From an optimization exercise on the open Yosys and OpenROAD flow, aimed at small area; shortcuts taken in it are not production practice. Where RTL was checked, it was by simulation tests only, not by an equivalence proof against the original. Not every run is shown, and edits may drop behaviour that the tests do not exercise. For run 4, only the layout was checked, not whether the RTL still works.

--- flow/run.sh ---
#!/bin/bash
# synth_recipe.tcl (not shown) runs the flow's synth.tcl, then flattens the netlist and writes it again
# the make line also repeats each setting of config.mk as NAME=value (left out here)
make -C /OpenROAD-flow-scripts/flow DESIGN_CONFIG=/design/flow/config.mk WORK_HOME=/design/flow/orfs CLKGATE_MAP_FILE= SYNTH_SCRIPT=/design/flow/synth_recipe.tcl finish
--- flow/config.mk ---
export PLATFORM = sky130hd
export DESIGN_NAME = vga_display
export DESIGN_NICKNAME = vga_display
export VERILOG_FILES = /design/flow/design.v
export SDC_FILE = /design/flow/constraint.sdc
export NUM_CORES = 4
export LEC_CHECK = 0
export CAP_MARGIN = 20
export CORE_MARGIN = 2
export CORE_UTILIZATION = 40
export SLEW_MARGIN = 20
--- flow/constraint.sdc ---
create_clock -name core_clock -period 10.0 [get_ports {clk}]
set_input_delay 2.0000 -clock core_clock [delete_from_list [all_inputs] [get_ports {clk}]]
set_output_delay 2.0000 -clock core_clock [all_outputs]
set_load 0.01 [all_outputs]
--- flow/design.v ---
`timescale 1ns / 1ps
module vga_controller(input wire clk_25mhz, pixel_strobe, reset,
    output wire hSync, vSync, blank, active, screenEnd, animate, 
    output wire [9:0] xPos, 
    output wire [8:0] yPos
    );
    localparam hSync_start = 16;
    localparam hSync_end = hSync_start + 96;
    localparam hActive_start = hSync_start + hSync_end + 48;
    localparam vSync_start = 480 + 10;
    localparam vSync_end = vSync_start + 2;
    localparam vActive_end = 480;
    localparam line = 800;
    localparam screen = 525;
    reg [9:0] hCount, vCount;
    assign hSync = ~((hCount >= hSync_start) & (hCount < hSync_end));
    assign vSync = ~((vCount >= vSync_start) & (vCount < vSync_end));
    assign xPos = (hCount < hActive_start) ? 0 : (hCount - hActive_start);
    assign yPos = (vCount >= vActive_end) ? (vActive_end - 1) : (vCount);
    assign blank = ((hCount < hActive_start) | (vCount > vActive_end - 1));
    assign active = ~((hCount < hActive_start) | (vCount > vActive_end - 1));
    assign screenEnd = ((vCount == screen - 1) & (hCount == line));
    assign animate = ((vCount == vActive_end -1) & (hCount == line));
    always @ (posedge clk_25mhz) begin
        if (reset) begin
            hCount = 0;
            vCount = 0;
        end
        if (pixel_strobe) begin
            if (hCount == line) begin
                hCount = 0;
                vCount = vCount + 1;
            end
            else 
                hCount = hCount + 1;
            end
            if (vCount == screen)
                vCount = 0;
    end
endmodule
`timescale 1ns / 1ps
module vga_display(
    input wire clk, reset,
    input cpu_isAttacking,
    input wire [3:0] p1_health_out, cpu_health_out,
    input wire [3:0] keyboard_input,
    output wire hSync, vSync,
    output wire [11:0] VGA
    );
    reg [15:0] count;
    reg pixel_strobe;
    always @(posedge clk)
        if (reset)
            {pixel_strobe, count} <= 17'd0;
        else
            {pixel_strobe, count} <= count + 16'h4000;
    wire [9:0] x;
    wire [8:0] y;
    vga_controller display (.clk_25mhz(clk), .pixel_strobe(pixel_strobe), .reset(reset), .hSync(hSync), .vSync(vSync), .xPos(x), .yPos(y));
    reg [11:0] playerL11_reg;
    reg [11:0] playerL21_reg;
	reg [11:0] playerL22_reg;
	reg [11:0] playerL23_reg;
	reg [11:0] playerL24_reg;
	reg [11:0] playerL25_reg;
	reg [11:0] playerL26_reg;
	reg [11:0] playerL31_reg;
	reg [11:0] playerL32_reg;
	reg [11:0] playerL33_reg;
	reg [11:0] playerL34_reg;
	reg [11:0] playerL35_reg;
	reg [11:0] playerL36_reg;
	reg [11:0] playerL41_reg;
	reg [11:0] playerL42_reg;
	reg [11:0] playerL43_reg;
	reg [11:0] playerL44_reg;
	reg [11:0] playerL45_reg;
	reg [11:0] playerL46_reg;
	reg [11:0] playerL47_reg;
	reg [11:0] playerL51_reg;
	reg [11:0] playerL52_reg;
	reg [11:0] playerL53_reg;
	reg [11:0] playerL54_reg;
	reg [11:0] playerL55_reg;
	reg [11:0] playerL56_reg;
	reg [11:0] playerL57_reg;
	reg [11:0] playerL58_reg;
	reg [11:0] playerL61_reg;
	reg [11:0] playerL62_reg;
	reg [11:0] playerL63_reg;
	reg [11:0] playerL64_reg;
	reg [11:0] playerL65_reg;
	reg [11:0] playerL66_reg;
	reg [11:0] playerL67_reg;
	reg [11:0] playerL68_reg;
	reg [11:0] playerL71_reg;
	reg [11:0] playerL72_reg;
	reg [11:0] playerL73_reg;
	reg [11:0] playerL74_reg;
	reg [11:0] playerL75_reg;
	reg [11:0] playerL76_reg;
	reg [11:0] playerL77_reg;
	reg [11:0] playerL78_reg;	
	reg [11:0] playerL79_reg;
	reg [11:0] playerL81_reg;
	reg [11:0] playerL82_reg;
	reg [11:0] playerL83_reg;
	reg [11:0] playerL84_reg;
	reg [11:0] playerL85_reg;
	reg [11:0] playerL86_reg;
	reg [11:0] playerL87_reg;
	reg [11:0] playerL91_reg;
	reg [11:0] playerL92_reg;
	reg [11:0] playerL93_reg;
	reg [11:0] playerL101_reg;
	reg [11:0] playerL111_reg;
	reg [11:0] playerL121_reg;
	reg [11:0] playerL122_reg;
	reg [11:0] playerL131_reg;
	reg [11:0] playerL132_reg;
    reg [11:0] cpuL11_reg;
	reg [11:0] cpuL21_reg;
	reg [11:0] cpuL22_reg;
	reg [11:0] cpuL23_reg;
	reg [11:0] cpuL24_reg;
	reg [11:0] cpuL25_reg;
	reg [11:0] cpuL26_reg;
	reg [11:0] cpuL31_reg;
	reg [11:0] cpuL32_reg;
	reg [11:0] cpuL33_reg;
	reg [11:0] cpuL34_reg;
	reg [11:0] cpuL35_reg;
	reg [11:0] cpuL36_reg;
	reg [11:0] cpuL41_reg;
	reg [11:0] cpuL42_reg;
	reg [11:0] cpuL43_reg;
	reg [11:0] cpuL44_reg;
	reg [11:0] cpuL45_reg;
	reg [11:0] cpuL46_reg;
	reg [11:0] cpuL47_reg;	
	reg [11:0] cpuL51_reg;
	reg [11:0] cpuL52_reg;
	reg [11:0] cpuL53_reg;
	reg [11:0] cpuL54_reg;
	reg [11:0] cpuL55_reg;
	reg [11:0] cpuL56_reg;
	reg [11:0] cpuL57_reg;
	reg [11:0] cpuL58_reg;	
	reg [11:0] cpuL61_reg;
	reg [11:0] cpuL62_reg;
	reg [11:0] cpuL63_reg;
	reg [11:0] cpuL64_reg;
	reg [11:0] cpuL65_reg;
	reg [11:0] cpuL66_reg;
	reg [11:0] cpuL67_reg;
	reg [11:0] cpuL68_reg;	
	reg [11:0] cpuL71_reg;
	reg [11:0] cpuL72_reg;
	reg [11:0] cpuL73_reg;
	reg [11:0] cpuL74_reg;
	reg [11:0] cpuL75_reg;
	reg [11:0] cpuL76_reg;
	reg [11:0] cpuL77_reg;
	reg [11:0] cpuL78_reg;	
	reg [11:0] cpuL79_reg;	
	reg [11:0] cpuL81_reg;
	reg [11:0] cpuL82_reg;
	reg [11:0] cpuL83_reg;
	reg [11:0] cpuL84_reg;
	reg [11:0] cpuL85_reg;
	reg [11:0] cpuL86_reg;
	reg [11:0] cpuL87_reg; 
	reg [11:0] cpuL91_reg;
	reg [11:0] cpuL92_reg;
	reg [11:0] cpuL93_reg;
	reg [11:0] cpuL101_reg;
	reg [11:0] cpuL111_reg;
	reg [11:0] cpuL121_reg;
	reg [11:0] cpuL122_reg;
	reg [11:0] cpuL131_reg;
	reg [11:0] cpuL132_reg;
	reg [11:0] playerHealthBarFull, cpuHealthBarFull;
	always @(*) begin
	playerL11_reg = 0; playerL21_reg = 0; playerL22_reg = 0; playerL23_reg = 0; playerL24_reg = 0; playerL25_reg = 0;
	playerL26_reg = 0; playerL31_reg = 0; playerL32_reg = 0; playerL33_reg = 0; playerL34_reg = 0; playerL35_reg = 0;
	playerL36_reg = 0; playerL41_reg = 0; playerL42_reg = 0; playerL43_reg = 0; playerL44_reg = 0; playerL45_reg = 0;
	playerL46_reg = 0; playerL47_reg = 0; playerL51_reg = 0; playerL52_reg = 0; playerL53_reg = 0; playerL54_reg = 0;
	playerL55_reg = 0; playerL56_reg = 0; playerL57_reg = 0; playerL58_reg = 0; playerL61_reg = 0; playerL62_reg = 0;
	playerL63_reg = 0; playerL64_reg = 0; playerL65_reg = 0; playerL66_reg = 0; playerL67_reg = 0; playerL68_reg = 0;
	playerL71_reg = 0; playerL72_reg = 0; playerL73_reg = 0; playerL74_reg = 0; playerL75_reg = 0; playerL76_reg = 0;
	playerL77_reg = 0; playerL78_reg = 0; playerL79_reg = 0; playerL81_reg = 0; playerL82_reg = 0; playerL83_reg = 0;
	playerL84_reg = 0; playerL85_reg = 0; playerL86_reg = 0; playerL87_reg = 0; playerL91_reg = 0; playerL92_reg = 0;
	playerL93_reg = 0; playerL101_reg = 0; playerL111_reg = 0; playerL121_reg = 0; playerL122_reg = 0; playerL131_reg = 0;
	playerL132_reg = 0; cpuL11_reg = 0; cpuL21_reg = 0; cpuL22_reg = 0; cpuL23_reg = 0; cpuL24_reg = 0;
	cpuL25_reg = 0; cpuL26_reg = 0; cpuL31_reg = 0; cpuL32_reg = 0; cpuL33_reg = 0; cpuL34_reg = 0;
	cpuL35_reg = 0; cpuL36_reg = 0; cpuL41_reg = 0; cpuL42_reg = 0; cpuL43_reg = 0; cpuL44_reg = 0;
	cpuL45_reg = 0; cpuL46_reg = 0; cpuL47_reg = 0; cpuL51_reg = 0; cpuL52_reg = 0; cpuL53_reg = 0;
	cpuL54_reg = 0; cpuL55_reg = 0; cpuL56_reg = 0; cpuL57_reg = 0; cpuL58_reg = 0; cpuL61_reg = 0;
	cpuL62_reg = 0; cpuL63_reg = 0; cpuL64_reg = 0; cpuL65_reg = 0; cpuL66_reg = 0; cpuL67_reg = 0;
	cpuL68_reg = 0; cpuL71_reg = 0; cpuL72_reg = 0; cpuL73_reg = 0; cpuL74_reg = 0; cpuL75_reg = 0;
	cpuL76_reg = 0; cpuL77_reg = 0; cpuL78_reg = 0; cpuL79_reg = 0; cpuL81_reg = 0; cpuL82_reg = 0;
	cpuL83_reg = 0; cpuL84_reg = 0; cpuL85_reg = 0; cpuL86_reg = 0; cpuL87_reg = 0; cpuL91_reg = 0;
	cpuL92_reg = 0; cpuL93_reg = 0; cpuL101_reg = 0; cpuL111_reg = 0; cpuL121_reg = 0; cpuL122_reg = 0;
	cpuL131_reg = 0; cpuL132_reg = 0;
	if(cpu_health_out == 0 && p1_health_out > 0)
	   begin
	        playerL11_reg = ((x >= 31) & (y >=  333) & (x <= 50) & (y <= 412)) ? 12'hB20 : 0;  
            playerL21_reg = ((x >= 51) & (y >=  253) & (x <= 70) & (y <= 312)) ? 12'h29A : 0;
            playerL22_reg = ((x >= 51) & (y >=  313) & (x <= 70) & (y <= 332)) ? 12'h4BC : 0;
            playerL23_reg = ((x >= 51) & (y >=  333) & (x <= 70) & (y <= 372)) ? 12'hB20  : 0; 
            playerL24_reg = ((x >= 51) & (y >=  373) & (x <= 70) & (y <= 392)) ? 12'hC20  : 0; 
            playerL25_reg = ((x >= 51) & (y >=  393) & (x <= 70) & (y <= 412)) ? 12'h66D  : 0; 
            playerL26_reg = ((x >= 51) & (y >=  413) & (x <= 70) & (y <= 452)) ? 12'h29A  : 0;
            playerL31_reg = ((x >= 71) & (y >=  233) & (x <= 90) & (y <= 252)) ? 12'h29A  : 0;
            playerL32_reg = ((x >= 71) & (y >=  253) & (x <= 90) & (y <= 312)) ? 12'h5AC  : 0;
            playerL33_reg = ((x >= 71) & (y >=  313) & (x <= 90) & (y <= 332)) ? 12'h4BC  : 0; 
            playerL34_reg = ((x >= 71) & (y >=  333) & (x <= 90) & (y <= 352)) ? 12'hB20  : 0; 
            playerL35_reg = ((x >= 71) & (y >=  353) & (x <= 90) & (y <= 372)) ? 12'hC20  : 0; 
            playerL36_reg = ((x >= 71) & (y >=  413) & (x <= 90) & (y <= 452)) ? 12'h5AC  : 0;
            playerL41_reg = ((x >= 91) & (y >=  213) & (x <= 110) & (y <= 232)) ? 12'h29A  : 0;
            playerL42_reg = ((x >= 91) & (y >=  233) & (x <= 110) & (y <= 252)) ? 12'h5AC  : 0;
            playerL43_reg = ((x >= 91) & (y >=  253) & (x <= 110) & (y <= 292)) ? 12'h4BC  : 0; 
            playerL44_reg = ((x >= 91) & (y >=  293) & (x <= 110) & (y <= 332)) ? 12'h5AC  : 0; 
            playerL45_reg = ((x >= 91) & (y >=  333) & (x <= 110) & (y <= 352)) ? 12'hB20  : 0; 
            playerL46_reg = ((x >= 91) & (y >=  353) & (x <= 110) & (y <= 372)) ? 12'hC20  : 0; 
            playerL47_reg = ((x >= 91) & (y >=  433) & (x <= 110) & (y <= 452)) ? 12'h5AC  : 0;
            playerL51_reg = ((x >= 111) & (y >=  153) & (x <= 130) & (y <= 172)) ? 12'h29A  : 0;
            playerL52_reg = ((x >= 111) & (y >=  173) & (x <= 130) & (y <= 212)) ? 12'h4BC  : 0;
            playerL53_reg = ((x >= 111) & (y >=  213) & (x <= 130) & (y <= 232)) ? 12'h66D  : 0; 
            playerL54_reg = ((x >= 111) & (y >=  233) & (x <= 130) & (y <= 252)) ? 12'h4BC  : 0; 
            playerL55_reg = ((x >= 111) & (y >=  253) & (x <= 130) & (y <= 292)) ? 12'h66D  : 0; 
            playerL56_reg = ((x >= 111) & (y >=  293) & (x <= 130) & (y <= 312)) ? 12'h4BC  : 0; 
            playerL57_reg = ((x >= 111) & (y >=  313) & (x <= 130) & (y <= 352)) ? 12'h5AC  : 0; 
            playerL58_reg = ((x >= 111) & (y >=  353) & (x <= 130) & (y <= 412)) ? 12'hC20  : 0; 
            playerL61_reg = ((x >= 131) & (y >=  133) & (x <= 150) & (y <= 212)) ? 12'h4BC  : 0;
            playerL62_reg = ((x >= 131) & (y >=  213) & (x <= 150) & (y <= 232)) ? 12'h66D  : 0;
            playerL63_reg = ((x >= 131) & (y >=  233) & (x <= 150) & (y <= 252)) ? 12'h4BC  : 0; 
            playerL64_reg = ((x >= 131) & (y >=  253) & (x <= 150) & (y <= 332)) ? 12'h66D  : 0; 
            playerL65_reg = ((x >= 131) & (y >=  333) & (x <= 150) & (y <= 352)) ? 12'h4BC  : 0;
            playerL66_reg = ((x >= 131) & (y >=  353) & (x <= 150) & (y <= 372)) ? 12'h5AC  : 0; 
            playerL67_reg = ((x >= 131) & (y >=  373) & (x <= 150) & (y <= 412)) ? 12'hF30  : 0; 
            playerL68_reg = ((x >= 131) & (y >=  413) & (x <= 150) & (y <= 452)) ? 12'h29A  : 0; 
            playerL71_reg = ((x >= 151) & (y >=  133) & (x <= 170) & (y <= 172)) ? 12'h4BC  : 0;
            playerL72_reg = ((x >= 151) & (y >=  173) & (x <= 170) & (y <= 193)) ? 12'hF30  : 0;
            playerL73_reg = ((x >= 151) & (y >=  193) & (x <= 170) & (y <= 232)) ? 12'h66D  : 0; 
            playerL74_reg = ((x >= 151) & (y >=  233) & (x <= 170) & (y <= 252)) ? 12'h4BC  : 0; 
            playerL75_reg = ((x >= 151) & (y >=  253) & (x <= 170) & (y <= 272)) ? 12'h66D  : 0; 
            playerL76_reg = ((x >= 151) & (y >=  273) & (x <= 170) & (y <= 292)) ? 12'h4BC  : 0; 
            playerL77_reg = ((x >= 151) & (y >=  293) & (x <= 170) & (y <= 312)) ? 12'h66D  : 0; 
            playerL78_reg = ((x >= 151) & (y >=  333) & (x <= 170) & (y <= 412)) ? 12'h66D  : 0; 
            playerL79_reg = ((x >= 151) & (y >=  413) & (x <= 170) & (y <= 452)) ? 12'h5AC  : 0; 
            playerL81_reg = ((x >= 171) & (y >=  133) & (x <= 190) & (y <= 172)) ? 12'h66D  : 0;
            playerL82_reg = ((x >= 171) & (y >=  173) & (x <= 190) & (y <= 193)) ? 12'hB20  : 0;
            playerL83_reg = ((x >= 171) & (y >=  193) & (x <= 190) & (y <= 232)) ? 12'h66D  : 0; 
            playerL84_reg = ((x >= 171) & (y >=  273) & (x <= 190) & (y <= 332)) ? 12'h4BC  : 0; 
            playerL85_reg = ((x >= 171) & (y >=  373) & (x <= 190) & (y <= 392)) ? 12'h66D  : 0; 
            playerL86_reg = ((x >= 171) & (y >=  433) & (x <= 190) & (y <= 452)) ? 12'h5AC  : 0;
            playerL87_reg = 0; 
            playerL91_reg = ((x >= 191) & (y >=  173) & (x <= 210) & (y <= 212)) ? 12'h66D  : 0;
            playerL92_reg = ((x >= 191) & (y >=  273) & (x <= 210) & (y <= 292)) ? 12'h4BC  : 0;
            playerL93_reg = ((x >= 191) & (y >=  293) & (x <= 210) & (y <= 312)) ? 12'h66D  : 0; 
            playerL101_reg = ((x >= 211) & (y >=  273) & (x <= 230) & (y <= 292)) ? 12'h4BC  : 0;
            playerL111_reg = ((x >= 231) & (y >=  273) & (x <= 250) & (y <= 292)) ? 12'h4BC  : 0;
            playerL121_reg = ((x >= 251) & (y >=  253) & (x <= 270) & (y <= 272)) ? 12'h66D  : 0;
            playerL122_reg = ((x >= 251) & (y >=  273) & (x <= 270) & (y <= 292)) ? 12'h66D  : 0;
            playerL131_reg = ((x >= 271) & (y >=  253) & (x <= 290) & (y <= 272)) ? 12'h66D  : 0;
            playerL132_reg = ((x >= 271) & (y >=  273) & (x <= 290) & (y <= 292)) ? 12'h4BC  : 0;
            cpuL11_reg = ((x >= 314) & (y >=  433) & (x <= 393) & (y <= 452)) ? 12'hB20 : 0;  
            cpuL21_reg = ((x >= 274) & (y >=  413) & (x <= 313) & (y <= 432)) ? 12'h29A : 0;
            cpuL22_reg = ((x >= 314) & (y >=  413) & (x <= 333) & (y <= 432)) ? 12'h4BC : 0;
            cpuL23_reg = ((x >= 334) & (y >=  413) & (x <= 353) & (y <= 432)) ? 12'hB20  : 0; 
            cpuL24_reg = ((x >= 354) & (y >=  413) & (x <= 393) & (y <= 432)) ? 12'hC20  : 0; 
            cpuL25_reg = ((x >= 394) & (y >=  413) & (x <= 413) & (y <= 432)) ? 12'h66D  : 0; 
            cpuL26_reg = ((x >= 414) & (y >=  413) & (x <= 473) & (y <= 432)) ? 12'h29A  : 0; 
            cpuL31_reg = ((x >= 274) & (y >=  393) & (x <= 313) & (y <= 412)) ? 12'h29A  : 0;
            cpuL32_reg = ((x >= 354) & (y >=  393) & (x <= 373) & (y <= 412)) ? 12'h5AC  : 0;
            cpuL33_reg = ((x >= 374) & (y >=  393) & (x <= 393) & (y <= 412)) ? 12'h4BC  : 0; 
            cpuL34_reg = ((x >= 394) & (y >=  393) & (x <= 413) & (y <= 412)) ? 12'hB20  : 0; 
            cpuL35_reg = ((x >= 414) & (y >=  393) & (x <= 473) & (y <= 412)) ? 12'hC20  : 0; 
            cpuL36_reg = ((x >= 474) & (y >=  393) & (x <= 493) & (y <= 412)) ? 12'h5AC  : 0; 
            cpuL41_reg = ((x >= 274) & (y >=  373) & (x <= 293) & (y <= 293)) ? 12'h29A  : 0;
            cpuL42_reg = ((x >= 354) & (y >=  373) & (x <= 373) & (y <= 373)) ? 12'h5AC  : 0;
            cpuL43_reg = ((x >= 374) & (y >=  373) & (x <= 393) & (y <= 393)) ? 12'h4BC  : 0; 
            cpuL44_reg = ((x >= 394) & (y >=  373) & (x <= 230) & (y <= 433)) ? 12'h5AC  : 0; 
            cpuL45_reg = ((x >= 434) & (y >=  373) & (x <= 250) & (y <= 473)) ? 12'hB20  : 0; 
            cpuL46_reg = ((x >= 474) & (y >=  373) & (x <= 270) & (y <= 493)) ? 12'hC20  : 0; 
            cpuL47_reg = ((x >= 494) & (y >=  373) & (x <= 350) & (y <= 513)) ? 12'h5AC  : 0; 	
            cpuL51_reg = ((x >= 314) & (y >=  353) & (x <= 130) & (y <= 373)) ? 12'h29A  : 0;
            cpuL52_reg = ((x >= 374) & (y >=  353) & (x <= 130) & (y <= 413)) ? 12'h4BC  : 0;
            cpuL53_reg = ((x >= 414) & (y >=  353) & (x <= 130) & (y <= 433)) ? 12'h66D  : 0; 
            cpuL54_reg = ((x >= 434) & (y >=  353) & (x <= 130) & (y <= 473)) ? 12'h4BC  : 0; 
            cpuL55_reg = ((x >= 474) & (y >=  353) & (x <= 130) & (y <= 493)) ? 12'h66D  : 0; 
            cpuL56_reg = ((x >= 494) & (y >=  353) & (x <= 130) & (y <= 513)) ? 12'h4BC  : 0; 
            cpuL57_reg = ((x >= 514) & (y >=  353) & (x <= 130) & (y <= 553)) ? 12'h5AC  : 0; 
            cpuL58_reg = ((x >= 554) & (y >=  353) & (x <= 130) & (y <= 573)) ? 12'hC20  : 0; 
            cpuL61_reg = ((x >= 274) & (y >=  333) & (x <= 313) & (y <= 352)) ? 12'h4BC  : 0;
            cpuL62_reg = ((x >= 314) & (y >=  333) & (x <= 353) & (y <= 352)) ? 12'h66D  : 0;
            cpuL63_reg = ((x >= 354) & (y >=  333) & (x <= 373) & (y <= 352)) ? 12'h4BC  : 0; 
            cpuL64_reg = ((x >= 374) & (y >=  333) & (x <= 393) & (y <= 352)) ? 12'h66D  : 0; 
            cpuL65_reg = ((x >= 394) & (y >=  333) & (x <= 473) & (y <= 352)) ? 12'h4BC  : 0; 
            cpuL66_reg = ((x >= 474) & (y >=  333) & (x <= 493) & (y <= 352)) ? 12'h5AC  : 0; 
            cpuL67_reg = ((x >= 494) & (y >=  333) & (x <= 513) & (y <= 352)) ? 12'hF30  : 0; 
            cpuL68_reg = ((x >= 514) & (y >=  333) & (x <= 593) & (y <= 352)) ? 12'h29A  : 0; 
            cpuL71_reg = ((x >= 274) & (y >=  313) & (x <= 313) & (y <= 332)) ? 12'h4BC  : 0;
            cpuL72_reg = ((x >= 314) & (y >=  313) & (x <= 393) & (y <= 332)) ? 12'hF30  : 0;
            cpuL73_reg = ((x >= 434) & (y >=  313) & (x <= 493) & (y <= 332)) ? 12'h66D  : 0; 
            cpuL74_reg = ((x >= 494) & (y >=  313) & (x <= 533) & (y <= 332)) ? 12'h4BC  : 0; 
            cpuL75_reg = ((x >= 534) & (y >=  313) & (x <= 553) & (y <= 332)) ? 12'h66D  : 0; 
            cpuL76_reg = ((x >= 554) & (y >=  313) & (x <= 593) & (y <= 332)) ? 12'h4BC  : 0;
            cpuL77_reg = 0; 
            cpuL78_reg = 0; 
            cpuL79_reg = 0; 
            cpuL81_reg = ((x >= 274) & (y >=  293) & (x <= 294) & (y <= 312)) ? 12'h66D  : 0;
            cpuL82_reg = ((x >= 334) & (y >=  293) & (x <= 353) & (y <= 312)) ? 12'hB20  : 0;
            cpuL83_reg = ((x >= 394) & (y >=  293) & (x <= 433) & (y <= 312)) ? 12'h66D  : 0;
            cpuL84_reg = ((x >= 434) & (y >=  293) & (x <= 473) & (y <= 312)) ? 12'h4BC  : 0; 
            cpuL85_reg = ((x >= 494) & (y >=  293) & (x <= 533) & (y <= 312)) ? 12'h66D  : 0;
            cpuL86_reg = ((x >= 534) & (y >=  293) & (x <= 553) & (y <= 312)) ? 12'h66D  : 0;
            cpuL87_reg = ((x >= 554) & (y >=  293) & (x <= 593) & (y <= 312)) ? 12'h5AC  : 0; 
            cpuL91_reg = ((x >= 374) & (y >=  273) & (x <= 393) & (y <= 292)) ? 12'h66D  : 0;
            cpuL92_reg = ((x >= 394) & (y >=  273) & (x <= 433) & (y <= 292)) ? 12'h4BC  : 0;
            cpuL93_reg = ((x >= 514) & (y >=  273) & (x <= 553) & (y <= 292)) ? 12'h66D  : 0; 
            cpuL101_reg = ((x >= 354) & (y >=  253) & (x <= 393) & (y <= 272)) ? 12'h4BC  : 0;
            cpuL111_reg = ((x >= 374) & (y >=  233) & (x <= 393) & (y <= 252)) ? 12'h4BC  : 0;
            cpuL121_reg = 0;
            cpuL122_reg = 0;
            cpuL131_reg = 0;
            cpuL132_reg = 0;
	   end
	   else if(p1_health_out == 0 && cpu_health_out > 0)
	   begin
	        playerL11_reg = ((x >= 231) & (y >=  433) & (x <= 310) & (y <= 452)) ? 12'hB20 : 0;  
            playerL21_reg = ((x >= 151) & (y >=  413) & (x <= 210) & (y <= 432)) ? 12'h29A : 0;
            playerL22_reg = ((x >= 211) & (y >=  413) & (x <= 230) & (y <= 432)) ? 12'h4BC : 0;
            playerL23_reg = ((x >= 231) & (y >=  413) & (x <= 270) & (y <= 432)) ? 12'hB20  : 0; 
            playerL24_reg = ((x >= 271) & (y >=  413) & (x <= 290) & (y <= 432)) ? 12'hC20  : 0; 
            playerL25_reg = ((x >= 291) & (y >=  413) & (x <= 310) & (y <= 432)) ? 12'h66D  : 0; 
            playerL26_reg = ((x >= 311) & (y >=  413) & (x <= 350) & (y <= 432)) ? 12'h29A  : 0;
            playerL31_reg = ((x >= 131) & (y >=  393) & (x <= 150) & (y <= 412)) ? 12'h29A  : 0;
            playerL32_reg = ((x >= 151) & (y >=  393) & (x <= 210) & (y <= 412)) ? 12'h5AC  : 0;
            playerL33_reg = ((x >= 211) & (y >=  393) & (x <= 230) & (y <= 412)) ? 12'h4BC  : 0; 
            playerL34_reg = ((x >= 231) & (y >=  393) & (x <= 250) & (y <= 412)) ? 12'hB20  : 0; 
            playerL35_reg = ((x >= 251) & (y >=  393) & (x <= 270) & (y <= 412)) ? 12'hC20  : 0; 
            playerL36_reg = ((x >= 311) & (y >=  393) & (x <= 350) & (y <= 412)) ? 12'h5AC  : 0;
            playerL41_reg = ((x >= 111) & (y >=  373) & (x <= 130) & (y <= 392)) ? 12'h29A  : 0;
            playerL42_reg = ((x >= 131) & (y >=  373) & (x <= 150) & (y <= 392)) ? 12'h5AC  : 0;
            playerL43_reg = ((x >= 151) & (y >=  373) & (x <= 190) & (y <= 392)) ? 12'h4BC  : 0; 
            playerL44_reg = ((x >= 191) & (y >=  373) & (x <= 230) & (y <= 392)) ? 12'h5AC  : 0; 
            playerL45_reg = ((x >= 231) & (y >=  373) & (x <= 250) & (y <= 392)) ? 12'hB20  : 0; 
            playerL46_reg = ((x >= 251) & (y >=  373) & (x <= 270) & (y <= 392)) ? 12'hC20  : 0; 
            playerL47_reg = ((x >= 331) & (y >=  373) & (x <= 350) & (y <= 392)) ? 12'h5AC  : 0;
            playerL51_reg = ((x >= 51) & (y >=  353) & (x <= 130) & (y <= 372)) ? 12'h29A  : 0;
            playerL52_reg = ((x >= 71) & (y >=  353) & (x <= 130) & (y <= 372)) ? 12'h4BC  : 0;
            playerL53_reg = ((x >= 111) & (y >=  353) & (x <= 130) & (y <= 372)) ? 12'h66D  : 0; 
            playerL54_reg = ((x >= 131) & (y >=  353) & (x <= 130) & (y <= 372)) ? 12'h4BC  : 0; 
            playerL55_reg = ((x >= 151) & (y >=  353) & (x <= 130) & (y <= 372)) ? 12'h66D  : 0; 
            playerL56_reg = ((x >= 191) & (y >=  353) & (x <= 130) & (y <= 372)) ? 12'h4BC  : 0; 
            playerL57_reg = ((x >= 211) & (y >=  353) & (x <= 130) & (y <= 372)) ? 12'h5AC  : 0; 
            playerL58_reg = ((x >= 251) & (y >=  353) & (x <= 130) & (y <= 372)) ? 12'hC20  : 0;
            playerL61_reg = ((x >= 31) & (y >=  333) & (x <= 150) & (y <= 352)) ? 12'h4BC  : 0;
            playerL62_reg = ((x >= 111) & (y >=  333) & (x <= 150) & (y <= 352)) ? 12'h66D  : 0;
            playerL63_reg = ((x >= 131) & (y >=  333) & (x <= 150) & (y <= 352)) ? 12'h4BC  : 0; 
            playerL64_reg = ((x >= 151) & (y >=  333) & (x <= 150) & (y <= 352)) ? 12'h66D  : 0; 
            playerL65_reg = ((x >= 231) & (y >=  333) & (x <= 150) & (y <= 352)) ? 12'h4BC  : 0; 
            playerL66_reg = ((x >= 251) & (y >=  333) & (x <= 150) & (y <= 352)) ? 12'h5AC  : 0; 
            playerL67_reg = ((x >= 271) & (y >=  333) & (x <= 150) & (y <= 352)) ? 12'hF30  : 0; 
            playerL68_reg = ((x >= 311) & (y >=  333) & (x <= 150) & (y <= 352)) ? 12'h29A  : 0; 
            playerL71_reg = ((x >= 31) & (y >=  313) & (x <= 70) & (y <= 332)) ? 12'h4BC  : 0;
            playerL72_reg = ((x >= 71) & (y >=  313) & (x <= 90) & (y <= 332)) ? 12'hF30  : 0;
            playerL73_reg = ((x >= 91) & (y >=  313) & (x <= 130) & (y <= 332)) ? 12'h66D  : 0; 
            playerL74_reg = ((x >= 131) & (y >=  313) & (x <= 190) & (y <= 332)) ? 12'h4BC  : 0; 
            playerL75_reg = ((x >= 231) & (y >=  313) & (x <= 310) & (y <= 332)) ? 12'h66D  : 0; 
            playerL76_reg = ((x >= 311) & (y >=  313) & (x <= 350) & (y <= 332)) ? 12'h4BC  : 0;  
            playerL77_reg = 0; 
            playerL78_reg = 0; 
            playerL81_reg = ((x >= 31) & (y >=  293) & (x <= 70) & (y <= 312)) ? 12'h66D  : 0;
            playerL82_reg = ((x >= 71) & (y >=  293) & (x <= 90) & (y <= 312)) ? 12'hB20  : 0;
            playerL83_reg = ((x >= 91) & (y >=  293) & (x <= 130) & (y <= 312)) ? 12'h66D  : 0;
            playerL84_reg = ((x >= 151) & (y >=  293) & (x <= 190) & (y <= 312)) ? 12'h4BC  : 0; 
            playerL85_reg = ((x >= 191) & (y >=  293) & (x <= 230) & (y <= 312)) ? 12'h66D  : 0;
            playerL86_reg = ((x >= 271) & (y >=  293) & (x <= 290) & (y <= 312)) ? 12'h66D  : 0;
            playerL87_reg = ((x >= 331) & (y >=  293) & (x <= 350) & (y <= 312)) ? 12'h5AC  : 0; 
            playerL91_reg = ((x >= 71) & (y >=  273) & (x <= 110) & (y <= 292)) ? 12'h66D  : 0;
            playerL92_reg = ((x >= 191) & (y >=  273) & (x <= 230) & (y <= 292)) ? 12'h4BC  : 0;
            playerL93_reg = ((x >= 231) & (y >=  273) & (x <= 250) & (y <= 292)) ? 12'h66D  : 0; 
            playerL101_reg = ((x >= 231) & (y >=  253) & (x <= 270) & (y <= 272)) ? 12'h4BC  : 0;
            playerL111_reg = ((x >= 231) & (y >=  233) & (x <= 250) & (y <= 252)) ? 12'h4BC  : 0;
            playerL121_reg = 0;
            playerL122_reg = 0;
            playerL131_reg = 0;
            playerL132_reg = 0;
	        cpuL11_reg = ((x >= 576) & (y >=  333) & (x <= 595) & (y <= 412)) ? 12'h29A : 0;  
            cpuL21_reg = ((x >= 556) & (y >=  253) & (x <= 575) & (y <= 312)) ? 12'hB20 : 0;
            cpuL22_reg = ((x >= 556) & (y >=  313) & (x <= 575) & (y <= 332)) ? 12'hE30 : 0;
            cpuL23_reg = ((x >= 556) & (y >=  333) & (x <= 575) & (y <= 372)) ? 12'h29A : 0; 
            cpuL24_reg = ((x >= 556) & (y >=  373) & (x <= 575) & (y <= 392)) ? 12'h5AC : 0; 
            cpuL25_reg = ((x >= 556) & (y >=  393) & (x <= 575) & (y <= 412)) ? 12'h66D : 0; 
            cpuL26_reg = ((x >= 556) & (y >=  413) & (x <= 575) & (y <= 452)) ? 12'hB20 : 0; 
            cpuL31_reg = ((x >= 536) & (y >=  233) & (x <= 555) & (y <= 252)) ? 12'hB20 : 0;
            cpuL32_reg = ((x >= 536) & (y >=  253) & (x <= 555) & (y <= 312)) ? 12'hC20 : 0;
            cpuL33_reg = ((x >= 536) & (y >=  313) & (x <= 555) & (y <= 332)) ? 12'hE30 : 0; 
            cpuL34_reg = ((x >= 536) & (y >=  333) & (x <= 555) & (y <= 352)) ? 12'h29A : 0; 
            cpuL35_reg = ((x >= 536) & (y >=  353) & (x <= 555) & (y <= 372)) ? 12'h5AC : 0; 
            cpuL36_reg = ((x >= 536) & (y >=  413) & (x <= 555) & (y <= 452)) ? 12'hC20 : 0; 
            cpuL41_reg = ((x >= 516) & (y >=  213) & (x <= 535) & (y <= 232)) ? 12'hB20 : 0;
            cpuL42_reg = ((x >= 516) & (y >=  233) & (x <= 535) & (y <= 252)) ? 12'hC20 : 0;
            cpuL43_reg = ((x >= 516) & (y >=  253) & (x <= 535) & (y <= 292)) ? 12'hE30 : 0; 
            cpuL44_reg = ((x >= 516) & (y >=  293) & (x <= 535) & (y <= 332)) ? 12'hC20 : 0; 
            cpuL45_reg = ((x >= 516) & (y >=  333) & (x <= 535) & (y <= 352)) ? 12'h29A : 0; 
            cpuL46_reg = ((x >= 516) & (y >=  353) & (x <= 535) & (y <= 372)) ? 12'h5AC : 0; 
            cpuL47_reg = ((x >= 516) & (y >=  433) & (x <= 535) & (y <= 452)) ? 12'hC20 : 0; 	
            cpuL51_reg = ((x >= 496) & (y >=  153) & (x <= 515) & (y <= 172)) ? 12'hB20 : 0;
            cpuL52_reg = ((x >= 496) & (y >=  173) & (x <= 515) & (y <= 212)) ? 12'hE30 : 0;
            cpuL53_reg = ((x >= 496) & (y >=  213) & (x <= 515) & (y <= 232)) ? 12'hF30 : 0; 
            cpuL54_reg = ((x >= 496) & (y >=  233) & (x <= 515) & (y <= 252)) ? 12'hE30 : 0; 
            cpuL55_reg = ((x >= 496) & (y >=  253) & (x <= 515) & (y <= 292)) ? 12'hF30 : 0; 
            cpuL56_reg = ((x >= 496) & (y >=  293) & (x <= 515) & (y <= 312)) ? 12'hE30 : 0; 
            cpuL57_reg = ((x >= 496) & (y >=  313) & (x <= 515) & (y <= 352)) ? 12'hC20 : 0; 
            cpuL58_reg = ((x >= 496) & (y >=  353) & (x <= 515) & (y <= 412)) ? 12'h5AC : 0; 
            cpuL61_reg = ((x >= 476) & (y >=  133) & (x <= 495) & (y <= 212)) ? 12'hE30 : 0;
            cpuL62_reg = ((x >= 476) & (y >=  213) & (x <= 495) & (y <= 232)) ? 12'hF30 : 0;
            cpuL63_reg = ((x >= 476) & (y >=  233) & (x <= 495) & (y <= 252)) ? 12'hE30 : 0; 
            cpuL64_reg = ((x >= 476) & (y >=  253) & (x <= 495) & (y <= 332)) ? 12'hF30 : 0; 
            cpuL65_reg = ((x >= 476) & (y >=  333) & (x <= 495) & (y <= 352)) ? 12'hE30 : 0; 
            cpuL66_reg = ((x >= 476) & (y >=  353) & (x <= 495) & (y <= 372)) ? 12'hC20 : 0; 
            cpuL67_reg = ((x >= 476) & (y >=  373) & (x <= 495) & (y <= 412)) ? 12'h66D : 0; 
            cpuL68_reg = ((x >= 476) & (y >=  413) & (x <= 495) & (y <= 452)) ? 12'hB20 : 0; 
            cpuL71_reg = ((x >= 456) & (y >=  133) & (x <= 475) & (y <= 172)) ? 12'hE30 : 0;
            cpuL72_reg = ((x >= 456) & (y >=  173) & (x <= 475) & (y <= 193)) ? 12'h66D : 0;
            cpuL73_reg = ((x >= 456) & (y >=  193) & (x <= 475) & (y <= 232)) ? 12'hF30 : 0; 
            cpuL74_reg = ((x >= 456) & (y >=  233) & (x <= 475) & (y <= 252)) ? 12'hE30 : 0; 
            cpuL75_reg = ((x >= 456) & (y >=  253) & (x <= 475) & (y <= 272)) ? 12'hF30 : 0; 
            cpuL76_reg = ((x >= 456) & (y >=  273) & (x <= 475) & (y <= 292)) ? 12'hE30 : 0; 
            cpuL77_reg = ((x >= 456) & (y >=  293) & (x <= 475) & (y <= 312)) ? 12'hF30 : 0; 
            cpuL78_reg = ((x >= 456) & (y >=  333) & (x <= 475) & (y <= 412)) ? 12'hF30 : 0; 
            cpuL79_reg = ((x >= 456) & (y >=  413) & (x <= 475) & (y <= 452)) ? 12'hC20 : 0; 
            cpuL81_reg = ((x >= 436) & (y >=  133) & (x <= 455) & (y <= 172)) ? 12'hF30 : 0;
            cpuL82_reg = ((x >= 436) & (y >=  173) & (x <= 455) & (y <= 193)) ? 12'h29A : 0;
            cpuL83_reg = ((x >= 436) & (y >=  193) & (x <= 455) & (y <= 232)) ? 12'hF30 : 0; 
            cpuL84_reg = ((x >= 436) & (y >=  273) & (x <= 455) & (y <= 332)) ? 12'hE30 : 0; 
            cpuL85_reg = ((x >= 436) & (y >=  373) & (x <= 455) & (y <= 392)) ? 12'hF30 : 0; 
            cpuL86_reg = ((x >= 436) & (y >=  433) & (x <= 455) & (y <= 452)) ? 12'hC20 : 0; 
            cpuL91_reg = ((x >= 416) & (y >=  173) & (x <= 435) & (y <= 212)) ? 12'hF30 : 0;
            cpuL92_reg = ((x >= 416) & (y >=  273) & (x <= 435) & (y <= 292)) ? 12'hE30 : 0;
            cpuL93_reg = ((x >= 416) & (y >=  293) & (x <= 435) & (y <= 312)) ? 12'hF30 : 0; 
            cpuL101_reg = ((x >= 396) & (y >=  273) & (x <= 415) & (y <= 292)) ? 12'hE30 : 0;
            cpuL111_reg = ((x >= 376) & (y >=  273) & (x <= 395) & (y <= 292)) ? 12'hE30 : 0;
            cpuL121_reg = ((x >= 356) & (y >=  253) & (x <= 375) & (y <= 272)) ? 12'hF30 : 0;
            cpuL122_reg = ((x >= 356) & (y >=  273) & (x <= 375) & (y <= 292)) ? 12'hF30 : 0;
            cpuL131_reg = ((x >= 336) & (y >=  253) & (x <= 355) & (y <= 272)) ? 12'hF30 : 0;
            cpuL132_reg = ((x >= 336) & (y >=  273) & (x <= 355) & (y <= 292)) ? 12'hE30 : 0;
	   end
	   else begin
	   if(keyboard_input == 4'b0010 || keyboard_input == 4'b0001)
	   begin
	        playerL11_reg = ((x >= 31) & (y >=  333) & (x <= 50) & (y <= 412)) ? 12'hB20 : 0;  
            playerL21_reg = ((x >= 51) & (y >=  253) & (x <= 70) & (y <= 312)) ? 12'h29A : 0;
            playerL22_reg = ((x >= 51) & (y >=  313) & (x <= 70) & (y <= 332)) ? 12'h4BC : 0;
            playerL23_reg = ((x >= 51) & (y >=  333) & (x <= 70) & (y <= 372)) ? 12'hB20  : 0; 
            playerL24_reg = ((x >= 51) & (y >=  373) & (x <= 70) & (y <= 392)) ? 12'hC20  : 0; 
            playerL25_reg = ((x >= 51) & (y >=  393) & (x <= 70) & (y <= 412)) ? 12'h66D  : 0; 
            playerL26_reg = ((x >= 51) & (y >=  413) & (x <= 70) & (y <= 452)) ? 12'h29A  : 0;
            playerL31_reg = ((x >= 71) & (y >=  233) & (x <= 90) & (y <= 252)) ? 12'h29A  : 0;
            playerL32_reg = ((x >= 71) & (y >=  253) & (x <= 90) & (y <= 312)) ? 12'h5AC  : 0;
            playerL33_reg = ((x >= 71) & (y >=  313) & (x <= 90) & (y <= 332)) ? 12'h4BC  : 0; 
            playerL34_reg = ((x >= 71) & (y >=  333) & (x <= 90) & (y <= 352)) ? 12'hB20  : 0; 
            playerL35_reg = ((x >= 71) & (y >=  353) & (x <= 90) & (y <= 372)) ? 12'hC20  : 0; 
            playerL36_reg = ((x >= 71) & (y >=  413) & (x <= 90) & (y <= 452)) ? 12'h5AC  : 0;
            playerL41_reg = ((x >= 91) & (y >=  213) & (x <= 110) & (y <= 232)) ? 12'h29A  : 0;
            playerL42_reg = ((x >= 91) & (y >=  233) & (x <= 110) & (y <= 252)) ? 12'h5AC  : 0;
            playerL43_reg = ((x >= 91) & (y >=  253) & (x <= 110) & (y <= 292)) ? 12'h4BC  : 0; 
            playerL44_reg = ((x >= 91) & (y >=  293) & (x <= 110) & (y <= 332)) ? 12'h5AC  : 0; 
            playerL45_reg = ((x >= 91) & (y >=  333) & (x <= 110) & (y <= 352)) ? 12'hB20  : 0; 
            playerL46_reg = ((x >= 91) & (y >=  353) & (x <= 110) & (y <= 372)) ? 12'hC20  : 0; 
            playerL47_reg = ((x >= 91) & (y >=  433) & (x <= 110) & (y <= 452)) ? 12'h5AC  : 0;
            playerL51_reg = ((x >= 111) & (y >=  153) & (x <= 130) & (y <= 172)) ? 12'h29A  : 0;
            playerL52_reg = ((x >= 111) & (y >=  173) & (x <= 130) & (y <= 212)) ? 12'h4BC  : 0;
            playerL53_reg = ((x >= 111) & (y >=  213) & (x <= 130) & (y <= 232)) ? 12'h66D  : 0; 
            playerL54_reg = ((x >= 111) & (y >=  233) & (x <= 130) & (y <= 252)) ? 12'h4BC  : 0; 
            playerL55_reg = ((x >= 111) & (y >=  253) & (x <= 130) & (y <= 292)) ? 12'h66D  : 0; 
            playerL56_reg = ((x >= 111) & (y >=  293) & (x <= 130) & (y <= 312)) ? 12'h4BC  : 0; 
            playerL57_reg = ((x >= 111) & (y >=  313) & (x <= 130) & (y <= 352)) ? 12'h5AC  : 0; 
            playerL58_reg = ((x >= 111) & (y >=  353) & (x <= 130) & (y <= 412)) ? 12'hC20  : 0; 
            playerL61_reg = ((x >= 131) & (y >=  133) & (x <= 150) & (y <= 212)) ? 12'h4BC  : 0;
            playerL62_reg = ((x >= 131) & (y >=  213) & (x <= 150) & (y <= 232)) ? 12'h66D  : 0;
            playerL63_reg = ((x >= 131) & (y >=  233) & (x <= 150) & (y <= 252)) ? 12'h4BC  : 0; 
            playerL64_reg = ((x >= 131) & (y >=  253) & (x <= 150) & (y <= 332)) ? 12'h66D  : 0; 
            playerL65_reg = ((x >= 131) & (y >=  333) & (x <= 150) & (y <= 352)) ? 12'h4BC  : 0;
            playerL66_reg = ((x >= 131) & (y >=  353) & (x <= 150) & (y <= 372)) ? 12'h5AC  : 0; 
            playerL67_reg = ((x >= 131) & (y >=  373) & (x <= 150) & (y <= 412)) ? 12'hF30  : 0; 
            playerL68_reg = ((x >= 131) & (y >=  413) & (x <= 150) & (y <= 452)) ? 12'h29A  : 0; 
            playerL71_reg = ((x >= 151) & (y >=  133) & (x <= 170) & (y <= 172)) ? 12'h4BC  : 0;
            playerL72_reg = ((x >= 151) & (y >=  173) & (x <= 170) & (y <= 193)) ? 12'hF30  : 0;
            playerL73_reg = ((x >= 151) & (y >=  193) & (x <= 170) & (y <= 232)) ? 12'h66D  : 0; 
            playerL74_reg = ((x >= 151) & (y >=  233) & (x <= 170) & (y <= 252)) ? 12'h4BC  : 0; 
            playerL75_reg = ((x >= 151) & (y >=  253) & (x <= 170) & (y <= 272)) ? 12'h66D  : 0; 
            playerL76_reg = ((x >= 151) & (y >=  273) & (x <= 170) & (y <= 292)) ? 12'h4BC  : 0; 
            playerL77_reg = ((x >= 151) & (y >=  293) & (x <= 170) & (y <= 312)) ? 12'h66D  : 0; 
            playerL78_reg = ((x >= 151) & (y >=  333) & (x <= 170) & (y <= 412)) ? 12'h66D  : 0; 
            playerL79_reg = ((x >= 151) & (y >=  413) & (x <= 170) & (y <= 452)) ? 12'h5AC  : 0; 
            playerL81_reg = ((x >= 171) & (y >=  133) & (x <= 190) & (y <= 172)) ? 12'h66D  : 0;
            playerL82_reg = ((x >= 171) & (y >=  173) & (x <= 190) & (y <= 193)) ? 12'hB20  : 0;
            playerL83_reg = ((x >= 171) & (y >=  193) & (x <= 190) & (y <= 232)) ? 12'h66D  : 0; 
            playerL84_reg = ((x >= 171) & (y >=  273) & (x <= 190) & (y <= 332)) ? 12'h4BC  : 0; 
            playerL85_reg = ((x >= 171) & (y >=  373) & (x <= 190) & (y <= 392)) ? 12'h66D  : 0; 
            playerL86_reg = ((x >= 171) & (y >=  433) & (x <= 190) & (y <= 452)) ? 12'h5AC  : 0;
            playerL87_reg = 0; 
            playerL91_reg = ((x >= 191) & (y >=  173) & (x <= 210) & (y <= 212)) ? 12'h66D  : 0;
            playerL92_reg = ((x >= 191) & (y >=  273) & (x <= 210) & (y <= 292)) ? 12'h4BC  : 0;
            playerL93_reg = ((x >= 191) & (y >=  293) & (x <= 210) & (y <= 312)) ? 12'h66D  : 0; 
            playerL101_reg = ((x >= 211) & (y >=  273) & (x <= 230) & (y <= 292)) ? 12'h4BC  : 0;
            playerL111_reg = ((x >= 231) & (y >=  273) & (x <= 250) & (y <= 292)) ? 12'h4BC  : 0;
            playerL121_reg = ((x >= 251) & (y >=  253) & (x <= 270) & (y <= 272)) ? 12'h66D  : 0;
            playerL122_reg = ((x >= 251) & (y >=  273) & (x <= 270) & (y <= 292)) ? 12'h66D  : 0;
            playerL131_reg = ((x >= 271) & (y >=  253) & (x <= 290) & (y <= 272)) ? 12'h66D  : 0;
            playerL132_reg = ((x >= 271) & (y >=  273) & (x <= 290) & (y <= 292)) ? 12'h4BC  : 0;
            cpuL11_reg = ((x >= 576) & (y >=  333) & (x <= 595) & (y <= 412)) ? 12'h29A : 0;  
            cpuL21_reg = ((x >= 556) & (y >=  253) & (x <= 575) & (y <= 312)) ? 12'hB20 : 0;
            cpuL22_reg = ((x >= 556) & (y >=  313) & (x <= 575) & (y <= 332)) ? 12'hE30 : 0;
            cpuL23_reg = ((x >= 556) & (y >=  333) & (x <= 575) & (y <= 372)) ? 12'h29A : 0; 
            cpuL24_reg = ((x >= 556) & (y >=  373) & (x <= 575) & (y <= 392)) ? 12'h5AC : 0; 
            cpuL25_reg = ((x >= 556) & (y >=  393) & (x <= 575) & (y <= 412)) ? 12'h66D : 0; 
            cpuL26_reg = ((x >= 556) & (y >=  413) & (x <= 575) & (y <= 452)) ? 12'hB20 : 0; 
            cpuL31_reg = ((x >= 536) & (y >=  233) & (x <= 555) & (y <= 252)) ? 12'hB20 : 0;
            cpuL32_reg = ((x >= 536) & (y >=  253) & (x <= 555) & (y <= 312)) ? 12'hC20 : 0;
            cpuL33_reg = ((x >= 536) & (y >=  313) & (x <= 555) & (y <= 332)) ? 12'hE30 : 0; 
            cpuL34_reg = ((x >= 536) & (y >=  333) & (x <= 555) & (y <= 352)) ? 12'h29A : 0; 
            cpuL35_reg = ((x >= 536) & (y >=  353) & (x <= 555) & (y <= 372)) ? 12'h5AC : 0; 
            cpuL36_reg = ((x >= 536) & (y >=  413) & (x <= 555) & (y <= 452)) ? 12'hC20 : 0;
            cpuL41_reg = ((x >= 516) & (y >=  213) & (x <= 535) & (y <= 232)) ? 12'hB20 : 0;
            cpuL42_reg = ((x >= 516) & (y >=  233) & (x <= 535) & (y <= 252)) ? 12'hC20 : 0;
            cpuL43_reg = ((x >= 516) & (y >=  253) & (x <= 535) & (y <= 292)) ? 12'hE30 : 0; 
            cpuL44_reg = ((x >= 516) & (y >=  293) & (x <= 535) & (y <= 332)) ? 12'hC20 : 0; 
            cpuL45_reg = ((x >= 516) & (y >=  333) & (x <= 535) & (y <= 352)) ? 12'h29A : 0; 
            cpuL46_reg = ((x >= 516) & (y >=  353) & (x <= 535) & (y <= 372)) ? 12'h5AC : 0; 
            cpuL47_reg = ((x >= 516) & (y >=  433) & (x <= 535) & (y <= 452)) ? 12'hC20 : 0; 	
            cpuL51_reg = ((x >= 496) & (y >=  153) & (x <= 515) & (y <= 172)) ? 12'hB20 : 0;
            cpuL52_reg = ((x >= 496) & (y >=  173) & (x <= 515) & (y <= 212)) ? 12'hE30 : 0;
            cpuL53_reg = ((x >= 496) & (y >=  213) & (x <= 515) & (y <= 232)) ? 12'hF30 : 0; 
            cpuL54_reg = ((x >= 496) & (y >=  233) & (x <= 515) & (y <= 252)) ? 12'hE30 : 0; 
            cpuL55_reg = ((x >= 496) & (y >=  253) & (x <= 515) & (y <= 292)) ? 12'hF30 : 0; 
            cpuL56_reg = ((x >= 496) & (y >=  293) & (x <= 515) & (y <= 312)) ? 12'hE30 : 0; 
            cpuL57_reg = ((x >= 496) & (y >=  313) & (x <= 515) & (y <= 352)) ? 12'hC20 : 0; 
            cpuL58_reg = ((x >= 496) & (y >=  353) & (x <= 515) & (y <= 412)) ? 12'h5AC : 0;
            cpuL61_reg = ((x >= 476) & (y >=  133) & (x <= 495) & (y <= 212)) ? 12'hE30 : 0;
            cpuL62_reg = ((x >= 476) & (y >=  213) & (x <= 495) & (y <= 232)) ? 12'hF30 : 0;
            cpuL63_reg = ((x >= 476) & (y >=  233) & (x <= 495) & (y <= 252)) ? 12'hE30 : 0; 
            cpuL64_reg = ((x >= 476) & (y >=  253) & (x <= 495) & (y <= 332)) ? 12'hF30 : 0; 
            cpuL65_reg = ((x >= 476) & (y >=  333) & (x <= 495) & (y <= 352)) ? 12'hE30 : 0; 
            cpuL66_reg = ((x >= 476) & (y >=  353) & (x <= 495) & (y <= 372)) ? 12'hC20 : 0; 
            cpuL67_reg = ((x >= 476) & (y >=  373) & (x <= 495) & (y <= 412)) ? 12'h66D : 0; 
            cpuL68_reg = ((x >= 476) & (y >=  413) & (x <= 495) & (y <= 452)) ? 12'hB20 : 0;
            cpuL71_reg = ((x >= 456) & (y >=  133) & (x <= 475) & (y <= 172)) ? 12'hE30 : 0;
            cpuL72_reg = ((x >= 456) & (y >=  173) & (x <= 475) & (y <= 193)) ? 12'h66D : 0;
            cpuL73_reg = ((x >= 456) & (y >=  193) & (x <= 475) & (y <= 232)) ? 12'hF30 : 0; 
            cpuL74_reg = ((x >= 456) & (y >=  233) & (x <= 475) & (y <= 252)) ? 12'hE30 : 0; 
            cpuL75_reg = ((x >= 456) & (y >=  253) & (x <= 475) & (y <= 272)) ? 12'hF30 : 0; 
            cpuL76_reg = ((x >= 456) & (y >=  273) & (x <= 475) & (y <= 292)) ? 12'hE30 : 0; 
            cpuL77_reg = ((x >= 456) & (y >=  333) & (x <= 475) & (y <= 412)) ? 12'hF30 : 0; 
            cpuL78_reg = ((x >= 456) & (y >=  413) & (x <= 475) & (y <= 452)) ? 12'hC20 : 0;  
            cpuL79_reg = 0; 
            cpuL81_reg = ((x >= 436) & (y >=  133) & (x <= 455) & (y <= 172)) ? 12'hF30 : 0;
            cpuL82_reg = ((x >= 436) & (y >=  173) & (x <= 455) & (y <= 193)) ? 12'h29A : 0;
            cpuL83_reg = ((x >= 436) & (y >=  193) & (x <= 455) & (y <= 232)) ? 12'hF30 : 0; 
            cpuL84_reg = ((x >= 436) & (y >=  253) & (x <= 455) & (y <= 292)) ? 12'hE30 : 0; 
            cpuL85_reg = ((x >= 436) & (y >=  293) & (x <= 455) & (y <= 332)) ? 12'hF30 : 0; 
            cpuL86_reg = ((x >= 436) & (y >=  373) & (x <= 455) & (y <= 392)) ? 12'hF30 : 0; 
            cpuL87_reg = ((x >= 436) & (y >=  433) & (x <= 455) & (y <= 452)) ? 12'hC20 : 0;
            cpuL91_reg = ((x >= 416) & (y >=  173) & (x <= 435) & (y <= 212)) ? 12'hF30 : 0;
            cpuL92_reg = ((x >= 416) & (y >=  293) & (x <= 435) & (y <= 332)) ? 12'hE30 : 0;
            cpuL93_reg = ((x >= 416) & (y >=  333) & (x <= 435) & (y <= 352)) ? 12'hF30 : 0; 
            cpuL101_reg = ((x >= 396) & (y >=  333) & (x <= 415) & (y <= 372)) ? 12'hE30 : 0;
            cpuL111_reg = ((x >= 376) & (y >=  333) & (x <= 395) & (y <= 352)) ? 12'hE30 : 0;
            cpuL121_reg = 0;
            cpuL122_reg = 0;
            cpuL131_reg = 0;
            cpuL132_reg = 0;
	   end
	   else if(cpu_isAttacking == 1'b1)
	   begin
	       playerL11_reg = ((x >= 31) & (y >=  333) & (x <= 50) & (y <= 412)) ? 12'hB20 : 0;  
            playerL21_reg = ((x >= 51) & (y >=  253) & (x <= 70) & (y <= 312)) ? 12'h29A : 0;
            playerL22_reg = ((x >= 51) & (y >=  313) & (x <= 70) & (y <= 332)) ? 12'h4BC : 0;
            playerL23_reg = ((x >= 51) & (y >=  333) & (x <= 70) & (y <= 372)) ? 12'hB20 : 0; 
            playerL24_reg = ((x >= 51) & (y >=  373) & (x <= 70) & (y <= 392)) ? 12'hC20 : 0; 
            playerL25_reg = ((x >= 51) & (y >=  393) & (x <= 70) & (y <= 412)) ? 12'h66D : 0; 
            playerL26_reg = ((x >= 51) & (y >=  413) & (x <= 70) & (y <= 452)) ? 12'h29A : 0;
            playerL31_reg = ((x >= 71) & (y >=  233) & (x <= 90) & (y <= 252)) ? 12'h29A  : 0;
            playerL32_reg = ((x >= 71) & (y >=  253) & (x <= 90) & (y <= 312)) ? 12'h5AC  : 0;
            playerL33_reg = ((x >= 71) & (y >=  313) & (x <= 90) & (y <= 332)) ? 12'h4BC  : 0; 
            playerL34_reg = ((x >= 71) & (y >=  333) & (x <= 90) & (y <= 352)) ? 12'hB20  : 0; 
            playerL35_reg = ((x >= 71) & (y >=  353) & (x <= 90) & (y <= 372)) ? 12'hC20  : 0; 
            playerL36_reg = ((x >= 71) & (y >=  413) & (x <= 90) & (y <= 452)) ? 12'h5AC  : 0;
            playerL41_reg = ((x >= 91) & (y >=  213) & (x <= 110) & (y <= 232)) ? 12'h29A  : 0;
            playerL42_reg = ((x >= 91) & (y >=  233) & (x <= 110) & (y <= 252)) ? 12'h5AC  : 0;
            playerL43_reg = ((x >= 91) & (y >=  253) & (x <= 110) & (y <= 292)) ? 12'h4BC  : 0; 
            playerL44_reg = ((x >= 91) & (y >=  293) & (x <= 110) & (y <= 332)) ? 12'h5AC  : 0; 
            playerL45_reg = ((x >= 91) & (y >=  333) & (x <= 110) & (y <= 352)) ? 12'hB20  : 0; 
            playerL46_reg = ((x >= 91) & (y >=  353) & (x <= 110) & (y <= 372)) ? 12'hC20  : 0; 
            playerL47_reg = ((x >= 91) & (y >=  433) & (x <= 110) & (y <= 452)) ? 12'h5AC  : 0;
            playerL51_reg = ((x >= 111) & (y >=  153) & (x <= 130) & (y <= 172)) ? 12'h29A  : 0;
            playerL52_reg = ((x >= 111) & (y >=  173) & (x <= 130) & (y <= 212)) ? 12'h4BC  : 0;
            playerL53_reg = ((x >= 111) & (y >=  213) & (x <= 130) & (y <= 232)) ? 12'h66D  : 0; 
            playerL54_reg = ((x >= 111) & (y >=  233) & (x <= 130) & (y <= 252)) ? 12'h4BC  : 0; 
            playerL55_reg = ((x >= 111) & (y >=  253) & (x <= 130) & (y <= 292)) ? 12'h66D  : 0; 
            playerL56_reg = ((x >= 111) & (y >=  293) & (x <= 130) & (y <= 312)) ? 12'h4BC  : 0; 
            playerL57_reg = ((x >= 111) & (y >=  313) & (x <= 130) & (y <= 352)) ? 12'h5AC  : 0; 
            playerL58_reg = ((x >= 111) & (y >=  353) & (x <= 130) & (y <= 412)) ? 12'hC20  : 0;
            playerL61_reg = ((x >= 131) & (y >=  133) & (x <= 150) & (y <= 212)) ? 12'h4BC  : 0;
            playerL62_reg = ((x >= 131) & (y >=  213) & (x <= 150) & (y <= 232)) ? 12'h66D  : 0;
            playerL63_reg = ((x >= 131) & (y >=  233) & (x <= 150) & (y <= 252)) ? 12'h4BC  : 0; 
            playerL64_reg = ((x >= 131) & (y >=  253) & (x <= 150) & (y <= 332)) ? 12'h66D  : 0; 
            playerL65_reg = ((x >= 131) & (y >=  333) & (x <= 150) & (y <= 352)) ? 12'h4BC  : 0; 
            playerL66_reg = ((x >= 131) & (y >=  353) & (x <= 150) & (y <= 372)) ? 12'h5AC  : 0; 
            playerL67_reg = ((x >= 131) & (y >=  373) & (x <= 150) & (y <= 412)) ? 12'hF30  : 0; 
            playerL68_reg = ((x >= 131) & (y >=  413) & (x <= 150) & (y <= 452)) ? 12'h29A  : 0; 
            playerL71_reg = ((x >= 151) & (y >=  133) & (x <= 170) & (y <= 172)) ? 12'h4BC  : 0;
            playerL72_reg = ((x >= 151) & (y >=  173) & (x <= 170) & (y <= 193)) ? 12'hF30  : 0;
            playerL73_reg = ((x >= 151) & (y >=  193) & (x <= 170) & (y <= 232)) ? 12'h66D  : 0; 
            playerL74_reg = ((x >= 151) & (y >=  233) & (x <= 170) & (y <= 252)) ? 12'h4BC  : 0; 
            playerL75_reg = ((x >= 151) & (y >=  253) & (x <= 170) & (y <= 272)) ? 12'h66D  : 0; 
            playerL76_reg = ((x >= 151) & (y >=  273) & (x <= 170) & (y <= 292)) ? 12'h4BC  : 0; 
            playerL77_reg = ((x >= 151) & (y >=  333) & (x <= 170) & (y <= 412)) ? 12'h66D  : 0; 
            playerL78_reg = ((x >= 151) & (y >=  413) & (x <= 170) & (y <= 452)) ? 12'h5AC  : 0; 
            playerL81_reg = ((x >= 171) & (y >=  133) & (x <= 190) & (y <= 172)) ? 12'h66D  : 0;
            playerL82_reg = ((x >= 171) & (y >=  173) & (x <= 190) & (y <= 193)) ? 12'hB20  : 0;
            playerL83_reg = ((x >= 171) & (y >=  193) & (x <= 190) & (y <= 232)) ? 12'h66D  : 0;
            playerL84_reg = ((x >= 171) & (y >=  253) & (x <= 190) & (y <= 292)) ? 12'h4BC  : 0; 
            playerL85_reg = ((x >= 171) & (y >=  293) & (x <= 190) & (y <= 332)) ? 12'h66D  : 0;
            playerL86_reg = ((x >= 171) & (y >=  373) & (x <= 190) & (y <= 393)) ? 12'h66D  : 0;
            playerL87_reg = ((x >= 171) & (y >=  433) & (x <= 190) & (y <= 452)) ? 12'h5AC  : 0;
            playerL91_reg = ((x >= 191) & (y >=  173) & (x <= 210) & (y <= 212)) ? 12'h66D  : 0;
            playerL92_reg = ((x >= 191) & (y >=  293) & (x <= 210) & (y <= 332)) ? 12'h4BC  : 0;
            playerL93_reg = ((x >= 191) & (y >=  333) & (x <= 210) & (y <= 352)) ? 12'h66D  : 0; 
            playerL101_reg = ((x >= 211) & (y >=  333) & (x <= 230) & (y <= 372)) ? 12'h4BC  : 0;
            playerL111_reg = ((x >= 231) & (y >=  333) & (x <= 250) & (y <= 352)) ? 12'h4BC  : 0;
            playerL121_reg = 0;
            playerL122_reg = 0;
            playerL131_reg = 0;
            playerL132_reg = 0;
	        cpuL11_reg = ((x >= 576) & (y >=  333) & (x <= 595) & (y <= 412)) ? 12'h29A : 0;  
            cpuL21_reg = ((x >= 556) & (y >=  253) & (x <= 575) & (y <= 312)) ? 12'hB20 : 0;
            cpuL22_reg = ((x >= 556) & (y >=  313) & (x <= 575) & (y <= 332)) ? 12'hE30 : 0;
            cpuL23_reg = ((x >= 556) & (y >=  333) & (x <= 575) & (y <= 372)) ? 12'h29A : 0; 
            cpuL24_reg = ((x >= 556) & (y >=  373) & (x <= 575) & (y <= 392)) ? 12'h5AC : 0; 
            cpuL25_reg = ((x >= 556) & (y >=  393) & (x <= 575) & (y <= 412)) ? 12'h66D : 0; 
            cpuL26_reg = ((x >= 556) & (y >=  413) & (x <= 575) & (y <= 452)) ? 12'hB20 : 0; 
            cpuL31_reg = ((x >= 536) & (y >=  233) & (x <= 555) & (y <= 252)) ? 12'hB20 : 0;
            cpuL32_reg = ((x >= 536) & (y >=  253) & (x <= 555) & (y <= 312)) ? 12'hC20 : 0;
            cpuL33_reg = ((x >= 536) & (y >=  313) & (x <= 555) & (y <= 332)) ? 12'hE30 : 0; 
            cpuL34_reg = ((x >= 536) & (y >=  333) & (x <= 555) & (y <= 352)) ? 12'h29A : 0; 
            cpuL35_reg = ((x >= 536) & (y >=  353) & (x <= 555) & (y <= 372)) ? 12'h5AC : 0; 
            cpuL36_reg = ((x >= 536) & (y >=  413) & (x <= 555) & (y <= 452)) ? 12'hC20 : 0; 
            cpuL41_reg = ((x >= 516) & (y >=  213) & (x <= 535) & (y <= 232)) ? 12'hB20 : 0;
            cpuL42_reg = ((x >= 516) & (y >=  233) & (x <= 535) & (y <= 252)) ? 12'hC20 : 0;
            cpuL43_reg = ((x >= 516) & (y >=  253) & (x <= 535) & (y <= 292)) ? 12'hE30 : 0; 
            cpuL44_reg = ((x >= 516) & (y >=  293) & (x <= 535) & (y <= 332)) ? 12'hC20 : 0; 
            cpuL45_reg = ((x >= 516) & (y >=  333) & (x <= 535) & (y <= 352)) ? 12'h29A : 0; 
            cpuL46_reg = ((x >= 516) & (y >=  353) & (x <= 535) & (y <= 372)) ? 12'h5AC : 0; 
            cpuL47_reg = ((x >= 516) & (y >=  433) & (x <= 535) & (y <= 452)) ? 12'hC20 : 0; 	
            cpuL51_reg = ((x >= 496) & (y >=  153) & (x <= 515) & (y <= 172)) ? 12'hB20 : 0;
            cpuL52_reg = ((x >= 496) & (y >=  173) & (x <= 515) & (y <= 212)) ? 12'hE30 : 0;
            cpuL53_reg = ((x >= 496) & (y >=  213) & (x <= 515) & (y <= 232)) ? 12'hF30 : 0; 
            cpuL54_reg = ((x >= 496) & (y >=  233) & (x <= 515) & (y <= 252)) ? 12'hE30 : 0; 
            cpuL55_reg = ((x >= 496) & (y >=  253) & (x <= 515) & (y <= 292)) ? 12'hF30 : 0; 
            cpuL56_reg = ((x >= 496) & (y >=  293) & (x <= 515) & (y <= 312)) ? 12'hE30 : 0; 
            cpuL57_reg = ((x >= 496) & (y >=  313) & (x <= 515) & (y <= 352)) ? 12'hC20 : 0; 
            cpuL58_reg = ((x >= 496) & (y >=  353) & (x <= 515) & (y <= 412)) ? 12'h5AC : 0; 
            cpuL61_reg = ((x >= 476) & (y >=  133) & (x <= 495) & (y <= 212)) ? 12'hE30 : 0;
            cpuL62_reg = ((x >= 476) & (y >=  213) & (x <= 495) & (y <= 232)) ? 12'hF30 : 0;
            cpuL63_reg = ((x >= 476) & (y >=  233) & (x <= 495) & (y <= 252)) ? 12'hE30 : 0; 
            cpuL64_reg = ((x >= 476) & (y >=  253) & (x <= 495) & (y <= 332)) ? 12'hF30 : 0; 
            cpuL65_reg = ((x >= 476) & (y >=  333) & (x <= 495) & (y <= 352)) ? 12'hE30 : 0; 
            cpuL66_reg = ((x >= 476) & (y >=  353) & (x <= 495) & (y <= 372)) ? 12'hC20 : 0; 
            cpuL67_reg = ((x >= 476) & (y >=  373) & (x <= 495) & (y <= 412)) ? 12'h66D : 0; 
            cpuL68_reg = ((x >= 476) & (y >=  413) & (x <= 495) & (y <= 452)) ? 12'hB20 : 0; 
            cpuL71_reg = ((x >= 456) & (y >=  133) & (x <= 475) & (y <= 172)) ? 12'hE30 : 0;
            cpuL72_reg = ((x >= 456) & (y >=  173) & (x <= 475) & (y <= 193)) ? 12'h66D : 0;
            cpuL73_reg = ((x >= 456) & (y >=  193) & (x <= 475) & (y <= 232)) ? 12'hF30 : 0; 
            cpuL74_reg = ((x >= 456) & (y >=  233) & (x <= 475) & (y <= 252)) ? 12'hE30 : 0; 
            cpuL75_reg = ((x >= 456) & (y >=  253) & (x <= 475) & (y <= 272)) ? 12'hF30 : 0; 
            cpuL76_reg = ((x >= 456) & (y >=  273) & (x <= 475) & (y <= 292)) ? 12'hE30 : 0; 
            cpuL77_reg = ((x >= 456) & (y >=  293) & (x <= 475) & (y <= 312)) ? 12'hF30 : 0; 
            cpuL78_reg = ((x >= 456) & (y >=  333) & (x <= 475) & (y <= 412)) ? 12'hF30 : 0; 
            cpuL79_reg = ((x >= 456) & (y >=  413) & (x <= 475) & (y <= 452)) ? 12'hC20 : 0; 
            cpuL81_reg = ((x >= 436) & (y >=  133) & (x <= 455) & (y <= 172)) ? 12'hF30 : 0;
            cpuL82_reg = ((x >= 436) & (y >=  173) & (x <= 455) & (y <= 193)) ? 12'h29A : 0;
            cpuL83_reg = ((x >= 436) & (y >=  193) & (x <= 455) & (y <= 232)) ? 12'hF30 : 0; 
            cpuL84_reg = ((x >= 436) & (y >=  273) & (x <= 455) & (y <= 332)) ? 12'hE30 : 0; 
            cpuL85_reg = ((x >= 436) & (y >=  373) & (x <= 455) & (y <= 392)) ? 12'hF30 : 0; 
            cpuL86_reg = ((x >= 436) & (y >=  433) & (x <= 455) & (y <= 452)) ? 12'hC20 : 0; 
            cpuL91_reg = ((x >= 416) & (y >=  173) & (x <= 435) & (y <= 212)) ? 12'hF30 : 0;
            cpuL92_reg = ((x >= 416) & (y >=  273) & (x <= 435) & (y <= 292)) ? 12'hE30 : 0;
            cpuL93_reg = ((x >= 416) & (y >=  293) & (x <= 435) & (y <= 312)) ? 12'hF30 : 0; 
            cpuL101_reg = ((x >= 396) & (y >=  273) & (x <= 415) & (y <= 292)) ? 12'hE30 : 0;
            cpuL111_reg = ((x >= 376) & (y >=  273) & (x <= 395) & (y <= 292)) ? 12'hE30 : 0;
            cpuL121_reg = ((x >= 356) & (y >=  253) & (x <= 375) & (y <= 272)) ? 12'hF30 : 0;
            cpuL122_reg = ((x >= 356) & (y >=  273) & (x <= 375) & (y <= 292)) ? 12'hF30 : 0;
            cpuL131_reg = ((x >= 336) & (y >=  253) & (x <= 355) & (y <= 272)) ? 12'hF30 : 0;
            cpuL132_reg = ((x >= 336) & (y >=  273) & (x <= 355) & (y <= 292)) ? 12'hE30 : 0;
	   end
	   else if(cpu_isAttacking == 1'b1 && (keyboard_input == 4'b0010 || keyboard_input == 4'b0001))
	   begin
	       playerL11_reg = ((x >= 31) & (y >=  333) & (x <= 50) & (y <= 412)) ? 12'hB20 : 0;  
            playerL21_reg = ((x >= 51) & (y >=  253) & (x <= 70) & (y <= 312)) ? 12'h29A : 0;
            playerL22_reg = ((x >= 51) & (y >=  313) & (x <= 70) & (y <= 332)) ? 12'h4BC : 0;
            playerL23_reg = ((x >= 51) & (y >=  333) & (x <= 70) & (y <= 372)) ? 12'hB20  : 0; 
            playerL24_reg = ((x >= 51) & (y >=  373) & (x <= 70) & (y <= 392)) ? 12'hC20  : 0; 
            playerL25_reg = ((x >= 51) & (y >=  393) & (x <= 70) & (y <= 412)) ? 12'h66D  : 0; 
            playerL26_reg = ((x >= 51) & (y >=  413) & (x <= 70) & (y <= 452)) ? 12'h29A  : 0;
            playerL31_reg = ((x >= 71) & (y >=  233) & (x <= 90) & (y <= 252)) ? 12'h29A  : 0;
            playerL32_reg = ((x >= 71) & (y >=  253) & (x <= 90) & (y <= 312)) ? 12'h5AC  : 0;
            playerL33_reg = ((x >= 71) & (y >=  313) & (x <= 90) & (y <= 332)) ? 12'h4BC  : 0; 
            playerL34_reg = ((x >= 71) & (y >=  333) & (x <= 90) & (y <= 352)) ? 12'hB20  : 0; 
            playerL35_reg = ((x >= 71) & (y >=  353) & (x <= 90) & (y <= 372)) ? 12'hC20  : 0; 
            playerL36_reg = ((x >= 71) & (y >=  413) & (x <= 90) & (y <= 452)) ? 12'h5AC  : 0;
            playerL41_reg = ((x >= 91) & (y >=  213) & (x <= 110) & (y <= 232)) ? 12'h29A  : 0;
            playerL42_reg = ((x >= 91) & (y >=  233) & (x <= 110) & (y <= 252)) ? 12'h5AC  : 0;
            playerL43_reg = ((x >= 91) & (y >=  253) & (x <= 110) & (y <= 292)) ? 12'h4BC  : 0; 
            playerL44_reg = ((x >= 91) & (y >=  293) & (x <= 110) & (y <= 332)) ? 12'h5AC  : 0; 
            playerL45_reg = ((x >= 91) & (y >=  333) & (x <= 110) & (y <= 352)) ? 12'hB20  : 0; 
            playerL46_reg = ((x >= 91) & (y >=  353) & (x <= 110) & (y <= 372)) ? 12'hC20  : 0; 
            playerL47_reg = ((x >= 91) & (y >=  433) & (x <= 110) & (y <= 452)) ? 12'h5AC  : 0;
            playerL51_reg = ((x >= 111) & (y >=  153) & (x <= 130) & (y <= 172)) ? 12'h29A  : 0;
            playerL52_reg = ((x >= 111) & (y >=  173) & (x <= 130) & (y <= 212)) ? 12'h4BC  : 0;
            playerL53_reg = ((x >= 111) & (y >=  213) & (x <= 130) & (y <= 232)) ? 12'h66D  : 0; 
            playerL54_reg = ((x >= 111) & (y >=  233) & (x <= 130) & (y <= 252)) ? 12'h4BC  : 0; 
            playerL55_reg = ((x >= 111) & (y >=  253) & (x <= 130) & (y <= 292)) ? 12'h66D  : 0; 
            playerL56_reg = ((x >= 111) & (y >=  293) & (x <= 130) & (y <= 312)) ? 12'h4BC  : 0; 
            playerL57_reg = ((x >= 111) & (y >=  313) & (x <= 130) & (y <= 352)) ? 12'h5AC  : 0; 
            playerL58_reg = ((x >= 111) & (y >=  353) & (x <= 130) & (y <= 412)) ? 12'hC20  : 0; 
            playerL61_reg = ((x >= 131) & (y >=  133) & (x <= 150) & (y <= 212)) ? 12'h4BC  : 0;
            playerL62_reg = ((x >= 131) & (y >=  213) & (x <= 150) & (y <= 232)) ? 12'h66D  : 0;
            playerL63_reg = ((x >= 131) & (y >=  233) & (x <= 150) & (y <= 252)) ? 12'h4BC  : 0; 
            playerL64_reg = ((x >= 131) & (y >=  253) & (x <= 150) & (y <= 332)) ? 12'h66D  : 0; 
            playerL65_reg = ((x >= 131) & (y >=  333) & (x <= 150) & (y <= 352)) ? 12'h4BC  : 0;
            playerL66_reg = ((x >= 131) & (y >=  353) & (x <= 150) & (y <= 372)) ? 12'h5AC  : 0; 
            playerL67_reg = ((x >= 131) & (y >=  373) & (x <= 150) & (y <= 412)) ? 12'hF30  : 0; 
            playerL68_reg = ((x >= 131) & (y >=  413) & (x <= 150) & (y <= 452)) ? 12'h29A  : 0; 
            playerL71_reg = ((x >= 151) & (y >=  133) & (x <= 170) & (y <= 172)) ? 12'h4BC  : 0;
            playerL72_reg = ((x >= 151) & (y >=  173) & (x <= 170) & (y <= 193)) ? 12'hF30  : 0;
            playerL73_reg = ((x >= 151) & (y >=  193) & (x <= 170) & (y <= 232)) ? 12'h66D  : 0; 
            playerL74_reg = ((x >= 151) & (y >=  233) & (x <= 170) & (y <= 252)) ? 12'h4BC  : 0; 
            playerL75_reg = ((x >= 151) & (y >=  253) & (x <= 170) & (y <= 272)) ? 12'h66D  : 0; 
            playerL76_reg = ((x >= 151) & (y >=  273) & (x <= 170) & (y <= 292)) ? 12'h4BC  : 0; 
            playerL77_reg = ((x >= 151) & (y >=  293) & (x <= 170) & (y <= 312)) ? 12'h66D  : 0; 
            playerL78_reg = ((x >= 151) & (y >=  333) & (x <= 170) & (y <= 412)) ? 12'h66D  : 0; 
            playerL79_reg = ((x >= 151) & (y >=  413) & (x <= 170) & (y <= 452)) ? 12'h5AC  : 0; 
            playerL81_reg = ((x >= 171) & (y >=  133) & (x <= 190) & (y <= 172)) ? 12'h66D  : 0;
            playerL82_reg = ((x >= 171) & (y >=  173) & (x <= 190) & (y <= 193)) ? 12'hB20  : 0;
            playerL83_reg = ((x >= 171) & (y >=  193) & (x <= 190) & (y <= 232)) ? 12'h66D  : 0; 
            playerL84_reg = ((x >= 171) & (y >=  273) & (x <= 190) & (y <= 332)) ? 12'h4BC  : 0; 
            playerL85_reg = ((x >= 171) & (y >=  373) & (x <= 190) & (y <= 392)) ? 12'h66D  : 0; 
            playerL86_reg = ((x >= 171) & (y >=  433) & (x <= 190) & (y <= 452)) ? 12'h5AC  : 0;
            playerL87_reg = 0; 
            playerL91_reg = ((x >= 191) & (y >=  173) & (x <= 210) & (y <= 212)) ? 12'h66D  : 0;
            playerL92_reg = ((x >= 191) & (y >=  273) & (x <= 210) & (y <= 292)) ? 12'h4BC  : 0;
            playerL93_reg = ((x >= 191) & (y >=  293) & (x <= 210) & (y <= 312)) ? 12'h66D  : 0; 
            playerL101_reg = ((x >= 211) & (y >=  273) & (x <= 230) & (y <= 292)) ? 12'h4BC  : 0;
            playerL111_reg = ((x >= 231) & (y >=  273) & (x <= 250) & (y <= 292)) ? 12'h4BC  : 0;
            playerL121_reg = ((x >= 251) & (y >=  253) & (x <= 270) & (y <= 272)) ? 12'h66D  : 0;
            playerL122_reg = ((x >= 251) & (y >=  273) & (x <= 270) & (y <= 292)) ? 12'h66D  : 0;
            playerL131_reg = ((x >= 271) & (y >=  253) & (x <= 290) & (y <= 272)) ? 12'h66D  : 0;
            playerL132_reg = ((x >= 271) & (y >=  273) & (x <= 290) & (y <= 292)) ? 12'h4BC  : 0;
	   end
	   else
	   begin
	        playerL11_reg = ((x >= 31) & (y >=  333) & (x <= 50) & (y <= 412)) ? 12'hB20 : 0;  
            playerL21_reg = ((x >= 51) & (y >=  253) & (x <= 70) & (y <= 312)) ? 12'h29A : 0;
            playerL22_reg = ((x >= 51) & (y >=  313) & (x <= 70) & (y <= 332)) ? 12'h4BC : 0;
            playerL23_reg = ((x >= 51) & (y >=  333) & (x <= 70) & (y <= 372)) ? 12'hB20 : 0; 
            playerL24_reg = ((x >= 51) & (y >=  373) & (x <= 70) & (y <= 392)) ? 12'hC20 : 0; 
            playerL25_reg = ((x >= 51) & (y >=  393) & (x <= 70) & (y <= 412)) ? 12'h66D : 0; 
            playerL26_reg = ((x >= 51) & (y >=  413) & (x <= 70) & (y <= 452)) ? 12'h29A : 0;
            playerL31_reg = ((x >= 71) & (y >=  233) & (x <= 90) & (y <= 252)) ? 12'h29A  : 0;
            playerL32_reg = ((x >= 71) & (y >=  253) & (x <= 90) & (y <= 312)) ? 12'h5AC  : 0;
            playerL33_reg = ((x >= 71) & (y >=  313) & (x <= 90) & (y <= 332)) ? 12'h4BC  : 0; 
            playerL34_reg = ((x >= 71) & (y >=  333) & (x <= 90) & (y <= 352)) ? 12'hB20  : 0; 
            playerL35_reg = ((x >= 71) & (y >=  353) & (x <= 90) & (y <= 372)) ? 12'hC20  : 0; 
            playerL36_reg = ((x >= 71) & (y >=  413) & (x <= 90) & (y <= 452)) ? 12'h5AC  : 0;
            playerL41_reg = ((x >= 91) & (y >=  213) & (x <= 110) & (y <= 232)) ? 12'h29A  : 0;
            playerL42_reg = ((x >= 91) & (y >=  233) & (x <= 110) & (y <= 252)) ? 12'h5AC  : 0;
            playerL43_reg = ((x >= 91) & (y >=  253) & (x <= 110) & (y <= 292)) ? 12'h4BC  : 0; 
            playerL44_reg = ((x >= 91) & (y >=  293) & (x <= 110) & (y <= 332)) ? 12'h5AC  : 0; 
            playerL45_reg = ((x >= 91) & (y >=  333) & (x <= 110) & (y <= 352)) ? 12'hB20  : 0; 
            playerL46_reg = ((x >= 91) & (y >=  353) & (x <= 110) & (y <= 372)) ? 12'hC20  : 0; 
            playerL47_reg = ((x >= 91) & (y >=  433) & (x <= 110) & (y <= 452)) ? 12'h5AC  : 0;
            playerL51_reg = ((x >= 111) & (y >=  153) & (x <= 130) & (y <= 172)) ? 12'h29A  : 0;
            playerL52_reg = ((x >= 111) & (y >=  173) & (x <= 130) & (y <= 212)) ? 12'h4BC  : 0;
            playerL53_reg = ((x >= 111) & (y >=  213) & (x <= 130) & (y <= 232)) ? 12'h66D  : 0; 
            playerL54_reg = ((x >= 111) & (y >=  233) & (x <= 130) & (y <= 252)) ? 12'h4BC  : 0; 
            playerL55_reg = ((x >= 111) & (y >=  253) & (x <= 130) & (y <= 292)) ? 12'h66D  : 0; 
            playerL56_reg = ((x >= 111) & (y >=  293) & (x <= 130) & (y <= 312)) ? 12'h4BC  : 0; 
            playerL57_reg = ((x >= 111) & (y >=  313) & (x <= 130) & (y <= 352)) ? 12'h5AC  : 0; 
            playerL58_reg = ((x >= 111) & (y >=  353) & (x <= 130) & (y <= 412)) ? 12'hC20  : 0;
            playerL61_reg = ((x >= 131) & (y >=  133) & (x <= 150) & (y <= 212)) ? 12'h4BC  : 0;
            playerL62_reg = ((x >= 131) & (y >=  213) & (x <= 150) & (y <= 232)) ? 12'h66D  : 0;
            playerL63_reg = ((x >= 131) & (y >=  233) & (x <= 150) & (y <= 252)) ? 12'h4BC  : 0; 
            playerL64_reg = ((x >= 131) & (y >=  253) & (x <= 150) & (y <= 332)) ? 12'h66D  : 0; 
            playerL65_reg = ((x >= 131) & (y >=  333) & (x <= 150) & (y <= 352)) ? 12'h4BC  : 0; 
            playerL66_reg = ((x >= 131) & (y >=  353) & (x <= 150) & (y <= 372)) ? 12'h5AC  : 0; 
            playerL67_reg = ((x >= 131) & (y >=  373) & (x <= 150) & (y <= 412)) ? 12'hF30  : 0; 
            playerL68_reg = ((x >= 131) & (y >=  413) & (x <= 150) & (y <= 452)) ? 12'h29A  : 0; 
            playerL71_reg = ((x >= 151) & (y >=  133) & (x <= 170) & (y <= 172)) ? 12'h4BC  : 0;
            playerL72_reg = ((x >= 151) & (y >=  173) & (x <= 170) & (y <= 193)) ? 12'hF30  : 0;
            playerL73_reg = ((x >= 151) & (y >=  193) & (x <= 170) & (y <= 232)) ? 12'h66D  : 0; 
            playerL74_reg = ((x >= 151) & (y >=  233) & (x <= 170) & (y <= 252)) ? 12'h4BC  : 0; 
            playerL75_reg = ((x >= 151) & (y >=  253) & (x <= 170) & (y <= 272)) ? 12'h66D  : 0; 
            playerL76_reg = ((x >= 151) & (y >=  273) & (x <= 170) & (y <= 292)) ? 12'h4BC  : 0; 
            playerL77_reg = ((x >= 151) & (y >=  333) & (x <= 170) & (y <= 412)) ? 12'h66D  : 0; 
            playerL78_reg = ((x >= 151) & (y >=  413) & (x <= 170) & (y <= 452)) ? 12'h5AC  : 0; 
            playerL81_reg = ((x >= 171) & (y >=  133) & (x <= 190) & (y <= 172)) ? 12'h66D  : 0;
            playerL82_reg = ((x >= 171) & (y >=  173) & (x <= 190) & (y <= 193)) ? 12'hB20  : 0;
            playerL83_reg = ((x >= 171) & (y >=  193) & (x <= 190) & (y <= 232)) ? 12'h66D  : 0;
            playerL84_reg = ((x >= 171) & (y >=  253) & (x <= 190) & (y <= 292)) ? 12'h4BC  : 0; 
            playerL85_reg = ((x >= 171) & (y >=  293) & (x <= 190) & (y <= 332)) ? 12'h66D  : 0;
            playerL86_reg = ((x >= 171) & (y >=  373) & (x <= 190) & (y <= 393)) ? 12'h66D  : 0;
            playerL87_reg = ((x >= 171) & (y >=  433) & (x <= 190) & (y <= 452)) ? 12'h5AC  : 0;
            playerL91_reg = ((x >= 191) & (y >=  173) & (x <= 210) & (y <= 212)) ? 12'h66D  : 0;
            playerL92_reg = ((x >= 191) & (y >=  293) & (x <= 210) & (y <= 332)) ? 12'h4BC  : 0;
            playerL93_reg = ((x >= 191) & (y >=  333) & (x <= 210) & (y <= 352)) ? 12'h66D  : 0; 
            playerL101_reg = ((x >= 211) & (y >=  333) & (x <= 230) & (y <= 372)) ? 12'h4BC  : 0;
            playerL111_reg = ((x >= 231) & (y >=  333) & (x <= 250) & (y <= 352)) ? 12'h4BC  : 0;
            playerL121_reg = 0;
            playerL122_reg = 0;
            playerL131_reg = 0;
            playerL132_reg = 0;
            cpuL11_reg = ((x >= 576) & (y >=  333) & (x <= 595) & (y <= 412)) ? 12'h29A : 0;  
            cpuL21_reg = ((x >= 556) & (y >=  253) & (x <= 575) & (y <= 312)) ? 12'hB20 : 0;
            cpuL22_reg = ((x >= 556) & (y >=  313) & (x <= 575) & (y <= 332)) ? 12'hE30 : 0;
            cpuL23_reg = ((x >= 556) & (y >=  333) & (x <= 575) & (y <= 372)) ? 12'h29A : 0; 
            cpuL24_reg = ((x >= 556) & (y >=  373) & (x <= 575) & (y <= 392)) ? 12'h5AC : 0; 
            cpuL25_reg = ((x >= 556) & (y >=  393) & (x <= 575) & (y <= 412)) ? 12'h66D : 0; 
            cpuL26_reg = ((x >= 556) & (y >=  413) & (x <= 575) & (y <= 452)) ? 12'hB20 : 0; 
            cpuL31_reg = ((x >= 536) & (y >=  233) & (x <= 555) & (y <= 252)) ? 12'hB20 : 0;
            cpuL32_reg = ((x >= 536) & (y >=  253) & (x <= 555) & (y <= 312)) ? 12'hC20 : 0;
            cpuL33_reg = ((x >= 536) & (y >=  313) & (x <= 555) & (y <= 332)) ? 12'hE30 : 0; 
            cpuL34_reg = ((x >= 536) & (y >=  333) & (x <= 555) & (y <= 352)) ? 12'h29A : 0; 
            cpuL35_reg = ((x >= 536) & (y >=  353) & (x <= 555) & (y <= 372)) ? 12'h5AC : 0; 
            cpuL36_reg = ((x >= 536) & (y >=  413) & (x <= 555) & (y <= 452)) ? 12'hC20 : 0;
            cpuL41_reg = ((x >= 516) & (y >=  213) & (x <= 535) & (y <= 232)) ? 12'hB20 : 0;
            cpuL42_reg = ((x >= 516) & (y >=  233) & (x <= 535) & (y <= 252)) ? 12'hC20 : 0;
            cpuL43_reg = ((x >= 516) & (y >=  253) & (x <= 535) & (y <= 292)) ? 12'hE30 : 0; 
            cpuL44_reg = ((x >= 516) & (y >=  293) & (x <= 535) & (y <= 332)) ? 12'hC20 : 0; 
            cpuL45_reg = ((x >= 516) & (y >=  333) & (x <= 535) & (y <= 352)) ? 12'h29A : 0; 
            cpuL46_reg = ((x >= 516) & (y >=  353) & (x <= 535) & (y <= 372)) ? 12'h5AC : 0; 
            cpuL47_reg = ((x >= 516) & (y >=  433) & (x <= 535) & (y <= 452)) ? 12'hC20 : 0; 	
            cpuL51_reg = ((x >= 496) & (y >=  153) & (x <= 515) & (y <= 172)) ? 12'hB20 : 0;
            cpuL52_reg = ((x >= 496) & (y >=  173) & (x <= 515) & (y <= 212)) ? 12'hE30 : 0;
            cpuL53_reg = ((x >= 496) & (y >=  213) & (x <= 515) & (y <= 232)) ? 12'hF30 : 0; 
            cpuL54_reg = ((x >= 496) & (y >=  233) & (x <= 515) & (y <= 252)) ? 12'hE30 : 0; 
            cpuL55_reg = ((x >= 496) & (y >=  253) & (x <= 515) & (y <= 292)) ? 12'hF30 : 0; 
            cpuL56_reg = ((x >= 496) & (y >=  293) & (x <= 515) & (y <= 312)) ? 12'hE30 : 0; 
            cpuL57_reg = ((x >= 496) & (y >=  313) & (x <= 515) & (y <= 352)) ? 12'hC20 : 0; 
            cpuL58_reg = ((x >= 496) & (y >=  353) & (x <= 515) & (y <= 412)) ? 12'h5AC : 0;
            cpuL61_reg = ((x >= 476) & (y >=  133) & (x <= 495) & (y <= 212)) ? 12'hE30 : 0;
            cpuL62_reg = ((x >= 476) & (y >=  213) & (x <= 495) & (y <= 232)) ? 12'hF30 : 0;
            cpuL63_reg = ((x >= 476) & (y >=  233) & (x <= 495) & (y <= 252)) ? 12'hE30 : 0; 
            cpuL64_reg = ((x >= 476) & (y >=  253) & (x <= 495) & (y <= 332)) ? 12'hF30 : 0; 
            cpuL65_reg = ((x >= 476) & (y >=  333) & (x <= 495) & (y <= 352)) ? 12'hE30 : 0; 
            cpuL66_reg = ((x >= 476) & (y >=  353) & (x <= 495) & (y <= 372)) ? 12'hC20 : 0; 
            cpuL67_reg = ((x >= 476) & (y >=  373) & (x <= 495) & (y <= 412)) ? 12'h66D : 0; 
            cpuL68_reg = ((x >= 476) & (y >=  413) & (x <= 495) & (y <= 452)) ? 12'hB20 : 0;
            cpuL71_reg = ((x >= 456) & (y >=  133) & (x <= 475) & (y <= 172)) ? 12'hE30 : 0;
            cpuL72_reg = ((x >= 456) & (y >=  173) & (x <= 475) & (y <= 193)) ? 12'h66D : 0;
            cpuL73_reg = ((x >= 456) & (y >=  193) & (x <= 475) & (y <= 232)) ? 12'hF30 : 0; 
            cpuL74_reg = ((x >= 456) & (y >=  233) & (x <= 475) & (y <= 252)) ? 12'hE30 : 0; 
            cpuL75_reg = ((x >= 456) & (y >=  253) & (x <= 475) & (y <= 272)) ? 12'hF30 : 0; 
            cpuL76_reg = ((x >= 456) & (y >=  273) & (x <= 475) & (y <= 292)) ? 12'hE30 : 0; 
            cpuL77_reg = ((x >= 456) & (y >=  333) & (x <= 475) & (y <= 412)) ? 12'hF30 : 0; 
            cpuL78_reg = ((x >= 456) & (y >=  413) & (x <= 475) & (y <= 452)) ? 12'hC20 : 0;  
            cpuL79_reg = 0; 
            cpuL81_reg = ((x >= 436) & (y >=  133) & (x <= 455) & (y <= 172)) ? 12'hF30 : 0;
            cpuL82_reg = ((x >= 436) & (y >=  173) & (x <= 455) & (y <= 193)) ? 12'h29A : 0;
            cpuL83_reg = ((x >= 436) & (y >=  193) & (x <= 455) & (y <= 232)) ? 12'hF30 : 0; 
            cpuL84_reg = ((x >= 436) & (y >=  253) & (x <= 455) & (y <= 292)) ? 12'hE30 : 0; 
            cpuL85_reg = ((x >= 436) & (y >=  293) & (x <= 455) & (y <= 332)) ? 12'hF30 : 0; 
            cpuL86_reg = ((x >= 436) & (y >=  373) & (x <= 455) & (y <= 392)) ? 12'hF30 : 0; 
            cpuL87_reg = ((x >= 436) & (y >=  433) & (x <= 455) & (y <= 452)) ? 12'hC20 : 0;
            cpuL91_reg = ((x >= 416) & (y >=  173) & (x <= 435) & (y <= 212)) ? 12'hF30 : 0;
            cpuL92_reg = ((x >= 416) & (y >=  293) & (x <= 435) & (y <= 332)) ? 12'hE30 : 0;
            cpuL93_reg = ((x >= 416) & (y >=  333) & (x <= 435) & (y <= 352)) ? 12'hF30 : 0; 
            cpuL101_reg = ((x >= 396) & (y >=  333) & (x <= 415) & (y <= 372)) ? 12'hE30 : 0;
            cpuL111_reg = ((x >= 376) & (y >=  333) & (x <= 395) & (y <= 352)) ? 12'hE30 : 0;
            cpuL121_reg = 0;
            cpuL122_reg = 0;
            cpuL131_reg = 0;
            cpuL132_reg = 0;
	   end
	end
	end
	wire [11:0] playerL11;
    assign playerL11 = playerL11_reg;  
	wire [11:0] playerL21;
	wire [11:0] playerL22;
	wire [11:0] playerL23;
	wire [11:0] playerL24;
	wire [11:0] playerL25;
	wire [11:0] playerL26;
    assign playerL21 = playerL21_reg;
	assign playerL22 = playerL22_reg;
	assign playerL23 = playerL23_reg; 
	assign playerL24 = playerL24_reg;
	assign playerL25 = playerL25_reg; 
	assign playerL26 = playerL26_reg;
	wire [11:0] playerL31;
	wire [11:0] playerL32;
	wire [11:0] playerL33;
	wire [11:0] playerL34;
	wire [11:0] playerL35;
	wire [11:0] playerL36;
    assign playerL31 = playerL31_reg;
	assign playerL32 = playerL32_reg;
	assign playerL33 = playerL33_reg;
	assign playerL34 = playerL34_reg;
	assign playerL35 = playerL35_reg;
	assign playerL36 = playerL36_reg;
	wire [11:0] playerL41;
	wire [11:0] playerL42;
	wire [11:0] playerL43;
	wire [11:0] playerL44;
	wire [11:0] playerL45;
	wire [11:0] playerL46;
	wire [11:0] playerL47;
    assign playerL41 = playerL41_reg;
	assign playerL42 = playerL42_reg;
	assign playerL43 = playerL43_reg;
	assign playerL44 = playerL44_reg;
	assign playerL45 = playerL45_reg;
	assign playerL46 = playerL46_reg;
	assign playerL47 = playerL47_reg;
	wire [11:0] playerL51;
	wire [11:0] playerL52;
	wire [11:0] playerL53;
	wire [11:0] playerL54;
	wire [11:0] playerL55;
	wire [11:0] playerL56;
	wire [11:0] playerL57;
	wire [11:0] playerL58;	
    assign playerL51 = playerL51_reg;
	assign playerL52 = playerL52_reg;
	assign playerL53 = playerL53_reg;
	assign playerL54 = playerL54_reg; 
	assign playerL55 = playerL55_reg; 
	assign playerL56 = playerL56_reg;
	assign playerL57 = playerL57_reg; 
	assign playerL58 = playerL58_reg; 
	wire [11:0] playerL61;
	wire [11:0] playerL62;
	wire [11:0] playerL63;
	wire [11:0] playerL64;
	wire [11:0] playerL65;
	wire [11:0] playerL66;
	wire [11:0] playerL67;
	wire [11:0] playerL68;	
    assign playerL61 = playerL61_reg;
	assign playerL62 = playerL62_reg;
	assign playerL63 = playerL63_reg; 
	assign playerL64 = playerL64_reg; 
	assign playerL65 = playerL65_reg;
	assign playerL66 = playerL66_reg;
	assign playerL67 = playerL67_reg; 
	assign playerL68 = playerL68_reg; 
	wire [11:0] playerL71;
	wire [11:0] playerL72;
	wire [11:0] playerL73;
	wire [11:0] playerL74;
	wire [11:0] playerL75;
	wire [11:0] playerL76;
	wire [11:0] playerL77;
	wire [11:0] playerL78;	
	wire [11:0] playerL79;	
    assign playerL71 = playerL71_reg;
	assign playerL72 = playerL72_reg;
	assign playerL73 = playerL73_reg; 
	assign playerL74 = playerL74_reg;
	assign playerL75 = playerL75_reg;
	assign playerL76 = playerL76_reg; 
	assign playerL77 = playerL77_reg; 
	assign playerL78 = playerL78_reg; 
	assign playerL79 = playerL79_reg;
	wire [11:0] playerL81;
	wire [11:0] playerL82;
	wire [11:0] playerL83;
	wire [11:0] playerL84;
	wire [11:0] playerL85;
	wire [11:0] playerL86;
	wire [11:0] playerL87;
    assign playerL81 = playerL81_reg;
	assign playerL82 = playerL82_reg;
	assign playerL83 = playerL83_reg;
	assign playerL84 = playerL84_reg;
	assign playerL85 = playerL85_reg;
	assign playerL86 = playerL86_reg;
	assign playerL87 = playerL87_reg;  
	wire [11:0] playerL91;
	wire [11:0] playerL92;
	wire [11:0] playerL93;
	assign playerL91 = playerL91_reg;
	assign playerL92 = playerL92_reg;
	assign playerL93 = playerL93_reg; 
	wire [11:0] playerL101;
	assign playerL101 = playerL101_reg;
	wire [11:0] playerL111;
	assign playerL111 = playerL111_reg;
	wire [11:0] playerL121;
	wire [11:0] playerL122;
	assign playerL121 = playerL121_reg;
	assign playerL122 = playerL122_reg;
	wire [11:0] playerL131;
	wire [11:0] playerL132;
	assign playerL131 = playerL131_reg;
	assign playerL132 = playerL132_reg;
    wire [11:0] cpuL11;
    assign cpuL11 = cpuL11_reg;  
	wire [11:0] cpuL21;
	wire [11:0] cpuL22;
	wire [11:0] cpuL23;
	wire [11:0] cpuL24;
	wire [11:0] cpuL25;
	wire [11:0] cpuL26;
    assign cpuL21 = cpuL21_reg;
	assign cpuL22 = cpuL22_reg;
	assign cpuL23 = cpuL23_reg; 
	assign cpuL24 = cpuL24_reg;
	assign cpuL25 = cpuL25_reg; 
	assign cpuL26 = cpuL26_reg; 
	wire [11:0] cpuL31;
	wire [11:0] cpuL32;
	wire [11:0] cpuL33;
	wire [11:0] cpuL34;
	wire [11:0] cpuL35;
	wire [11:0] cpuL36;
    assign cpuL31 = cpuL31_reg;
	assign cpuL32 = cpuL32_reg;
	assign cpuL33 = cpuL33_reg;
	assign cpuL34 = cpuL34_reg;
	assign cpuL35 = cpuL35_reg;
	assign cpuL36 = cpuL36_reg;
	wire [11:0] cpuL41;
	wire [11:0] cpuL42;
	wire [11:0] cpuL43;
	wire [11:0] cpuL44;
	wire [11:0] cpuL45;
	wire [11:0] cpuL46;
	wire [11:0] cpuL47;
    assign cpuL41 = cpuL41_reg;
	assign cpuL42 = cpuL42_reg;
	assign cpuL43 = cpuL43_reg; 
	assign cpuL44 = cpuL44_reg; 
	assign cpuL45 = cpuL45_reg; 
	assign cpuL46 = cpuL46_reg;
	assign cpuL47 = cpuL47_reg;	
	wire [11:0] cpuL51;
	wire [11:0] cpuL52;
	wire [11:0] cpuL53;
	wire [11:0] cpuL54;
	wire [11:0] cpuL55;
	wire [11:0] cpuL56;
	wire [11:0] cpuL57;
	wire [11:0] cpuL58;	
    assign cpuL51 = cpuL51_reg;
	assign cpuL52 = cpuL52_reg;
	assign cpuL53 = cpuL53_reg;
	assign cpuL54 = cpuL54_reg; 
	assign cpuL55 = cpuL55_reg;
	assign cpuL56 = cpuL56_reg;
	assign cpuL57 = cpuL57_reg; 
	assign cpuL58 = cpuL58_reg; 
	wire [11:0] cpuL61;
	wire [11:0] cpuL62;
	wire [11:0] cpuL63;
	wire [11:0] cpuL64;
	wire [11:0] cpuL65;
	wire [11:0] cpuL66;
	wire [11:0] cpuL67;
	wire [11:0] cpuL68;	
    assign cpuL61 = cpuL61_reg;
	assign cpuL62 = cpuL62_reg;
	assign cpuL63 = cpuL63_reg; 
	assign cpuL64 = cpuL64_reg;
	assign cpuL65 = cpuL65_reg;
	assign cpuL66 = cpuL66_reg;
	assign cpuL67 = cpuL67_reg; 
	assign cpuL68 = cpuL68_reg; 
	wire [11:0] cpuL71;
	wire [11:0] cpuL72;
	wire [11:0] cpuL73;
	wire [11:0] cpuL74;
	wire [11:0] cpuL75;
	wire [11:0] cpuL76;
	wire [11:0] cpuL77;
	wire [11:0] cpuL78;	
	wire [11:0] cpuL79;	
    assign cpuL71 = cpuL71_reg;
	assign cpuL72 = cpuL72_reg;
	assign cpuL73 = cpuL73_reg; 
	assign cpuL74 = cpuL74_reg;
	assign cpuL75 = cpuL75_reg; 
	assign cpuL76 = cpuL76_reg;
	assign cpuL77 = cpuL77_reg; 
	assign cpuL78 = cpuL78_reg;
	assign cpuL79 = cpuL79_reg; 
	wire [11:0] cpuL81;
	wire [11:0] cpuL82;
	wire [11:0] cpuL83;
	wire [11:0] cpuL84;
	wire [11:0] cpuL85;
	wire [11:0] cpuL86;
    assign cpuL81 = cpuL81_reg;
	assign cpuL82 = cpuL82_reg;
	assign cpuL83 = cpuL83_reg; 
	assign cpuL84 = cpuL84_reg;
	assign cpuL85 = cpuL85_reg; 
	assign cpuL86 = cpuL86_reg; 
	wire [11:0] cpuL91;
	wire [11:0] cpuL92;
	wire [11:0] cpuL93;
	assign cpuL91 = cpuL91_reg;
	assign cpuL92 = cpuL92_reg;
	assign cpuL93 = cpuL93_reg; 
	wire [11:0] cpuL101;
	assign cpuL101 = cpuL101_reg;
	wire [11:0] cpuL111;
	assign cpuL111 = cpuL111_reg;
	wire [11:0] cpuL121;
	wire [11:0] cpuL122;
	assign cpuL121 = cpuL121_reg;
	assign cpuL122 = cpuL122_reg;
	wire [11:0] cpuL131;
	wire [11:0] cpuL132;
	assign cpuL131 = cpuL131_reg;
	assign cpuL132 = cpuL132_reg;
	wire [11:0] playerHealthBarThreeQuarter, cpuHealthBarThreeQuarter;
	wire [11:0] playerHealthBar, cpuHealthBar;
	assign playerHealthBarThreeQuarter  = ((x >= 31) & (y >= 93) & (x <= 180) & (y <= 113)) ? 12'h0F0 : 0;
	assign cpuHealthBarThreeQuarter = ((x >= 396) & (y >= 93) & (x <= 545) & (y <= 113)) ? 12'h0F0 : 0;
	wire [11:0] ground;
	wire [11:0] post1, post2;
	wire [11:0] r1, r2, r3, r4;
	assign ground = ((x >= 0) & (y >= 450)) ? 12'hFFF : 0;
	assign post1 = ((x <= 10) & (y >= 290)) ? 12'hF00 : 0;
	assign post2 = ((x >= 600) & (y >= 290)) ? 12'h00F : 0;
	assign r1 = ((x > 10) & (x < 600) & (y >= 300) & (y <= 310)) ? 12'hFFF : 0;
	assign r2 = ((x > 10) & (x < 600) & (y >= 350) & (y <= 360)) ? 12'hFFF : 0;
	assign r3 = ((x > 10) & (x < 600)& (y >= 400) & (y <= 410)) ? 12'hFFF : 0;
     assign VGA[11:0] = playerL11 | playerL21 | playerL22 | playerL23 | playerL24 | playerL25 | playerL26 | playerL31 | playerL32 | playerL33 | playerL34 | playerL35 | playerL36 |playerL41 | playerL42 | playerL43 | playerL44 | playerL45 | playerL46 | playerL47 | 
     playerL51 | playerL52 | playerL53 | playerL54 | playerL55 | playerL56 | playerL57 | playerL58 | playerL61 | playerL62 | playerL63 | playerL64 | playerL65 | playerL66 | playerL67 | playerL68 | playerL71 |
      playerL72 | playerL73 | playerL74 | playerL75 | playerL76 | playerL77 | playerL78 | playerL79 | playerL81 | playerL82 | playerL83 | playerL84 | playerL85 | playerL86 | playerL87 |
       playerL91 | playerL92 | playerL93 | playerL101 | playerL111 | playerL121 | playerL122 | playerL131 | playerL132 | cpuL11 | cpuL21 | cpuL22 | cpuL23 | cpuL24 | cpuL25 | cpuL26 | cpuL31 | cpuL32 | cpuL33 | cpuL34 | cpuL35 | cpuL36 |cpuL41 | cpuL42 | cpuL43 | cpuL44 | cpuL45 | cpuL46 | cpuL47 | 
     cpuL51 | cpuL52 | cpuL53 | cpuL54 | cpuL55 | cpuL56 | cpuL57 | cpuL58 | cpuL61 | cpuL62 | cpuL63 | cpuL64 | cpuL65 | cpuL66 | cpuL67 | cpuL68 | cpuL71 |
      cpuL72 | cpuL73 | cpuL74 | cpuL75 | cpuL76 | cpuL77 | cpuL78 | cpuL79 | cpuL81 | cpuL82 | cpuL83 | cpuL84 | cpuL85 | cpuL86 |
       cpuL91 | cpuL92 | cpuL93 | cpuL101 | cpuL111 | cpuL121 | cpuL122 | cpuL131 | cpuL132 | ground | post1 | post2 | r1 | r2 | r3;
endmodule
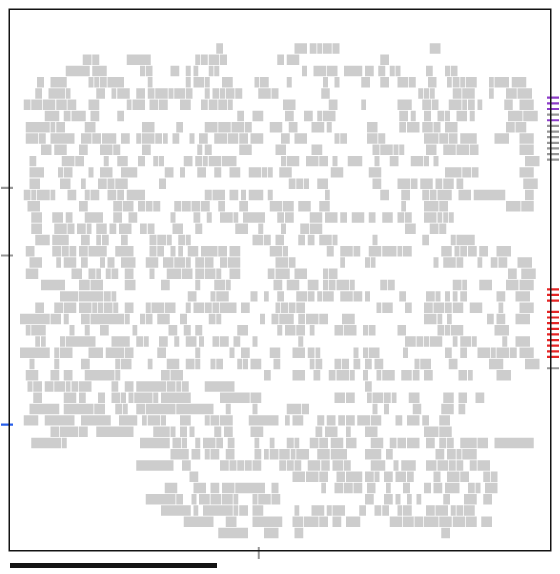
run_1/io_placement.png
Scale bar: 50 um. Pins as bars across the die edge, other pins in gray.
- cpu_health_out: purple (pins 4; direction input; edge east)
- VGA: red (pins 12; direction output; edge east)
- reset: blue (pins 1; direction input; edge west)
die width: 130 um
Die Y: 130 um
buffers added on ports: 28

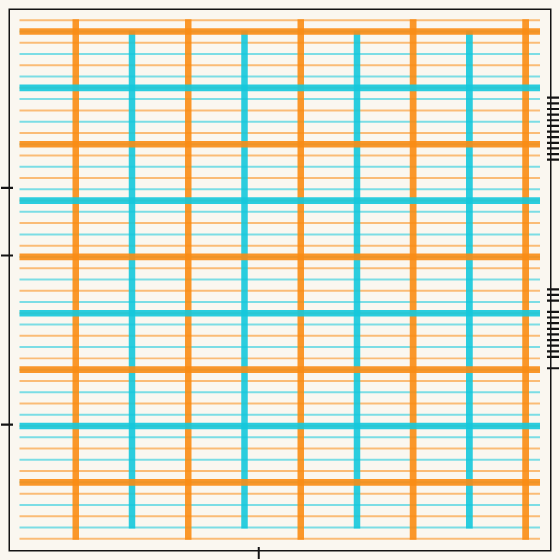
run_1/power_grid.png
Pins as bars on the die edge.
- VSS: orange
- VDD: cyan
- rows: 46
- signal pins: 29
core area: 0.0157 mm2

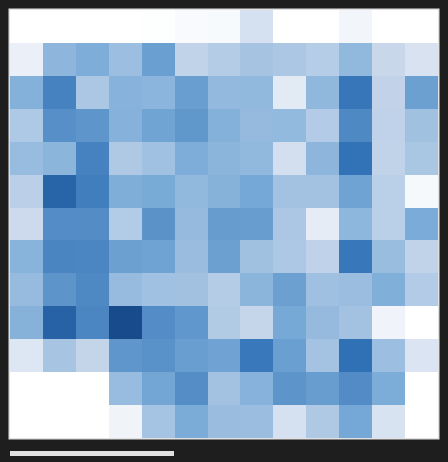
run_1/cell_density.png
Scale bar: 50 um. The die is cut into 13 by 13 equal tiles; white is low, dark blue is high, 0 to 100% covered.
- mean over tiles: 38%
- fullest tile: 89%
- nearly empty tiles: 11%
- densest ninth of the die: west
post-layout util: 43.0%
Starting Density: 40.6%

==> qor.yml, run 1 <==
drt:
  wire_per_inst_um: 25.9
  wl_um: 30300
synth:
  ys_seq_elements: 23
  synth_edf_count: 0
  syn-instance-count: 985
  postSynth.asyncResetShare_pct: 0
  synth_most_common_cell: "nor2_1"
  synth-xor-area-share_pct: 2.57
  synth_top_area_share_pct: 7.22
  synthesis.nets: 1007
  yosys.cell_types.count: 105
  yosysWarningCount: 2
  synth.top_cells.by_count: "nor2_1 (107), nand2_1 (103), a21oi_1 (58)"
  synthAdderAreaFrac_pct: 1.53
floorplan:
  die_area_mm2: 0.0170
  row_count: 46
setup_path:
  cp.arrival_ns: 6.23
  required_ns: 8.00
  rrSetupSlack_ns: 6.54
  critPathSlowestCell: "ha_1"
  cp-start-kind: "flip-flop"
  r2r-start: "display.hCount[8]"
grt:
  grt_pass1_wl_um: 45800
  grt-ovfl-total: 0
  grt_pass1_vias: 7353
status:
  status: "no timing/DRC/antenna violations"
sta:
  setup_viol: 0
cells_and_area:
  regArea_um2: 460
cts:
  cts_resized: 0
==> run 1: area by class of cell <==
cell class,instances,share of cell area [%]
flip-flops and latches,23,6.82
multi-input cells,867,81.2
clock inverters,1,0.0741
inverters,15,0.834
repair buffers,44,5.93
well taps,216,4.00
clock buffers,3,1.11
==> run 1: metal layers <==
layer / global-route usage, % / routed length (um) / part of all wire [%]
met1: 48.5 / 12300 / 41
met2: 53.3 / 12800 / 42
met3: 5.70 / 3620 / 12
met4: 15.4 / 1570 / 5.2
met5: 0 / 0 / 0
==> run 1: per-stage QoR <==
step	cells	hold slack, ns	util (%)
6_report	1169	0.413	43.0
4_1_cts	1169	0.417	43.0
3_3_place_gp	1165	0.403	42.5
2_1_floorplan	985	0.390	-
5_1_grt	1169	0.454	43.0
3_5_place_dp	1165	0.408	42.5
run_1/clocks.png
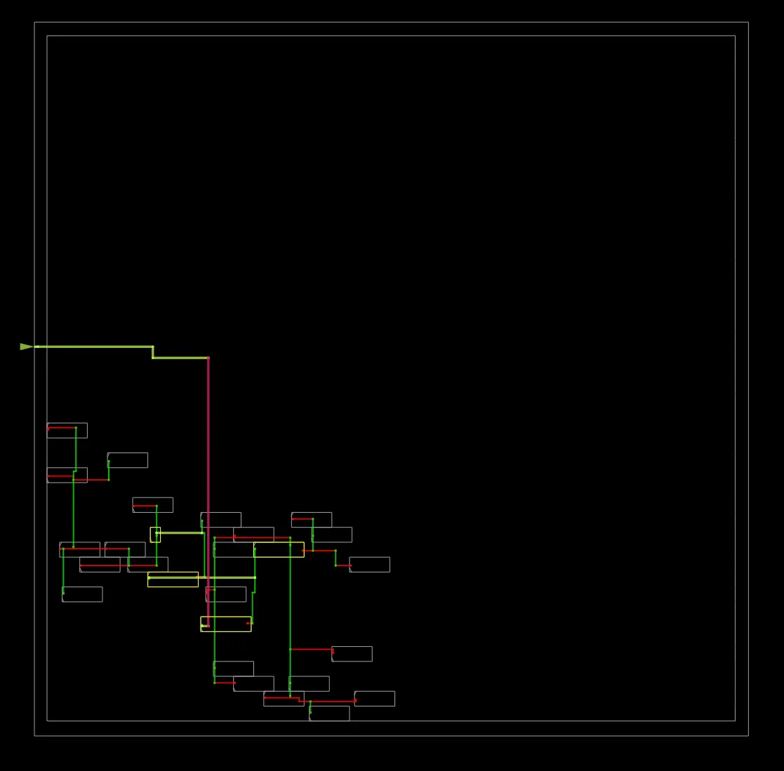

==> run 2: a larger rewrite; changed files in full <==
removed: flow/run.sh
==> flow/design.v <==
module vga_logic(
    input wire reset,
    input wire [1:0] count, input wire pixel_strobe,
    input wire [5:0] hq, input wire [4:0] hr, input wire [4:0] vq, input wire [4:0] vr,
    input wire cpu_isAttacking, input wire [3:0] p1_health_out, input wire [3:0] cpu_health_out, input wire [3:0] keyboard_input,
    output wire [1:0] count_n, output wire pixel_strobe_n,
    output wire [5:0] hq_n, output wire [4:0] hr_n, output wire [4:0] vq_n, output wire [4:0] vr_n,
    output wire hSync, output wire vSync, output wire [11:0] VGA
);
wire new_n78, new_n79, new_n80, new_n83, new_n84, new_n85, new_n86,
    new_n87, new_n88, new_n89, new_n90, new_n92, new_n93, new_n94, new_n96,
    new_n97, new_n98, new_n99, new_n101, new_n102, new_n103, new_n104,
    new_n105, new_n106, new_n107, new_n108, new_n109, new_n110, new_n111,
    new_n112, new_n113, new_n114, new_n115, new_n116, new_n117, new_n118,
    new_n119, new_n120, new_n122, new_n123, new_n124, new_n125, new_n127,
    new_n128, new_n129, new_n130, new_n132, new_n133, new_n134, new_n135,
    new_n137, new_n138, new_n140, new_n141, new_n142, new_n143, new_n144,
    new_n145, new_n147, new_n148, new_n149, new_n150, new_n152, new_n153,
    new_n154, new_n155, new_n156, new_n158, new_n159, new_n160, new_n161,
    new_n162, new_n163, new_n164, new_n165, new_n167, new_n168, new_n169,
    new_n170, new_n171, new_n172, new_n173, new_n174, new_n175, new_n176,
    new_n177, new_n178, new_n179, new_n180, new_n181, new_n183, new_n184,
    new_n185, new_n187, new_n188, new_n189, new_n191, new_n192, new_n193,
    new_n195, new_n196, new_n197, new_n199, new_n200, new_n202, new_n203,
    new_n204, new_n205, new_n206, new_n208, new_n209, new_n210, new_n212,
    new_n213, new_n214, new_n215, new_n217, new_n218, new_n219, new_n220,
    new_n221, new_n223, new_n224, new_n225, new_n226, new_n227, new_n229,
    new_n230, new_n231, new_n232, new_n233, new_n234, new_n235, new_n236,
    new_n237, new_n238, new_n239, new_n240, new_n241, new_n242, new_n243,
    new_n244, new_n245, new_n246, new_n247, new_n248, new_n249, new_n250,
    new_n251, new_n252, new_n253, new_n254, new_n255, new_n256, new_n257,
    new_n258, new_n259, new_n260, new_n261, new_n262, new_n263, new_n264,
    new_n265, new_n266, new_n267, new_n268, new_n269, new_n270, new_n271,
    new_n272, new_n273, new_n274, new_n275, new_n276, new_n277, new_n278,
    new_n279, new_n280, new_n281, new_n282, new_n283, new_n284, new_n285,
    new_n286, new_n287, new_n288, new_n289, new_n290, new_n291, new_n292,
    new_n293, new_n294, new_n295, new_n296, new_n297, new_n298, new_n299,
    new_n300, new_n301, new_n302, new_n303, new_n304, new_n305, new_n306,
    new_n307, new_n308, new_n309, new_n310, new_n311, new_n312, new_n313,
    new_n314, new_n315, new_n316, new_n317, new_n318, new_n319, new_n320,
    new_n321, new_n322, new_n323, new_n324, new_n325, new_n326, new_n327,
    new_n328, new_n329, new_n330, new_n331, new_n332, new_n333, new_n334,
    new_n335, new_n336, new_n337, new_n338, new_n339, new_n340, new_n341,
    new_n342, new_n343, new_n344, new_n345, new_n346, new_n347, new_n348,
    new_n349, new_n350, new_n351, new_n352, new_n353, new_n354, new_n355,
    new_n356, new_n357, new_n358, new_n359, new_n360, new_n361, new_n362,
    new_n363, new_n364, new_n365, new_n366, new_n367, new_n368, new_n369,
    new_n370, new_n371, new_n372, new_n373, new_n374, new_n375, new_n376,
    new_n377, new_n378, new_n379, new_n380, new_n381, new_n382, new_n383,
    new_n384, new_n385, new_n386, new_n387, new_n388, new_n389, new_n390,
    new_n391, new_n392, new_n393, new_n394, new_n395, new_n396, new_n397,
    new_n398, new_n399, new_n400, new_n401, new_n402, new_n403, new_n404,
    new_n405, new_n406, new_n407, new_n408, new_n409, new_n410, new_n411,
    new_n412, new_n413, new_n414, new_n415, new_n416, new_n417, new_n418,
    new_n419, new_n420, new_n421, new_n422, new_n423, new_n424, new_n425,
    new_n426, new_n427, new_n428, new_n429, new_n430, new_n431, new_n432,
    new_n433, new_n434, new_n435, new_n436, new_n437, new_n438, new_n439,
    new_n440, new_n441, new_n442, new_n443, new_n444, new_n445, new_n446,
    new_n447, new_n448, new_n449, new_n450, new_n451, new_n452, new_n453,
    new_n454, new_n455, new_n456, new_n457, new_n458, new_n459, new_n460,
    new_n461, new_n462, new_n463, new_n464, new_n465, new_n466, new_n467,
    new_n468, new_n469, new_n470, new_n471, new_n472, new_n473, new_n474,
    new_n475, new_n476, new_n477, new_n478, new_n479, new_n480, new_n481,
    new_n482, new_n483, new_n484, new_n485, new_n486, new_n487, new_n488,
    new_n489, new_n490, new_n491, new_n492, new_n493, new_n494, new_n495,
    new_n496, new_n497, new_n498, new_n499, new_n500, new_n501, new_n502,
    new_n503, new_n504, new_n505, new_n506, new_n507, new_n508, new_n509,
    new_n510, new_n511, new_n512, new_n513, new_n514, new_n515, new_n516,
    new_n517, new_n518, new_n519, new_n520, new_n521, new_n522, new_n523,
    new_n524, new_n525, new_n526, new_n527, new_n528, new_n529, new_n530,
    new_n531, new_n532, new_n533, new_n534, new_n535, new_n536, new_n537,
    new_n538, new_n539, new_n540, new_n541, new_n542, new_n543, new_n544,
    new_n545, new_n546, new_n547, new_n548, new_n549, new_n550, new_n551,
    new_n552, new_n553, new_n554, new_n555, new_n556, new_n557, new_n558,
    new_n559, new_n560, new_n561, new_n562, new_n563, new_n564, new_n565,
    new_n566, new_n567, new_n568, new_n569, new_n570, new_n571, new_n572,
    new_n573, new_n574, new_n575, new_n576, new_n577, new_n578, new_n579,
    new_n580, new_n581, new_n582, new_n583, new_n584, new_n585, new_n586,
    new_n587, new_n588, new_n589, new_n590, new_n591, new_n592, new_n593,
    new_n594, new_n595, new_n596, new_n597, new_n598, new_n599, new_n600,
    new_n601, new_n602, new_n603, new_n604, new_n605, new_n606, new_n607,
    new_n608, new_n609, new_n610, new_n611, new_n612, new_n613, new_n614,
    new_n615, new_n616, new_n617, new_n618, new_n619, new_n620, new_n621,
    new_n622, new_n623, new_n624, new_n625, new_n626, new_n627, new_n628,
    new_n629, new_n630, new_n631, new_n632, new_n633, new_n634, new_n635,
    new_n636, new_n637, new_n638, new_n639, new_n640, new_n641, new_n642,
    new_n643, new_n644, new_n645, new_n646, new_n647, new_n648, new_n649,
    new_n650, new_n651, new_n652, new_n653, new_n654, new_n655, new_n656,
    new_n657, new_n658, new_n659, new_n660, new_n661, new_n662, new_n663,
    new_n664, new_n665, new_n666, new_n667, new_n668, new_n669, new_n670,
    new_n671, new_n672, new_n673, new_n674, new_n675, new_n676, new_n677,
    new_n678, new_n679, new_n680, new_n681, new_n682, new_n683, new_n684,
    new_n685, new_n686, new_n687, new_n688, new_n689, new_n690, new_n691,
    new_n692, new_n693, new_n694, new_n695, new_n696, new_n697, new_n698,
    new_n699, new_n700, new_n701, new_n702, new_n703, new_n704, new_n705,
    new_n706, new_n707, new_n708, new_n709, new_n710, new_n711, new_n712,
    new_n713, new_n714, new_n715, new_n716, new_n717, new_n718, new_n719,
    new_n720, new_n721, new_n722, new_n723, new_n724, new_n725, new_n726,
    new_n727, new_n728, new_n729, new_n730, new_n731, new_n732, new_n733,
    new_n734, new_n735, new_n736, new_n737, new_n738, new_n739, new_n740,
    new_n741, new_n742, new_n743, new_n744, new_n745, new_n746, new_n747,
    new_n748, new_n749, new_n750, new_n751, new_n752, new_n753, new_n754,
    new_n755, new_n756, new_n757, new_n758, new_n759, new_n760, new_n761,
    new_n762, new_n763, new_n764, new_n765, new_n766, new_n767, new_n768,
    new_n769, new_n770, new_n771, new_n772, new_n773, new_n774, new_n775,
    new_n776, new_n777, new_n778, new_n779, new_n780, new_n781, new_n782,
    new_n783, new_n784, new_n785, new_n786, new_n787, new_n788, new_n789,
    new_n790, new_n791, new_n793, new_n794, new_n795, new_n796, new_n798,
    new_n800, new_n801, new_n805, new_n806, new_n807, new_n808, new_n809,
    new_n811, new_n812, new_n814, new_n816, new_n817, new_n819, new_n820,
    new_n822;
  assign count_n[0] = ~reset & ~count[0];
  assign new_n78 = count[0] & count[1];
  assign new_n79 = ~count[0] & ~count[1];
  assign new_n80 = ~reset & ~new_n79;
  assign count_n[1] = ~new_n78 & new_n80;
  assign pixel_strobe_n = reset | ~new_n78;
  assign new_n83 = ~pixel_strobe & ~hr[0];
  assign new_n84 = ~hr[1] & new_n83;
  assign new_n85 = hr[2] & ~hr[3];
  assign new_n86 = hr[4] & new_n85;
  assign new_n87 = new_n84 & new_n86;
  assign new_n88 = hq[0] & ~new_n87;
  assign new_n89 = ~hq[0] & new_n87;
  assign new_n90 = ~reset & ~new_n89;
  assign hq_n[0] = new_n88 | ~new_n90;
  assign new_n92 = hq[1] & new_n89;
  assign new_n93 = ~hq[1] & ~new_n89;
  assign new_n94 = ~reset & ~new_n93;
  assign hq_n[1] = ~new_n92 & new_n94;
  assign new_n96 = ~hq[2] & ~new_n92;
  assign new_n97 = hq[1] & hq[2];
  assign new_n98 = new_n89 & new_n97;
  assign new_n99 = ~reset & ~new_n98;
  assign hq_n[2] = ~new_n96 & new_n99;
  assign new_n101 = ~hq[4] & ~hq[5];
  assign new_n102 = ~hq[0] & new_n97;
  assign new_n103 = ~hr[3] & ~hr[4];
  assign new_n104 = hr[2] & new_n103;
  assign new_n105 = new_n102 & ~new_n104;
  assign new_n106 = hq[3] & ~new_n105;
  assign new_n107 = new_n101 & ~new_n106;
  assign new_n108 = ~hq[1] & ~hq[2];
  assign new_n109 = hq[0] & new_n108;
  assign new_n110 = hr[0] & hr[1];
  assign new_n111 = hr[2] & hr[3];
  assign new_n112 = ~hr[4] & new_n111;
  assign new_n113 = new_n110 & new_n112;
  assign new_n114 = new_n109 & new_n113;
  assign new_n115 = new_n107 & new_n114;
  assign new_n116 = ~pixel_strobe & new_n115;
  assign new_n117 = ~reset & ~new_n116;
  assign new_n118 = hq[3] & ~new_n98;
  assign new_n119 = ~hq[3] & new_n98;
  assign new_n120 = ~new_n118 & ~new_n119;
  assign hq_n[3] = ~new_n117 | ~new_n120;
  assign new_n122 = hq[4] & ~new_n119;
  assign new_n123 = ~hq[3] & ~hq[4];
  assign new_n124 = new_n98 & new_n123;
  assign new_n125 = ~new_n122 & ~new_n124;
  assign hq_n[4] = ~reset & ~new_n125;
  assign new_n127 = ~hq[3] & new_n101;
  assign new_n128 = new_n98 & new_n127;
  assign new_n129 = hq[5] & ~new_n124;
  assign new_n130 = ~new_n128 & ~new_n129;
  assign hq_n[5] = ~new_n117 | ~new_n130;
  assign new_n132 = ~reset & ~hr[0];
  assign new_n133 = pixel_strobe & ~new_n132;
  assign new_n134 = ~new_n83 & ~new_n116;
  assign new_n135 = ~reset & ~new_n134;
  assign hr_n[0] = new_n133 | new_n135;
  assign new_n137 = hr[1] & ~new_n83;
  assign new_n138 = ~reset & ~new_n84;
  assign hr_n[1] = new_n137 | ~new_n138;
  assign new_n140 = ~hr[3] & hr[4];
  assign new_n141 = ~reset & hr[2];
  assign new_n142 = ~new_n140 & new_n141;
  assign new_n143 = new_n84 & new_n142;
  assign new_n144 = ~reset & ~hr[2];
  assign new_n145 = ~new_n84 & new_n144;
  assign hr_n[2] = ~new_n143 & ~new_n145;
  assign new_n147 = hr[3] & new_n84;
  assign new_n148 = new_n144 & new_n147;
  assign new_n149 = ~new_n138 & ~new_n141;
  assign new_n150 = ~hr[3] & ~new_n149;
  assign hr_n[3] = ~new_n148 & ~new_n150;
  assign new_n152 = ~hr[4] & new_n147;
  assign new_n153 = ~new_n140 & ~new_n152;
  assign new_n154 = new_n144 & ~new_n153;
  assign new_n155 = ~new_n138 & ~new_n142;
  assign new_n156 = hr[4] & ~new_n155;
  assign hr_n[4] = new_n154 | new_n156;
  assign new_n158 = vr[2] & ~vr[3];
  assign new_n159 = ~vr[4] & new_n158;
  assign new_n160 = vr[0] & vr[1];
  assign new_n161 = new_n116 & new_n160;
  assign new_n162 = new_n159 & new_n161;
  assign new_n163 = vq[0] & ~new_n162;
  assign new_n164 = ~vq[0] & new_n162;
  assign new_n165 = ~new_n163 & ~new_n164;
  assign vq_n[0] = ~reset & ~new_n165;
  assign new_n167 = vq[1] & ~new_n164;
  assign new_n168 = ~vq[0] & ~vq[1];
  assign new_n169 = ~vr[2] & vr[3];
  assign new_n170 = vr[4] & ~new_n169;
  assign new_n171 = new_n168 & ~new_n170;
  assign new_n172 = ~vq[2] & vq[3];
  assign new_n173 = ~vq[4] & new_n172;
  assign new_n174 = ~new_n171 & new_n173;
  assign new_n175 = vr[3] & new_n160;
  assign new_n176 = new_n168 & new_n175;
  assign new_n177 = new_n174 & new_n176;
  assign new_n178 = ~reset & ~new_n177;
  assign new_n179 = ~new_n117 & ~new_n178;
  assign new_n180 = new_n162 & new_n168;
  assign new_n181 = ~new_n179 & ~new_n180;
  assign vq_n[1] = new_n167 | ~new_n181;
  assign new_n183 = vq[2] & new_n180;
  assign new_n184 = ~vq[2] & ~new_n180;
  assign new_n185 = ~reset & ~new_n184;
  assign vq_n[2] = ~new_n183 & new_n185;
  assign new_n187 = ~vq[3] & new_n183;
  assign new_n188 = vq[3] & ~new_n183;
  assign new_n189 = ~new_n187 & ~new_n188;
  assign vq_n[3] = ~new_n179 & ~new_n189;
  assign new_n191 = vq[4] & new_n187;
  assign new_n192 = ~vq[4] & ~new_n187;
  assign new_n193 = ~reset & ~new_n192;
  assign vq_n[4] = ~new_n191 & new_n193;
  assign new_n195 = vr[0] & new_n116;
  assign new_n196 = ~vr[0] & ~new_n116;
  assign new_n197 = ~new_n195 & ~new_n196;
  assign vr_n[0] = ~new_n178 | new_n197;
  assign new_n199 = ~vr[1] & ~new_n195;
  assign new_n200 = ~new_n161 & ~new_n199;
  assign vr_n[1] = ~new_n178 | new_n200;
  assign new_n202 = vr[2] & ~new_n161;
  assign new_n203 = ~vr[2] & new_n160;
  assign new_n204 = new_n116 & new_n203;
  assign new_n205 = ~new_n159 & ~new_n204;
  assign new_n206 = ~new_n202 & new_n205;
  assign vr_n[2] = ~reset & ~new_n206;
  assign new_n208 = vr[3] & new_n204;
  assign new_n209 = ~vr[3] & ~new_n204;
  assign new_n210 = ~new_n179 & ~new_n209;
  assign vr_n[3] = ~new_n208 & new_n210;
  assign new_n212 = vr[4] & ~new_n208;
  assign new_n213 = ~vr[4] & new_n208;
  assign new_n214 = ~reset & ~new_n162;
  assign new_n215 = ~new_n213 & new_n214;
  assign vr_n[4] = new_n212 | ~new_n215;
  assign new_n217 = ~hq[0] & ~new_n104;
  assign new_n218 = new_n108 & ~new_n217;
  assign new_n219 = hq[3] & hq[5];
  assign new_n220 = ~hq[4] & ~new_n97;
  assign new_n221 = new_n219 & new_n220;
  assign hSync = new_n218 | ~new_n221;
  assign new_n223 = ~vq[0] & vq[1];
  assign new_n224 = ~vr[0] & ~vr[1];
  assign new_n225 = ~new_n160 & ~new_n224;
  assign new_n226 = new_n223 & new_n225;
  assign new_n227 = new_n159 & new_n173;
  assign vSync = ~new_n226 | ~new_n227;
  assign new_n229 = hq[4] & ~hq[5];
  assign new_n230 = ~hq[3] & new_n229;
  assign new_n231 = hq[3] & new_n229;
  assign new_n232 = hr[1] & new_n85;
  assign new_n233 = hr[4] & ~new_n232;
  assign new_n234 = hq[0] & ~new_n233;
  assign new_n235 = new_n97 & ~new_n234;
  assign new_n236 = new_n231 & new_n235;
  assign new_n237 = ~hq[0] & new_n233;
  assign new_n238 = hq[1] & ~new_n234;
  assign new_n239 = ~hq[1] & new_n234;
  assign new_n240 = ~new_n238 & ~new_n239;
  assign new_n241 = new_n230 & ~new_n240;
  assign new_n242 = ~hq[2] & new_n241;
  assign new_n243 = ~new_n237 & new_n242;
  assign new_n244 = ~new_n236 & ~new_n243;
  assign new_n245 = hq[2] & new_n230;
  assign new_n246 = new_n240 & new_n245;
  assign new_n247 = hq[1] & new_n245;
  assign new_n248 = hq[3] & new_n101;
  assign new_n249 = ~hq[2] & new_n248;
  assign new_n250 = ~hq[1] & new_n249;
  assign new_n251 = ~new_n247 & ~new_n250;
  assign new_n252 = ~new_n240 & ~new_n251;
  assign new_n253 = ~new_n246 & ~new_n252;
  assign new_n254 = new_n244 & new_n253;
  assign new_n255 = new_n230 & new_n254;
  assign new_n256 = vq[2] & vq[4];
  assign new_n257 = vq[3] & new_n256;
  assign new_n258 = new_n168 & new_n257;
  assign new_n259 = ~new_n240 & new_n258;
  assign new_n260 = ~vq[2] & vq[4];
  assign new_n261 = ~vq[3] & new_n260;
  assign new_n262 = vq[0] & ~vq[1];
  assign new_n263 = new_n261 & new_n262;
  assign new_n264 = ~new_n259 & ~new_n263;
  assign new_n265 = new_n255 & ~new_n264;
  assign new_n266 = ~new_n234 & ~new_n237;
  assign new_n267 = ~new_n240 & ~new_n266;
  assign new_n268 = new_n223 & new_n260;
  assign new_n269 = ~vq[3] & new_n268;
  assign new_n270 = ~new_n267 & new_n269;
  assign new_n271 = ~vq[3] & vq[4];
  assign new_n272 = vq[1] & new_n271;
  assign new_n273 = ~vq[2] & new_n272;
  assign new_n274 = ~new_n270 & new_n273;
  assign new_n275 = ~new_n259 & ~new_n274;
  assign new_n276 = ~hq[1] & new_n266;
  assign new_n277 = new_n249 & new_n276;
  assign new_n278 = ~new_n252 & ~new_n277;
  assign new_n279 = ~new_n235 & new_n248;
  assign new_n280 = new_n278 & new_n279;
  assign new_n281 = hq[2] & ~new_n239;
  assign new_n282 = new_n280 & ~new_n281;
  assign new_n283 = ~new_n275 & new_n282;
  assign new_n284 = new_n269 & ~new_n278;
  assign new_n285 = vq[0] & new_n261;
  assign new_n286 = vq[1] & new_n285;
  assign new_n287 = vq[2] & new_n271;
  assign new_n288 = ~vq[1] & new_n287;
  assign new_n289 = vq[0] & new_n288;
  assign new_n290 = new_n266 & new_n289;
  assign new_n291 = ~new_n286 & ~new_n290;
  assign new_n292 = new_n246 & ~new_n291;
  assign new_n293 = ~hr[0] & ~hr[1];
  assign new_n294 = new_n85 & ~new_n293;
  assign new_n295 = ~hq[0] & hr[4];
  assign new_n296 = ~new_n294 & new_n295;
  assign new_n297 = new_n286 & ~new_n296;
  assign new_n298 = new_n236 & new_n297;
  assign new_n299 = ~p1_health_out[0] & ~p1_health_out[1];
  assign new_n300 = ~p1_health_out[2] & ~p1_health_out[3];
  assign new_n301 = new_n299 & new_n300;
  assign new_n302 = ~cpu_health_out[0] & ~cpu_health_out[1];
  assign new_n303 = ~cpu_health_out[2] & ~cpu_health_out[3];
  assign new_n304 = new_n302 & new_n303;
  assign new_n305 = ~new_n301 & new_n304;
  assign new_n306 = ~new_n298 & new_n305;
  assign new_n307 = ~new_n292 & new_n306;
  assign new_n308 = ~new_n284 & new_n307;
  assign new_n309 = ~new_n283 & new_n308;
  assign new_n310 = ~new_n265 & new_n309;
  assign new_n311 = ~hq[0] & hq[1];
  assign new_n312 = new_n245 & new_n311;
  assign new_n313 = vq[3] & new_n260;
  assign new_n314 = vq[0] & new_n256;
  assign new_n315 = ~new_n313 & ~new_n314;
  assign new_n316 = ~new_n262 & ~new_n315;
  assign new_n317 = new_n312 & new_n316;
  assign new_n318 = hq[0] & ~hq[1];
  assign new_n319 = new_n249 & new_n318;
  assign new_n320 = ~new_n317 & ~new_n319;
  assign new_n321 = new_n158 & new_n224;
  assign new_n322 = vr[4] & new_n321;
  assign new_n323 = ~vq[0] & ~new_n322;
  assign new_n324 = ~vq[1] & new_n172;
  assign new_n325 = ~new_n323 & new_n324;
  assign new_n326 = ~new_n320 & new_n325;
  assign new_n327 = ~hq[0] & ~hq[1];
  assign new_n328 = vq[0] & new_n327;
  assign new_n329 = hq[2] & new_n328;
  assign new_n330 = vq[1] & new_n287;
  assign new_n331 = new_n248 & new_n327;
  assign new_n332 = new_n330 & new_n331;
  assign new_n333 = ~new_n329 & new_n332;
  assign new_n334 = ~new_n305 & ~new_n333;
  assign new_n335 = ~new_n326 & new_n334;
  assign new_n336 = ~new_n310 & ~new_n335;
  assign new_n337 = keyboard_input[0] & ~keyboard_input[1];
  assign new_n338 = ~keyboard_input[0] & keyboard_input[1];
  assign new_n339 = ~new_n337 & ~new_n338;
  assign new_n340 = ~keyboard_input[2] & ~keyboard_input[3];
  assign new_n341 = ~new_n339 & new_n340;
  assign new_n342 = ~new_n305 & ~new_n341;
  assign new_n343 = ~hr[2] & hr[3];
  assign new_n344 = new_n293 & new_n343;
  assign new_n345 = ~hr[4] & ~new_n344;
  assign new_n346 = ~hq[0] & ~new_n345;
  assign new_n347 = hq[0] & new_n345;
  assign new_n348 = ~new_n346 & ~new_n347;
  assign new_n349 = hq[1] & new_n348;
  assign new_n350 = ~hq[1] & new_n347;
  assign new_n351 = hq[2] & ~new_n350;
  assign new_n352 = new_n231 & ~new_n351;
  assign new_n353 = new_n349 & new_n352;
  assign new_n354 = hq[5] & new_n123;
  assign new_n355 = new_n97 & new_n346;
  assign new_n356 = new_n354 & new_n355;
  assign new_n357 = ~hq[2] & ~new_n346;
  assign new_n358 = ~hq[1] & new_n231;
  assign new_n359 = new_n357 & new_n358;
  assign new_n360 = ~new_n356 & ~new_n359;
  assign new_n361 = ~new_n353 & new_n360;
  assign new_n362 = new_n286 & ~new_n361;
  assign new_n363 = ~vq[1] & new_n257;
  assign new_n364 = hq[1] & ~new_n347;
  assign new_n365 = new_n231 & new_n351;
  assign new_n366 = ~new_n364 & new_n365;
  assign new_n367 = ~hq[1] & ~new_n346;
  assign new_n368 = new_n366 & ~new_n367;
  assign new_n369 = new_n242 & new_n347;
  assign new_n370 = ~new_n365 & ~new_n369;
  assign new_n371 = vq[0] & ~new_n349;
  assign new_n372 = ~new_n370 & ~new_n371;
  assign new_n373 = vq[0] & new_n372;
  assign new_n374 = ~new_n368 & ~new_n373;
  assign new_n375 = new_n363 & ~new_n374;
  assign new_n376 = ~new_n362 & ~new_n375;
  assign new_n377 = ~new_n342 & ~new_n376;
  assign new_n378 = vq[0] & new_n359;
  assign new_n379 = new_n351 & new_n354;
  assign new_n380 = ~new_n364 & new_n379;
  assign new_n381 = ~hq[2] & ~new_n364;
  assign new_n382 = new_n229 & ~new_n350;
  assign new_n383 = new_n381 & new_n382;
  assign new_n384 = hq[3] & new_n383;
  assign new_n385 = ~new_n380 & ~new_n384;
  assign new_n386 = ~new_n367 & new_n379;
  assign new_n387 = ~new_n359 & ~new_n386;
  assign new_n388 = new_n385 & ~new_n387;
  assign new_n389 = ~new_n223 & new_n388;
  assign new_n390 = ~new_n378 & ~new_n389;
  assign new_n391 = new_n257 & ~new_n390;
  assign new_n392 = ~new_n352 & ~new_n356;
  assign new_n393 = new_n388 & ~new_n392;
  assign new_n394 = new_n273 & new_n393;
  assign new_n395 = vq[3] & new_n168;
  assign new_n396 = vq[1] & ~new_n367;
  assign new_n397 = ~new_n395 & ~new_n396;
  assign new_n398 = new_n271 & new_n322;
  assign new_n399 = ~new_n260 & ~new_n398;
  assign new_n400 = new_n342 & ~new_n399;
  assign new_n401 = new_n315 & ~new_n400;
  assign new_n402 = ~new_n397 & ~new_n401;
  assign new_n403 = ~vq[1] & new_n261;
  assign new_n404 = ~new_n330 & ~new_n403;
  assign new_n405 = ~new_n392 & ~new_n404;
  assign new_n406 = new_n367 & new_n405;
  assign new_n407 = ~new_n402 & ~new_n406;
  assign new_n408 = new_n384 & ~new_n407;
  assign new_n409 = new_n263 & new_n342;
  assign new_n410 = vq[4] & new_n324;
  assign new_n411 = ~new_n409 & ~new_n410;
  assign new_n412 = new_n353 & ~new_n411;
  assign new_n413 = new_n354 & ~new_n381;
  assign new_n414 = ~new_n357 & new_n413;
  assign new_n415 = vq[2] & new_n223;
  assign new_n416 = new_n271 & new_n415;
  assign new_n417 = ~new_n351 & new_n416;
  assign new_n418 = new_n414 & new_n417;
  assign new_n419 = new_n301 & ~new_n304;
  assign new_n420 = ~new_n418 & ~new_n419;
  assign new_n421 = ~new_n412 & new_n420;
  assign new_n422 = ~new_n408 & new_n421;
  assign new_n423 = ~new_n394 & new_n422;
  assign new_n424 = ~new_n391 & new_n423;
  assign new_n425 = ~new_n377 & new_n424;
  assign new_n426 = new_n287 & new_n366;
  assign new_n427 = new_n273 & new_n367;
  assign new_n428 = new_n379 & new_n427;
  assign new_n429 = new_n288 & new_n372;
  assign new_n430 = ~new_n428 & ~new_n429;
  assign new_n431 = ~new_n426 & new_n430;
  assign new_n432 = new_n288 & ~new_n370;
  assign new_n433 = new_n431 & new_n432;
  assign new_n434 = vq[0] & ~new_n351;
  assign new_n435 = new_n413 & new_n434;
  assign new_n436 = ~new_n372 & ~new_n435;
  assign new_n437 = vq[1] & ~new_n436;
  assign new_n438 = new_n262 & new_n388;
  assign new_n439 = ~vq[2] & new_n168;
  assign new_n440 = ~new_n415 & ~new_n439;
  assign new_n441 = ~new_n396 & new_n440;
  assign new_n442 = new_n379 & ~new_n441;
  assign new_n443 = ~new_n355 & new_n442;
  assign new_n444 = vq[0] & vq[1];
  assign new_n445 = new_n352 & ~new_n381;
  assign new_n446 = new_n444 & new_n445;
  assign new_n447 = ~new_n443 & ~new_n446;
  assign new_n448 = ~new_n438 & new_n447;
  assign new_n449 = ~new_n437 & new_n448;
  assign new_n450 = new_n261 & ~new_n449;
  assign new_n451 = ~new_n273 & ~new_n363;
  assign new_n452 = new_n380 & ~new_n451;
  assign new_n453 = new_n348 & new_n358;
  assign new_n454 = ~new_n452 & ~new_n453;
  assign new_n455 = hq[2] & new_n258;
  assign new_n456 = ~new_n454 & new_n455;
  assign new_n457 = new_n419 & ~new_n456;
  assign new_n458 = ~new_n450 & new_n457;
  assign new_n459 = ~new_n433 & new_n458;
  assign new_n460 = ~new_n425 & ~new_n459;
  assign new_n461 = ~new_n336 & ~new_n460;
  assign new_n462 = new_n103 & new_n109;
  assign new_n463 = new_n127 & ~new_n462;
  assign new_n464 = new_n219 & new_n462;
  assign new_n465 = hq[4] & hq[5];
  assign new_n466 = ~new_n464 & ~new_n465;
  assign new_n467 = ~new_n463 & new_n466;
  assign new_n468 = ~new_n115 & ~new_n467;
  assign new_n469 = ~vr[4] & ~new_n321;
  assign new_n470 = new_n168 & new_n287;
  assign new_n471 = new_n469 & new_n470;
  assign new_n472 = ~new_n174 & ~new_n471;
  assign new_n473 = ~new_n468 & ~new_n472;
  assign new_n474 = ~hq[2] & new_n367;
  assign new_n475 = ~hq[3] & ~new_n474;
  assign new_n476 = hq[5] & ~new_n475;
  assign new_n477 = ~new_n286 & ~new_n416;
  assign new_n478 = ~vr[1] & new_n159;
  assign new_n479 = ~vr[3] & ~new_n203;
  assign new_n480 = vr[4] & ~new_n479;
  assign new_n481 = ~new_n478 & ~new_n480;
  assign new_n482 = ~new_n477 & ~new_n481;
  assign new_n483 = new_n262 & new_n469;
  assign new_n484 = ~vr[3] & vr[4];
  assign new_n485 = new_n168 & new_n484;
  assign new_n486 = ~new_n483 & ~new_n485;
  assign new_n487 = new_n261 & ~new_n486;
  assign new_n488 = ~new_n482 & ~new_n487;
  assign new_n489 = ~new_n107 & ~new_n465;
  assign new_n490 = ~new_n488 & new_n489;
  assign new_n491 = ~new_n476 & new_n490;
  assign new_n492 = ~new_n473 & ~new_n491;
  assign new_n493 = new_n461 & new_n492;
  assign new_n494 = new_n419 & new_n431;
  assign new_n495 = ~new_n349 & new_n436;
  assign new_n496 = new_n354 & ~new_n495;
  assign new_n497 = ~new_n388 & ~new_n496;
  assign new_n498 = new_n330 & ~new_n497;
  assign new_n499 = new_n403 & new_n413;
  assign new_n500 = ~new_n388 & new_n499;
  assign new_n501 = new_n325 & new_n384;
  assign new_n502 = ~vq[0] & ~new_n357;
  assign new_n503 = ~new_n355 & new_n502;
  assign new_n504 = new_n499 & new_n503;
  assign new_n505 = ~new_n419 & ~new_n504;
  assign new_n506 = ~new_n501 & new_n505;
  assign new_n507 = ~new_n500 & new_n506;
  assign new_n508 = ~new_n498 & new_n507;
  assign new_n509 = ~new_n494 & ~new_n508;
  assign new_n510 = hq[1] & ~hq[2];
  assign new_n511 = new_n230 & new_n510;
  assign new_n512 = ~new_n255 & ~new_n511;
  assign new_n513 = new_n240 & new_n273;
  assign new_n514 = ~new_n288 & ~new_n513;
  assign new_n515 = ~new_n512 & ~new_n514;
  assign new_n516 = new_n249 & new_n263;
  assign new_n517 = new_n240 & new_n516;
  assign new_n518 = ~new_n515 & ~new_n517;
  assign new_n519 = ~new_n168 & new_n276;
  assign new_n520 = ~new_n518 & ~new_n519;
  assign new_n521 = new_n269 & ~new_n512;
  assign new_n522 = new_n305 & ~new_n521;
  assign new_n523 = ~new_n253 & new_n416;
  assign new_n524 = new_n522 & ~new_n523;
  assign new_n525 = ~new_n520 & new_n524;
  assign new_n526 = cpu_isAttacking & ~new_n341;
  assign new_n527 = ~new_n419 & ~new_n526;
  assign new_n528 = hq[0] & new_n247;
  assign new_n529 = ~new_n250 & ~new_n528;
  assign new_n530 = new_n286 & ~new_n529;
  assign new_n531 = new_n363 & new_n511;
  assign new_n532 = ~new_n530 & ~new_n531;
  assign new_n533 = ~new_n527 & ~new_n532;
  assign new_n534 = hq[0] & ~vq[0];
  assign new_n535 = ~new_n311 & ~new_n534;
  assign new_n536 = new_n403 & new_n535;
  assign new_n537 = new_n257 & ~new_n311;
  assign new_n538 = hq[1] & ~new_n537;
  assign new_n539 = ~new_n451 & new_n538;
  assign new_n540 = ~new_n536 & ~new_n539;
  assign new_n541 = new_n527 & ~new_n540;
  assign new_n542 = new_n223 & new_n256;
  assign new_n543 = new_n272 & new_n311;
  assign new_n544 = ~new_n542 & new_n543;
  assign new_n545 = ~new_n541 & ~new_n544;
  assign new_n546 = new_n245 & ~new_n545;
  assign new_n547 = new_n245 & ~new_n527;
  assign new_n548 = new_n258 & new_n547;
  assign new_n549 = ~new_n305 & ~new_n317;
  assign new_n550 = vq[1] & new_n172;
  assign new_n551 = new_n250 & new_n550;
  assign new_n552 = new_n249 & new_n363;
  assign new_n553 = ~new_n551 & ~new_n552;
  assign new_n554 = new_n549 & new_n553;
  assign new_n555 = ~new_n548 & new_n554;
  assign new_n556 = ~new_n546 & new_n555;
  assign new_n557 = ~new_n533 & new_n556;
  assign new_n558 = ~new_n168 & ~new_n444;
  assign new_n559 = hq[1] & new_n558;
  assign new_n560 = hq[0] & ~new_n395;
  assign new_n561 = ~new_n559 & new_n560;
  assign new_n562 = new_n260 & ~new_n311;
  assign new_n563 = ~new_n561 & new_n562;
  assign new_n564 = ~new_n257 & ~new_n563;
  assign new_n565 = ~hq[2] & ~new_n564;
  assign new_n566 = ~new_n97 & ~new_n108;
  assign new_n567 = new_n273 & new_n566;
  assign new_n568 = ~vq[1] & new_n256;
  assign new_n569 = new_n223 & new_n257;
  assign new_n570 = hq[0] & new_n569;
  assign new_n571 = ~new_n568 & ~new_n570;
  assign new_n572 = ~hq[1] & ~new_n571;
  assign new_n573 = ~new_n567 & ~new_n572;
  assign new_n574 = ~new_n565 & new_n573;
  assign new_n575 = new_n248 & ~new_n574;
  assign new_n576 = ~new_n287 & ~new_n403;
  assign new_n577 = new_n319 & ~new_n576;
  assign new_n578 = new_n410 & new_n528;
  assign new_n579 = ~new_n577 & ~new_n578;
  assign new_n580 = ~vq[1] & new_n249;
  assign new_n581 = ~new_n547 & ~new_n580;
  assign new_n582 = new_n287 & new_n311;
  assign new_n583 = ~new_n558 & new_n582;
  assign new_n584 = ~new_n581 & new_n583;
  assign new_n585 = new_n579 & ~new_n584;
  assign new_n586 = ~new_n575 & new_n585;
  assign new_n587 = new_n557 & new_n586;
  assign new_n588 = ~new_n525 & ~new_n587;
  assign new_n589 = ~new_n509 & ~new_n588;
  assign new_n590 = ~new_n168 & new_n260;
  assign new_n591 = ~new_n325 & ~new_n590;
  assign new_n592 = ~new_n257 & ~new_n410;
  assign new_n593 = new_n591 & new_n592;
  assign new_n594 = new_n327 & ~new_n593;
  assign new_n595 = ~hq[1] & ~new_n591;
  assign new_n596 = ~new_n286 & ~new_n330;
  assign new_n597 = new_n592 & new_n596;
  assign new_n598 = hq[0] & ~new_n597;
  assign new_n599 = ~new_n595 & new_n598;
  assign new_n600 = ~new_n594 & ~new_n599;
  assign new_n601 = ~hq[2] & ~new_n600;
  assign new_n602 = new_n329 & new_n330;
  assign new_n603 = ~vq[0] & new_n261;
  assign new_n604 = new_n566 & new_n603;
  assign new_n605 = new_n540 & new_n604;
  assign new_n606 = ~new_n602 & ~new_n605;
  assign new_n607 = ~new_n601 & new_n606;
  assign new_n608 = new_n248 & ~new_n607;
  assign new_n609 = ~vq[2] & ~new_n579;
  assign new_n610 = new_n557 & ~new_n609;
  assign new_n611 = ~new_n608 & new_n610;
  assign new_n612 = new_n277 & new_n416;
  assign new_n613 = new_n522 & ~new_n612;
  assign new_n614 = ~new_n330 & ~new_n542;
  assign new_n615 = ~new_n266 & ~new_n614;
  assign new_n616 = new_n257 & new_n262;
  assign new_n617 = vq[0] & ~new_n322;
  assign new_n618 = new_n330 & ~new_n617;
  assign new_n619 = ~new_n616 & ~new_n618;
  assign new_n620 = ~new_n615 & new_n619;
  assign new_n621 = ~new_n240 & ~new_n620;
  assign new_n622 = ~new_n512 & new_n621;
  assign new_n623 = new_n255 & new_n290;
  assign new_n624 = new_n261 & new_n558;
  assign new_n625 = ~new_n244 & new_n624;
  assign new_n626 = new_n270 & new_n280;
  assign new_n627 = new_n285 & ~new_n513;
  assign new_n628 = ~new_n253 & new_n627;
  assign new_n629 = new_n246 & new_n258;
  assign new_n630 = ~new_n517 & ~new_n629;
  assign new_n631 = ~new_n628 & new_n630;
  assign new_n632 = ~new_n626 & new_n631;
  assign new_n633 = ~new_n625 & new_n632;
  assign new_n634 = ~new_n623 & new_n633;
  assign new_n635 = ~new_n622 & new_n634;
  assign new_n636 = new_n613 & new_n635;
  assign new_n637 = ~new_n611 & ~new_n636;
  assign new_n638 = ~new_n353 & ~new_n383;
  assign new_n639 = new_n403 & new_n638;
  assign new_n640 = ~new_n372 & new_n639;
  assign new_n641 = new_n363 & ~new_n378;
  assign new_n642 = new_n384 & new_n641;
  assign new_n643 = new_n273 & new_n353;
  assign new_n644 = new_n342 & ~new_n643;
  assign new_n645 = ~new_n642 & new_n644;
  assign new_n646 = ~new_n640 & new_n645;
  assign new_n647 = ~new_n368 & ~new_n393;
  assign new_n648 = new_n273 & new_n384;
  assign new_n649 = ~new_n367 & new_n648;
  assign new_n650 = ~new_n258 & ~new_n342;
  assign new_n651 = ~new_n649 & new_n650;
  assign new_n652 = hq[2] & new_n346;
  assign new_n653 = new_n231 & ~new_n652;
  assign new_n654 = ~new_n651 & new_n653;
  assign new_n655 = new_n647 & new_n654;
  assign new_n656 = ~new_n646 & new_n655;
  assign new_n657 = ~new_n405 & ~new_n410;
  assign new_n658 = new_n388 & ~new_n657;
  assign new_n659 = ~new_n387 & new_n569;
  assign new_n660 = ~new_n452 & ~new_n659;
  assign new_n661 = ~new_n658 & new_n660;
  assign new_n662 = new_n172 & ~new_n360;
  assign new_n663 = new_n349 & new_n379;
  assign new_n664 = new_n261 & new_n663;
  assign new_n665 = ~new_n662 & ~new_n664;
  assign new_n666 = ~new_n168 & ~new_n665;
  assign new_n667 = new_n289 & ~new_n348;
  assign new_n668 = new_n288 & ~new_n667;
  assign new_n669 = ~new_n385 & new_n668;
  assign new_n670 = ~new_n419 & ~new_n669;
  assign new_n671 = ~new_n666 & new_n670;
  assign new_n672 = new_n661 & new_n671;
  assign new_n673 = ~new_n656 & new_n672;
  assign new_n674 = ~new_n383 & ~new_n394;
  assign new_n675 = new_n223 & new_n271;
  assign new_n676 = ~new_n674 & new_n675;
  assign new_n677 = ~new_n258 & ~new_n330;
  assign new_n678 = vq[0] & ~new_n392;
  assign new_n679 = ~new_n445 & ~new_n678;
  assign new_n680 = ~new_n677 & ~new_n679;
  assign new_n681 = new_n272 & new_n383;
  assign new_n682 = new_n475 & new_n681;
  assign new_n683 = new_n257 & new_n558;
  assign new_n684 = ~new_n396 & new_n683;
  assign new_n685 = new_n366 & new_n684;
  assign new_n686 = new_n445 & new_n667;
  assign new_n687 = ~new_n685 & ~new_n686;
  assign new_n688 = ~new_n682 & new_n687;
  assign new_n689 = ~vq[1] & new_n664;
  assign new_n690 = new_n419 & ~new_n648;
  assign new_n691 = ~new_n689 & new_n690;
  assign new_n692 = new_n688 & new_n691;
  assign new_n693 = ~new_n680 & new_n692;
  assign new_n694 = ~new_n676 & new_n693;
  assign new_n695 = ~new_n673 & ~new_n694;
  assign new_n696 = ~new_n502 & ~new_n694;
  assign new_n697 = ~new_n388 & ~new_n413;
  assign new_n698 = ~new_n442 & new_n624;
  assign new_n699 = ~new_n697 & new_n698;
  assign new_n700 = ~new_n696 & new_n699;
  assign new_n701 = ~new_n695 & ~new_n700;
  assign new_n702 = ~new_n637 & new_n701;
  assign new_n703 = new_n589 & ~new_n702;
  assign new_n704 = new_n492 & ~new_n703;
  assign new_n705 = new_n533 & ~new_n534;
  assign new_n706 = new_n273 & ~new_n561;
  assign new_n707 = ~new_n537 & ~new_n706;
  assign new_n708 = new_n569 & ~new_n707;
  assign new_n709 = ~new_n569 & new_n707;
  assign new_n710 = new_n168 & new_n318;
  assign new_n711 = new_n249 & ~new_n710;
  assign new_n712 = ~new_n709 & new_n711;
  assign new_n713 = ~new_n708 & new_n712;
  assign new_n714 = ~new_n286 & ~new_n568;
  assign new_n715 = new_n318 & ~new_n714;
  assign new_n716 = ~new_n102 & new_n403;
  assign new_n717 = hq[0] & hq[1];
  assign new_n718 = ~new_n328 & ~new_n717;
  assign new_n719 = new_n330 & ~new_n718;
  assign new_n720 = ~new_n109 & ~new_n719;
  assign new_n721 = ~new_n716 & new_n720;
  assign new_n722 = ~new_n715 & new_n721;
  assign new_n723 = new_n168 & new_n260;
  assign new_n724 = new_n108 & ~new_n723;
  assign new_n725 = new_n248 & ~new_n724;
  assign new_n726 = ~new_n722 & new_n725;
  assign new_n727 = ~new_n536 & ~new_n544;
  assign new_n728 = new_n247 & new_n527;
  assign new_n729 = ~new_n727 & new_n728;
  assign new_n730 = new_n312 & new_n313;
  assign new_n731 = new_n549 & ~new_n730;
  assign new_n732 = ~new_n729 & new_n731;
  assign new_n733 = ~new_n726 & new_n732;
  assign new_n734 = new_n585 & new_n733;
  assign new_n735 = ~new_n713 & new_n734;
  assign new_n736 = ~new_n705 & new_n735;
  assign new_n737 = new_n322 & new_n510;
  assign new_n738 = new_n444 & ~new_n737;
  assign new_n739 = ~new_n168 & new_n287;
  assign new_n740 = ~new_n738 & new_n739;
  assign new_n741 = ~new_n276 & new_n740;
  assign new_n742 = ~new_n254 & new_n741;
  assign new_n743 = new_n241 & new_n289;
  assign new_n744 = new_n108 & new_n234;
  assign new_n745 = new_n263 & ~new_n744;
  assign new_n746 = new_n279 & new_n745;
  assign new_n747 = ~new_n743 & ~new_n746;
  assign new_n748 = ~new_n742 & new_n747;
  assign new_n749 = new_n613 & new_n748;
  assign new_n750 = ~new_n736 & ~new_n749;
  assign new_n751 = hq[2] & ~new_n367;
  assign new_n752 = ~new_n714 & ~new_n751;
  assign new_n753 = ~new_n498 & ~new_n752;
  assign new_n754 = new_n414 & ~new_n753;
  assign new_n755 = ~new_n268 & ~new_n403;
  assign new_n756 = new_n663 & ~new_n755;
  assign new_n757 = new_n271 & ~new_n590;
  assign new_n758 = ~new_n663 & new_n757;
  assign new_n759 = ~new_n756 & ~new_n758;
  assign new_n760 = new_n388 & ~new_n759;
  assign new_n761 = ~new_n257 & ~new_n261;
  assign new_n762 = new_n442 & ~new_n761;
  assign new_n763 = new_n325 & ~new_n360;
  assign new_n764 = ~new_n762 & ~new_n763;
  assign new_n765 = ~new_n388 & ~new_n764;
  assign new_n766 = new_n670 & ~new_n765;
  assign new_n767 = ~new_n760 & new_n766;
  assign new_n768 = ~new_n754 & new_n767;
  assign new_n769 = ~vq[0] & new_n638;
  assign new_n770 = new_n444 & ~new_n445;
  assign new_n771 = ~new_n388 & new_n770;
  assign new_n772 = ~new_n769 & ~new_n771;
  assign new_n773 = new_n647 & ~new_n772;
  assign new_n774 = vq[0] & ~new_n638;
  assign new_n775 = ~vq[1] & ~new_n774;
  assign new_n776 = ~new_n773 & ~new_n775;
  assign new_n777 = new_n682 & ~new_n776;
  assign new_n778 = new_n287 & new_n776;
  assign new_n779 = ~new_n430 & new_n558;
  assign new_n780 = new_n419 & ~new_n504;
  assign new_n781 = ~new_n779 & new_n780;
  assign new_n782 = ~new_n778 & new_n781;
  assign new_n783 = ~new_n777 & new_n782;
  assign new_n784 = ~new_n768 & ~new_n783;
  assign new_n785 = ~new_n750 & ~new_n784;
  assign new_n786 = new_n702 & ~new_n785;
  assign new_n787 = new_n589 & new_n786;
  assign new_n788 = ~new_n702 & ~new_n785;
  assign new_n789 = ~new_n461 & new_n788;
  assign new_n790 = ~new_n787 & ~new_n789;
  assign new_n791 = new_n704 & ~new_n790;
  assign VGA[6] = ~new_n493 & ~new_n791;
  assign new_n793 = new_n258 & new_n469;
  assign new_n794 = ~new_n271 & ~new_n793;
  assign new_n795 = ~new_n468 & ~new_n794;
  assign new_n796 = new_n107 & new_n795;
  assign VGA[0] = VGA[6] | new_n796;
  assign new_n798 = new_n492 & ~new_n796;
  assign VGA[1] = ~new_n790 | ~new_n798;
  assign new_n800 = ~new_n461 & new_n702;
  assign new_n801 = new_n798 & ~new_n800;
  assign VGA[2] = new_n703 | ~new_n801;
  assign VGA[7] = ~new_n704 | ~new_n790;
  assign VGA[3] = ~new_n801 | VGA[7];
  assign new_n805 = new_n702 & new_n785;
  assign new_n806 = ~new_n589 & ~new_n786;
  assign new_n807 = new_n476 & new_n795;
  assign new_n808 = new_n493 & ~new_n807;
  assign new_n809 = ~new_n787 & new_n808;
  assign VGA[9] = new_n806 | ~new_n809;
  assign new_n811 = ~new_n785 & ~VGA[9];
  assign new_n812 = ~new_n805 & ~new_n811;
  assign VGA[4] = ~new_n492 | new_n812;
  assign new_n814 = new_n589 & new_n702;
  assign VGA[5] = ~new_n493 | ~new_n814;
  assign new_n816 = ~new_n805 & new_n808;
  assign new_n817 = new_n492 & ~new_n807;
  assign VGA[11] = ~new_n589 | ~new_n817;
  assign new_n819 = ~new_n816 & VGA[11];
  assign new_n820 = new_n788 & new_n808;
  assign VGA[8] = new_n819 | new_n820;
  assign new_n822 = new_n702 & new_n808;
  assign VGA[10] = new_n811 | ~new_n822;
endmodule
module vga_display(
    input wire clk, reset,
    input cpu_isAttacking,
    input wire [3:0] p1_health_out, cpu_health_out,
    input wire [3:0] keyboard_input,
    output wire hSync, vSync,
    output wire [11:0] VGA
    );
    reg [1:0] count;
    reg pixel_strobe;
    reg [5:0] hq;
    reg [4:0] hr, vq, vr;
    wire [1:0] count_n;
    wire pixel_strobe_n;
    wire [5:0] hq_n;
    wire [4:0] hr_n, vq_n, vr_n;
    always @(posedge clk) begin
        count <= count_n;
        pixel_strobe <= pixel_strobe_n;
        hq <= hq_n;
        hr <= hr_n;
        vq <= vq_n;
        vr <= vr_n;
    end
    vga_logic logic_i (.reset(reset), .count(count), .pixel_strobe(pixel_strobe),
        .hq(hq), .hr(hr), .vq(vq), .vr(vr),
        .cpu_isAttacking(cpu_isAttacking), .p1_health_out(p1_health_out), .cpu_health_out(cpu_health_out),
        .keyboard_input(keyboard_input),
        .count_n(count_n), .pixel_strobe_n(pixel_strobe_n), .hq_n(hq_n), .hr_n(hr_n), .vq_n(vq_n), .vr_n(vr_n),
        .hSync(hSync), .vSync(vSync), .VGA(VGA));
endmodule
==> flow/flow/run.sh <==
#!/bin/bash
# Own layout flow: the standard ORFS flow (standard.sh), unchanged except that the
# technology-mapping ABC call of the standard synthesis uses an area-oriented script
# (flow/abc_area_own.script) instead of ORFS's delay-oriented one. Registers, their names and
# cell types are those of the standard synthesis. Ports are buffered as in the standard flow, with
# the smallest buffer (buf_1) instead of ORFS's default choice. ORFS writes each tool's log under
# orfs/logs/; make's own output goes to flow_make.log here.
set -euo pipefail
W=$(pwd)
{
  echo "proc abc {args} {"
  echo "  set i [lsearch -exact \$args -script]"
  echo "  if {\$i >= 0} { lset args [expr {\$i + 1}] $W/flow/abc_area_own.script }"
  echo "  yosys abc {*}\$args"
  echo "}"
  cat "$W/synth_recipe.tcl"
} > "$W/own_synth.tcl"
sed "s#SYNTH_SCRIPT=[^ ]*#SYNTH_SCRIPT=$W/own_synth.tcl#" "$W/standard.sh" > "$W/own_standard.sh"
grep -q "SYNTH_SCRIPT=$W/own_synth.tcl" "$W/own_standard.sh"
export BUFFER_PORTS_ARGS="-buffer_cell sky130_fd_sc_hd__buf_1"
bash "$W/own_standard.sh" > "$W/flow_make.log" 2>&1
==> flow/flow/abc_area_own.script <==
strash
dch -f
amap
topo
==> flow/standard.sh <==
#!/bin/bash
# synth_recipe.tcl (not shown) runs the flow's synth.tcl, then flattens the netlist and writes it again
# the make line also repeats each setting of config.mk as NAME=value (left out here)
make -C /OpenROAD-flow-scripts/flow DESIGN_CONFIG=/design/flow/config.mk WORK_HOME=/design/flow/orfs CLKGATE_MAP_FILE= SYNTH_SCRIPT=/design/flow/synth_recipe.tcl "${@:-finish}"
==> flow/config.mk <==
export PLATFORM = sky130hd
export DESIGN_NAME = vga_display
export DESIGN_NICKNAME = vga_display
export VERILOG_FILES = /design/flow/design.v
export SDC_FILE = /design/flow/constraint.sdc
export NUM_CORES = 4
export LEC_CHECK = 0
export CAP_MARGIN = 20
export CORE_MARGIN = 2
export CORE_UTILIZATION = 50
export CTS_BUF_LIST = sky130_fd_sc_hd__clkbuf_8
export PLACE_DENSITY = 0.6
export SLEW_MARGIN = 20
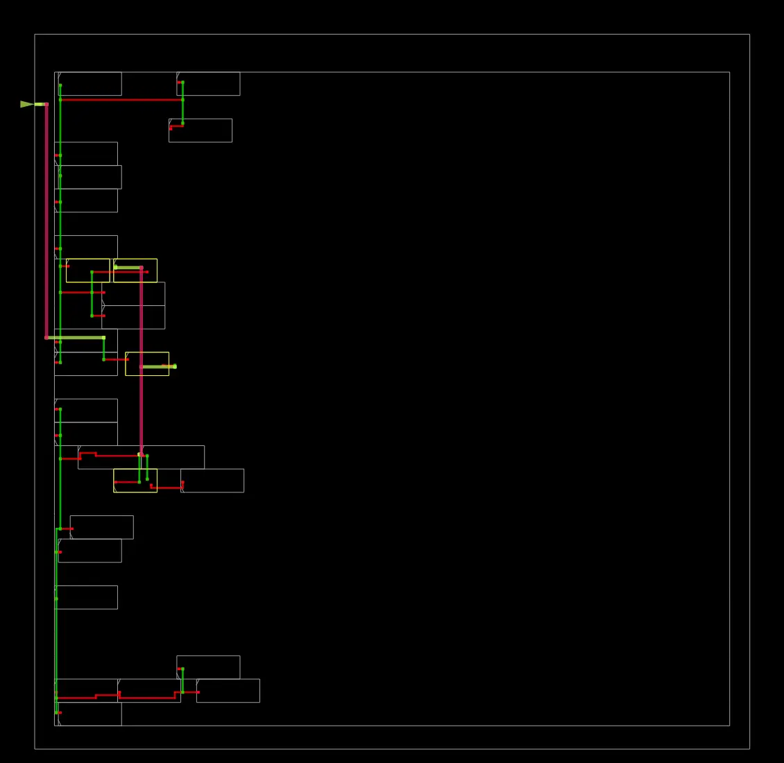
run_2/clocks.png
TritonCTS Buffers: 3
# clk buffers: 4
final clock skew: 0.00404 ns

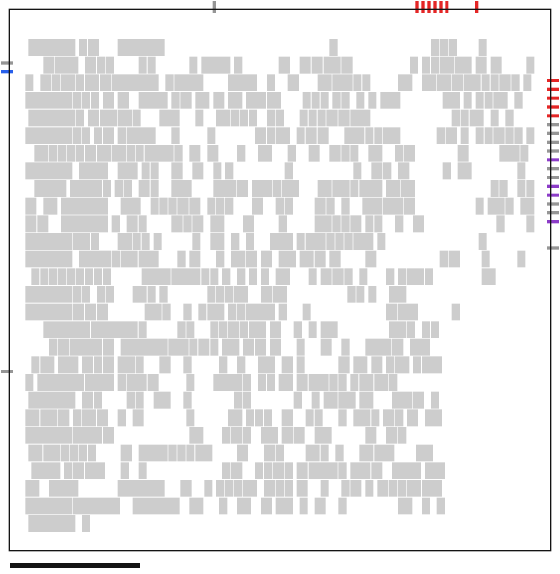
run_2/io_placement.png
Scale bar: 20 um. Pins as bars across the die edge, other pins in gray.
- cpu_health_out: purple (pins 4; direction input; edge east)
- reset: blue (pins 1; direction input; edge west)
- VGA: red (pins 12; direction output; edge 7 north, 5 east)
- all pins by edge: 18 east, 8 north, 3 west
Die Y: 83.3 um
die width: 83.3 um

==> qor.yml, run 2 <==
drt:
  wire_per_inst_um: 20.9  # -20%
  wl_um: 13400  # -56%
  drcViolationCount: 0
  vias_per_cell: 7.08
status:
  status: "no timing/DRC/antenna violations"
synth:
  synth_most_common_cell: "nor2_1"
  synth.top_cells.by_count: "nor2_1 (133), clkinv_1 (75), o21ai_0 (47)"
  yosys.cell_types.count: 44  # -58%
  syn-instance-count: 535  # -46%
  yosysWarningCount: 1  # -1
  postSynth.asyncResetShare_pct: 0  # unchanged
  ys_seq_elements: 24  # +4.3%
  synth-xor-area-share_pct: 0  # -2.6 points
  synthesis.nets: 568  # -44%
  syn_area_mm2: 0.00314
  synth_top_area_share_pct: 15.9  # +8.7 points
  synth_edf_count: 0  # unchanged
grt:
  grt-ovfl-total: 0  # unchanged
  track_usage_pct: 37.3
  grt_pass1_vias: 4262  # -42%
  grt_pass1_wl_um: 21300  # -53%
cts:
  cts_resized: 0  # unchanged
sta:
  slew_headroom_pct: 49.4
  fin_ws_ns: 2.03
  setup_viol: 0  # unchanged
  period_minus_slack_ns: 7.97
setup_path:
  cp.depth: 21
  critPathSlowestCell: "dfxtp_1"
  cp.arrival_ns: 5.97  # -0.26 ns
  r2r-start: "vq[0]"
  end_kind: "primary output"
  required_ns: 8.00  # about the same
  cp-start-kind: "flip-flop"
  rrSetupSlack_ns: 6.64  # +0.10 ns
  worstPathMaxFanout: 14
placed_design:
  gp_congestion: 1.10
  numPortBuffers: 28  # unchanged
hold_path:
  hold_class: "reg2reg"
floorplan:
  row_count: 28  # -39%
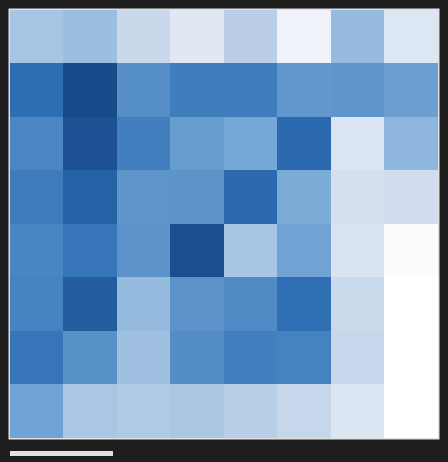
run_2/cell_density.png
Scale bar: 20 um. The die is cut into 8 by 8 equal tiles; white is low, dark blue is high, 0 to 100% covered.
- densest ninth of the die: west
- emptiest ninth of the die: south-east
- fullest tile: 89%
- tiles over 75% full: 11%
core area: 0.00599 mm2
post-layout util: 56.9%
Starting Density: 52.5%

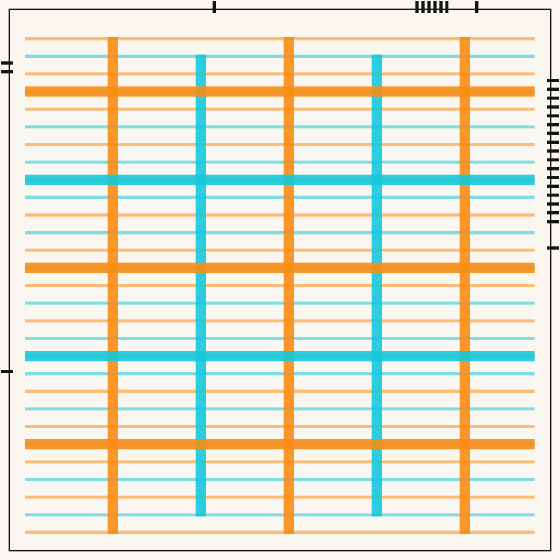
run_2/power_grid.png
Pins as bars on the die edge.

## run 2: cell types whose count changed in the layout (fill, tap and decap cells not counted), moves of 15 or more
cell | previous run | this run
clkinv_1 | 1 | 75
nand2_1 | 103 | 46
a21oi_1 | 58 | 26
nand2b_1 | 30 | 1
buf_1 | 0 | 28
clkdlybuf4s50_1 | 28 | 0
nor2_1 | 106 | 133
nand3_1 | 42 | 17
nand4_1 | 26 | 3
nor3_1 | 46 | 25
buf_4 | 16 | 1
## run 2: routing by layer
layer  vias up  part of all wire [%]  track usage (%)
met3       129                    14             9.24
met1      1973                    36             45.4
met5         -                     0                0
met4         0                   7.6             23.4
li1       1984                     -                -
met2       466                    42             58.7
## run 2: metrics by stage
| step | hold slack [ns] | instances |
|---|---|---|
| after floorplan | 0.378 | 535 |
| after global placement | 0.391 | 639 |
| after detailed placement | 0.400 | 639 |
| after CTS | 0.426 | 643 |
| after global routing | 0.439 | 643 |
| final | 0.432 | 643 |
## run 2: final cells by class
class	instances	share of cell area (%)
Multi-Input combinational cell	436	69.9
Sequential cell	24	14.1
Inverter	75	8.27
Timing Repair Buffer	29	3.31
Tap cell	75	2.76
Clock buffer	4	1.62
run_2/logic_types.png
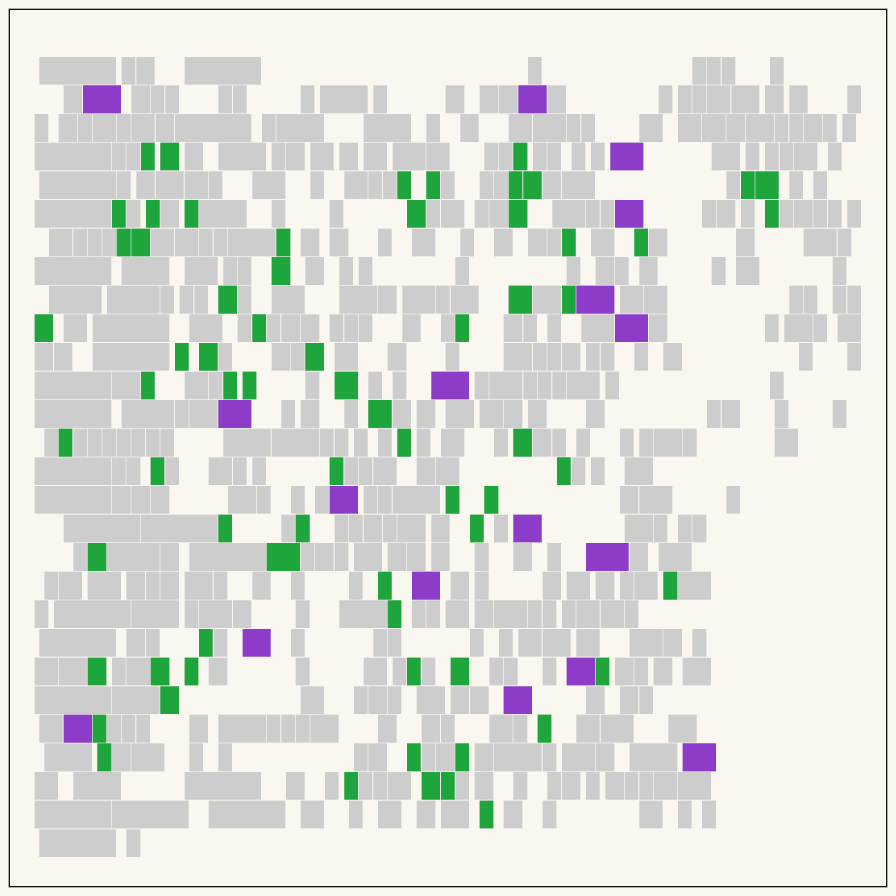

## Run 3: files that changed since run 2, shown whole
==> flow/design.v <==
module vga_logic(
    input wire reset,
    input wire [1:0] count, input wire pixel_strobe,
    input wire [5:0] hq, input wire [4:0] hr, input wire [4:0] vq, input wire [4:0] vr,
    input wire cpu_isAttacking, input wire [3:0] p1_health_out, input wire [3:0] cpu_health_out, input wire [3:0] keyboard_input,
    output wire [1:0] count_n, output wire pixel_strobe_n,
    output wire [5:0] hq_n, output wire [4:0] hr_n, output wire [4:0] vq_n, output wire [4:0] vr_n,
    output wire hSync, output wire vSync, output wire [11:0] VGA
);
wire new_n78, new_n79, new_n80, new_n83, new_n84, new_n85, new_n86,
    new_n87, new_n88, new_n89, new_n90, new_n92, new_n93, new_n94, new_n96,
    new_n97, new_n98, new_n99, new_n101, new_n102, new_n103, new_n104,
    new_n105, new_n106, new_n107, new_n108, new_n109, new_n110, new_n111,
    new_n112, new_n113, new_n114, new_n115, new_n116, new_n117, new_n118,
    new_n120, new_n121, new_n122, new_n123, new_n125, new_n126, new_n127,
    new_n129, new_n130, new_n131, new_n132, new_n134, new_n135, new_n136,
    new_n138, new_n139, new_n140, new_n141, new_n143, new_n144, new_n145,
    new_n147, new_n148, new_n149, new_n150, new_n152, new_n153, new_n154,
    new_n155, new_n156, new_n157, new_n158, new_n159, new_n161, new_n162,
    new_n163, new_n164, new_n165, new_n166, new_n167, new_n168, new_n169,
    new_n170, new_n171, new_n172, new_n173, new_n174, new_n175, new_n176,
    new_n177, new_n178, new_n179, new_n180, new_n182, new_n183, new_n184,
    new_n185, new_n186, new_n187, new_n189, new_n190, new_n191, new_n192,
    new_n193, new_n195, new_n196, new_n197, new_n199, new_n200, new_n201,
    new_n203, new_n204, new_n206, new_n207, new_n208, new_n209, new_n211,
    new_n212, new_n213, new_n215, new_n216, new_n217, new_n218, new_n219,
    new_n221, new_n222, new_n223, new_n224, new_n225, new_n226, new_n227,
    new_n228, new_n229, new_n230, new_n231, new_n232, new_n233, new_n234,
    new_n235, new_n236, new_n237, new_n238, new_n239, new_n240, new_n241,
    new_n242, new_n243, new_n244, new_n245, new_n246, new_n247, new_n249,
    new_n250, new_n251, new_n252, new_n254, new_n255, new_n256, new_n257,
    new_n258, new_n259, new_n260, new_n261, new_n262, new_n263, new_n264,
    new_n265, new_n266, new_n267, new_n268, new_n269, new_n270, new_n271,
    new_n272, new_n273, new_n274, new_n275, new_n276, new_n277, new_n278,
    new_n279, new_n280, new_n281, new_n282, new_n283, new_n284, new_n285,
    new_n286, new_n287, new_n288, new_n289, new_n290, new_n291, new_n292,
    new_n293, new_n294, new_n295, new_n296, new_n297, new_n298, new_n299,
    new_n300, new_n301, new_n302, new_n303, new_n304, new_n305, new_n306,
    new_n307, new_n308, new_n309, new_n310, new_n311, new_n312, new_n313,
    new_n314, new_n315, new_n316, new_n317, new_n318, new_n319, new_n320,
    new_n321, new_n322, new_n323, new_n324, new_n325, new_n326, new_n327,
    new_n328, new_n329, new_n330, new_n331, new_n332, new_n333, new_n334,
    new_n335, new_n336, new_n337, new_n338, new_n339, new_n340, new_n341,
    new_n342, new_n343, new_n344, new_n345, new_n346, new_n347, new_n348,
    new_n349, new_n350, new_n351, new_n352, new_n353, new_n354, new_n355,
    new_n356, new_n357, new_n358, new_n359, new_n360, new_n361, new_n362,
    new_n363, new_n364, new_n365, new_n366, new_n367, new_n368, new_n369,
    new_n370, new_n371, new_n372, new_n373, new_n374, new_n375, new_n376,
    new_n377, new_n378, new_n379, new_n380, new_n381, new_n382, new_n383,
    new_n384, new_n385, new_n386, new_n387, new_n388, new_n389, new_n390,
    new_n391, new_n392, new_n393, new_n394, new_n395, new_n396, new_n397,
    new_n398, new_n399, new_n400, new_n401, new_n402, new_n403, new_n404,
    new_n405, new_n406, new_n407, new_n408, new_n409, new_n410, new_n411,
    new_n412, new_n413, new_n414, new_n415, new_n416, new_n417, new_n418,
    new_n419, new_n420, new_n421, new_n422, new_n423, new_n424, new_n425,
    new_n426, new_n427, new_n428, new_n429, new_n430, new_n431, new_n432,
    new_n433, new_n434, new_n435, new_n436, new_n437, new_n438, new_n439,
    new_n440, new_n441, new_n442, new_n443, new_n444, new_n445, new_n446,
    new_n447, new_n448, new_n449, new_n450, new_n451, new_n452, new_n453,
    new_n454, new_n455, new_n456, new_n457, new_n458, new_n459, new_n460,
    new_n461, new_n462, new_n463, new_n464, new_n465, new_n466, new_n467,
    new_n468, new_n469, new_n470, new_n471, new_n472, new_n473, new_n474,
    new_n475, new_n476, new_n477, new_n478, new_n479, new_n480, new_n481,
    new_n482, new_n483, new_n484, new_n485, new_n486, new_n487, new_n488,
    new_n489, new_n490, new_n491, new_n492, new_n493, new_n494, new_n495,
    new_n496, new_n497, new_n498, new_n499, new_n500, new_n501, new_n502,
    new_n503, new_n504, new_n505, new_n506, new_n507, new_n508, new_n509,
    new_n510, new_n511, new_n512, new_n513, new_n514, new_n515, new_n516,
    new_n517, new_n518, new_n519, new_n520, new_n521, new_n522, new_n523,
    new_n524, new_n525, new_n526, new_n527, new_n528, new_n529, new_n530,
    new_n531, new_n532, new_n533, new_n534, new_n535, new_n536, new_n537,
    new_n538, new_n539, new_n540, new_n541, new_n542, new_n543, new_n544,
    new_n545, new_n546, new_n547, new_n548, new_n549, new_n550, new_n551,
    new_n552, new_n553, new_n554, new_n555, new_n556, new_n557, new_n558,
    new_n559, new_n560, new_n561, new_n562, new_n563, new_n564, new_n565,
    new_n566, new_n567, new_n568, new_n569, new_n570, new_n571, new_n572,
    new_n573, new_n574, new_n575, new_n576, new_n577, new_n578, new_n579,
    new_n580, new_n581, new_n582, new_n583, new_n584, new_n585, new_n586,
    new_n587, new_n588, new_n589, new_n590, new_n591, new_n592, new_n593,
    new_n594, new_n595, new_n596, new_n597, new_n598, new_n599, new_n600,
    new_n601, new_n602, new_n603, new_n604, new_n605, new_n606, new_n607,
    new_n608, new_n609, new_n610, new_n611, new_n612, new_n613, new_n614,
    new_n615, new_n616, new_n617, new_n618, new_n619, new_n620, new_n621,
    new_n622, new_n623, new_n624, new_n625, new_n626, new_n627, new_n628,
    new_n629, new_n630, new_n631, new_n632, new_n633, new_n634, new_n635,
    new_n636, new_n637, new_n638, new_n639, new_n640, new_n641, new_n642,
    new_n643, new_n644, new_n645, new_n646, new_n647, new_n648, new_n649,
    new_n650, new_n651, new_n652, new_n653, new_n654, new_n655, new_n656,
    new_n657, new_n658, new_n659, new_n660, new_n661, new_n662, new_n663,
    new_n664, new_n665, new_n666, new_n667, new_n668, new_n669, new_n670,
    new_n671, new_n672, new_n673, new_n674, new_n675, new_n676, new_n677,
    new_n678, new_n679, new_n680, new_n681, new_n682, new_n683, new_n685,
    new_n686, new_n687, new_n688, new_n690, new_n691, new_n692, new_n693,
    new_n694, new_n695, new_n696, new_n697, new_n698, new_n699, new_n700,
    new_n701, new_n702, new_n703, new_n704, new_n705, new_n706, new_n707,
    new_n708, new_n709, new_n710, new_n711, new_n712, new_n713, new_n714,
    new_n715, new_n716, new_n717, new_n718, new_n719, new_n720, new_n721,
    new_n722, new_n723, new_n724, new_n725, new_n726, new_n727, new_n728,
    new_n729, new_n730, new_n731, new_n732, new_n733, new_n734, new_n735,
    new_n736, new_n738, new_n739, new_n740, new_n741, new_n742, new_n743,
    new_n744, new_n745, new_n746, new_n747, new_n748, new_n750, new_n752,
    new_n753, new_n754, new_n755, new_n756, new_n758, new_n759, new_n760,
    new_n761, new_n762, new_n765, new_n766, new_n767, new_n768, new_n769,
    new_n770, new_n771, new_n772, new_n774, new_n775, new_n776, new_n777,
    new_n778, new_n779, new_n781, new_n782, new_n784, new_n785;
  assign count_n[0] = ~reset & ~count[0];
  assign new_n78 = count[0] & count[1];
  assign new_n79 = ~count[0] & ~count[1];
  assign new_n80 = ~reset & ~new_n79;
  assign count_n[1] = ~new_n78 & new_n80;
  assign pixel_strobe_n = reset | ~new_n78;
  assign new_n83 = ~hr[0] & ~hr[1];
  assign new_n84 = ~pixel_strobe & new_n83;
  assign new_n85 = hr[2] & ~hr[3];
  assign new_n86 = new_n84 & new_n85;
  assign new_n87 = hr[4] & new_n86;
  assign new_n88 = hq[0] & ~new_n87;
  assign new_n89 = ~hq[0] & new_n87;
  assign new_n90 = ~new_n88 & ~new_n89;
  assign hq_n[0] = ~reset & ~new_n90;
  assign new_n92 = hq[1] & new_n89;
  assign new_n93 = ~hq[1] & ~new_n89;
  assign new_n94 = ~new_n92 & ~new_n93;
  assign hq_n[1] = reset | new_n94;
  assign new_n96 = ~hq[2] & ~new_n92;
  assign new_n97 = hq[1] & hq[2];
  assign new_n98 = new_n89 & new_n97;
  assign new_n99 = ~new_n96 & ~new_n98;
  assign hq_n[2] = reset | new_n99;
  assign new_n101 = ~hr[2] & hr[3];
  assign new_n102 = ~hr[4] & ~new_n101;
  assign new_n103 = ~hq[0] & ~hq[4];
  assign new_n104 = new_n97 & new_n103;
  assign new_n105 = ~new_n102 & new_n104;
  assign new_n106 = hr[1] & ~hr[4];
  assign new_n107 = ~hq[3] & ~new_n106;
  assign new_n108 = new_n105 & new_n107;
  assign new_n109 = ~hq[5] & ~new_n108;
  assign new_n110 = ~hq[3] & new_n109;
  assign new_n111 = hr[0] & new_n106;
  assign new_n112 = new_n105 & ~new_n111;
  assign new_n113 = ~pixel_strobe & new_n112;
  assign new_n114 = new_n110 & new_n113;
  assign new_n115 = ~reset & ~new_n114;
  assign new_n116 = hq[3] & ~new_n98;
  assign new_n117 = ~hq[3] & new_n98;
  assign new_n118 = ~new_n116 & ~new_n117;
  assign hq_n[3] = ~new_n115 | ~new_n118;
  assign new_n120 = hq[4] & ~new_n117;
  assign new_n121 = ~hq[3] & ~hq[4];
  assign new_n122 = new_n98 & new_n121;
  assign new_n123 = ~new_n120 & ~new_n122;
  assign hq_n[4] = ~reset & ~new_n123;
  assign new_n125 = ~hq[5] & new_n122;
  assign new_n126 = hq[5] & ~new_n122;
  assign new_n127 = new_n115 & ~new_n126;
  assign hq_n[5] = new_n125 | ~new_n127;
  assign new_n129 = ~hr[0] & ~new_n114;
  assign new_n130 = ~reset & ~new_n129;
  assign new_n131 = ~pixel_strobe & ~new_n130;
  assign new_n132 = pixel_strobe & new_n130;
  assign hr_n[0] = new_n131 | new_n132;
  assign new_n134 = ~reset & ~hr[1];
  assign new_n135 = ~new_n131 & new_n134;
  assign new_n136 = new_n131 & ~new_n134;
  assign hr_n[1] = ~new_n135 & ~new_n136;
  assign new_n138 = ~hr[2] & new_n84;
  assign new_n139 = new_n84 & ~new_n87;
  assign new_n140 = hr[2] & ~new_n139;
  assign new_n141 = ~new_n138 & ~new_n140;
  assign hr_n[2] = ~reset & ~new_n141;
  assign new_n143 = ~hr[3] & ~new_n138;
  assign new_n144 = hr[3] & new_n138;
  assign new_n145 = ~new_n143 & ~new_n144;
  assign hr_n[3] = reset | new_n145;
  assign new_n147 = hr[4] & new_n144;
  assign new_n148 = ~hr[4] & ~new_n144;
  assign new_n149 = ~reset & ~new_n86;
  assign new_n150 = ~new_n148 & new_n149;
  assign hr_n[4] = ~new_n147 & new_n150;
  assign new_n152 = vr[2] & ~vr[3];
  assign new_n153 = ~vr[4] & new_n152;
  assign new_n154 = vr[0] & vr[1];
  assign new_n155 = new_n114 & new_n154;
  assign new_n156 = new_n153 & new_n155;
  assign new_n157 = vq[0] & ~new_n156;
  assign new_n158 = ~vq[0] & new_n156;
  assign new_n159 = ~new_n157 & ~new_n158;
  assign vq_n[0] = ~reset & ~new_n159;
  assign new_n161 = vq[1] & ~new_n158;
  assign new_n162 = ~vq[0] & ~vq[1];
  assign new_n163 = ~vr[2] & vr[3];
  assign new_n164 = vr[4] & ~new_n163;
  assign new_n165 = new_n162 & ~new_n164;
  assign new_n166 = ~vq[2] & vq[3];
  assign new_n167 = ~vq[4] & new_n166;
  assign new_n168 = ~new_n165 & new_n167;
  assign new_n169 = ~vq[2] & ~vr[3];
  assign new_n170 = vr[4] & new_n169;
  assign new_n171 = ~vq[0] & vq[1];
  assign new_n172 = vq[0] & ~vq[2];
  assign new_n173 = ~new_n171 & ~new_n172;
  assign new_n174 = ~new_n170 & new_n173;
  assign new_n175 = new_n154 & new_n174;
  assign new_n176 = new_n168 & new_n175;
  assign new_n177 = ~reset & ~new_n176;
  assign new_n178 = ~new_n115 & ~new_n177;
  assign new_n179 = new_n156 & new_n162;
  assign new_n180 = ~new_n178 & ~new_n179;
  assign vq_n[1] = new_n161 | ~new_n180;
  assign new_n182 = ~vq[1] & vq[2];
  assign new_n183 = vq[1] & ~vq[2];
  assign new_n184 = ~new_n182 & ~new_n183;
  assign new_n185 = new_n158 & ~new_n184;
  assign new_n186 = ~vq[2] & ~new_n158;
  assign new_n187 = ~reset & ~new_n186;
  assign vq_n[2] = ~new_n185 & new_n187;
  assign new_n189 = vq[2] & ~vq[3];
  assign new_n190 = new_n179 & new_n189;
  assign new_n191 = vq[3] & ~new_n179;
  assign new_n192 = ~new_n166 & ~new_n191;
  assign new_n193 = ~new_n190 & new_n192;
  assign vq_n[3] = ~new_n178 & ~new_n193;
  assign new_n195 = vq[4] & new_n190;
  assign new_n196 = ~vq[4] & ~new_n190;
  assign new_n197 = ~reset & ~new_n196;
  assign vq_n[4] = ~new_n195 & new_n197;
  assign new_n199 = vr[0] & new_n114;
  assign new_n200 = ~vr[0] & ~new_n114;
  assign new_n201 = ~new_n199 & ~new_n200;
  assign vr_n[0] = ~new_n177 | new_n201;
  assign new_n203 = ~vr[1] & ~new_n199;
  assign new_n204 = ~new_n155 & ~new_n203;
  assign vr_n[1] = ~new_n177 | new_n204;
  assign new_n206 = ~vr[2] & new_n155;
  assign new_n207 = vr[2] & ~new_n155;
  assign new_n208 = ~new_n153 & ~new_n207;
  assign new_n209 = ~new_n206 & new_n208;
  assign vr_n[2] = ~reset & ~new_n209;
  assign new_n211 = ~vr[3] & ~new_n206;
  assign new_n212 = new_n155 & new_n163;
  assign new_n213 = ~new_n178 & ~new_n212;
  assign vr_n[3] = ~new_n211 & new_n213;
  assign new_n215 = ~vr[4] & ~new_n212;
  assign new_n216 = vr[4] & new_n212;
  assign new_n217 = ~new_n215 & ~new_n216;
  assign new_n218 = new_n152 & new_n155;
  assign new_n219 = ~reset & ~new_n218;
  assign vr_n[4] = new_n217 | ~new_n219;
  assign new_n221 = ~hr[4] & new_n85;
  assign new_n222 = ~hr[3] & new_n111;
  assign new_n223 = ~hq[4] & ~new_n222;
  assign new_n224 = ~new_n221 & new_n223;
  assign new_n225 = hq[0] & ~new_n224;
  assign new_n226 = ~hq[4] & ~new_n225;
  assign new_n227 = ~hq[1] & ~new_n226;
  assign new_n228 = ~hq[4] & ~new_n227;
  assign new_n229 = hq[2] & ~new_n228;
  assign new_n230 = ~hq[2] & new_n228;
  assign new_n231 = ~new_n229 & ~new_n230;
  assign new_n232 = hq[1] & new_n226;
  assign new_n233 = ~new_n227 & ~new_n232;
  assign new_n234 = ~hq[0] & ~new_n221;
  assign new_n235 = new_n223 & new_n234;
  assign new_n236 = ~new_n225 & ~new_n235;
  assign new_n237 = new_n233 & new_n236;
  assign new_n238 = hr[0] & hr[1];
  assign new_n239 = hr[3] & ~new_n238;
  assign new_n240 = hq[0] & new_n102;
  assign new_n241 = ~new_n239 & new_n240;
  assign new_n242 = new_n237 & new_n241;
  assign new_n243 = ~new_n231 & new_n242;
  assign new_n244 = new_n231 & ~new_n237;
  assign new_n245 = ~new_n112 & ~new_n121;
  assign new_n246 = hq[5] & ~new_n245;
  assign new_n247 = ~new_n244 & new_n246;
  assign hSync = new_n243 | ~new_n247;
  assign new_n249 = ~vr[0] & ~vr[1];
  assign new_n250 = ~new_n154 & new_n171;
  assign new_n251 = ~new_n249 & new_n250;
  assign new_n252 = new_n153 & new_n167;
  assign vSync = ~new_n251 | ~new_n252;
  assign new_n254 = ~p1_health_out[0] & ~p1_health_out[1];
  assign new_n255 = ~p1_health_out[2] & ~p1_health_out[3];
  assign new_n256 = new_n254 & new_n255;
  assign new_n257 = ~cpu_health_out[0] & ~cpu_health_out[1];
  assign new_n258 = ~cpu_health_out[2] & ~cpu_health_out[3];
  assign new_n259 = new_n257 & new_n258;
  assign new_n260 = new_n256 & ~new_n259;
  assign new_n261 = hq[4] & new_n260;
  assign new_n262 = vq[0] & ~vq[1];
  assign new_n263 = new_n162 & ~new_n236;
  assign new_n264 = ~new_n262 & ~new_n263;
  assign new_n265 = new_n233 & new_n264;
  assign new_n266 = vq[0] & ~new_n233;
  assign new_n267 = ~vq[2] & ~vq[3];
  assign new_n268 = vq[1] & new_n236;
  assign new_n269 = new_n267 & ~new_n268;
  assign new_n270 = ~new_n266 & new_n269;
  assign new_n271 = ~new_n265 & new_n270;
  assign new_n272 = new_n261 & ~new_n271;
  assign new_n273 = vq[0] & new_n236;
  assign new_n274 = ~new_n233 & ~new_n273;
  assign new_n275 = ~vq[1] & new_n166;
  assign new_n276 = new_n152 & new_n249;
  assign new_n277 = vr[4] & new_n276;
  assign new_n278 = ~vq[2] & new_n277;
  assign new_n279 = new_n162 & ~new_n278;
  assign new_n280 = new_n275 & ~new_n279;
  assign new_n281 = ~new_n256 & new_n259;
  assign new_n282 = keyboard_input[0] & keyboard_input[1];
  assign new_n283 = ~keyboard_input[0] & ~keyboard_input[1];
  assign new_n284 = ~keyboard_input[2] & ~keyboard_input[3];
  assign new_n285 = ~new_n283 & new_n284;
  assign new_n286 = ~new_n282 & new_n285;
  assign new_n287 = ~new_n281 & ~new_n286;
  assign new_n288 = hq[4] & ~new_n287;
  assign new_n289 = ~hq[4] & cpu_isAttacking;
  assign new_n290 = new_n287 & new_n289;
  assign new_n291 = ~new_n260 & ~new_n290;
  assign new_n292 = ~new_n288 & new_n291;
  assign new_n293 = vq[1] & new_n189;
  assign new_n294 = new_n277 & new_n293;
  assign new_n295 = ~vq[1] & new_n189;
  assign new_n296 = ~new_n294 & ~new_n295;
  assign new_n297 = new_n236 & ~new_n296;
  assign new_n298 = new_n292 & new_n297;
  assign new_n299 = ~new_n280 & ~new_n298;
  assign new_n300 = new_n274 & ~new_n299;
  assign new_n301 = ~hq[1] & ~hq[2];
  assign new_n302 = ~hq[4] & ~new_n301;
  assign new_n303 = ~new_n226 & ~new_n302;
  assign new_n304 = hq[3] & ~new_n303;
  assign new_n305 = ~hq[3] & new_n303;
  assign new_n306 = ~new_n304 & ~new_n305;
  assign new_n307 = ~new_n231 & new_n306;
  assign new_n308 = ~new_n300 & ~new_n307;
  assign new_n309 = ~new_n231 & new_n300;
  assign new_n310 = ~hq[4] & new_n281;
  assign new_n311 = ~new_n261 & new_n306;
  assign new_n312 = new_n237 & new_n293;
  assign new_n313 = new_n311 & ~new_n312;
  assign new_n314 = ~new_n310 & ~new_n313;
  assign new_n315 = ~new_n309 & new_n314;
  assign new_n316 = ~new_n308 & new_n315;
  assign new_n317 = ~new_n272 & new_n316;
  assign new_n318 = ~new_n231 & new_n233;
  assign new_n319 = ~vq[3] & ~new_n236;
  assign new_n320 = vq[0] & vq[3];
  assign new_n321 = ~new_n162 & ~new_n320;
  assign new_n322 = ~new_n319 & new_n321;
  assign new_n323 = vq[0] & vq[1];
  assign new_n324 = new_n267 & new_n323;
  assign new_n325 = ~new_n275 & ~new_n324;
  assign new_n326 = ~new_n166 & ~new_n295;
  assign new_n327 = new_n325 & new_n326;
  assign new_n328 = ~new_n322 & new_n327;
  assign new_n329 = new_n318 & ~new_n328;
  assign new_n330 = vq[3] & ~new_n268;
  assign new_n331 = vq[1] & ~vq[3];
  assign new_n332 = ~vq[0] & ~new_n166;
  assign new_n333 = ~new_n331 & new_n332;
  assign new_n334 = ~new_n330 & new_n333;
  assign new_n335 = new_n182 & ~new_n236;
  assign new_n336 = ~new_n324 & ~new_n335;
  assign new_n337 = ~new_n233 & new_n336;
  assign new_n338 = ~new_n334 & new_n337;
  assign new_n339 = ~new_n329 & ~new_n338;
  assign new_n340 = new_n267 & new_n268;
  assign new_n341 = ~new_n339 & ~new_n340;
  assign new_n342 = ~new_n310 & new_n311;
  assign new_n343 = new_n231 & ~new_n312;
  assign new_n344 = new_n342 & ~new_n343;
  assign new_n345 = ~new_n341 & new_n344;
  assign new_n346 = vq[2] & vq[3];
  assign new_n347 = new_n162 & new_n346;
  assign new_n348 = new_n231 & new_n233;
  assign new_n349 = ~new_n292 & new_n325;
  assign new_n350 = ~new_n236 & ~new_n349;
  assign new_n351 = new_n348 & ~new_n350;
  assign new_n352 = ~new_n347 & new_n351;
  assign new_n353 = vq[0] & ~new_n236;
  assign new_n354 = ~new_n172 & new_n233;
  assign new_n355 = new_n353 & ~new_n354;
  assign new_n356 = vq[3] & new_n182;
  assign new_n357 = ~new_n237 & new_n356;
  assign new_n358 = ~new_n355 & new_n357;
  assign new_n359 = ~new_n231 & ~new_n358;
  assign new_n360 = ~new_n292 & ~new_n359;
  assign new_n361 = ~new_n352 & new_n360;
  assign new_n362 = ~new_n183 & ~new_n236;
  assign new_n363 = ~new_n361 & ~new_n362;
  assign new_n364 = ~new_n267 & ~new_n346;
  assign new_n365 = new_n279 & new_n364;
  assign new_n366 = new_n171 & ~new_n189;
  assign new_n367 = ~new_n166 & ~new_n366;
  assign new_n368 = ~new_n236 & new_n367;
  assign new_n369 = ~new_n365 & ~new_n368;
  assign new_n370 = ~new_n233 & new_n369;
  assign new_n371 = new_n231 & new_n370;
  assign new_n372 = ~new_n363 & ~new_n371;
  assign new_n373 = ~new_n347 & new_n372;
  assign new_n374 = ~new_n236 & ~new_n373;
  assign new_n375 = ~new_n261 & new_n361;
  assign new_n376 = new_n262 & new_n267;
  assign new_n377 = ~new_n231 & ~new_n376;
  assign new_n378 = ~new_n318 & ~new_n377;
  assign new_n379 = ~new_n263 & new_n267;
  assign new_n380 = new_n233 & ~new_n275;
  assign new_n381 = ~new_n379 & new_n380;
  assign new_n382 = ~vq[1] & ~vq[3];
  assign new_n383 = new_n237 & ~new_n382;
  assign new_n384 = ~new_n281 & new_n292;
  assign new_n385 = ~new_n383 & new_n384;
  assign new_n386 = ~new_n381 & new_n385;
  assign new_n387 = new_n378 & new_n386;
  assign new_n388 = ~new_n375 & ~new_n387;
  assign new_n389 = ~new_n306 & ~new_n388;
  assign new_n390 = ~new_n183 & ~new_n323;
  assign new_n391 = new_n267 & ~new_n292;
  assign new_n392 = ~new_n390 & ~new_n391;
  assign new_n393 = new_n371 & ~new_n392;
  assign new_n394 = ~new_n351 & ~new_n359;
  assign new_n395 = ~new_n393 & new_n394;
  assign new_n396 = new_n389 & new_n395;
  assign new_n397 = ~new_n374 & new_n396;
  assign new_n398 = ~new_n345 & ~new_n397;
  assign new_n399 = ~vq[3] & ~new_n390;
  assign new_n400 = ~new_n354 & new_n399;
  assign new_n401 = new_n233 & new_n347;
  assign new_n402 = new_n231 & ~new_n401;
  assign new_n403 = ~new_n400 & new_n402;
  assign new_n404 = ~vq[0] & new_n293;
  assign new_n405 = vq[0] & new_n295;
  assign new_n406 = ~new_n404 & ~new_n405;
  assign new_n407 = new_n237 & ~new_n406;
  assign new_n408 = new_n403 & ~new_n407;
  assign new_n409 = new_n293 & new_n408;
  assign new_n410 = hq[0] & new_n323;
  assign new_n411 = ~new_n171 & ~new_n410;
  assign new_n412 = ~new_n231 & new_n411;
  assign new_n413 = ~vq[3] & new_n233;
  assign new_n414 = ~vq[2] & ~new_n162;
  assign new_n415 = new_n413 & new_n414;
  assign new_n416 = ~new_n412 & new_n415;
  assign new_n417 = new_n262 & new_n413;
  assign new_n418 = ~new_n263 & ~new_n331;
  assign new_n419 = ~new_n233 & ~new_n319;
  assign new_n420 = ~new_n418 & new_n419;
  assign new_n421 = ~new_n417 & ~new_n420;
  assign new_n422 = vq[2] & ~new_n421;
  assign new_n423 = new_n171 & new_n267;
  assign new_n424 = ~new_n306 & ~new_n423;
  assign new_n425 = ~new_n422 & new_n424;
  assign new_n426 = ~new_n416 & new_n425;
  assign new_n427 = ~new_n231 & ~new_n426;
  assign new_n428 = ~new_n409 & ~new_n427;
  assign new_n429 = ~new_n162 & ~new_n340;
  assign new_n430 = ~new_n233 & ~new_n364;
  assign new_n431 = ~new_n429 & new_n430;
  assign new_n432 = ~new_n231 & new_n431;
  assign new_n433 = new_n306 & ~new_n432;
  assign new_n434 = ~vq[2] & ~new_n236;
  assign new_n435 = ~vq[0] & ~new_n236;
  assign new_n436 = vq[1] & ~new_n172;
  assign new_n437 = ~new_n435 & new_n436;
  assign new_n438 = ~new_n434 & ~new_n437;
  assign new_n439 = new_n413 & ~new_n438;
  assign new_n440 = ~new_n376 & ~new_n439;
  assign new_n441 = ~new_n273 & ~new_n434;
  assign new_n442 = new_n318 & ~new_n441;
  assign new_n443 = ~new_n440 & new_n442;
  assign new_n444 = new_n433 & ~new_n443;
  assign new_n445 = ~new_n428 & ~new_n444;
  assign new_n446 = new_n324 & new_n348;
  assign new_n447 = ~new_n445 & ~new_n446;
  assign new_n448 = new_n261 & ~new_n447;
  assign new_n449 = new_n398 & ~new_n448;
  assign new_n450 = ~new_n294 & ~new_n356;
  assign new_n451 = ~new_n348 & new_n450;
  assign new_n452 = new_n363 & ~new_n451;
  assign new_n453 = new_n264 & new_n330;
  assign new_n454 = new_n236 & ~new_n390;
  assign new_n455 = ~new_n453 & ~new_n454;
  assign new_n456 = ~new_n372 & new_n455;
  assign new_n457 = ~new_n452 & new_n456;
  assign new_n458 = new_n389 & ~new_n457;
  assign new_n459 = new_n355 & ~new_n457;
  assign new_n460 = ~new_n189 & ~new_n459;
  assign new_n461 = vq[1] & ~new_n460;
  assign new_n462 = vq[1] & vq[2];
  assign new_n463 = new_n237 & ~new_n462;
  assign new_n464 = new_n189 & ~new_n274;
  assign new_n465 = new_n162 & new_n267;
  assign new_n466 = ~new_n231 & ~new_n465;
  assign new_n467 = ~new_n464 & new_n466;
  assign new_n468 = ~new_n463 & ~new_n467;
  assign new_n469 = ~vq[2] & ~new_n331;
  assign new_n470 = ~new_n318 & new_n469;
  assign new_n471 = new_n342 & ~new_n470;
  assign new_n472 = ~new_n468 & new_n471;
  assign new_n473 = ~new_n461 & new_n472;
  assign new_n474 = ~new_n458 & ~new_n473;
  assign new_n475 = new_n233 & new_n379;
  assign new_n476 = ~new_n262 & ~new_n435;
  assign new_n477 = ~new_n233 & new_n346;
  assign new_n478 = ~new_n476 & new_n477;
  assign new_n479 = ~new_n231 & ~new_n478;
  assign new_n480 = ~new_n475 & ~new_n479;
  assign new_n481 = ~new_n162 & new_n189;
  assign new_n482 = new_n403 & ~new_n481;
  assign new_n483 = new_n440 & ~new_n482;
  assign new_n484 = new_n306 & ~new_n483;
  assign new_n485 = ~new_n480 & ~new_n484;
  assign new_n486 = ~new_n306 & ~new_n482;
  assign new_n487 = new_n480 & ~new_n486;
  assign new_n488 = new_n261 & ~new_n487;
  assign new_n489 = ~new_n485 & new_n488;
  assign new_n490 = new_n474 & ~new_n489;
  assign new_n491 = new_n166 & ~new_n353;
  assign new_n492 = new_n457 & ~new_n491;
  assign new_n493 = new_n162 & new_n278;
  assign new_n494 = new_n236 & new_n493;
  assign new_n495 = ~new_n295 & ~new_n494;
  assign new_n496 = new_n389 & new_n495;
  assign new_n497 = ~new_n492 & new_n496;
  assign new_n498 = vq[1] & new_n271;
  assign new_n499 = new_n237 & new_n414;
  assign new_n500 = new_n236 & new_n356;
  assign new_n501 = new_n325 & ~new_n346;
  assign new_n502 = new_n233 & ~new_n501;
  assign new_n503 = ~new_n500 & ~new_n502;
  assign new_n504 = ~new_n499 & new_n503;
  assign new_n505 = ~new_n378 & new_n504;
  assign new_n506 = ~new_n498 & new_n505;
  assign new_n507 = vq[1] & ~new_n441;
  assign new_n508 = ~new_n182 & new_n413;
  assign new_n509 = ~new_n507 & new_n508;
  assign new_n510 = new_n231 & ~new_n509;
  assign new_n511 = new_n342 & ~new_n510;
  assign new_n512 = ~new_n506 & new_n511;
  assign new_n513 = ~new_n497 & ~new_n512;
  assign new_n514 = new_n233 & ~new_n435;
  assign new_n515 = new_n267 & ~new_n514;
  assign new_n516 = ~new_n231 & new_n515;
  assign new_n517 = new_n433 & ~new_n516;
  assign new_n518 = hq[0] & ~hq[1];
  assign new_n519 = hq[0] & vq[0];
  assign new_n520 = ~vq[1] & ~new_n519;
  assign new_n521 = ~new_n518 & ~new_n520;
  assign new_n522 = new_n189 & ~new_n521;
  assign new_n523 = new_n424 & ~new_n522;
  assign new_n524 = new_n479 & new_n523;
  assign new_n525 = ~new_n517 & ~new_n524;
  assign new_n526 = ~new_n416 & ~new_n525;
  assign new_n527 = new_n408 & new_n525;
  assign new_n528 = new_n261 & ~new_n527;
  assign new_n529 = ~new_n526 & new_n528;
  assign new_n530 = new_n513 & ~new_n529;
  assign new_n531 = ~new_n490 & ~new_n530;
  assign new_n532 = new_n449 & ~new_n531;
  assign new_n533 = ~new_n317 & new_n532;
  assign new_n534 = ~hq[4] & new_n316;
  assign new_n535 = ~new_n532 & new_n534;
  assign new_n536 = ~hq[5] & vq[4];
  assign new_n537 = ~new_n535 & new_n536;
  assign new_n538 = ~new_n533 & new_n537;
  assign new_n539 = hq[4] & new_n317;
  assign new_n540 = new_n421 & new_n539;
  assign new_n541 = new_n490 & new_n540;
  assign new_n542 = ~new_n449 & ~new_n530;
  assign new_n543 = ~new_n317 & ~new_n542;
  assign new_n544 = ~hq[4] & ~new_n474;
  assign new_n545 = ~new_n543 & ~new_n544;
  assign new_n546 = ~new_n541 & new_n545;
  assign new_n547 = new_n538 & new_n546;
  assign new_n548 = vq[4] & new_n281;
  assign new_n549 = ~new_n83 & new_n221;
  assign new_n550 = hq[0] & new_n549;
  assign new_n551 = hq[1] & ~new_n550;
  assign new_n552 = new_n518 & new_n549;
  assign new_n553 = ~new_n551 & ~new_n552;
  assign new_n554 = ~new_n97 & ~new_n301;
  assign new_n555 = ~new_n553 & ~new_n554;
  assign new_n556 = new_n110 & new_n555;
  assign new_n557 = ~new_n231 & new_n556;
  assign new_n558 = ~new_n234 & new_n557;
  assign new_n559 = ~hq[4] & ~hq[5];
  assign new_n560 = hq[3] & new_n559;
  assign new_n561 = hq[2] & new_n560;
  assign new_n562 = new_n553 & new_n561;
  assign new_n563 = ~new_n558 & ~new_n562;
  assign new_n564 = new_n324 & ~new_n563;
  assign new_n565 = vq[0] & new_n551;
  assign new_n566 = ~hq[0] & ~new_n549;
  assign new_n567 = ~hq[1] & ~new_n566;
  assign new_n568 = ~hq[3] & new_n567;
  assign new_n569 = ~hq[2] & new_n568;
  assign new_n570 = ~new_n553 & new_n554;
  assign new_n571 = hq[2] & hq[3];
  assign new_n572 = ~new_n570 & new_n571;
  assign new_n573 = ~new_n569 & ~new_n572;
  assign new_n574 = ~new_n565 & new_n573;
  assign new_n575 = ~hq[2] & new_n574;
  assign new_n576 = new_n376 & ~new_n555;
  assign new_n577 = new_n575 & new_n576;
  assign new_n578 = ~hq[2] & new_n324;
  assign new_n579 = ~new_n570 & ~new_n578;
  assign new_n580 = ~hq[2] & ~new_n566;
  assign new_n581 = ~new_n320 & ~new_n580;
  assign new_n582 = ~new_n189 & ~new_n581;
  assign new_n583 = ~new_n262 & ~new_n356;
  assign new_n584 = hq[3] & ~new_n583;
  assign new_n585 = ~new_n582 & new_n584;
  assign new_n586 = vq[1] & new_n267;
  assign new_n587 = ~new_n580 & new_n586;
  assign new_n588 = hq[1] & new_n324;
  assign new_n589 = ~new_n347 & ~new_n588;
  assign new_n590 = ~new_n587 & new_n589;
  assign new_n591 = ~hq[3] & ~new_n590;
  assign new_n592 = ~new_n585 & ~new_n591;
  assign new_n593 = ~new_n579 & ~new_n592;
  assign new_n594 = hq[3] & ~new_n567;
  assign new_n595 = ~new_n568 & ~new_n594;
  assign new_n596 = new_n262 & new_n595;
  assign new_n597 = ~new_n171 & ~new_n596;
  assign new_n598 = ~hq[3] & ~vq[2];
  assign new_n599 = hq[3] & vq[2];
  assign new_n600 = ~new_n598 & ~new_n599;
  assign new_n601 = new_n553 & new_n600;
  assign new_n602 = ~vq[3] & ~new_n601;
  assign new_n603 = ~new_n573 & new_n602;
  assign new_n604 = ~new_n597 & new_n603;
  assign new_n605 = ~new_n593 & ~new_n604;
  assign new_n606 = ~new_n577 & new_n605;
  assign new_n607 = new_n559 & ~new_n606;
  assign new_n608 = ~new_n564 & ~new_n607;
  assign new_n609 = new_n548 & ~new_n608;
  assign new_n610 = ~new_n462 & new_n609;
  assign new_n611 = ~vq[3] & vq[4];
  assign new_n612 = new_n560 & new_n611;
  assign new_n613 = new_n301 & ~new_n410;
  assign new_n614 = new_n612 & new_n613;
  assign new_n615 = new_n260 & new_n614;
  assign new_n616 = vq[1] & new_n615;
  assign new_n617 = ~hq[3] & ~new_n580;
  assign new_n618 = ~new_n553 & new_n617;
  assign new_n619 = new_n559 & ~new_n618;
  assign new_n620 = new_n573 & new_n619;
  assign new_n621 = ~new_n557 & ~new_n620;
  assign new_n622 = new_n555 & ~new_n621;
  assign new_n623 = new_n559 & ~new_n573;
  assign new_n624 = new_n560 & new_n580;
  assign new_n625 = ~new_n553 & new_n624;
  assign new_n626 = ~new_n623 & ~new_n625;
  assign new_n627 = ~new_n622 & new_n626;
  assign new_n628 = vq[0] & new_n267;
  assign new_n629 = ~new_n553 & new_n628;
  assign new_n630 = new_n621 & new_n629;
  assign new_n631 = new_n404 & ~new_n595;
  assign new_n632 = ~new_n376 & ~new_n631;
  assign new_n633 = ~new_n630 & new_n632;
  assign new_n634 = ~new_n627 & ~new_n633;
  assign new_n635 = new_n423 & ~new_n621;
  assign new_n636 = ~hq[5] & new_n121;
  assign new_n637 = new_n576 & new_n636;
  assign new_n638 = new_n575 & new_n637;
  assign new_n639 = vq[2] & ~new_n162;
  assign new_n640 = vq[1] & ~new_n581;
  assign new_n641 = new_n639 & ~new_n640;
  assign new_n642 = ~new_n294 & ~new_n641;
  assign new_n643 = new_n560 & new_n570;
  assign new_n644 = ~new_n642 & new_n643;
  assign new_n645 = new_n347 & new_n562;
  assign new_n646 = new_n405 & ~new_n550;
  assign new_n647 = new_n624 & new_n646;
  assign new_n648 = ~new_n645 & ~new_n647;
  assign new_n649 = ~new_n644 & new_n648;
  assign new_n650 = ~new_n638 & new_n649;
  assign new_n651 = ~new_n635 & new_n650;
  assign new_n652 = ~new_n634 & new_n651;
  assign new_n653 = new_n548 & ~new_n652;
  assign new_n654 = ~new_n616 & ~new_n653;
  assign new_n655 = new_n610 & new_n654;
  assign new_n656 = ~new_n109 & ~new_n246;
  assign new_n657 = ~vr[4] & ~new_n276;
  assign new_n658 = ~vq[0] & new_n182;
  assign new_n659 = new_n657 & new_n658;
  assign new_n660 = new_n611 & new_n659;
  assign new_n661 = ~new_n168 & ~new_n660;
  assign new_n662 = ~new_n656 & ~new_n661;
  assign new_n663 = ~hq[2] & hq[3];
  assign new_n664 = hq[4] & new_n663;
  assign new_n665 = new_n518 & new_n664;
  assign new_n666 = ~hq[5] & ~new_n665;
  assign new_n667 = new_n262 & ~new_n657;
  assign new_n668 = ~new_n423 & new_n611;
  assign new_n669 = ~new_n174 & new_n668;
  assign new_n670 = ~new_n667 & new_n669;
  assign new_n671 = new_n666 & new_n670;
  assign new_n672 = ~vr[2] & new_n154;
  assign new_n673 = ~vr[3] & ~new_n672;
  assign new_n674 = vr[4] & ~new_n673;
  assign new_n675 = ~vr[1] & new_n153;
  assign new_n676 = vq[1] & ~new_n675;
  assign new_n677 = ~new_n674 & new_n676;
  assign new_n678 = new_n97 & new_n121;
  assign new_n679 = ~new_n241 & new_n678;
  assign new_n680 = ~new_n677 & ~new_n679;
  assign new_n681 = new_n671 & new_n680;
  assign new_n682 = ~new_n662 & ~new_n681;
  assign new_n683 = ~new_n655 & new_n682;
  assign VGA[6] = new_n547 | ~new_n683;
  assign new_n685 = vq[3] & ~new_n659;
  assign new_n686 = vq[4] & ~new_n685;
  assign new_n687 = new_n109 & new_n679;
  assign new_n688 = new_n686 & new_n687;
  assign VGA[0] = VGA[6] | new_n688;
  assign new_n690 = ~new_n490 & new_n536;
  assign new_n691 = ~hq[4] & ~new_n316;
  assign new_n692 = new_n690 & new_n691;
  assign new_n693 = new_n449 & ~new_n691;
  assign new_n694 = ~new_n530 & ~new_n693;
  assign new_n695 = ~new_n449 & new_n691;
  assign new_n696 = new_n530 & ~new_n539;
  assign new_n697 = ~new_n695 & new_n696;
  assign new_n698 = ~new_n694 & ~new_n697;
  assign new_n699 = new_n490 & new_n536;
  assign new_n700 = ~hq[4] & ~new_n513;
  assign new_n701 = ~new_n539 & ~new_n700;
  assign new_n702 = new_n398 & ~new_n701;
  assign new_n703 = new_n699 & new_n702;
  assign new_n704 = ~new_n693 & new_n701;
  assign new_n705 = new_n693 & ~new_n701;
  assign new_n706 = ~new_n704 & ~new_n705;
  assign new_n707 = new_n690 & new_n706;
  assign new_n708 = ~new_n703 & ~new_n707;
  assign new_n709 = ~new_n698 & ~new_n708;
  assign new_n710 = ~new_n688 & ~new_n709;
  assign new_n711 = ~new_n692 & ~new_n710;
  assign new_n712 = vq[0] & new_n567;
  assign new_n713 = ~new_n184 & new_n281;
  assign new_n714 = new_n612 & new_n713;
  assign new_n715 = ~new_n712 & new_n714;
  assign new_n716 = ~new_n555 & new_n715;
  assign new_n717 = new_n574 & new_n716;
  assign new_n718 = ~new_n609 & ~new_n717;
  assign new_n719 = ~new_n323 & ~new_n639;
  assign new_n720 = new_n615 & ~new_n719;
  assign new_n721 = ~new_n550 & new_n567;
  assign new_n722 = new_n623 & ~new_n721;
  assign new_n723 = new_n404 & ~new_n722;
  assign new_n724 = hq[1] & new_n294;
  assign new_n725 = new_n580 & new_n724;
  assign new_n726 = ~new_n723 & ~new_n725;
  assign new_n727 = ~new_n627 & ~new_n726;
  assign new_n728 = ~new_n622 & ~new_n722;
  assign new_n729 = new_n405 & ~new_n728;
  assign new_n730 = ~new_n637 & ~new_n729;
  assign new_n731 = ~new_n727 & new_n730;
  assign new_n732 = new_n548 & ~new_n731;
  assign new_n733 = ~new_n720 & ~new_n732;
  assign new_n734 = new_n718 & ~new_n733;
  assign new_n735 = new_n654 & new_n734;
  assign new_n736 = new_n682 & ~new_n735;
  assign VGA[1] = new_n711 | ~new_n736;
  assign new_n738 = ~new_n654 & new_n718;
  assign new_n739 = ~VGA[0] & ~new_n738;
  assign new_n740 = new_n698 & new_n699;
  assign new_n741 = ~new_n693 & new_n697;
  assign new_n742 = new_n690 & new_n741;
  assign new_n743 = ~new_n740 & ~new_n742;
  assign new_n744 = new_n449 & ~new_n743;
  assign new_n745 = ~new_n692 & ~new_n744;
  assign new_n746 = new_n708 & new_n743;
  assign new_n747 = new_n745 & ~new_n746;
  assign new_n748 = ~new_n532 & new_n747;
  assign VGA[2] = ~new_n739 | new_n748;
  assign new_n750 = ~new_n734 & ~new_n747;
  assign VGA[3] = ~new_n739 | ~new_n750;
  assign new_n752 = ~new_n717 & new_n733;
  assign new_n753 = new_n609 & new_n752;
  assign new_n754 = ~new_n654 & ~new_n734;
  assign new_n755 = ~new_n753 & new_n754;
  assign new_n756 = new_n736 & ~new_n755;
  assign VGA[4] = ~new_n708 | ~new_n756;
  assign new_n758 = ~new_n538 & new_n718;
  assign new_n759 = new_n542 & new_n692;
  assign new_n760 = new_n743 & ~new_n759;
  assign new_n761 = new_n682 & ~new_n738;
  assign new_n762 = new_n760 & new_n761;
  assign VGA[5] = ~new_n758 | ~new_n762;
  assign VGA[7] = ~new_n750 | ~new_n761;
  assign new_n765 = ~new_n666 & new_n686;
  assign new_n766 = ~new_n656 & new_n765;
  assign new_n767 = new_n682 & ~new_n766;
  assign new_n768 = new_n532 & new_n690;
  assign new_n769 = new_n317 & new_n768;
  assign new_n770 = new_n767 & ~new_n769;
  assign new_n771 = ~new_n735 & ~new_n752;
  assign new_n772 = new_n760 & ~new_n771;
  assign VGA[8] = ~new_n770 | ~new_n772;
  assign new_n774 = ~new_n530 & ~new_n745;
  assign new_n775 = ~new_n738 & ~new_n752;
  assign new_n776 = ~new_n766 & ~new_n775;
  assign new_n777 = ~new_n703 & new_n776;
  assign new_n778 = ~new_n768 & new_n777;
  assign new_n779 = ~new_n774 & new_n778;
  assign VGA[9] = VGA[6] | ~new_n779;
  assign new_n781 = ~new_n610 & new_n767;
  assign new_n782 = new_n654 & new_n781;
  assign VGA[10] = new_n538 | ~new_n782;
  assign new_n784 = ~VGA[2] & ~new_n758;
  assign new_n785 = new_n745 & new_n770;
  assign VGA[11] = new_n784 | ~new_n785;
endmodule
module vga_display(
    input wire clk, reset,
    input cpu_isAttacking,
    input wire [3:0] p1_health_out, cpu_health_out,
    input wire [3:0] keyboard_input,
    output wire hSync, vSync,
    output wire [11:0] VGA
    );
    reg [1:0] count;
    reg pixel_strobe;
    reg [5:0] hq;
    reg [4:0] hr, vq, vr;
    wire [1:0] count_n;
    wire pixel_strobe_n;
    wire [5:0] hq_n;
    wire [4:0] hr_n, vq_n, vr_n;
    always @(posedge clk) begin
        count <= count_n;
        pixel_strobe <= pixel_strobe_n;
        hq <= hq_n;
        hr <= hr_n;
        vq <= vq_n;
        vr <= vr_n;
    end
    vga_logic logic_i (.reset(reset), .count(count), .pixel_strobe(pixel_strobe),
        .hq(hq), .hr(hr), .vq(vq), .vr(vr),
        .cpu_isAttacking(cpu_isAttacking), .p1_health_out(p1_health_out), .cpu_health_out(cpu_health_out),
        .keyboard_input(keyboard_input),
        .count_n(count_n), .pixel_strobe_n(pixel_strobe_n), .hq_n(hq_n), .hr_n(hr_n), .vq_n(vq_n), .vr_n(vr_n),
        .hSync(hSync), .vSync(vSync), .VGA(VGA));
endmodule
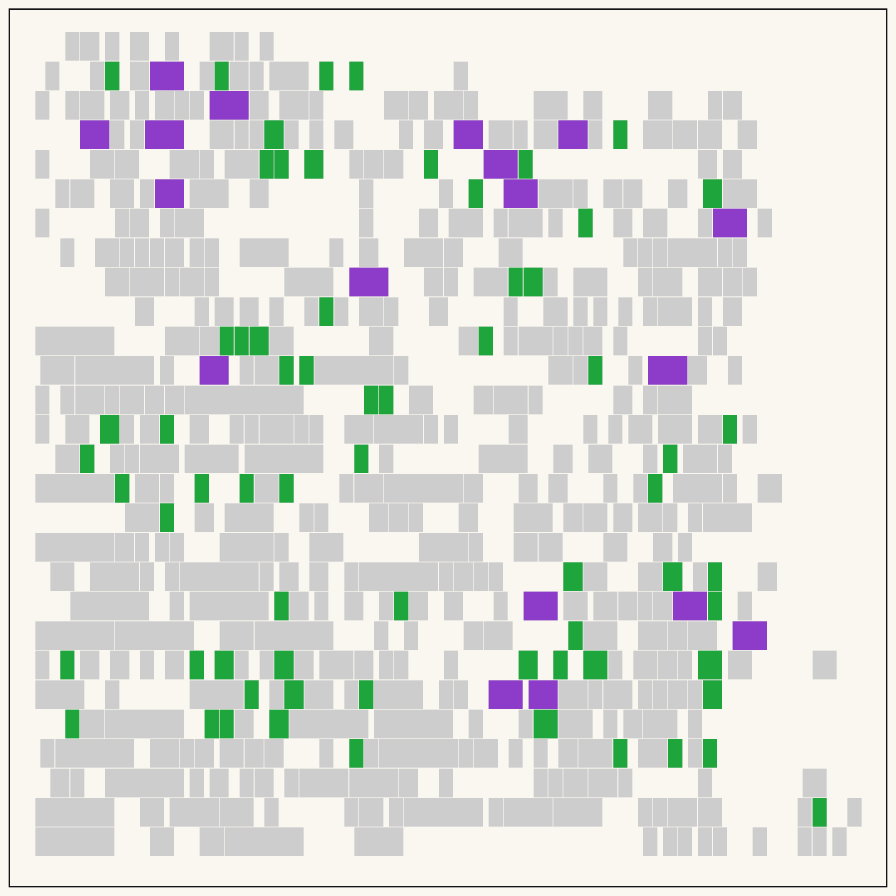
run_3/logic_types.png
- NAND gates: green (cells 67; where all over the die)
- AND-OR and OR-AND gates: purple (cells 18; where all over the die)
Cell Count, Final, Fillers Out: 594
commonest non-fill, non-tap cell in the layout: nor2_1

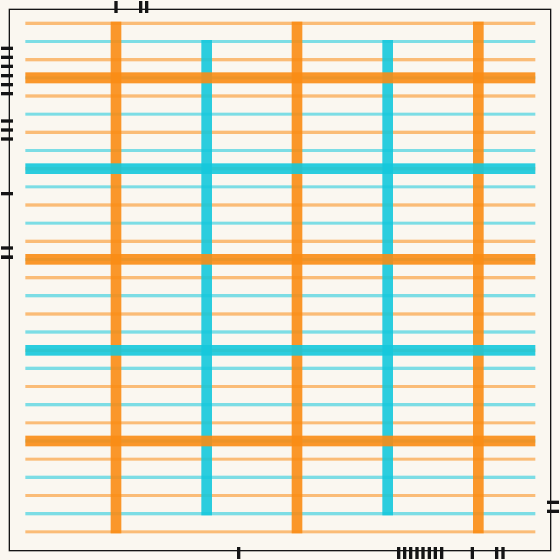
run_3/power_grid.png
Pins as bars on the die edge.
- VDD: cyan
- VSS: orange
- met4 straps: 5
- rows: 28
- met1 rails: 29
Die Y: 80.9 um
die width: 80.9 um
core area: 0.00582 mm2

==> qor.yml, run 3 <==
drt:
  drtAntennaViolNets: 0
  vias_per_cell: 6.76  # -4.5%
  wire_per_inst_um: 18.7  # -10%
  drcViolationCount: 0  # unchanged
  wl_um: 11100  # -17%
synth:
  postSynth.asyncResetShare_pct: 0  # unchanged
  synthSimpleGateAreaFrac_pct: 34.1
  yosys.cell_types.count: 41  # -6.8%
  syn-instance-count: 484  # -9.5%
  syn_area_mm2: 0.00296  # -6.0%
  synth_top_area_share_pct: 16.3  # +0.38 points
  ys_seq_elements: 24  # unchanged
  synthesis.nets: 517  # -9.0%
  synth_edf_count: 0  # unchanged
  yosysWarningCount: 1  # unchanged
  synth-xor-area-share_pct: 0  # unchanged
  synth_most_common_cell: "nor2_1"
  synth.top_cells.by_count: "nor2_1 (102), clkinv_1 (63), nand2_1 (50)"
status:
  status: "no timing/DRC/antenna violations"
placed_design:
  numPortBuffers: 28  # unchanged
  dp_cells: 590  # -7.7%
  gp_congestion: 1.02  # -7.7%
grt:
  grt_pass1_vias: 3768  # -12%
  grt_pass1_wl_um: 18400  # -14%
  grt-ovfl-total: 0  # unchanged
  track_usage_pct: 35.5  # -1.9 points
setup_path:
  max_stage_delay_ns: 0.53
  cp.arrival_ns: 7.37  # +1.40 ns
  end_kind: "primary output"
  cp-start-kind: "primary input"
  crit_family: "compound AO/OA/AOI/OAI gates"
  required_ns: 8.00  # about the same
  rrSetupSlack_ns: 6.44  # -0.20 ns
  critPathSlowestCell: "or4_1"
  worstPathMaxFanout: 5  # -9
floorplan:
  start_util_pct: 50.8  # -1.7 points
  row_count: 28  # unchanged
  die_area_mm2: 0.00654
sta:
  setup_viol: 0  # unchanged
  slew_headroom_pct: 39.7  # -9.7 points
  period_minus_slack_ns: 9.37  # +1.41 ns
  fin_ws_ns: 0.627  # -1.41 ns
  holdWs_ns: 0.445  # +0.0127 ns
cells_and_area:
  antennaDiodeCount: 0
  final_core_util_pct: 55.9  # -0.98 points
  nFillCells: 632
  final_cell_mix: "nor2_1 (102), clkinv_1 (63), nand2_1 (50)"
  layout-drive-gt1-share_pct: 1.35
  synthToLayoutAreaGrowth_pct: 9.95
cts:
  cts.path.max_buffers: 2
  clock-root-buffer: "clkbuf_8"
  cts_buffers: 3  # unchanged
  cts_resized: 0  # unchanged
  clk_latency_ns: 0.27
hold_path:
  hold_class: "reg2reg"
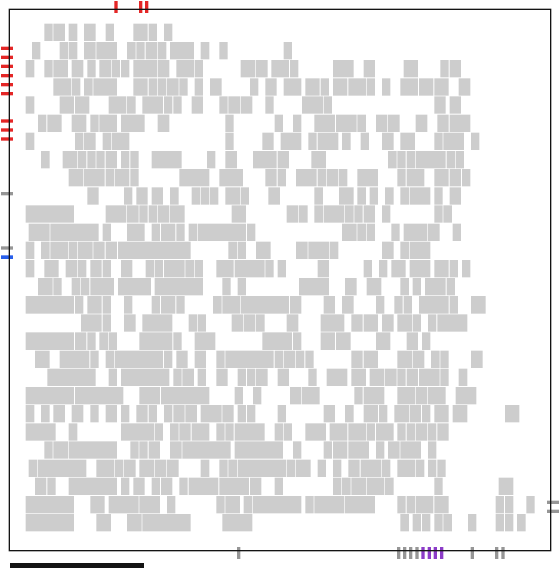
run_3/io_placement.png
Scale bar: 20 um. Pins as bars across the die edge, other pins in gray.

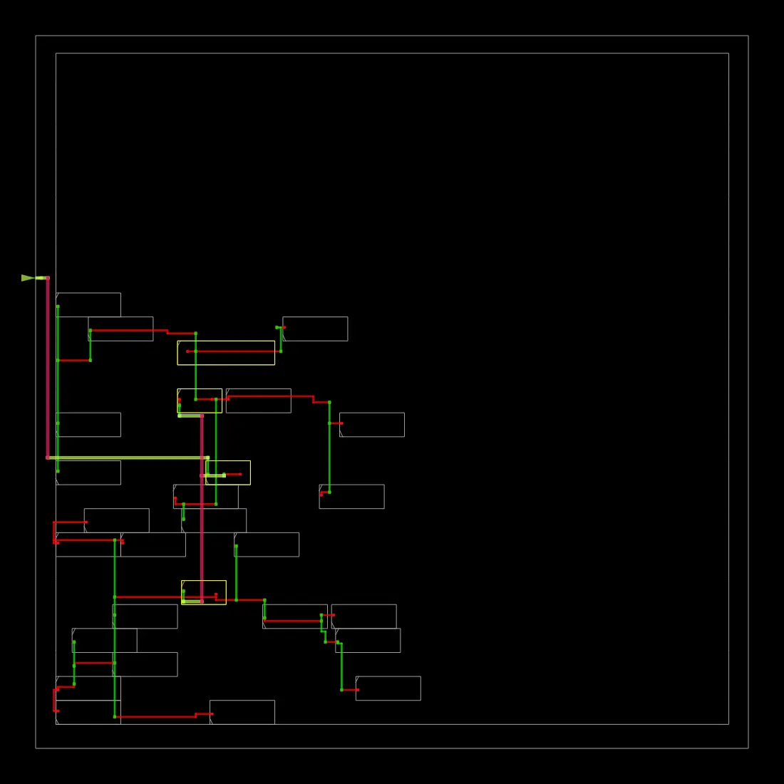
run_3/clocks.png
clock sinks: 24
final clock skew: 0.00237 ns

==> run 3: cell count changes after synthesis, moves of 5 or more <==
cell and delta:
clkinv_1 -12, o21ai_0 -5, a31oi_1 +9, nor2_1 -31
==> run 3: cell type report <==
class                      instances  share of cell area (%)
multi-input combinational        397                    68.9
sequential                        24                    14.8
inverter                          63                    7.28
timing repair buffer              31                    3.93
tap                               75                    2.89
clock buffer                       3                    1.27
clock inverter                     1                   0.924
==> run 3: metal layers <==
layer  vias up  track usage, %  routed length (um)  share of wire, %
li1       1850               -                   -                 -
met1      1786            46.4                4450                40
met2       312            57.4                4780                43
met3        66            4.67                1240                11
met4         0            17.3                 644               5.8
met5         -               0                   0                 0
==> run 3: path summary, 6_finish.rpt <==
| path | startpoint | endpoint | cells after the start |
|---|---|---|---|
| worst max-delay path | p1_health_out[0] | VGA[11] | 23 |
| worst min-delay path | count[0] | count[0] | 1 |
| worst max register to register | hq[4] | vq[4] | 12 |
| worst min register to register | count[0] | count[0] | 1 |
run_3/cell_density.png
Scale bar: 20 um. The die is cut into 8 by 8 equal tiles; white is low, dark blue is high, 0 to 100% covered.
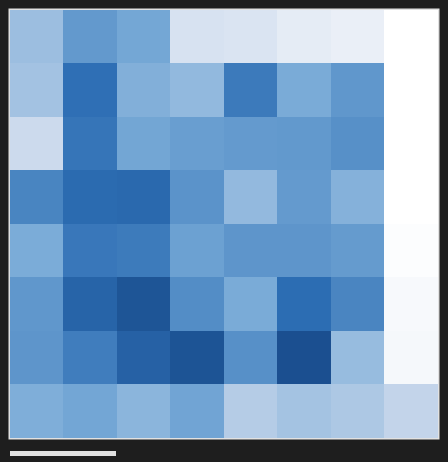

--- run 4: outline of the changes from run 3 ---
flow/design.v: 847 -> 935 lines; modules unchanged: 1
  vga_logic: edited, 816 -> 904 lines
==> flow/flow/run.sh (replaced) <==
#!/bin/bash
# Own layout flow: the standard ORFS flow (standard.sh), unchanged except that the
# technology-mapping ABC call of the standard synthesis uses an area-oriented script
# (flow/abc_area_own.script) instead of ORFS's delay-oriented one. Registers, their names and
# cell types are those of the standard synthesis.
set -euo pipefail
W=$(pwd)
{
  echo "proc abc {args} {"
  echo "  set i [lsearch -exact \$args -script]"
  echo "  if {\$i >= 0} { lset args [expr {\$i + 1}] $W/flow/abc_area_own.script }"
  echo "  yosys abc {*}\$args"
  echo "}"
  cat "$W/synth_recipe.tcl"
} > "$W/own_synth.tcl"
sed "s#SYNTH_SCRIPT=[^ ]*#SYNTH_SCRIPT=$W/own_synth.tcl#" "$W/standard.sh" > "$W/own_standard.sh"
grep -q "SYNTH_SCRIPT=$W/own_synth.tcl" "$W/own_standard.sh"
bash "$W/own_standard.sh" > "$W/flow_make.log" 2>&1
==> flow/flow/abc_area_own.script (replaced) <==
strash
dch -f
map -a
topo
stime -c
--- a/flow/config.mk
+++ b/flow/config.mk
@@ -8,6 +8,4 @@
 export CAP_MARGIN = 20
 export CORE_MARGIN = 2
-export CORE_UTILIZATION = 50
-export CTS_BUF_LIST = sky130_fd_sc_hd__clkbuf_8
-export PLACE_DENSITY = 0.6
+export CORE_UTILIZATION = 40
 export SLEW_MARGIN = 20
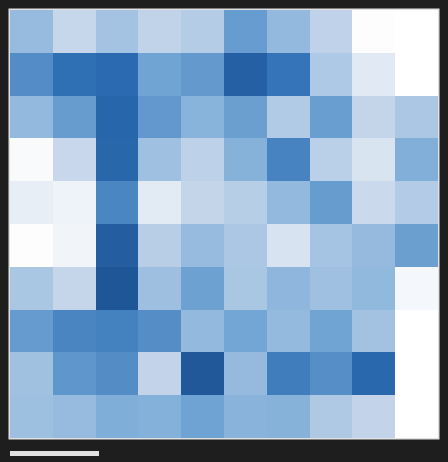
run_4/cell_density.png
Scale bar: 20 um. The die is cut into 10 by 10 equal tiles; white is low, dark blue is high, 0 to 100% covered.
- nearly empty tiles: 7.0%
- fullest tile: 85%
- mean over tiles: 41%
post-layout util: 47.4%
core area: 0.00818 mm2
Starting Density: 41.2%

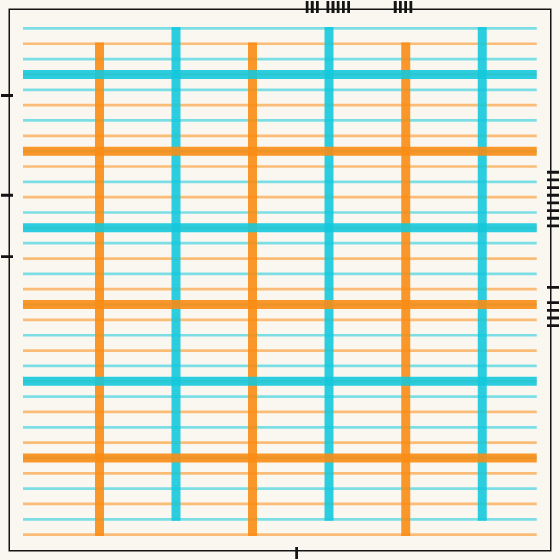
run_4/power_grid.png
Pins as bars on the die edge.
- VSS: orange
- VDD: cyan
- rows: 33
- met1 rails: 34
die width: 95.7 um
Die Y: 95.7 um

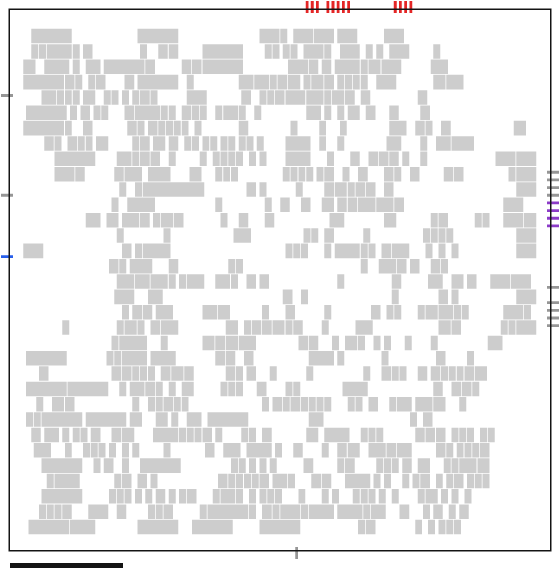
run_4/io_placement.png
Scale bar: 20 um. Pins as bars across the die edge, other pins in gray.
- reset: blue (pins 1; direction input; edge west)
- VGA: red (pins 12; direction output; edge north)
- cpu_health_out: purple (pins 4; direction input; edge east)

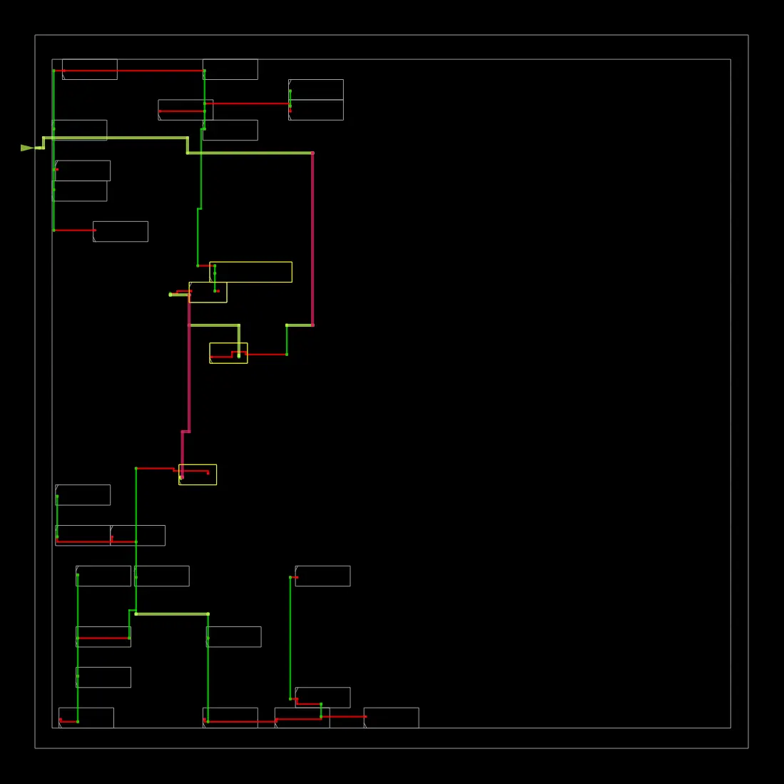
run_4/clocks.png
# clk buffers: 3
final clock skew: 0.00926 ns
Clk Latency, worst-skew pair: 0.28 ns
seq_cells: 24

==> qor.yml, run 4 <==
floorplan:
  row_count: 33  # +18%
  taps: 105  # +40%
synth:
  synth.top_cells.by_count: "nor2_1 (124), clkinv_1 (110), nand2_1 (82)"
  yosys.cell_types.count: 38  # -7.3%
  syn-instance-count: 605  # +25%
  synth_most_common_cell: "nor2_1"
  synth_edf_count: 0  # unchanged
  synth-xor-area-share_pct: 0.260  # +0.26 points
  postSynth.asyncResetShare_pct: 0  # unchanged
  ys_seq_elements: 24  # unchanged
  synthesis.nets: 639  # +24%
  yosysWarningCount: 1  # unchanged
  synthSimpleGateAreaFrac_pct: 34.7  # +0.63 points
hold_path:
  hold_class: "reg2reg"
  holdPathEnd: "pixel_strobe"
  min_path_cells: 2  # +1
  min_from: "count[1]"
setup_path:
  r2r-start: "vq[1]"
  end_kind: "primary output"
  rrSetupSlack_ns: 7.01  # +0.57 ns
  max_stage_delay_ns: 0.53  # about the same
  cp-start-kind: "primary input"
  crit_family: "buffers and inverters"
  reg2reg_depth: 8  # -4
cts:
  cts.path.max_buffers: 2  # unchanged
  clock-root-buffer: "clkbuf_8"
  cts_buffers: 3  # unchanged
  cts_resized: 0  # unchanged
drt:
  wire_per_inst_um: 21.1  # +13%
  vias_per_cell: 6.32  # -6.5%
  wl_um: 15700  # +41%
cells_and_area:
  synthToLayoutAreaGrowth_pct: 15.0
  buf_share_pct: 7.82  # +3.9 points
  multi_input_area_share_pct: 63.9  # -5.0 points
  final_common_cell: "nor2_1"
  inv_count: 110  # +75%
  signal_buffers: 31  # unchanged
  layout-drive-gt1-share_pct: 2.50  # +1.2 points
  final_cell_mix: "nor2_1 (124), clkinv_1 (110), nand2_1 (82)"
status:
  status: "no timing/DRC/antenna violations"
placed_design:
  gp_congestion: 1.11  # +9.1%
  numPortBuffers: 28  # unchanged
sta:
  fin_ws_ns: 1.95  # +1.33 ns
  setup_viol: 0  # unchanged
grt:
  grt_pass1_wl_um: 24000  # +31%
  track_usage_pct: 35.0  # -0.46 points
  grt_pass1_vias: 4396  # +17%
==> run 4: worst min-delay path, delay by kind of cell, from the launching register on <==
kind,cells,cell delay (ns)
DFF,1,0.33
and+or+nand+nor,2,0.08
==> run 4: routing by layer <==
layer  vias up  share of wire [%]  track usage [%]
met1      2116                 40             45.8
met2       339                 44             56.2
met4         0                6.8             20.1
li1       2170                  -                -
met5         -                  0                0
met3        83                9.4             3.21
==> run 4: worst max path at each step <==
stage	cells past startpoint	end	slack [ns]	start
after floorplan	13	VGA[0]	3.54	cpu_health_out[1]
after global placement	15	VGA[0]	2.11	p1_health_out[1]
after detailed placement	16	VGA[6]	2.00	p1_health_out[1]
after CTS	16	VGA[6]	1.98	p1_health_out[1]
after global routing	16	VGA[0]	1.53	p1_health_out[1]
final	16	VGA[6]	1.95	p1_health_out[1]
==> run 4: through the flow <==
step                      hold WS, ns  cells
final                           0.448    745
after global routing            0.479    745
after CTS                       0.454    745
after detailed placement        0.438    741
after global placement          0.418    741
after floorplan                 0.407    605
run_4/logic_types.png
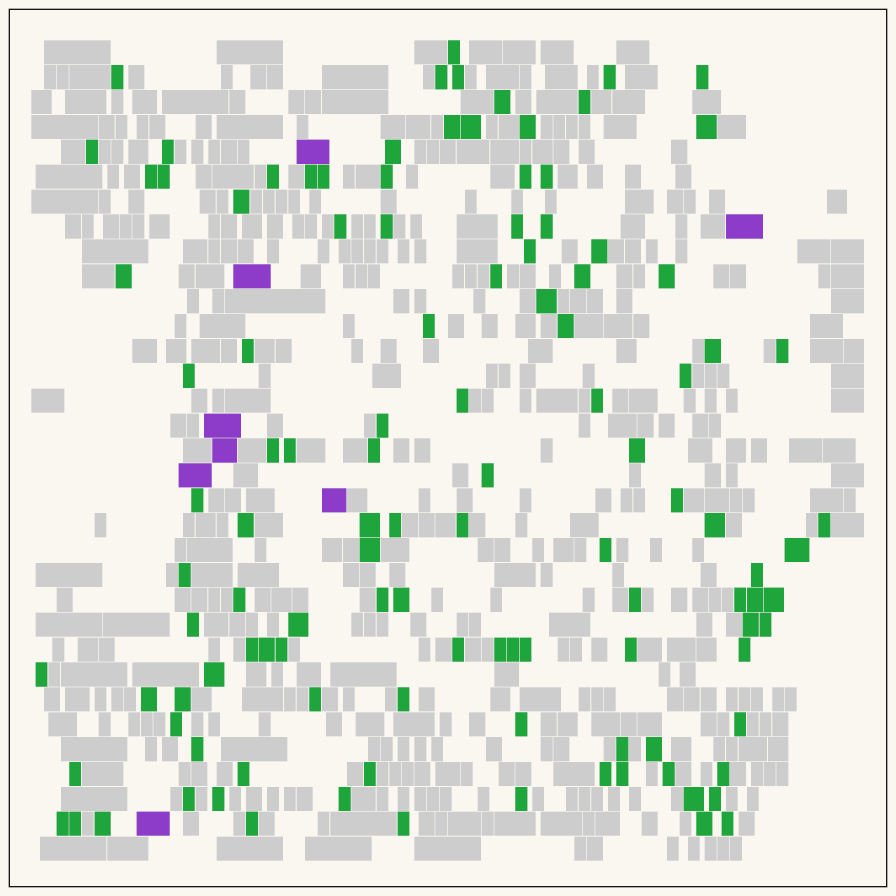

--- run 5: outline of the changes from run 4 ---
flow/design.v: 935 -> 814 lines; modules unchanged: 1
  vga_logic: edited, 904 -> 783 lines
--- a/flow/flow/run.sh
+++ b/flow/flow/run.sh
@@ -3,5 +3,8 @@
 # technology-mapping ABC call of the standard synthesis uses an area-oriented script
 # (flow/abc_area_own.script) instead of ORFS's delay-oriented one. Registers, their names and
-# cell types are those of the standard synthesis.
+# cell types are those of the standard synthesis. Half and full adders are left to ABC as plain
+# gates (ADDER_MAP_FILE empty) instead of being mapped to adder cells before ABC. Ports are buffered as in the standard flow, with
+# the smallest buffer (buf_1) instead of ORFS's default choice. ORFS writes each tool's log under
+# orfs/logs/; make's own output goes to flow_make.log here.
 set -euo pipefail
 W=$(pwd)
@@ -14,5 +17,6 @@
   cat "$W/synth_recipe.tcl"
 } > "$W/own_synth.tcl"
-sed "s#SYNTH_SCRIPT=[^ ]*#SYNTH_SCRIPT=$W/own_synth.tcl#" "$W/standard.sh" > "$W/own_standard.sh"
+sed "s#SYNTH_SCRIPT=[^ ]*#SYNTH_SCRIPT=$W/own_synth.tcl ADDER_MAP_FILE=#" "$W/standard.sh" > "$W/own_standard.sh"
 grep -q "SYNTH_SCRIPT=$W/own_synth.tcl" "$W/own_standard.sh"
+export BUFFER_PORTS_ARGS="-buffer_cell sky130_fd_sc_hd__buf_1"
 bash "$W/own_standard.sh" > "$W/flow_make.log" 2>&1
==> flow/flow/abc_area_own.script (replaced) <==
strash
dch -f
amap
topo
--- a/flow/config.mk
+++ b/flow/config.mk
@@ -8,4 +8,6 @@
 export CAP_MARGIN = 20
 export CORE_MARGIN = 2
-export CORE_UTILIZATION = 40
+export CORE_UTILIZATION = 50
+export CTS_BUF_LIST = sky130_fd_sc_hd__clkbuf_8
+export PLACE_DENSITY = 0.6
 export SLEW_MARGIN = 20
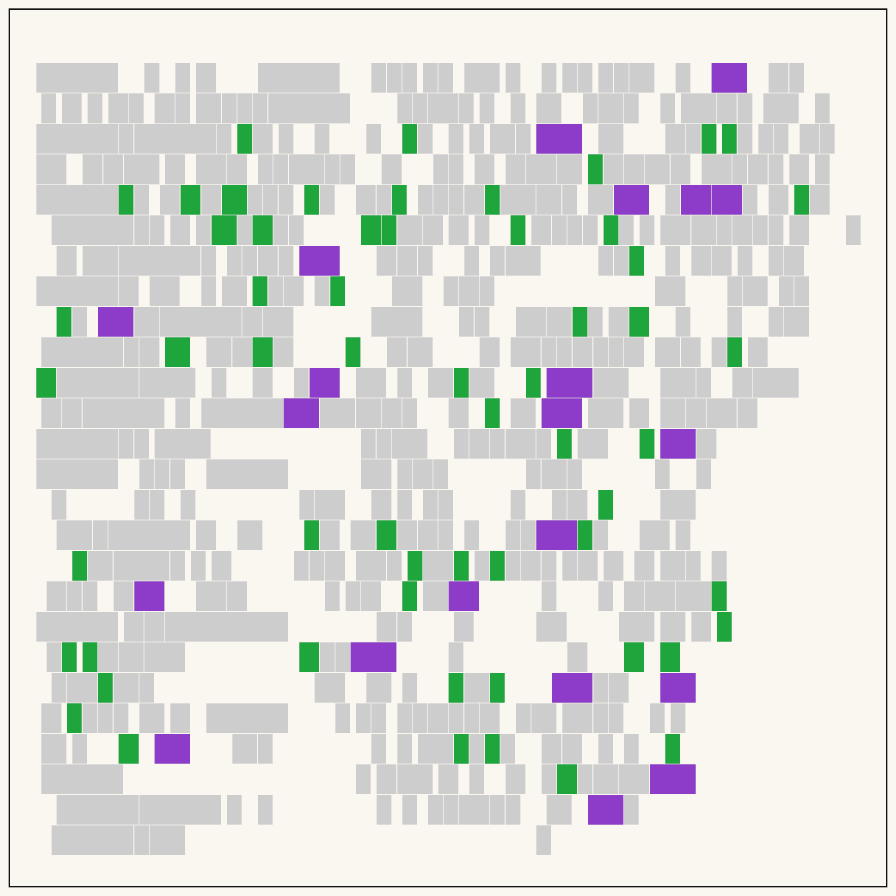
run_5/logic_types.png
- NAND gates: green (cells 59)
- AND-OR and OR-AND gates: purple (cells 21)
Cell Count, Final, Fillers Out: 591
multi-input combinational area share: 66.8%

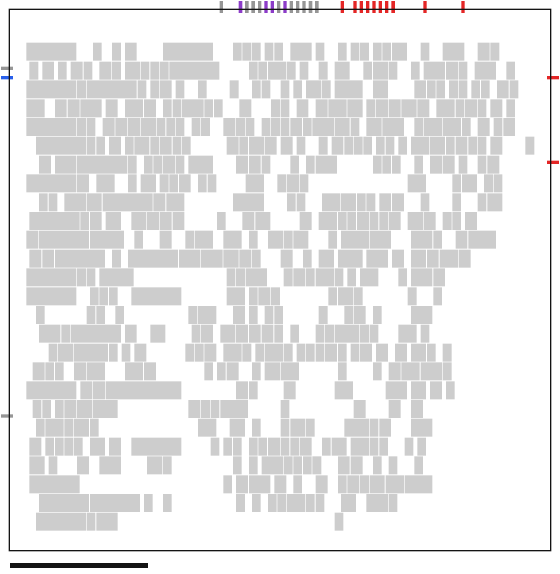
run_5/io_placement.png
Scale bar: 20 um. Pins as bars across the die edge, other pins in gray.
- cpu_health_out: purple (pins 4; direction input; edge north)
- reset: blue (pins 1; direction input; edge west)
- VGA: red (pins 12; direction output; edge 10 north, 2 east)
- all pins by edge: 24 north, 3 west, 2 east
Die Y: 78.1 um
die width: 78.1 um

==> qor.yml, run 5 <==
drt:
  vias_per_cell: 6.50  # +2.8%
  wire_per_inst_um: 17.7  # -16%
  wl_met2_um: 4840  # -29%
cells_and_area:
  final_common_cell: "nor2_1"
  synthToLayoutAreaGrowth_pct: 12.4
placed_design:
  gp_congestion: 1.03  # -7.3%
  dp_cells: 587  # -21%
  numPortBuffers: 28  # unchanged
synth:
  yosysWarningCount: 1  # unchanged
  postSynth.asyncResetShare_pct: 0  # unchanged
  syn-instance-count: 481  # -20%
  yosys.cell_types.count: 46  # +21%
  ys_seq_elements: 24  # unchanged
  synth_edf_count: 0  # unchanged
  synth_most_common_cell: "nor2_1"
cts:
  clock-root-buffer: "clkbuf_8"
  cts_buffers: 3  # unchanged
setup_path:
  setup.worst_path.start: "p1_health_out[0]"
  r2r-start: "hq[4]"
  crit_family: "simple AND/OR/NAND/NOR gates"
  end_kind: "primary output"
  max_stage_delay_ns: 0.53  # about the same
grt:
  met3_usage_pct: 5.86  # +2.7 points
  grt_pass1_wl_um: 16600  # -31%
  use_met2_pct: 55.0  # -1.2 points
  track_usage_pct: 33.2  # -1.8 points
  grt_pass1_vias: 3623  # -18%
  grt_busiest_layer: "met2"
hold_path:
  min_from: "count[1]"
  hold_class: "reg2reg"
sta:
  setup_viol: 0  # unchanged
  holdWs_ns: 0.417  # -0.0318 ns
  fin_ws_ns: 0.497  # -1.46 ns
status:
  status: "no timing/DRC/antenna violations"
floorplan:
  row_count: 26  # -21%
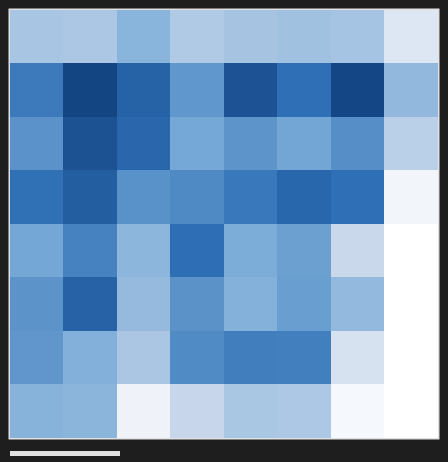
run_5/cell_density.png
Scale bar: 20 um. The die is cut into 8 by 8 equal tiles; white is low, dark blue is high, 0 to 100% covered.
- nearly empty tiles: 6.2%
- emptiest ninth of the die: south-east
- fullest tile: 92%
- mean over tiles: 49%
- tiles over 75% full: 16%
Starting Density: 52.8%
post-layout util: 59.3%
core area: 0.00520 mm2

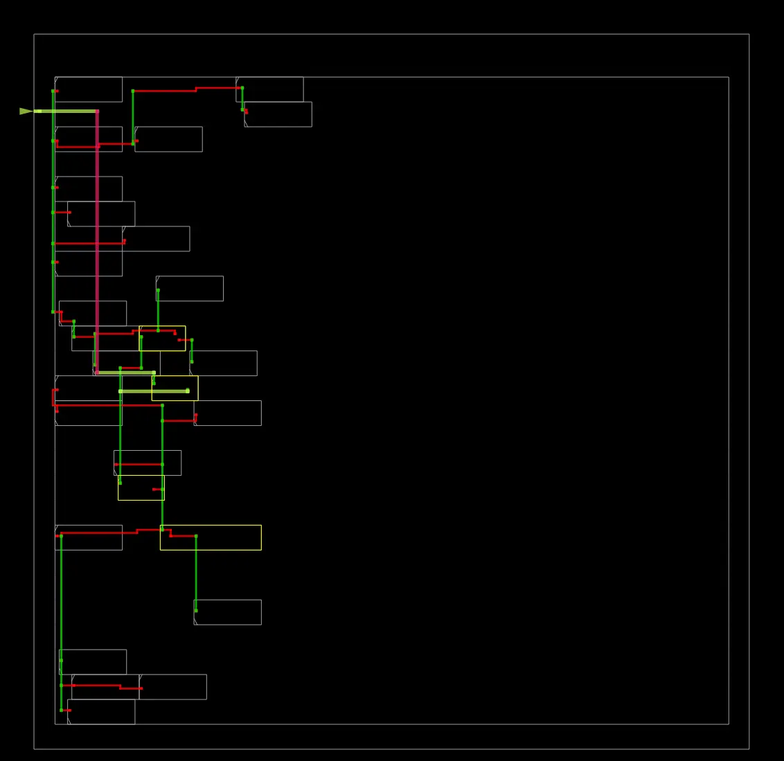
run_5/clocks.png
Clk Latency, worst-skew pair: 0.26 ns
final clock skew: 0.00227 ns

==> run 5: cell count changes after synthesis, moves of 7 or more <==
cell / before / now
ha_1: 19 / 0
nand4_1: 10 / 1
a21oi_1: 48 / 28
or2_0: 0 / 7
nor2_1: 124 / 134
nand3_1: 22 / 12
nand2_1: 82 / 44
clkinv_1: 110 / 59
==> run 5: final cells by class <==
type / count / share of cell area, %
Clock inverter: 1 / 0.972
Timing Repair Buffer: 36 / 5.35
Tap cell: 70 / 2.84
Multi-Input combinational cell: 398 / 66.8
Sequential cell: 24 / 15.6
Inverter: 59 / 7.17
Clock buffer: 3 / 1.34
==> run 5: worst paths after layout <==
kind         cells past startpoint            to  slack (ns)
min                              1  pixel_strobe        0.42
max reg2reg                     16         vq[4]        6.79
min reg2reg                      1  pixel_strobe        0.42
max                             38        VGA[8]        0.50
==> run 5: timing repair <==
action                                  CTS  global route
endpoints found under the setup margin    0             5
gates resized for setup                   0             8
hold endpoints to repair                  0             0
setup buffers                             0             0
==> run 5: cells by family after synthesis <==
group	count (synthesis)	share of synthesized area [%]
flops	24	17.5
compound gates	157	36.8
buf+inv	59	8.06
xor+xnor	1	0.319
simple gates	240	37.3
run_5/power_grid.png
Pins as bars on the die edge.
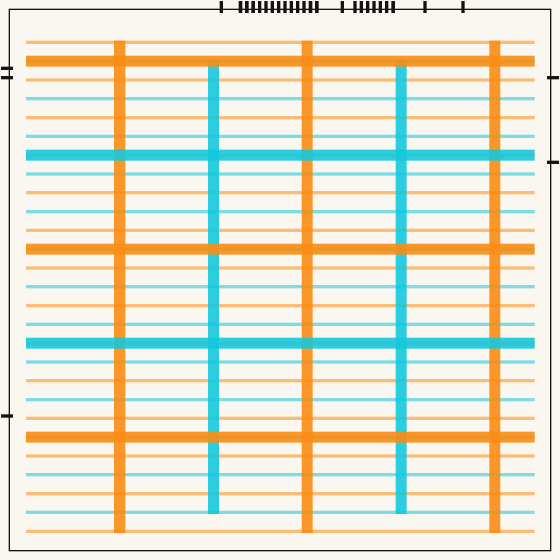

## Run 6: what changed since run 5
--- a/flow/flow/run.sh
+++ b/flow/flow/run.sh
@@ -4,4 +4,3 @@
 # (flow/abc_area_own.script) instead of ORFS's delay-oriented one. Registers, their names and
-# cell types are those of the standard synthesis. Half and full adders are left to ABC as plain
-# gates (ADDER_MAP_FILE empty) instead of being mapped to adder cells before ABC. Ports are buffered as in the standard flow, with
+# cell types are those of the standard synthesis. Ports are buffered as in the standard flow, with
 # the smallest buffer (buf_1) instead of ORFS's default choice. ORFS writes each tool's log under
@@ -18,3 +17,3 @@
 } > "$W/own_synth.tcl"
-sed "s#SYNTH_SCRIPT=[^ ]*#SYNTH_SCRIPT=$W/own_synth.tcl ADDER_MAP_FILE=#" "$W/standard.sh" > "$W/own_standard.sh"
+sed "s#SYNTH_SCRIPT=[^ ]*#SYNTH_SCRIPT=$W/own_synth.tcl#" "$W/standard.sh" > "$W/own_standard.sh"
 grep -q "SYNTH_SCRIPT=$W/own_synth.tcl" "$W/own_standard.sh"
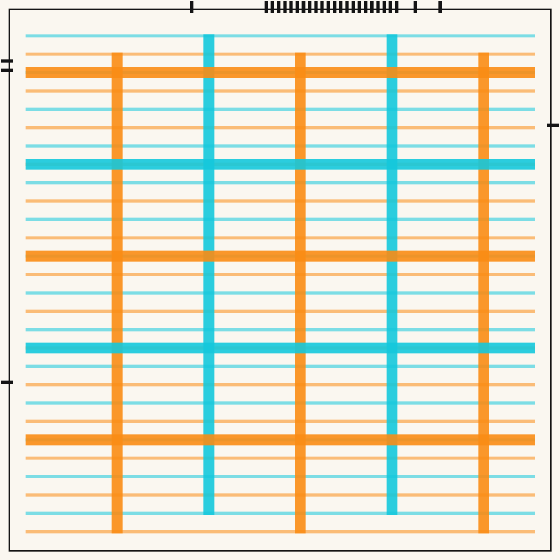
run_6/power_grid.png
Pins as bars on the die edge.
- VSS: orange
- VDD: cyan
- signal pins: 29
- rows: 27
die width: 80.0 um
core area: 0.00554 mm2
Die Y: 80.0 um

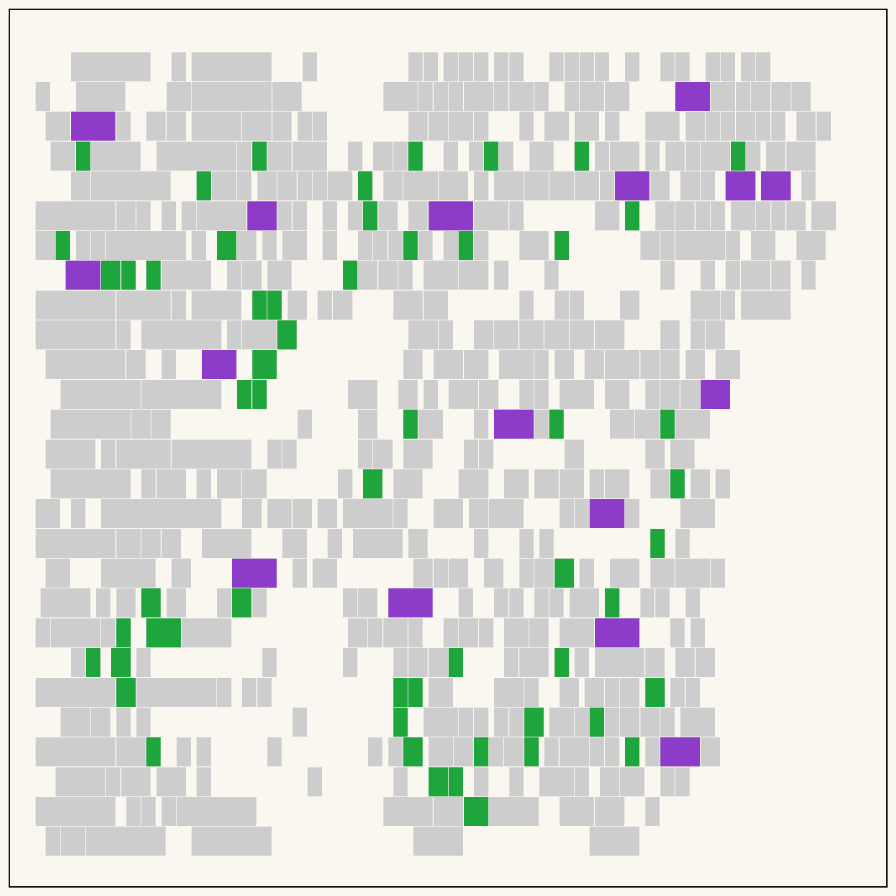
run_6/logic_types.png
- NAND gates: green (cells 56)
- AND-OR and OR-AND gates: purple (cells 16)
Cell Count, Final, Fillers Out: 595
multi-input combinational area share: 66.7%

==> qor.yml, run 6 <==
synth:
  synth_area_per_cell_um2: 6.05
  yosysWarningCount: 1  # unchanged
  yosys.cell_types.count: 44  # -4.3%
  ys_seq_elements: 24  # unchanged
  synth_most_common_cell: "nor2_1"
  syn-instance-count: 477  # -0.83%
  postSynth.asyncResetShare_pct: 0  # unchanged
  synth_edf_count: 0  # unchanged
  syn_area_mm2: 0.00289
  synth_area_leaders: "dfxtp_1 (17%), nor2_1 (15%), ha_1 (8.7%), clkinv_1 (8.2%), o21ai_0 (8.1%)"
status:
  status: "no timing/DRC/antenna violations"
setup_path:
  max_stage_delay_ns: 0.54  # about the same
  r2r-start: "hr[3]"
  setup.worst_path.start: "p1_health_out[0]"
  end_kind: "primary output"
  rrSetupSlack_ns: 6.93  # +0.14 ns
  crit_end: "VGA[5]"
  r2r_end: "vq[4]"
  reg2reg_depth: 14  # -2
  required_ns: 8.00
cells_and_area:
  final_common_cell: "nor2_1"
  synthToLayoutAreaGrowth_pct: 13.6
  final_cell_mix: "nor2_1 (112), clkinv_1 (61), o21ai_0 (43)"
  largest_register: "hq"
placed_design:
  placed_area_mm2: 0.00318
  gp_congestion: 1.09  # +5.7%
  numPortBuffers: 28  # unchanged
  dp_cells: 590  # +0.51%
drt:
  vias_per_cell: 6.52  # +0.41%
  drtAntennaViolNets: 0
  wire_per_inst_um: 17.7  # +0.34%
grt:
  use_met2_pct: 53.5  # -1.5 points
  grt_pass1_wl_um: 16800  # +1.0%
  grt_busiest_layer: "met2"
  grt_start_max_net_pins: 19
  track_usage_pct: 33.1  # -0.13 points
  grt_pass1_vias: 3496  # -3.5%
  antenna_found_initial: 0
  met3_usage_pct: 5.09  # -0.77 points
job:
  drv_cap: 0
cts:
  cts.path.max_buffers: 2
  clock-root-buffer: "clkbuf_8"
  cts_buffers: 3  # unchanged
  clk_latency_ns: 0.26  # about the same
hold_path:
  hold_class: "reg2reg"
  holdPathEnd: "pixel_strobe"
  min_from: "count[1]"
  min_path_cells: 1  # unchanged
sta:
  fin_tns_setup_ns: 0
  holdWs_ns: 0.428  # +0.0111 ns
  fin_ws_ns: 0.540  # +0.0436 ns
  setup_viol: 0  # unchanged
floorplan:
  row_count: 27  # +3.8%
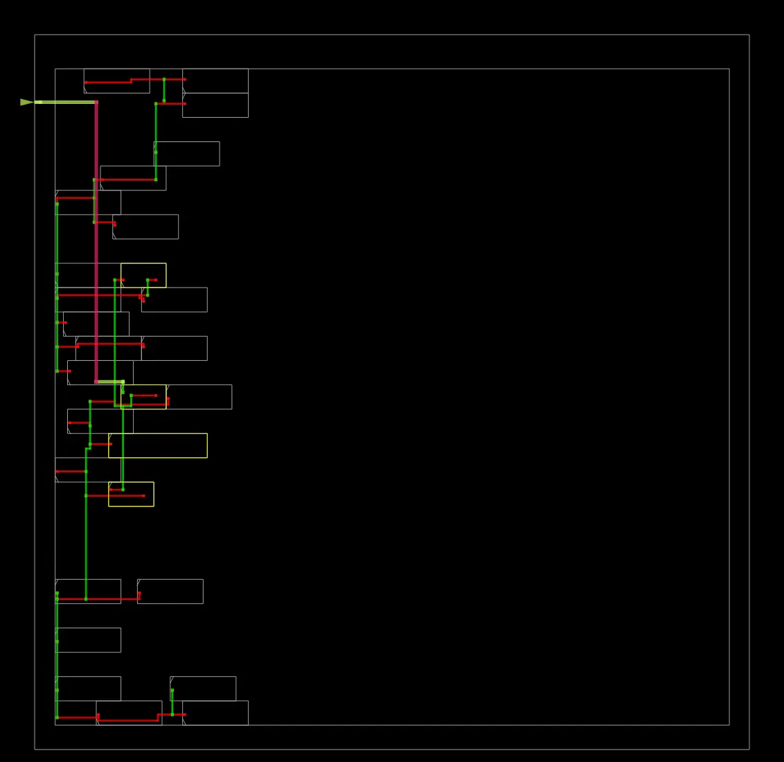
run_6/clocks.png
final clock skew: 0.00164 ns

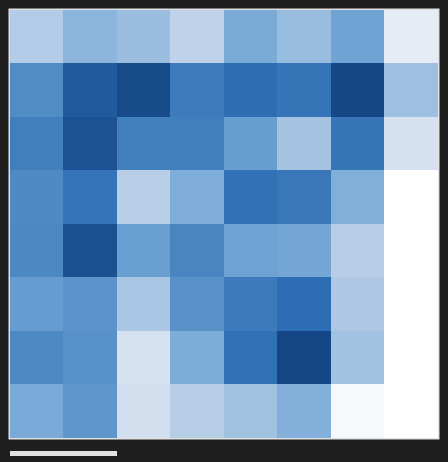
run_6/cell_density.png
Scale bar: 20 um. The die is cut into 8 by 8 equal tiles; white is low, dark blue is high, 0 to 100% covered.
post-layout util: 59.2%
Starting Density: 52.1%

-- run 6: per-layer routing --
layer  vias to the layer above  wire length [um]
met5                         -                 0
met4                         0               626
met3                        79              1140
met2                       279              4690
met1                      1710              4100
li1                       1813                 -
-- run 6: logic make-up (layout without fill, tap and decap cells) --
kind of cell,after synthesis,count (layout),share of synthesized area [%]
adder cells (fa/ha/maj),20,20,8.67
XOR/XNOR,1,1,0.303
flip-flops,24,24,16.6
AO/OA/AOI/OAI,143,143,31.9
buffers and inverters,63,109,8.19
AND/OR/NAND/NOR,226,226,34.2
-- run 6: timing repair --
item	in CTS	in global routing
endpoints found under the setup margin	0	5
gates resized for setup	0	11
buffers inserted	0	1
hold endpoints to repair	0	0
-- run 6: area by class of cell --
type	count	area share (%)
sequential	24	14.7
timing repair buffer	42	6.41
tap	72	2.75
clock inverter	1	0.916
clock buffer	3	1.26
inverter	63	7.33
multi-input combinational	390	66.7
-- run 6: critical path: cells and delay by family --
| kind | cells | cell delay [ns] |
|---|---|---|
| buffers and inverters | 6 | 1.03 |
| AO/OA/AOI/OAI | 9 | 1.93 |
| AND/OR/NAND/NOR | 12 | 2.49 |
run_6/io_placement.png
Scale bar: 20 um. Pins as bars across the die edge, other pins in gray.
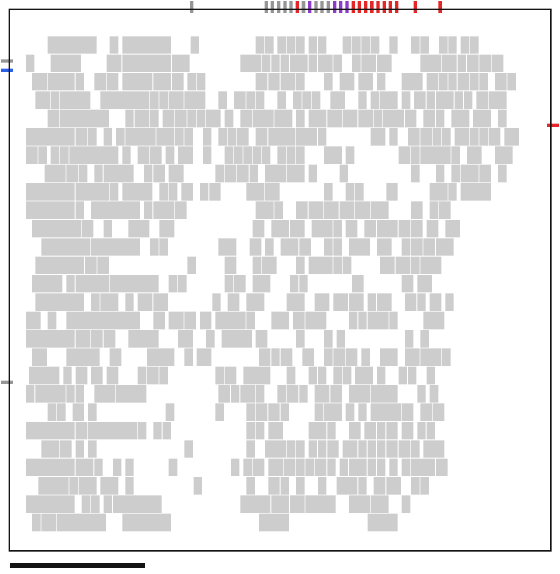

## Run 7: what changed since run 6
==> flow/flow/run.sh (replaced) <==
#!/bin/bash
# Own layout flow: the standard ORFS flow (standard.sh) with three changes to synthesis and
# placement, none to the registers (their names and cell types are the standard synthesis's):
#  - the technology-mapping ABC call uses an area-oriented script (flow/abc_area_own.script)
#    instead of ORFS's delay-oriented one;
#  - half and full adders are left to ABC as plain gates (ADDER_MAP_FILE empty) instead of being
#    mapped to adder cells before ABC;
#  - ports are buffered as in the standard flow, but with the smallest buffer (buf_1).
# ORFS writes each tool's log under orfs/logs/; make's own output goes to flow_make.log here.
set -euo pipefail
W=$(pwd)
{
  echo "proc abc {args} {"
  echo "  set i [lsearch -exact \$args -script]"
  echo "  if {\$i >= 0} { lset args [expr {\$i + 1}] $W/flow/abc_area_own.script }"
  echo "  yosys abc {*}\$args"
  echo "}"
  cat "$W/synth_recipe.tcl"
} > "$W/own_synth.tcl"
sed "s#SYNTH_SCRIPT=[^ ]*#SYNTH_SCRIPT=$W/own_synth.tcl ADDER_MAP_FILE=#" "$W/standard.sh" > "$W/own_standard.sh"
grep -q "SYNTH_SCRIPT=$W/own_synth.tcl" "$W/own_standard.sh"
export BUFFER_PORTS_ARGS="-buffer_cell sky130_fd_sc_hd__buf_1"
bash "$W/own_standard.sh" > "$W/flow_make.log" 2>&1
--- a/flow/config.mk
+++ b/flow/config.mk
@@ -11,2 +11,5 @@
 export CTS_BUF_LIST = sky130_fd_sc_hd__clkbuf_8
+export CTS_CLUSTER_DIAMETER = 200
+export CTS_CLUSTER_SIZE = 30
+export GPL_TIMING_DRIVEN = 0
 export PLACE_DENSITY = 0.6
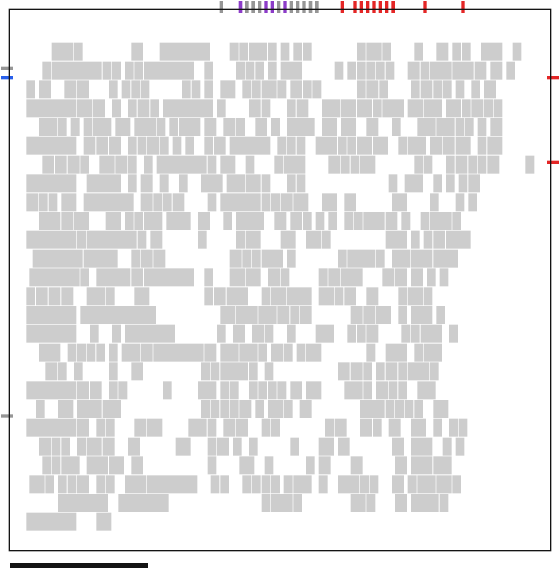
run_7/io_placement.png
Scale bar: 20 um. Pins as bars across the die edge, other pins in gray.
- cpu_health_out: purple (pins 4; direction input; edge north)
- reset: blue (pins 1; direction input; edge west)
- VGA: red (pins 12; direction output; edge 10 north, 2 east)
die width: 78.1 um
Die Y: 78.1 um

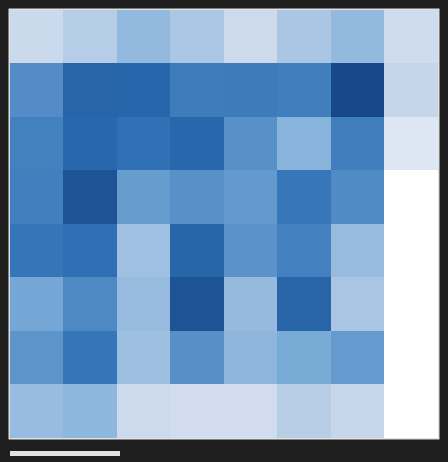
run_7/cell_density.png
Scale bar: 20 um. The die is cut into 8 by 8 equal tiles; white is low, dark blue is high, 0 to 100% covered.
- fullest tile: 90%
- mean over tiles: 49%
- emptiest ninth of the die: south-east
core area: 0.00520 mm2
Starting Density: 52.8%
post-layout util: 59.4%

==> qor.yml, run 7 <==
cells_and_area:
  signal_buffers: 31  # -26%
hold_path:
  min_path_cells: 1  # unchanged
  hold_class: "reg2reg"
setup_path:
  setup.worst_path.start: "p1_health_out[0]"
  r2r_end: "vq[4]"
cts:
  clock-root-buffer: "clkbuf_8"
grt:
  grt_pass1_wl_um: 15900  # -5.1%
  antenna_found_initial: 0  # unchanged
  grt_busiest_layer: "met2"
sta:
  fin_ws_ns: 0.424  # -0.116 ns
synth:
  muxShareOfSynthArea_pct: 0  # unchanged
  synth-compound-area-share_pct: 36.8  # +4.8 points
status:
  status: "no timing/DRC/antenna violations"
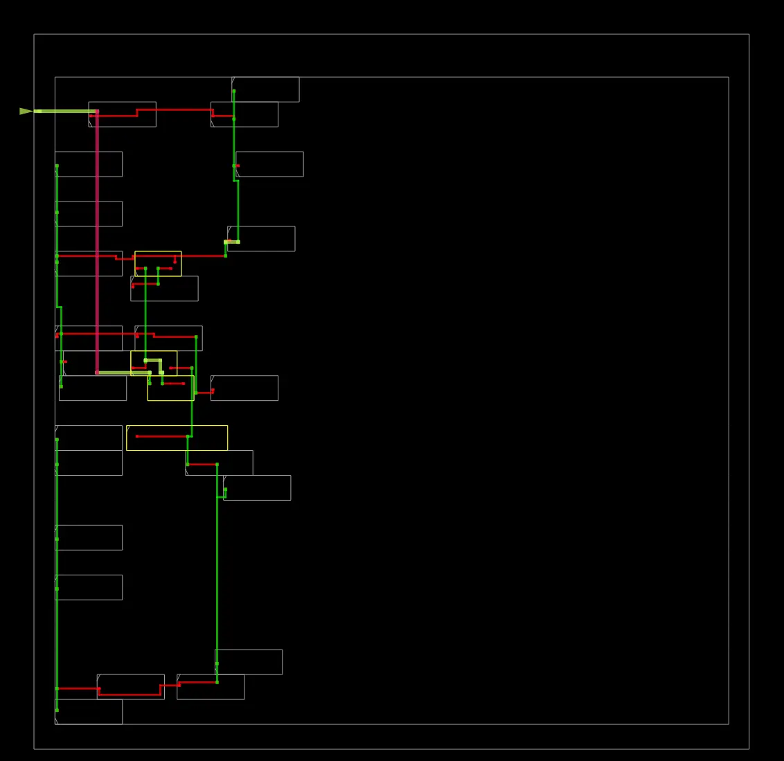
run_7/clocks.png
final clock skew: 0.00663 ns

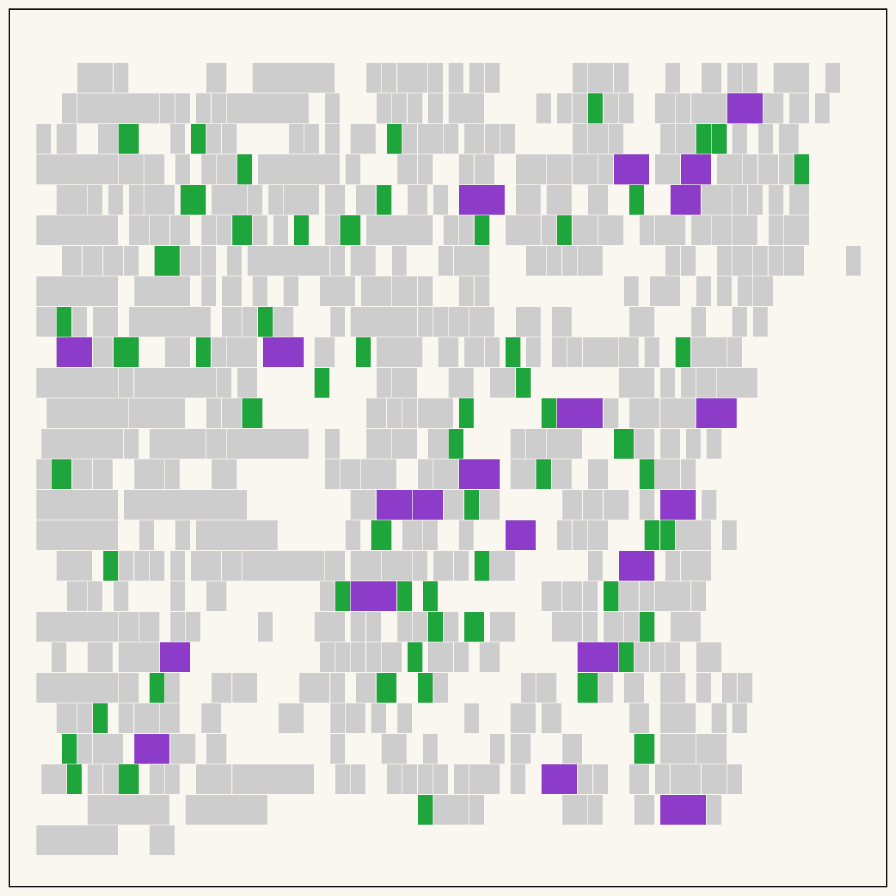
run_7/logic_types.png
Cell Count, Final, Fillers Out: 586
multi-input combinational area share: 67.8%

==> run 7: what timing repair did <==
action	in CTS	in global routing
gates resized for setup	6	15
setup endpoints to repair	8	8
cloned	0	0
pin swaps	0	0
setup buffers	0	2
==> run 7: critical path: cells and delay by family <==
family                 cells  cell delay, ns
buffers and inverters      9            1.00
AO/OA/AOI/OAI             14            2.47
AND/OR/NAND/NOR           13            2.12

[afterwards: timing with drivers on the ports]
Ports are ideal in the flow. The routed layouts listed here were re-timed in OpenROAD. Step 1: set_driving_cell puts a clkbuf_16 on clk and a buf_2 on each other input, an assumption about the parent block. Step 2 adds t to the input delays and takes it off the output delays; t is the mean of the earliest and latest rising clock arrival at the registers after step 1. Input paths then give back, and output paths get back, about the clock's delay inside the block. Slacks: ideal ports / drivers / drivers and shift; pairs: ideal ports / drivers.
| run | t (ns) | slack for setup (ns) | hold WS [ns] | clock arrival spread, ns | pins driven straight from the clock port |
|---|---|---|---|---|---|
| run 1 | 0.291 | 1.774 / 1.735 / 1.793 | 0.413 / 0.413 / 0.413 | 0.002 / 0.001 | 1 |
| run 2 | 0.283 | 2.033 / 2.010 / 2.161 | 0.432 / 0.432 / 0.432 | 0.004 / 0.004 | 1 |
| run 3 | 0.290 | 0.627 / 0.607 / 0.607 | 0.445 / 0.445 / 0.445 | 0.002 / 0.002 | 1 |
| run 4 | 0.306 | 1.954 / 1.932 / 1.932 | 0.448 / 0.448 / 0.448 | 0.009 / 0.009 | 1 |
| run 5 | 0.284 | 0.497 / 0.476 / 0.476 | 0.417 / 0.417 / 0.417 | 0.003 / 0.003 | 1 |
| run 6 | 0.284 | 0.540 / 0.517 / 0.517 | 0.428 / 0.428 / 0.428 | 0.001 / 0.002 | 1 |
| run 7 | 0.283 | 0.424 / 0.403 / 0.403 | 0.412 / 0.412 / 0.412 | 0.007 / 0.007 | 1 |
After both steps setup and hold are still met in every run listed. For run 6, which loses most, drivers alone change the setup slack by -0.023 ns; drivers and shift together by -0.023 ns.
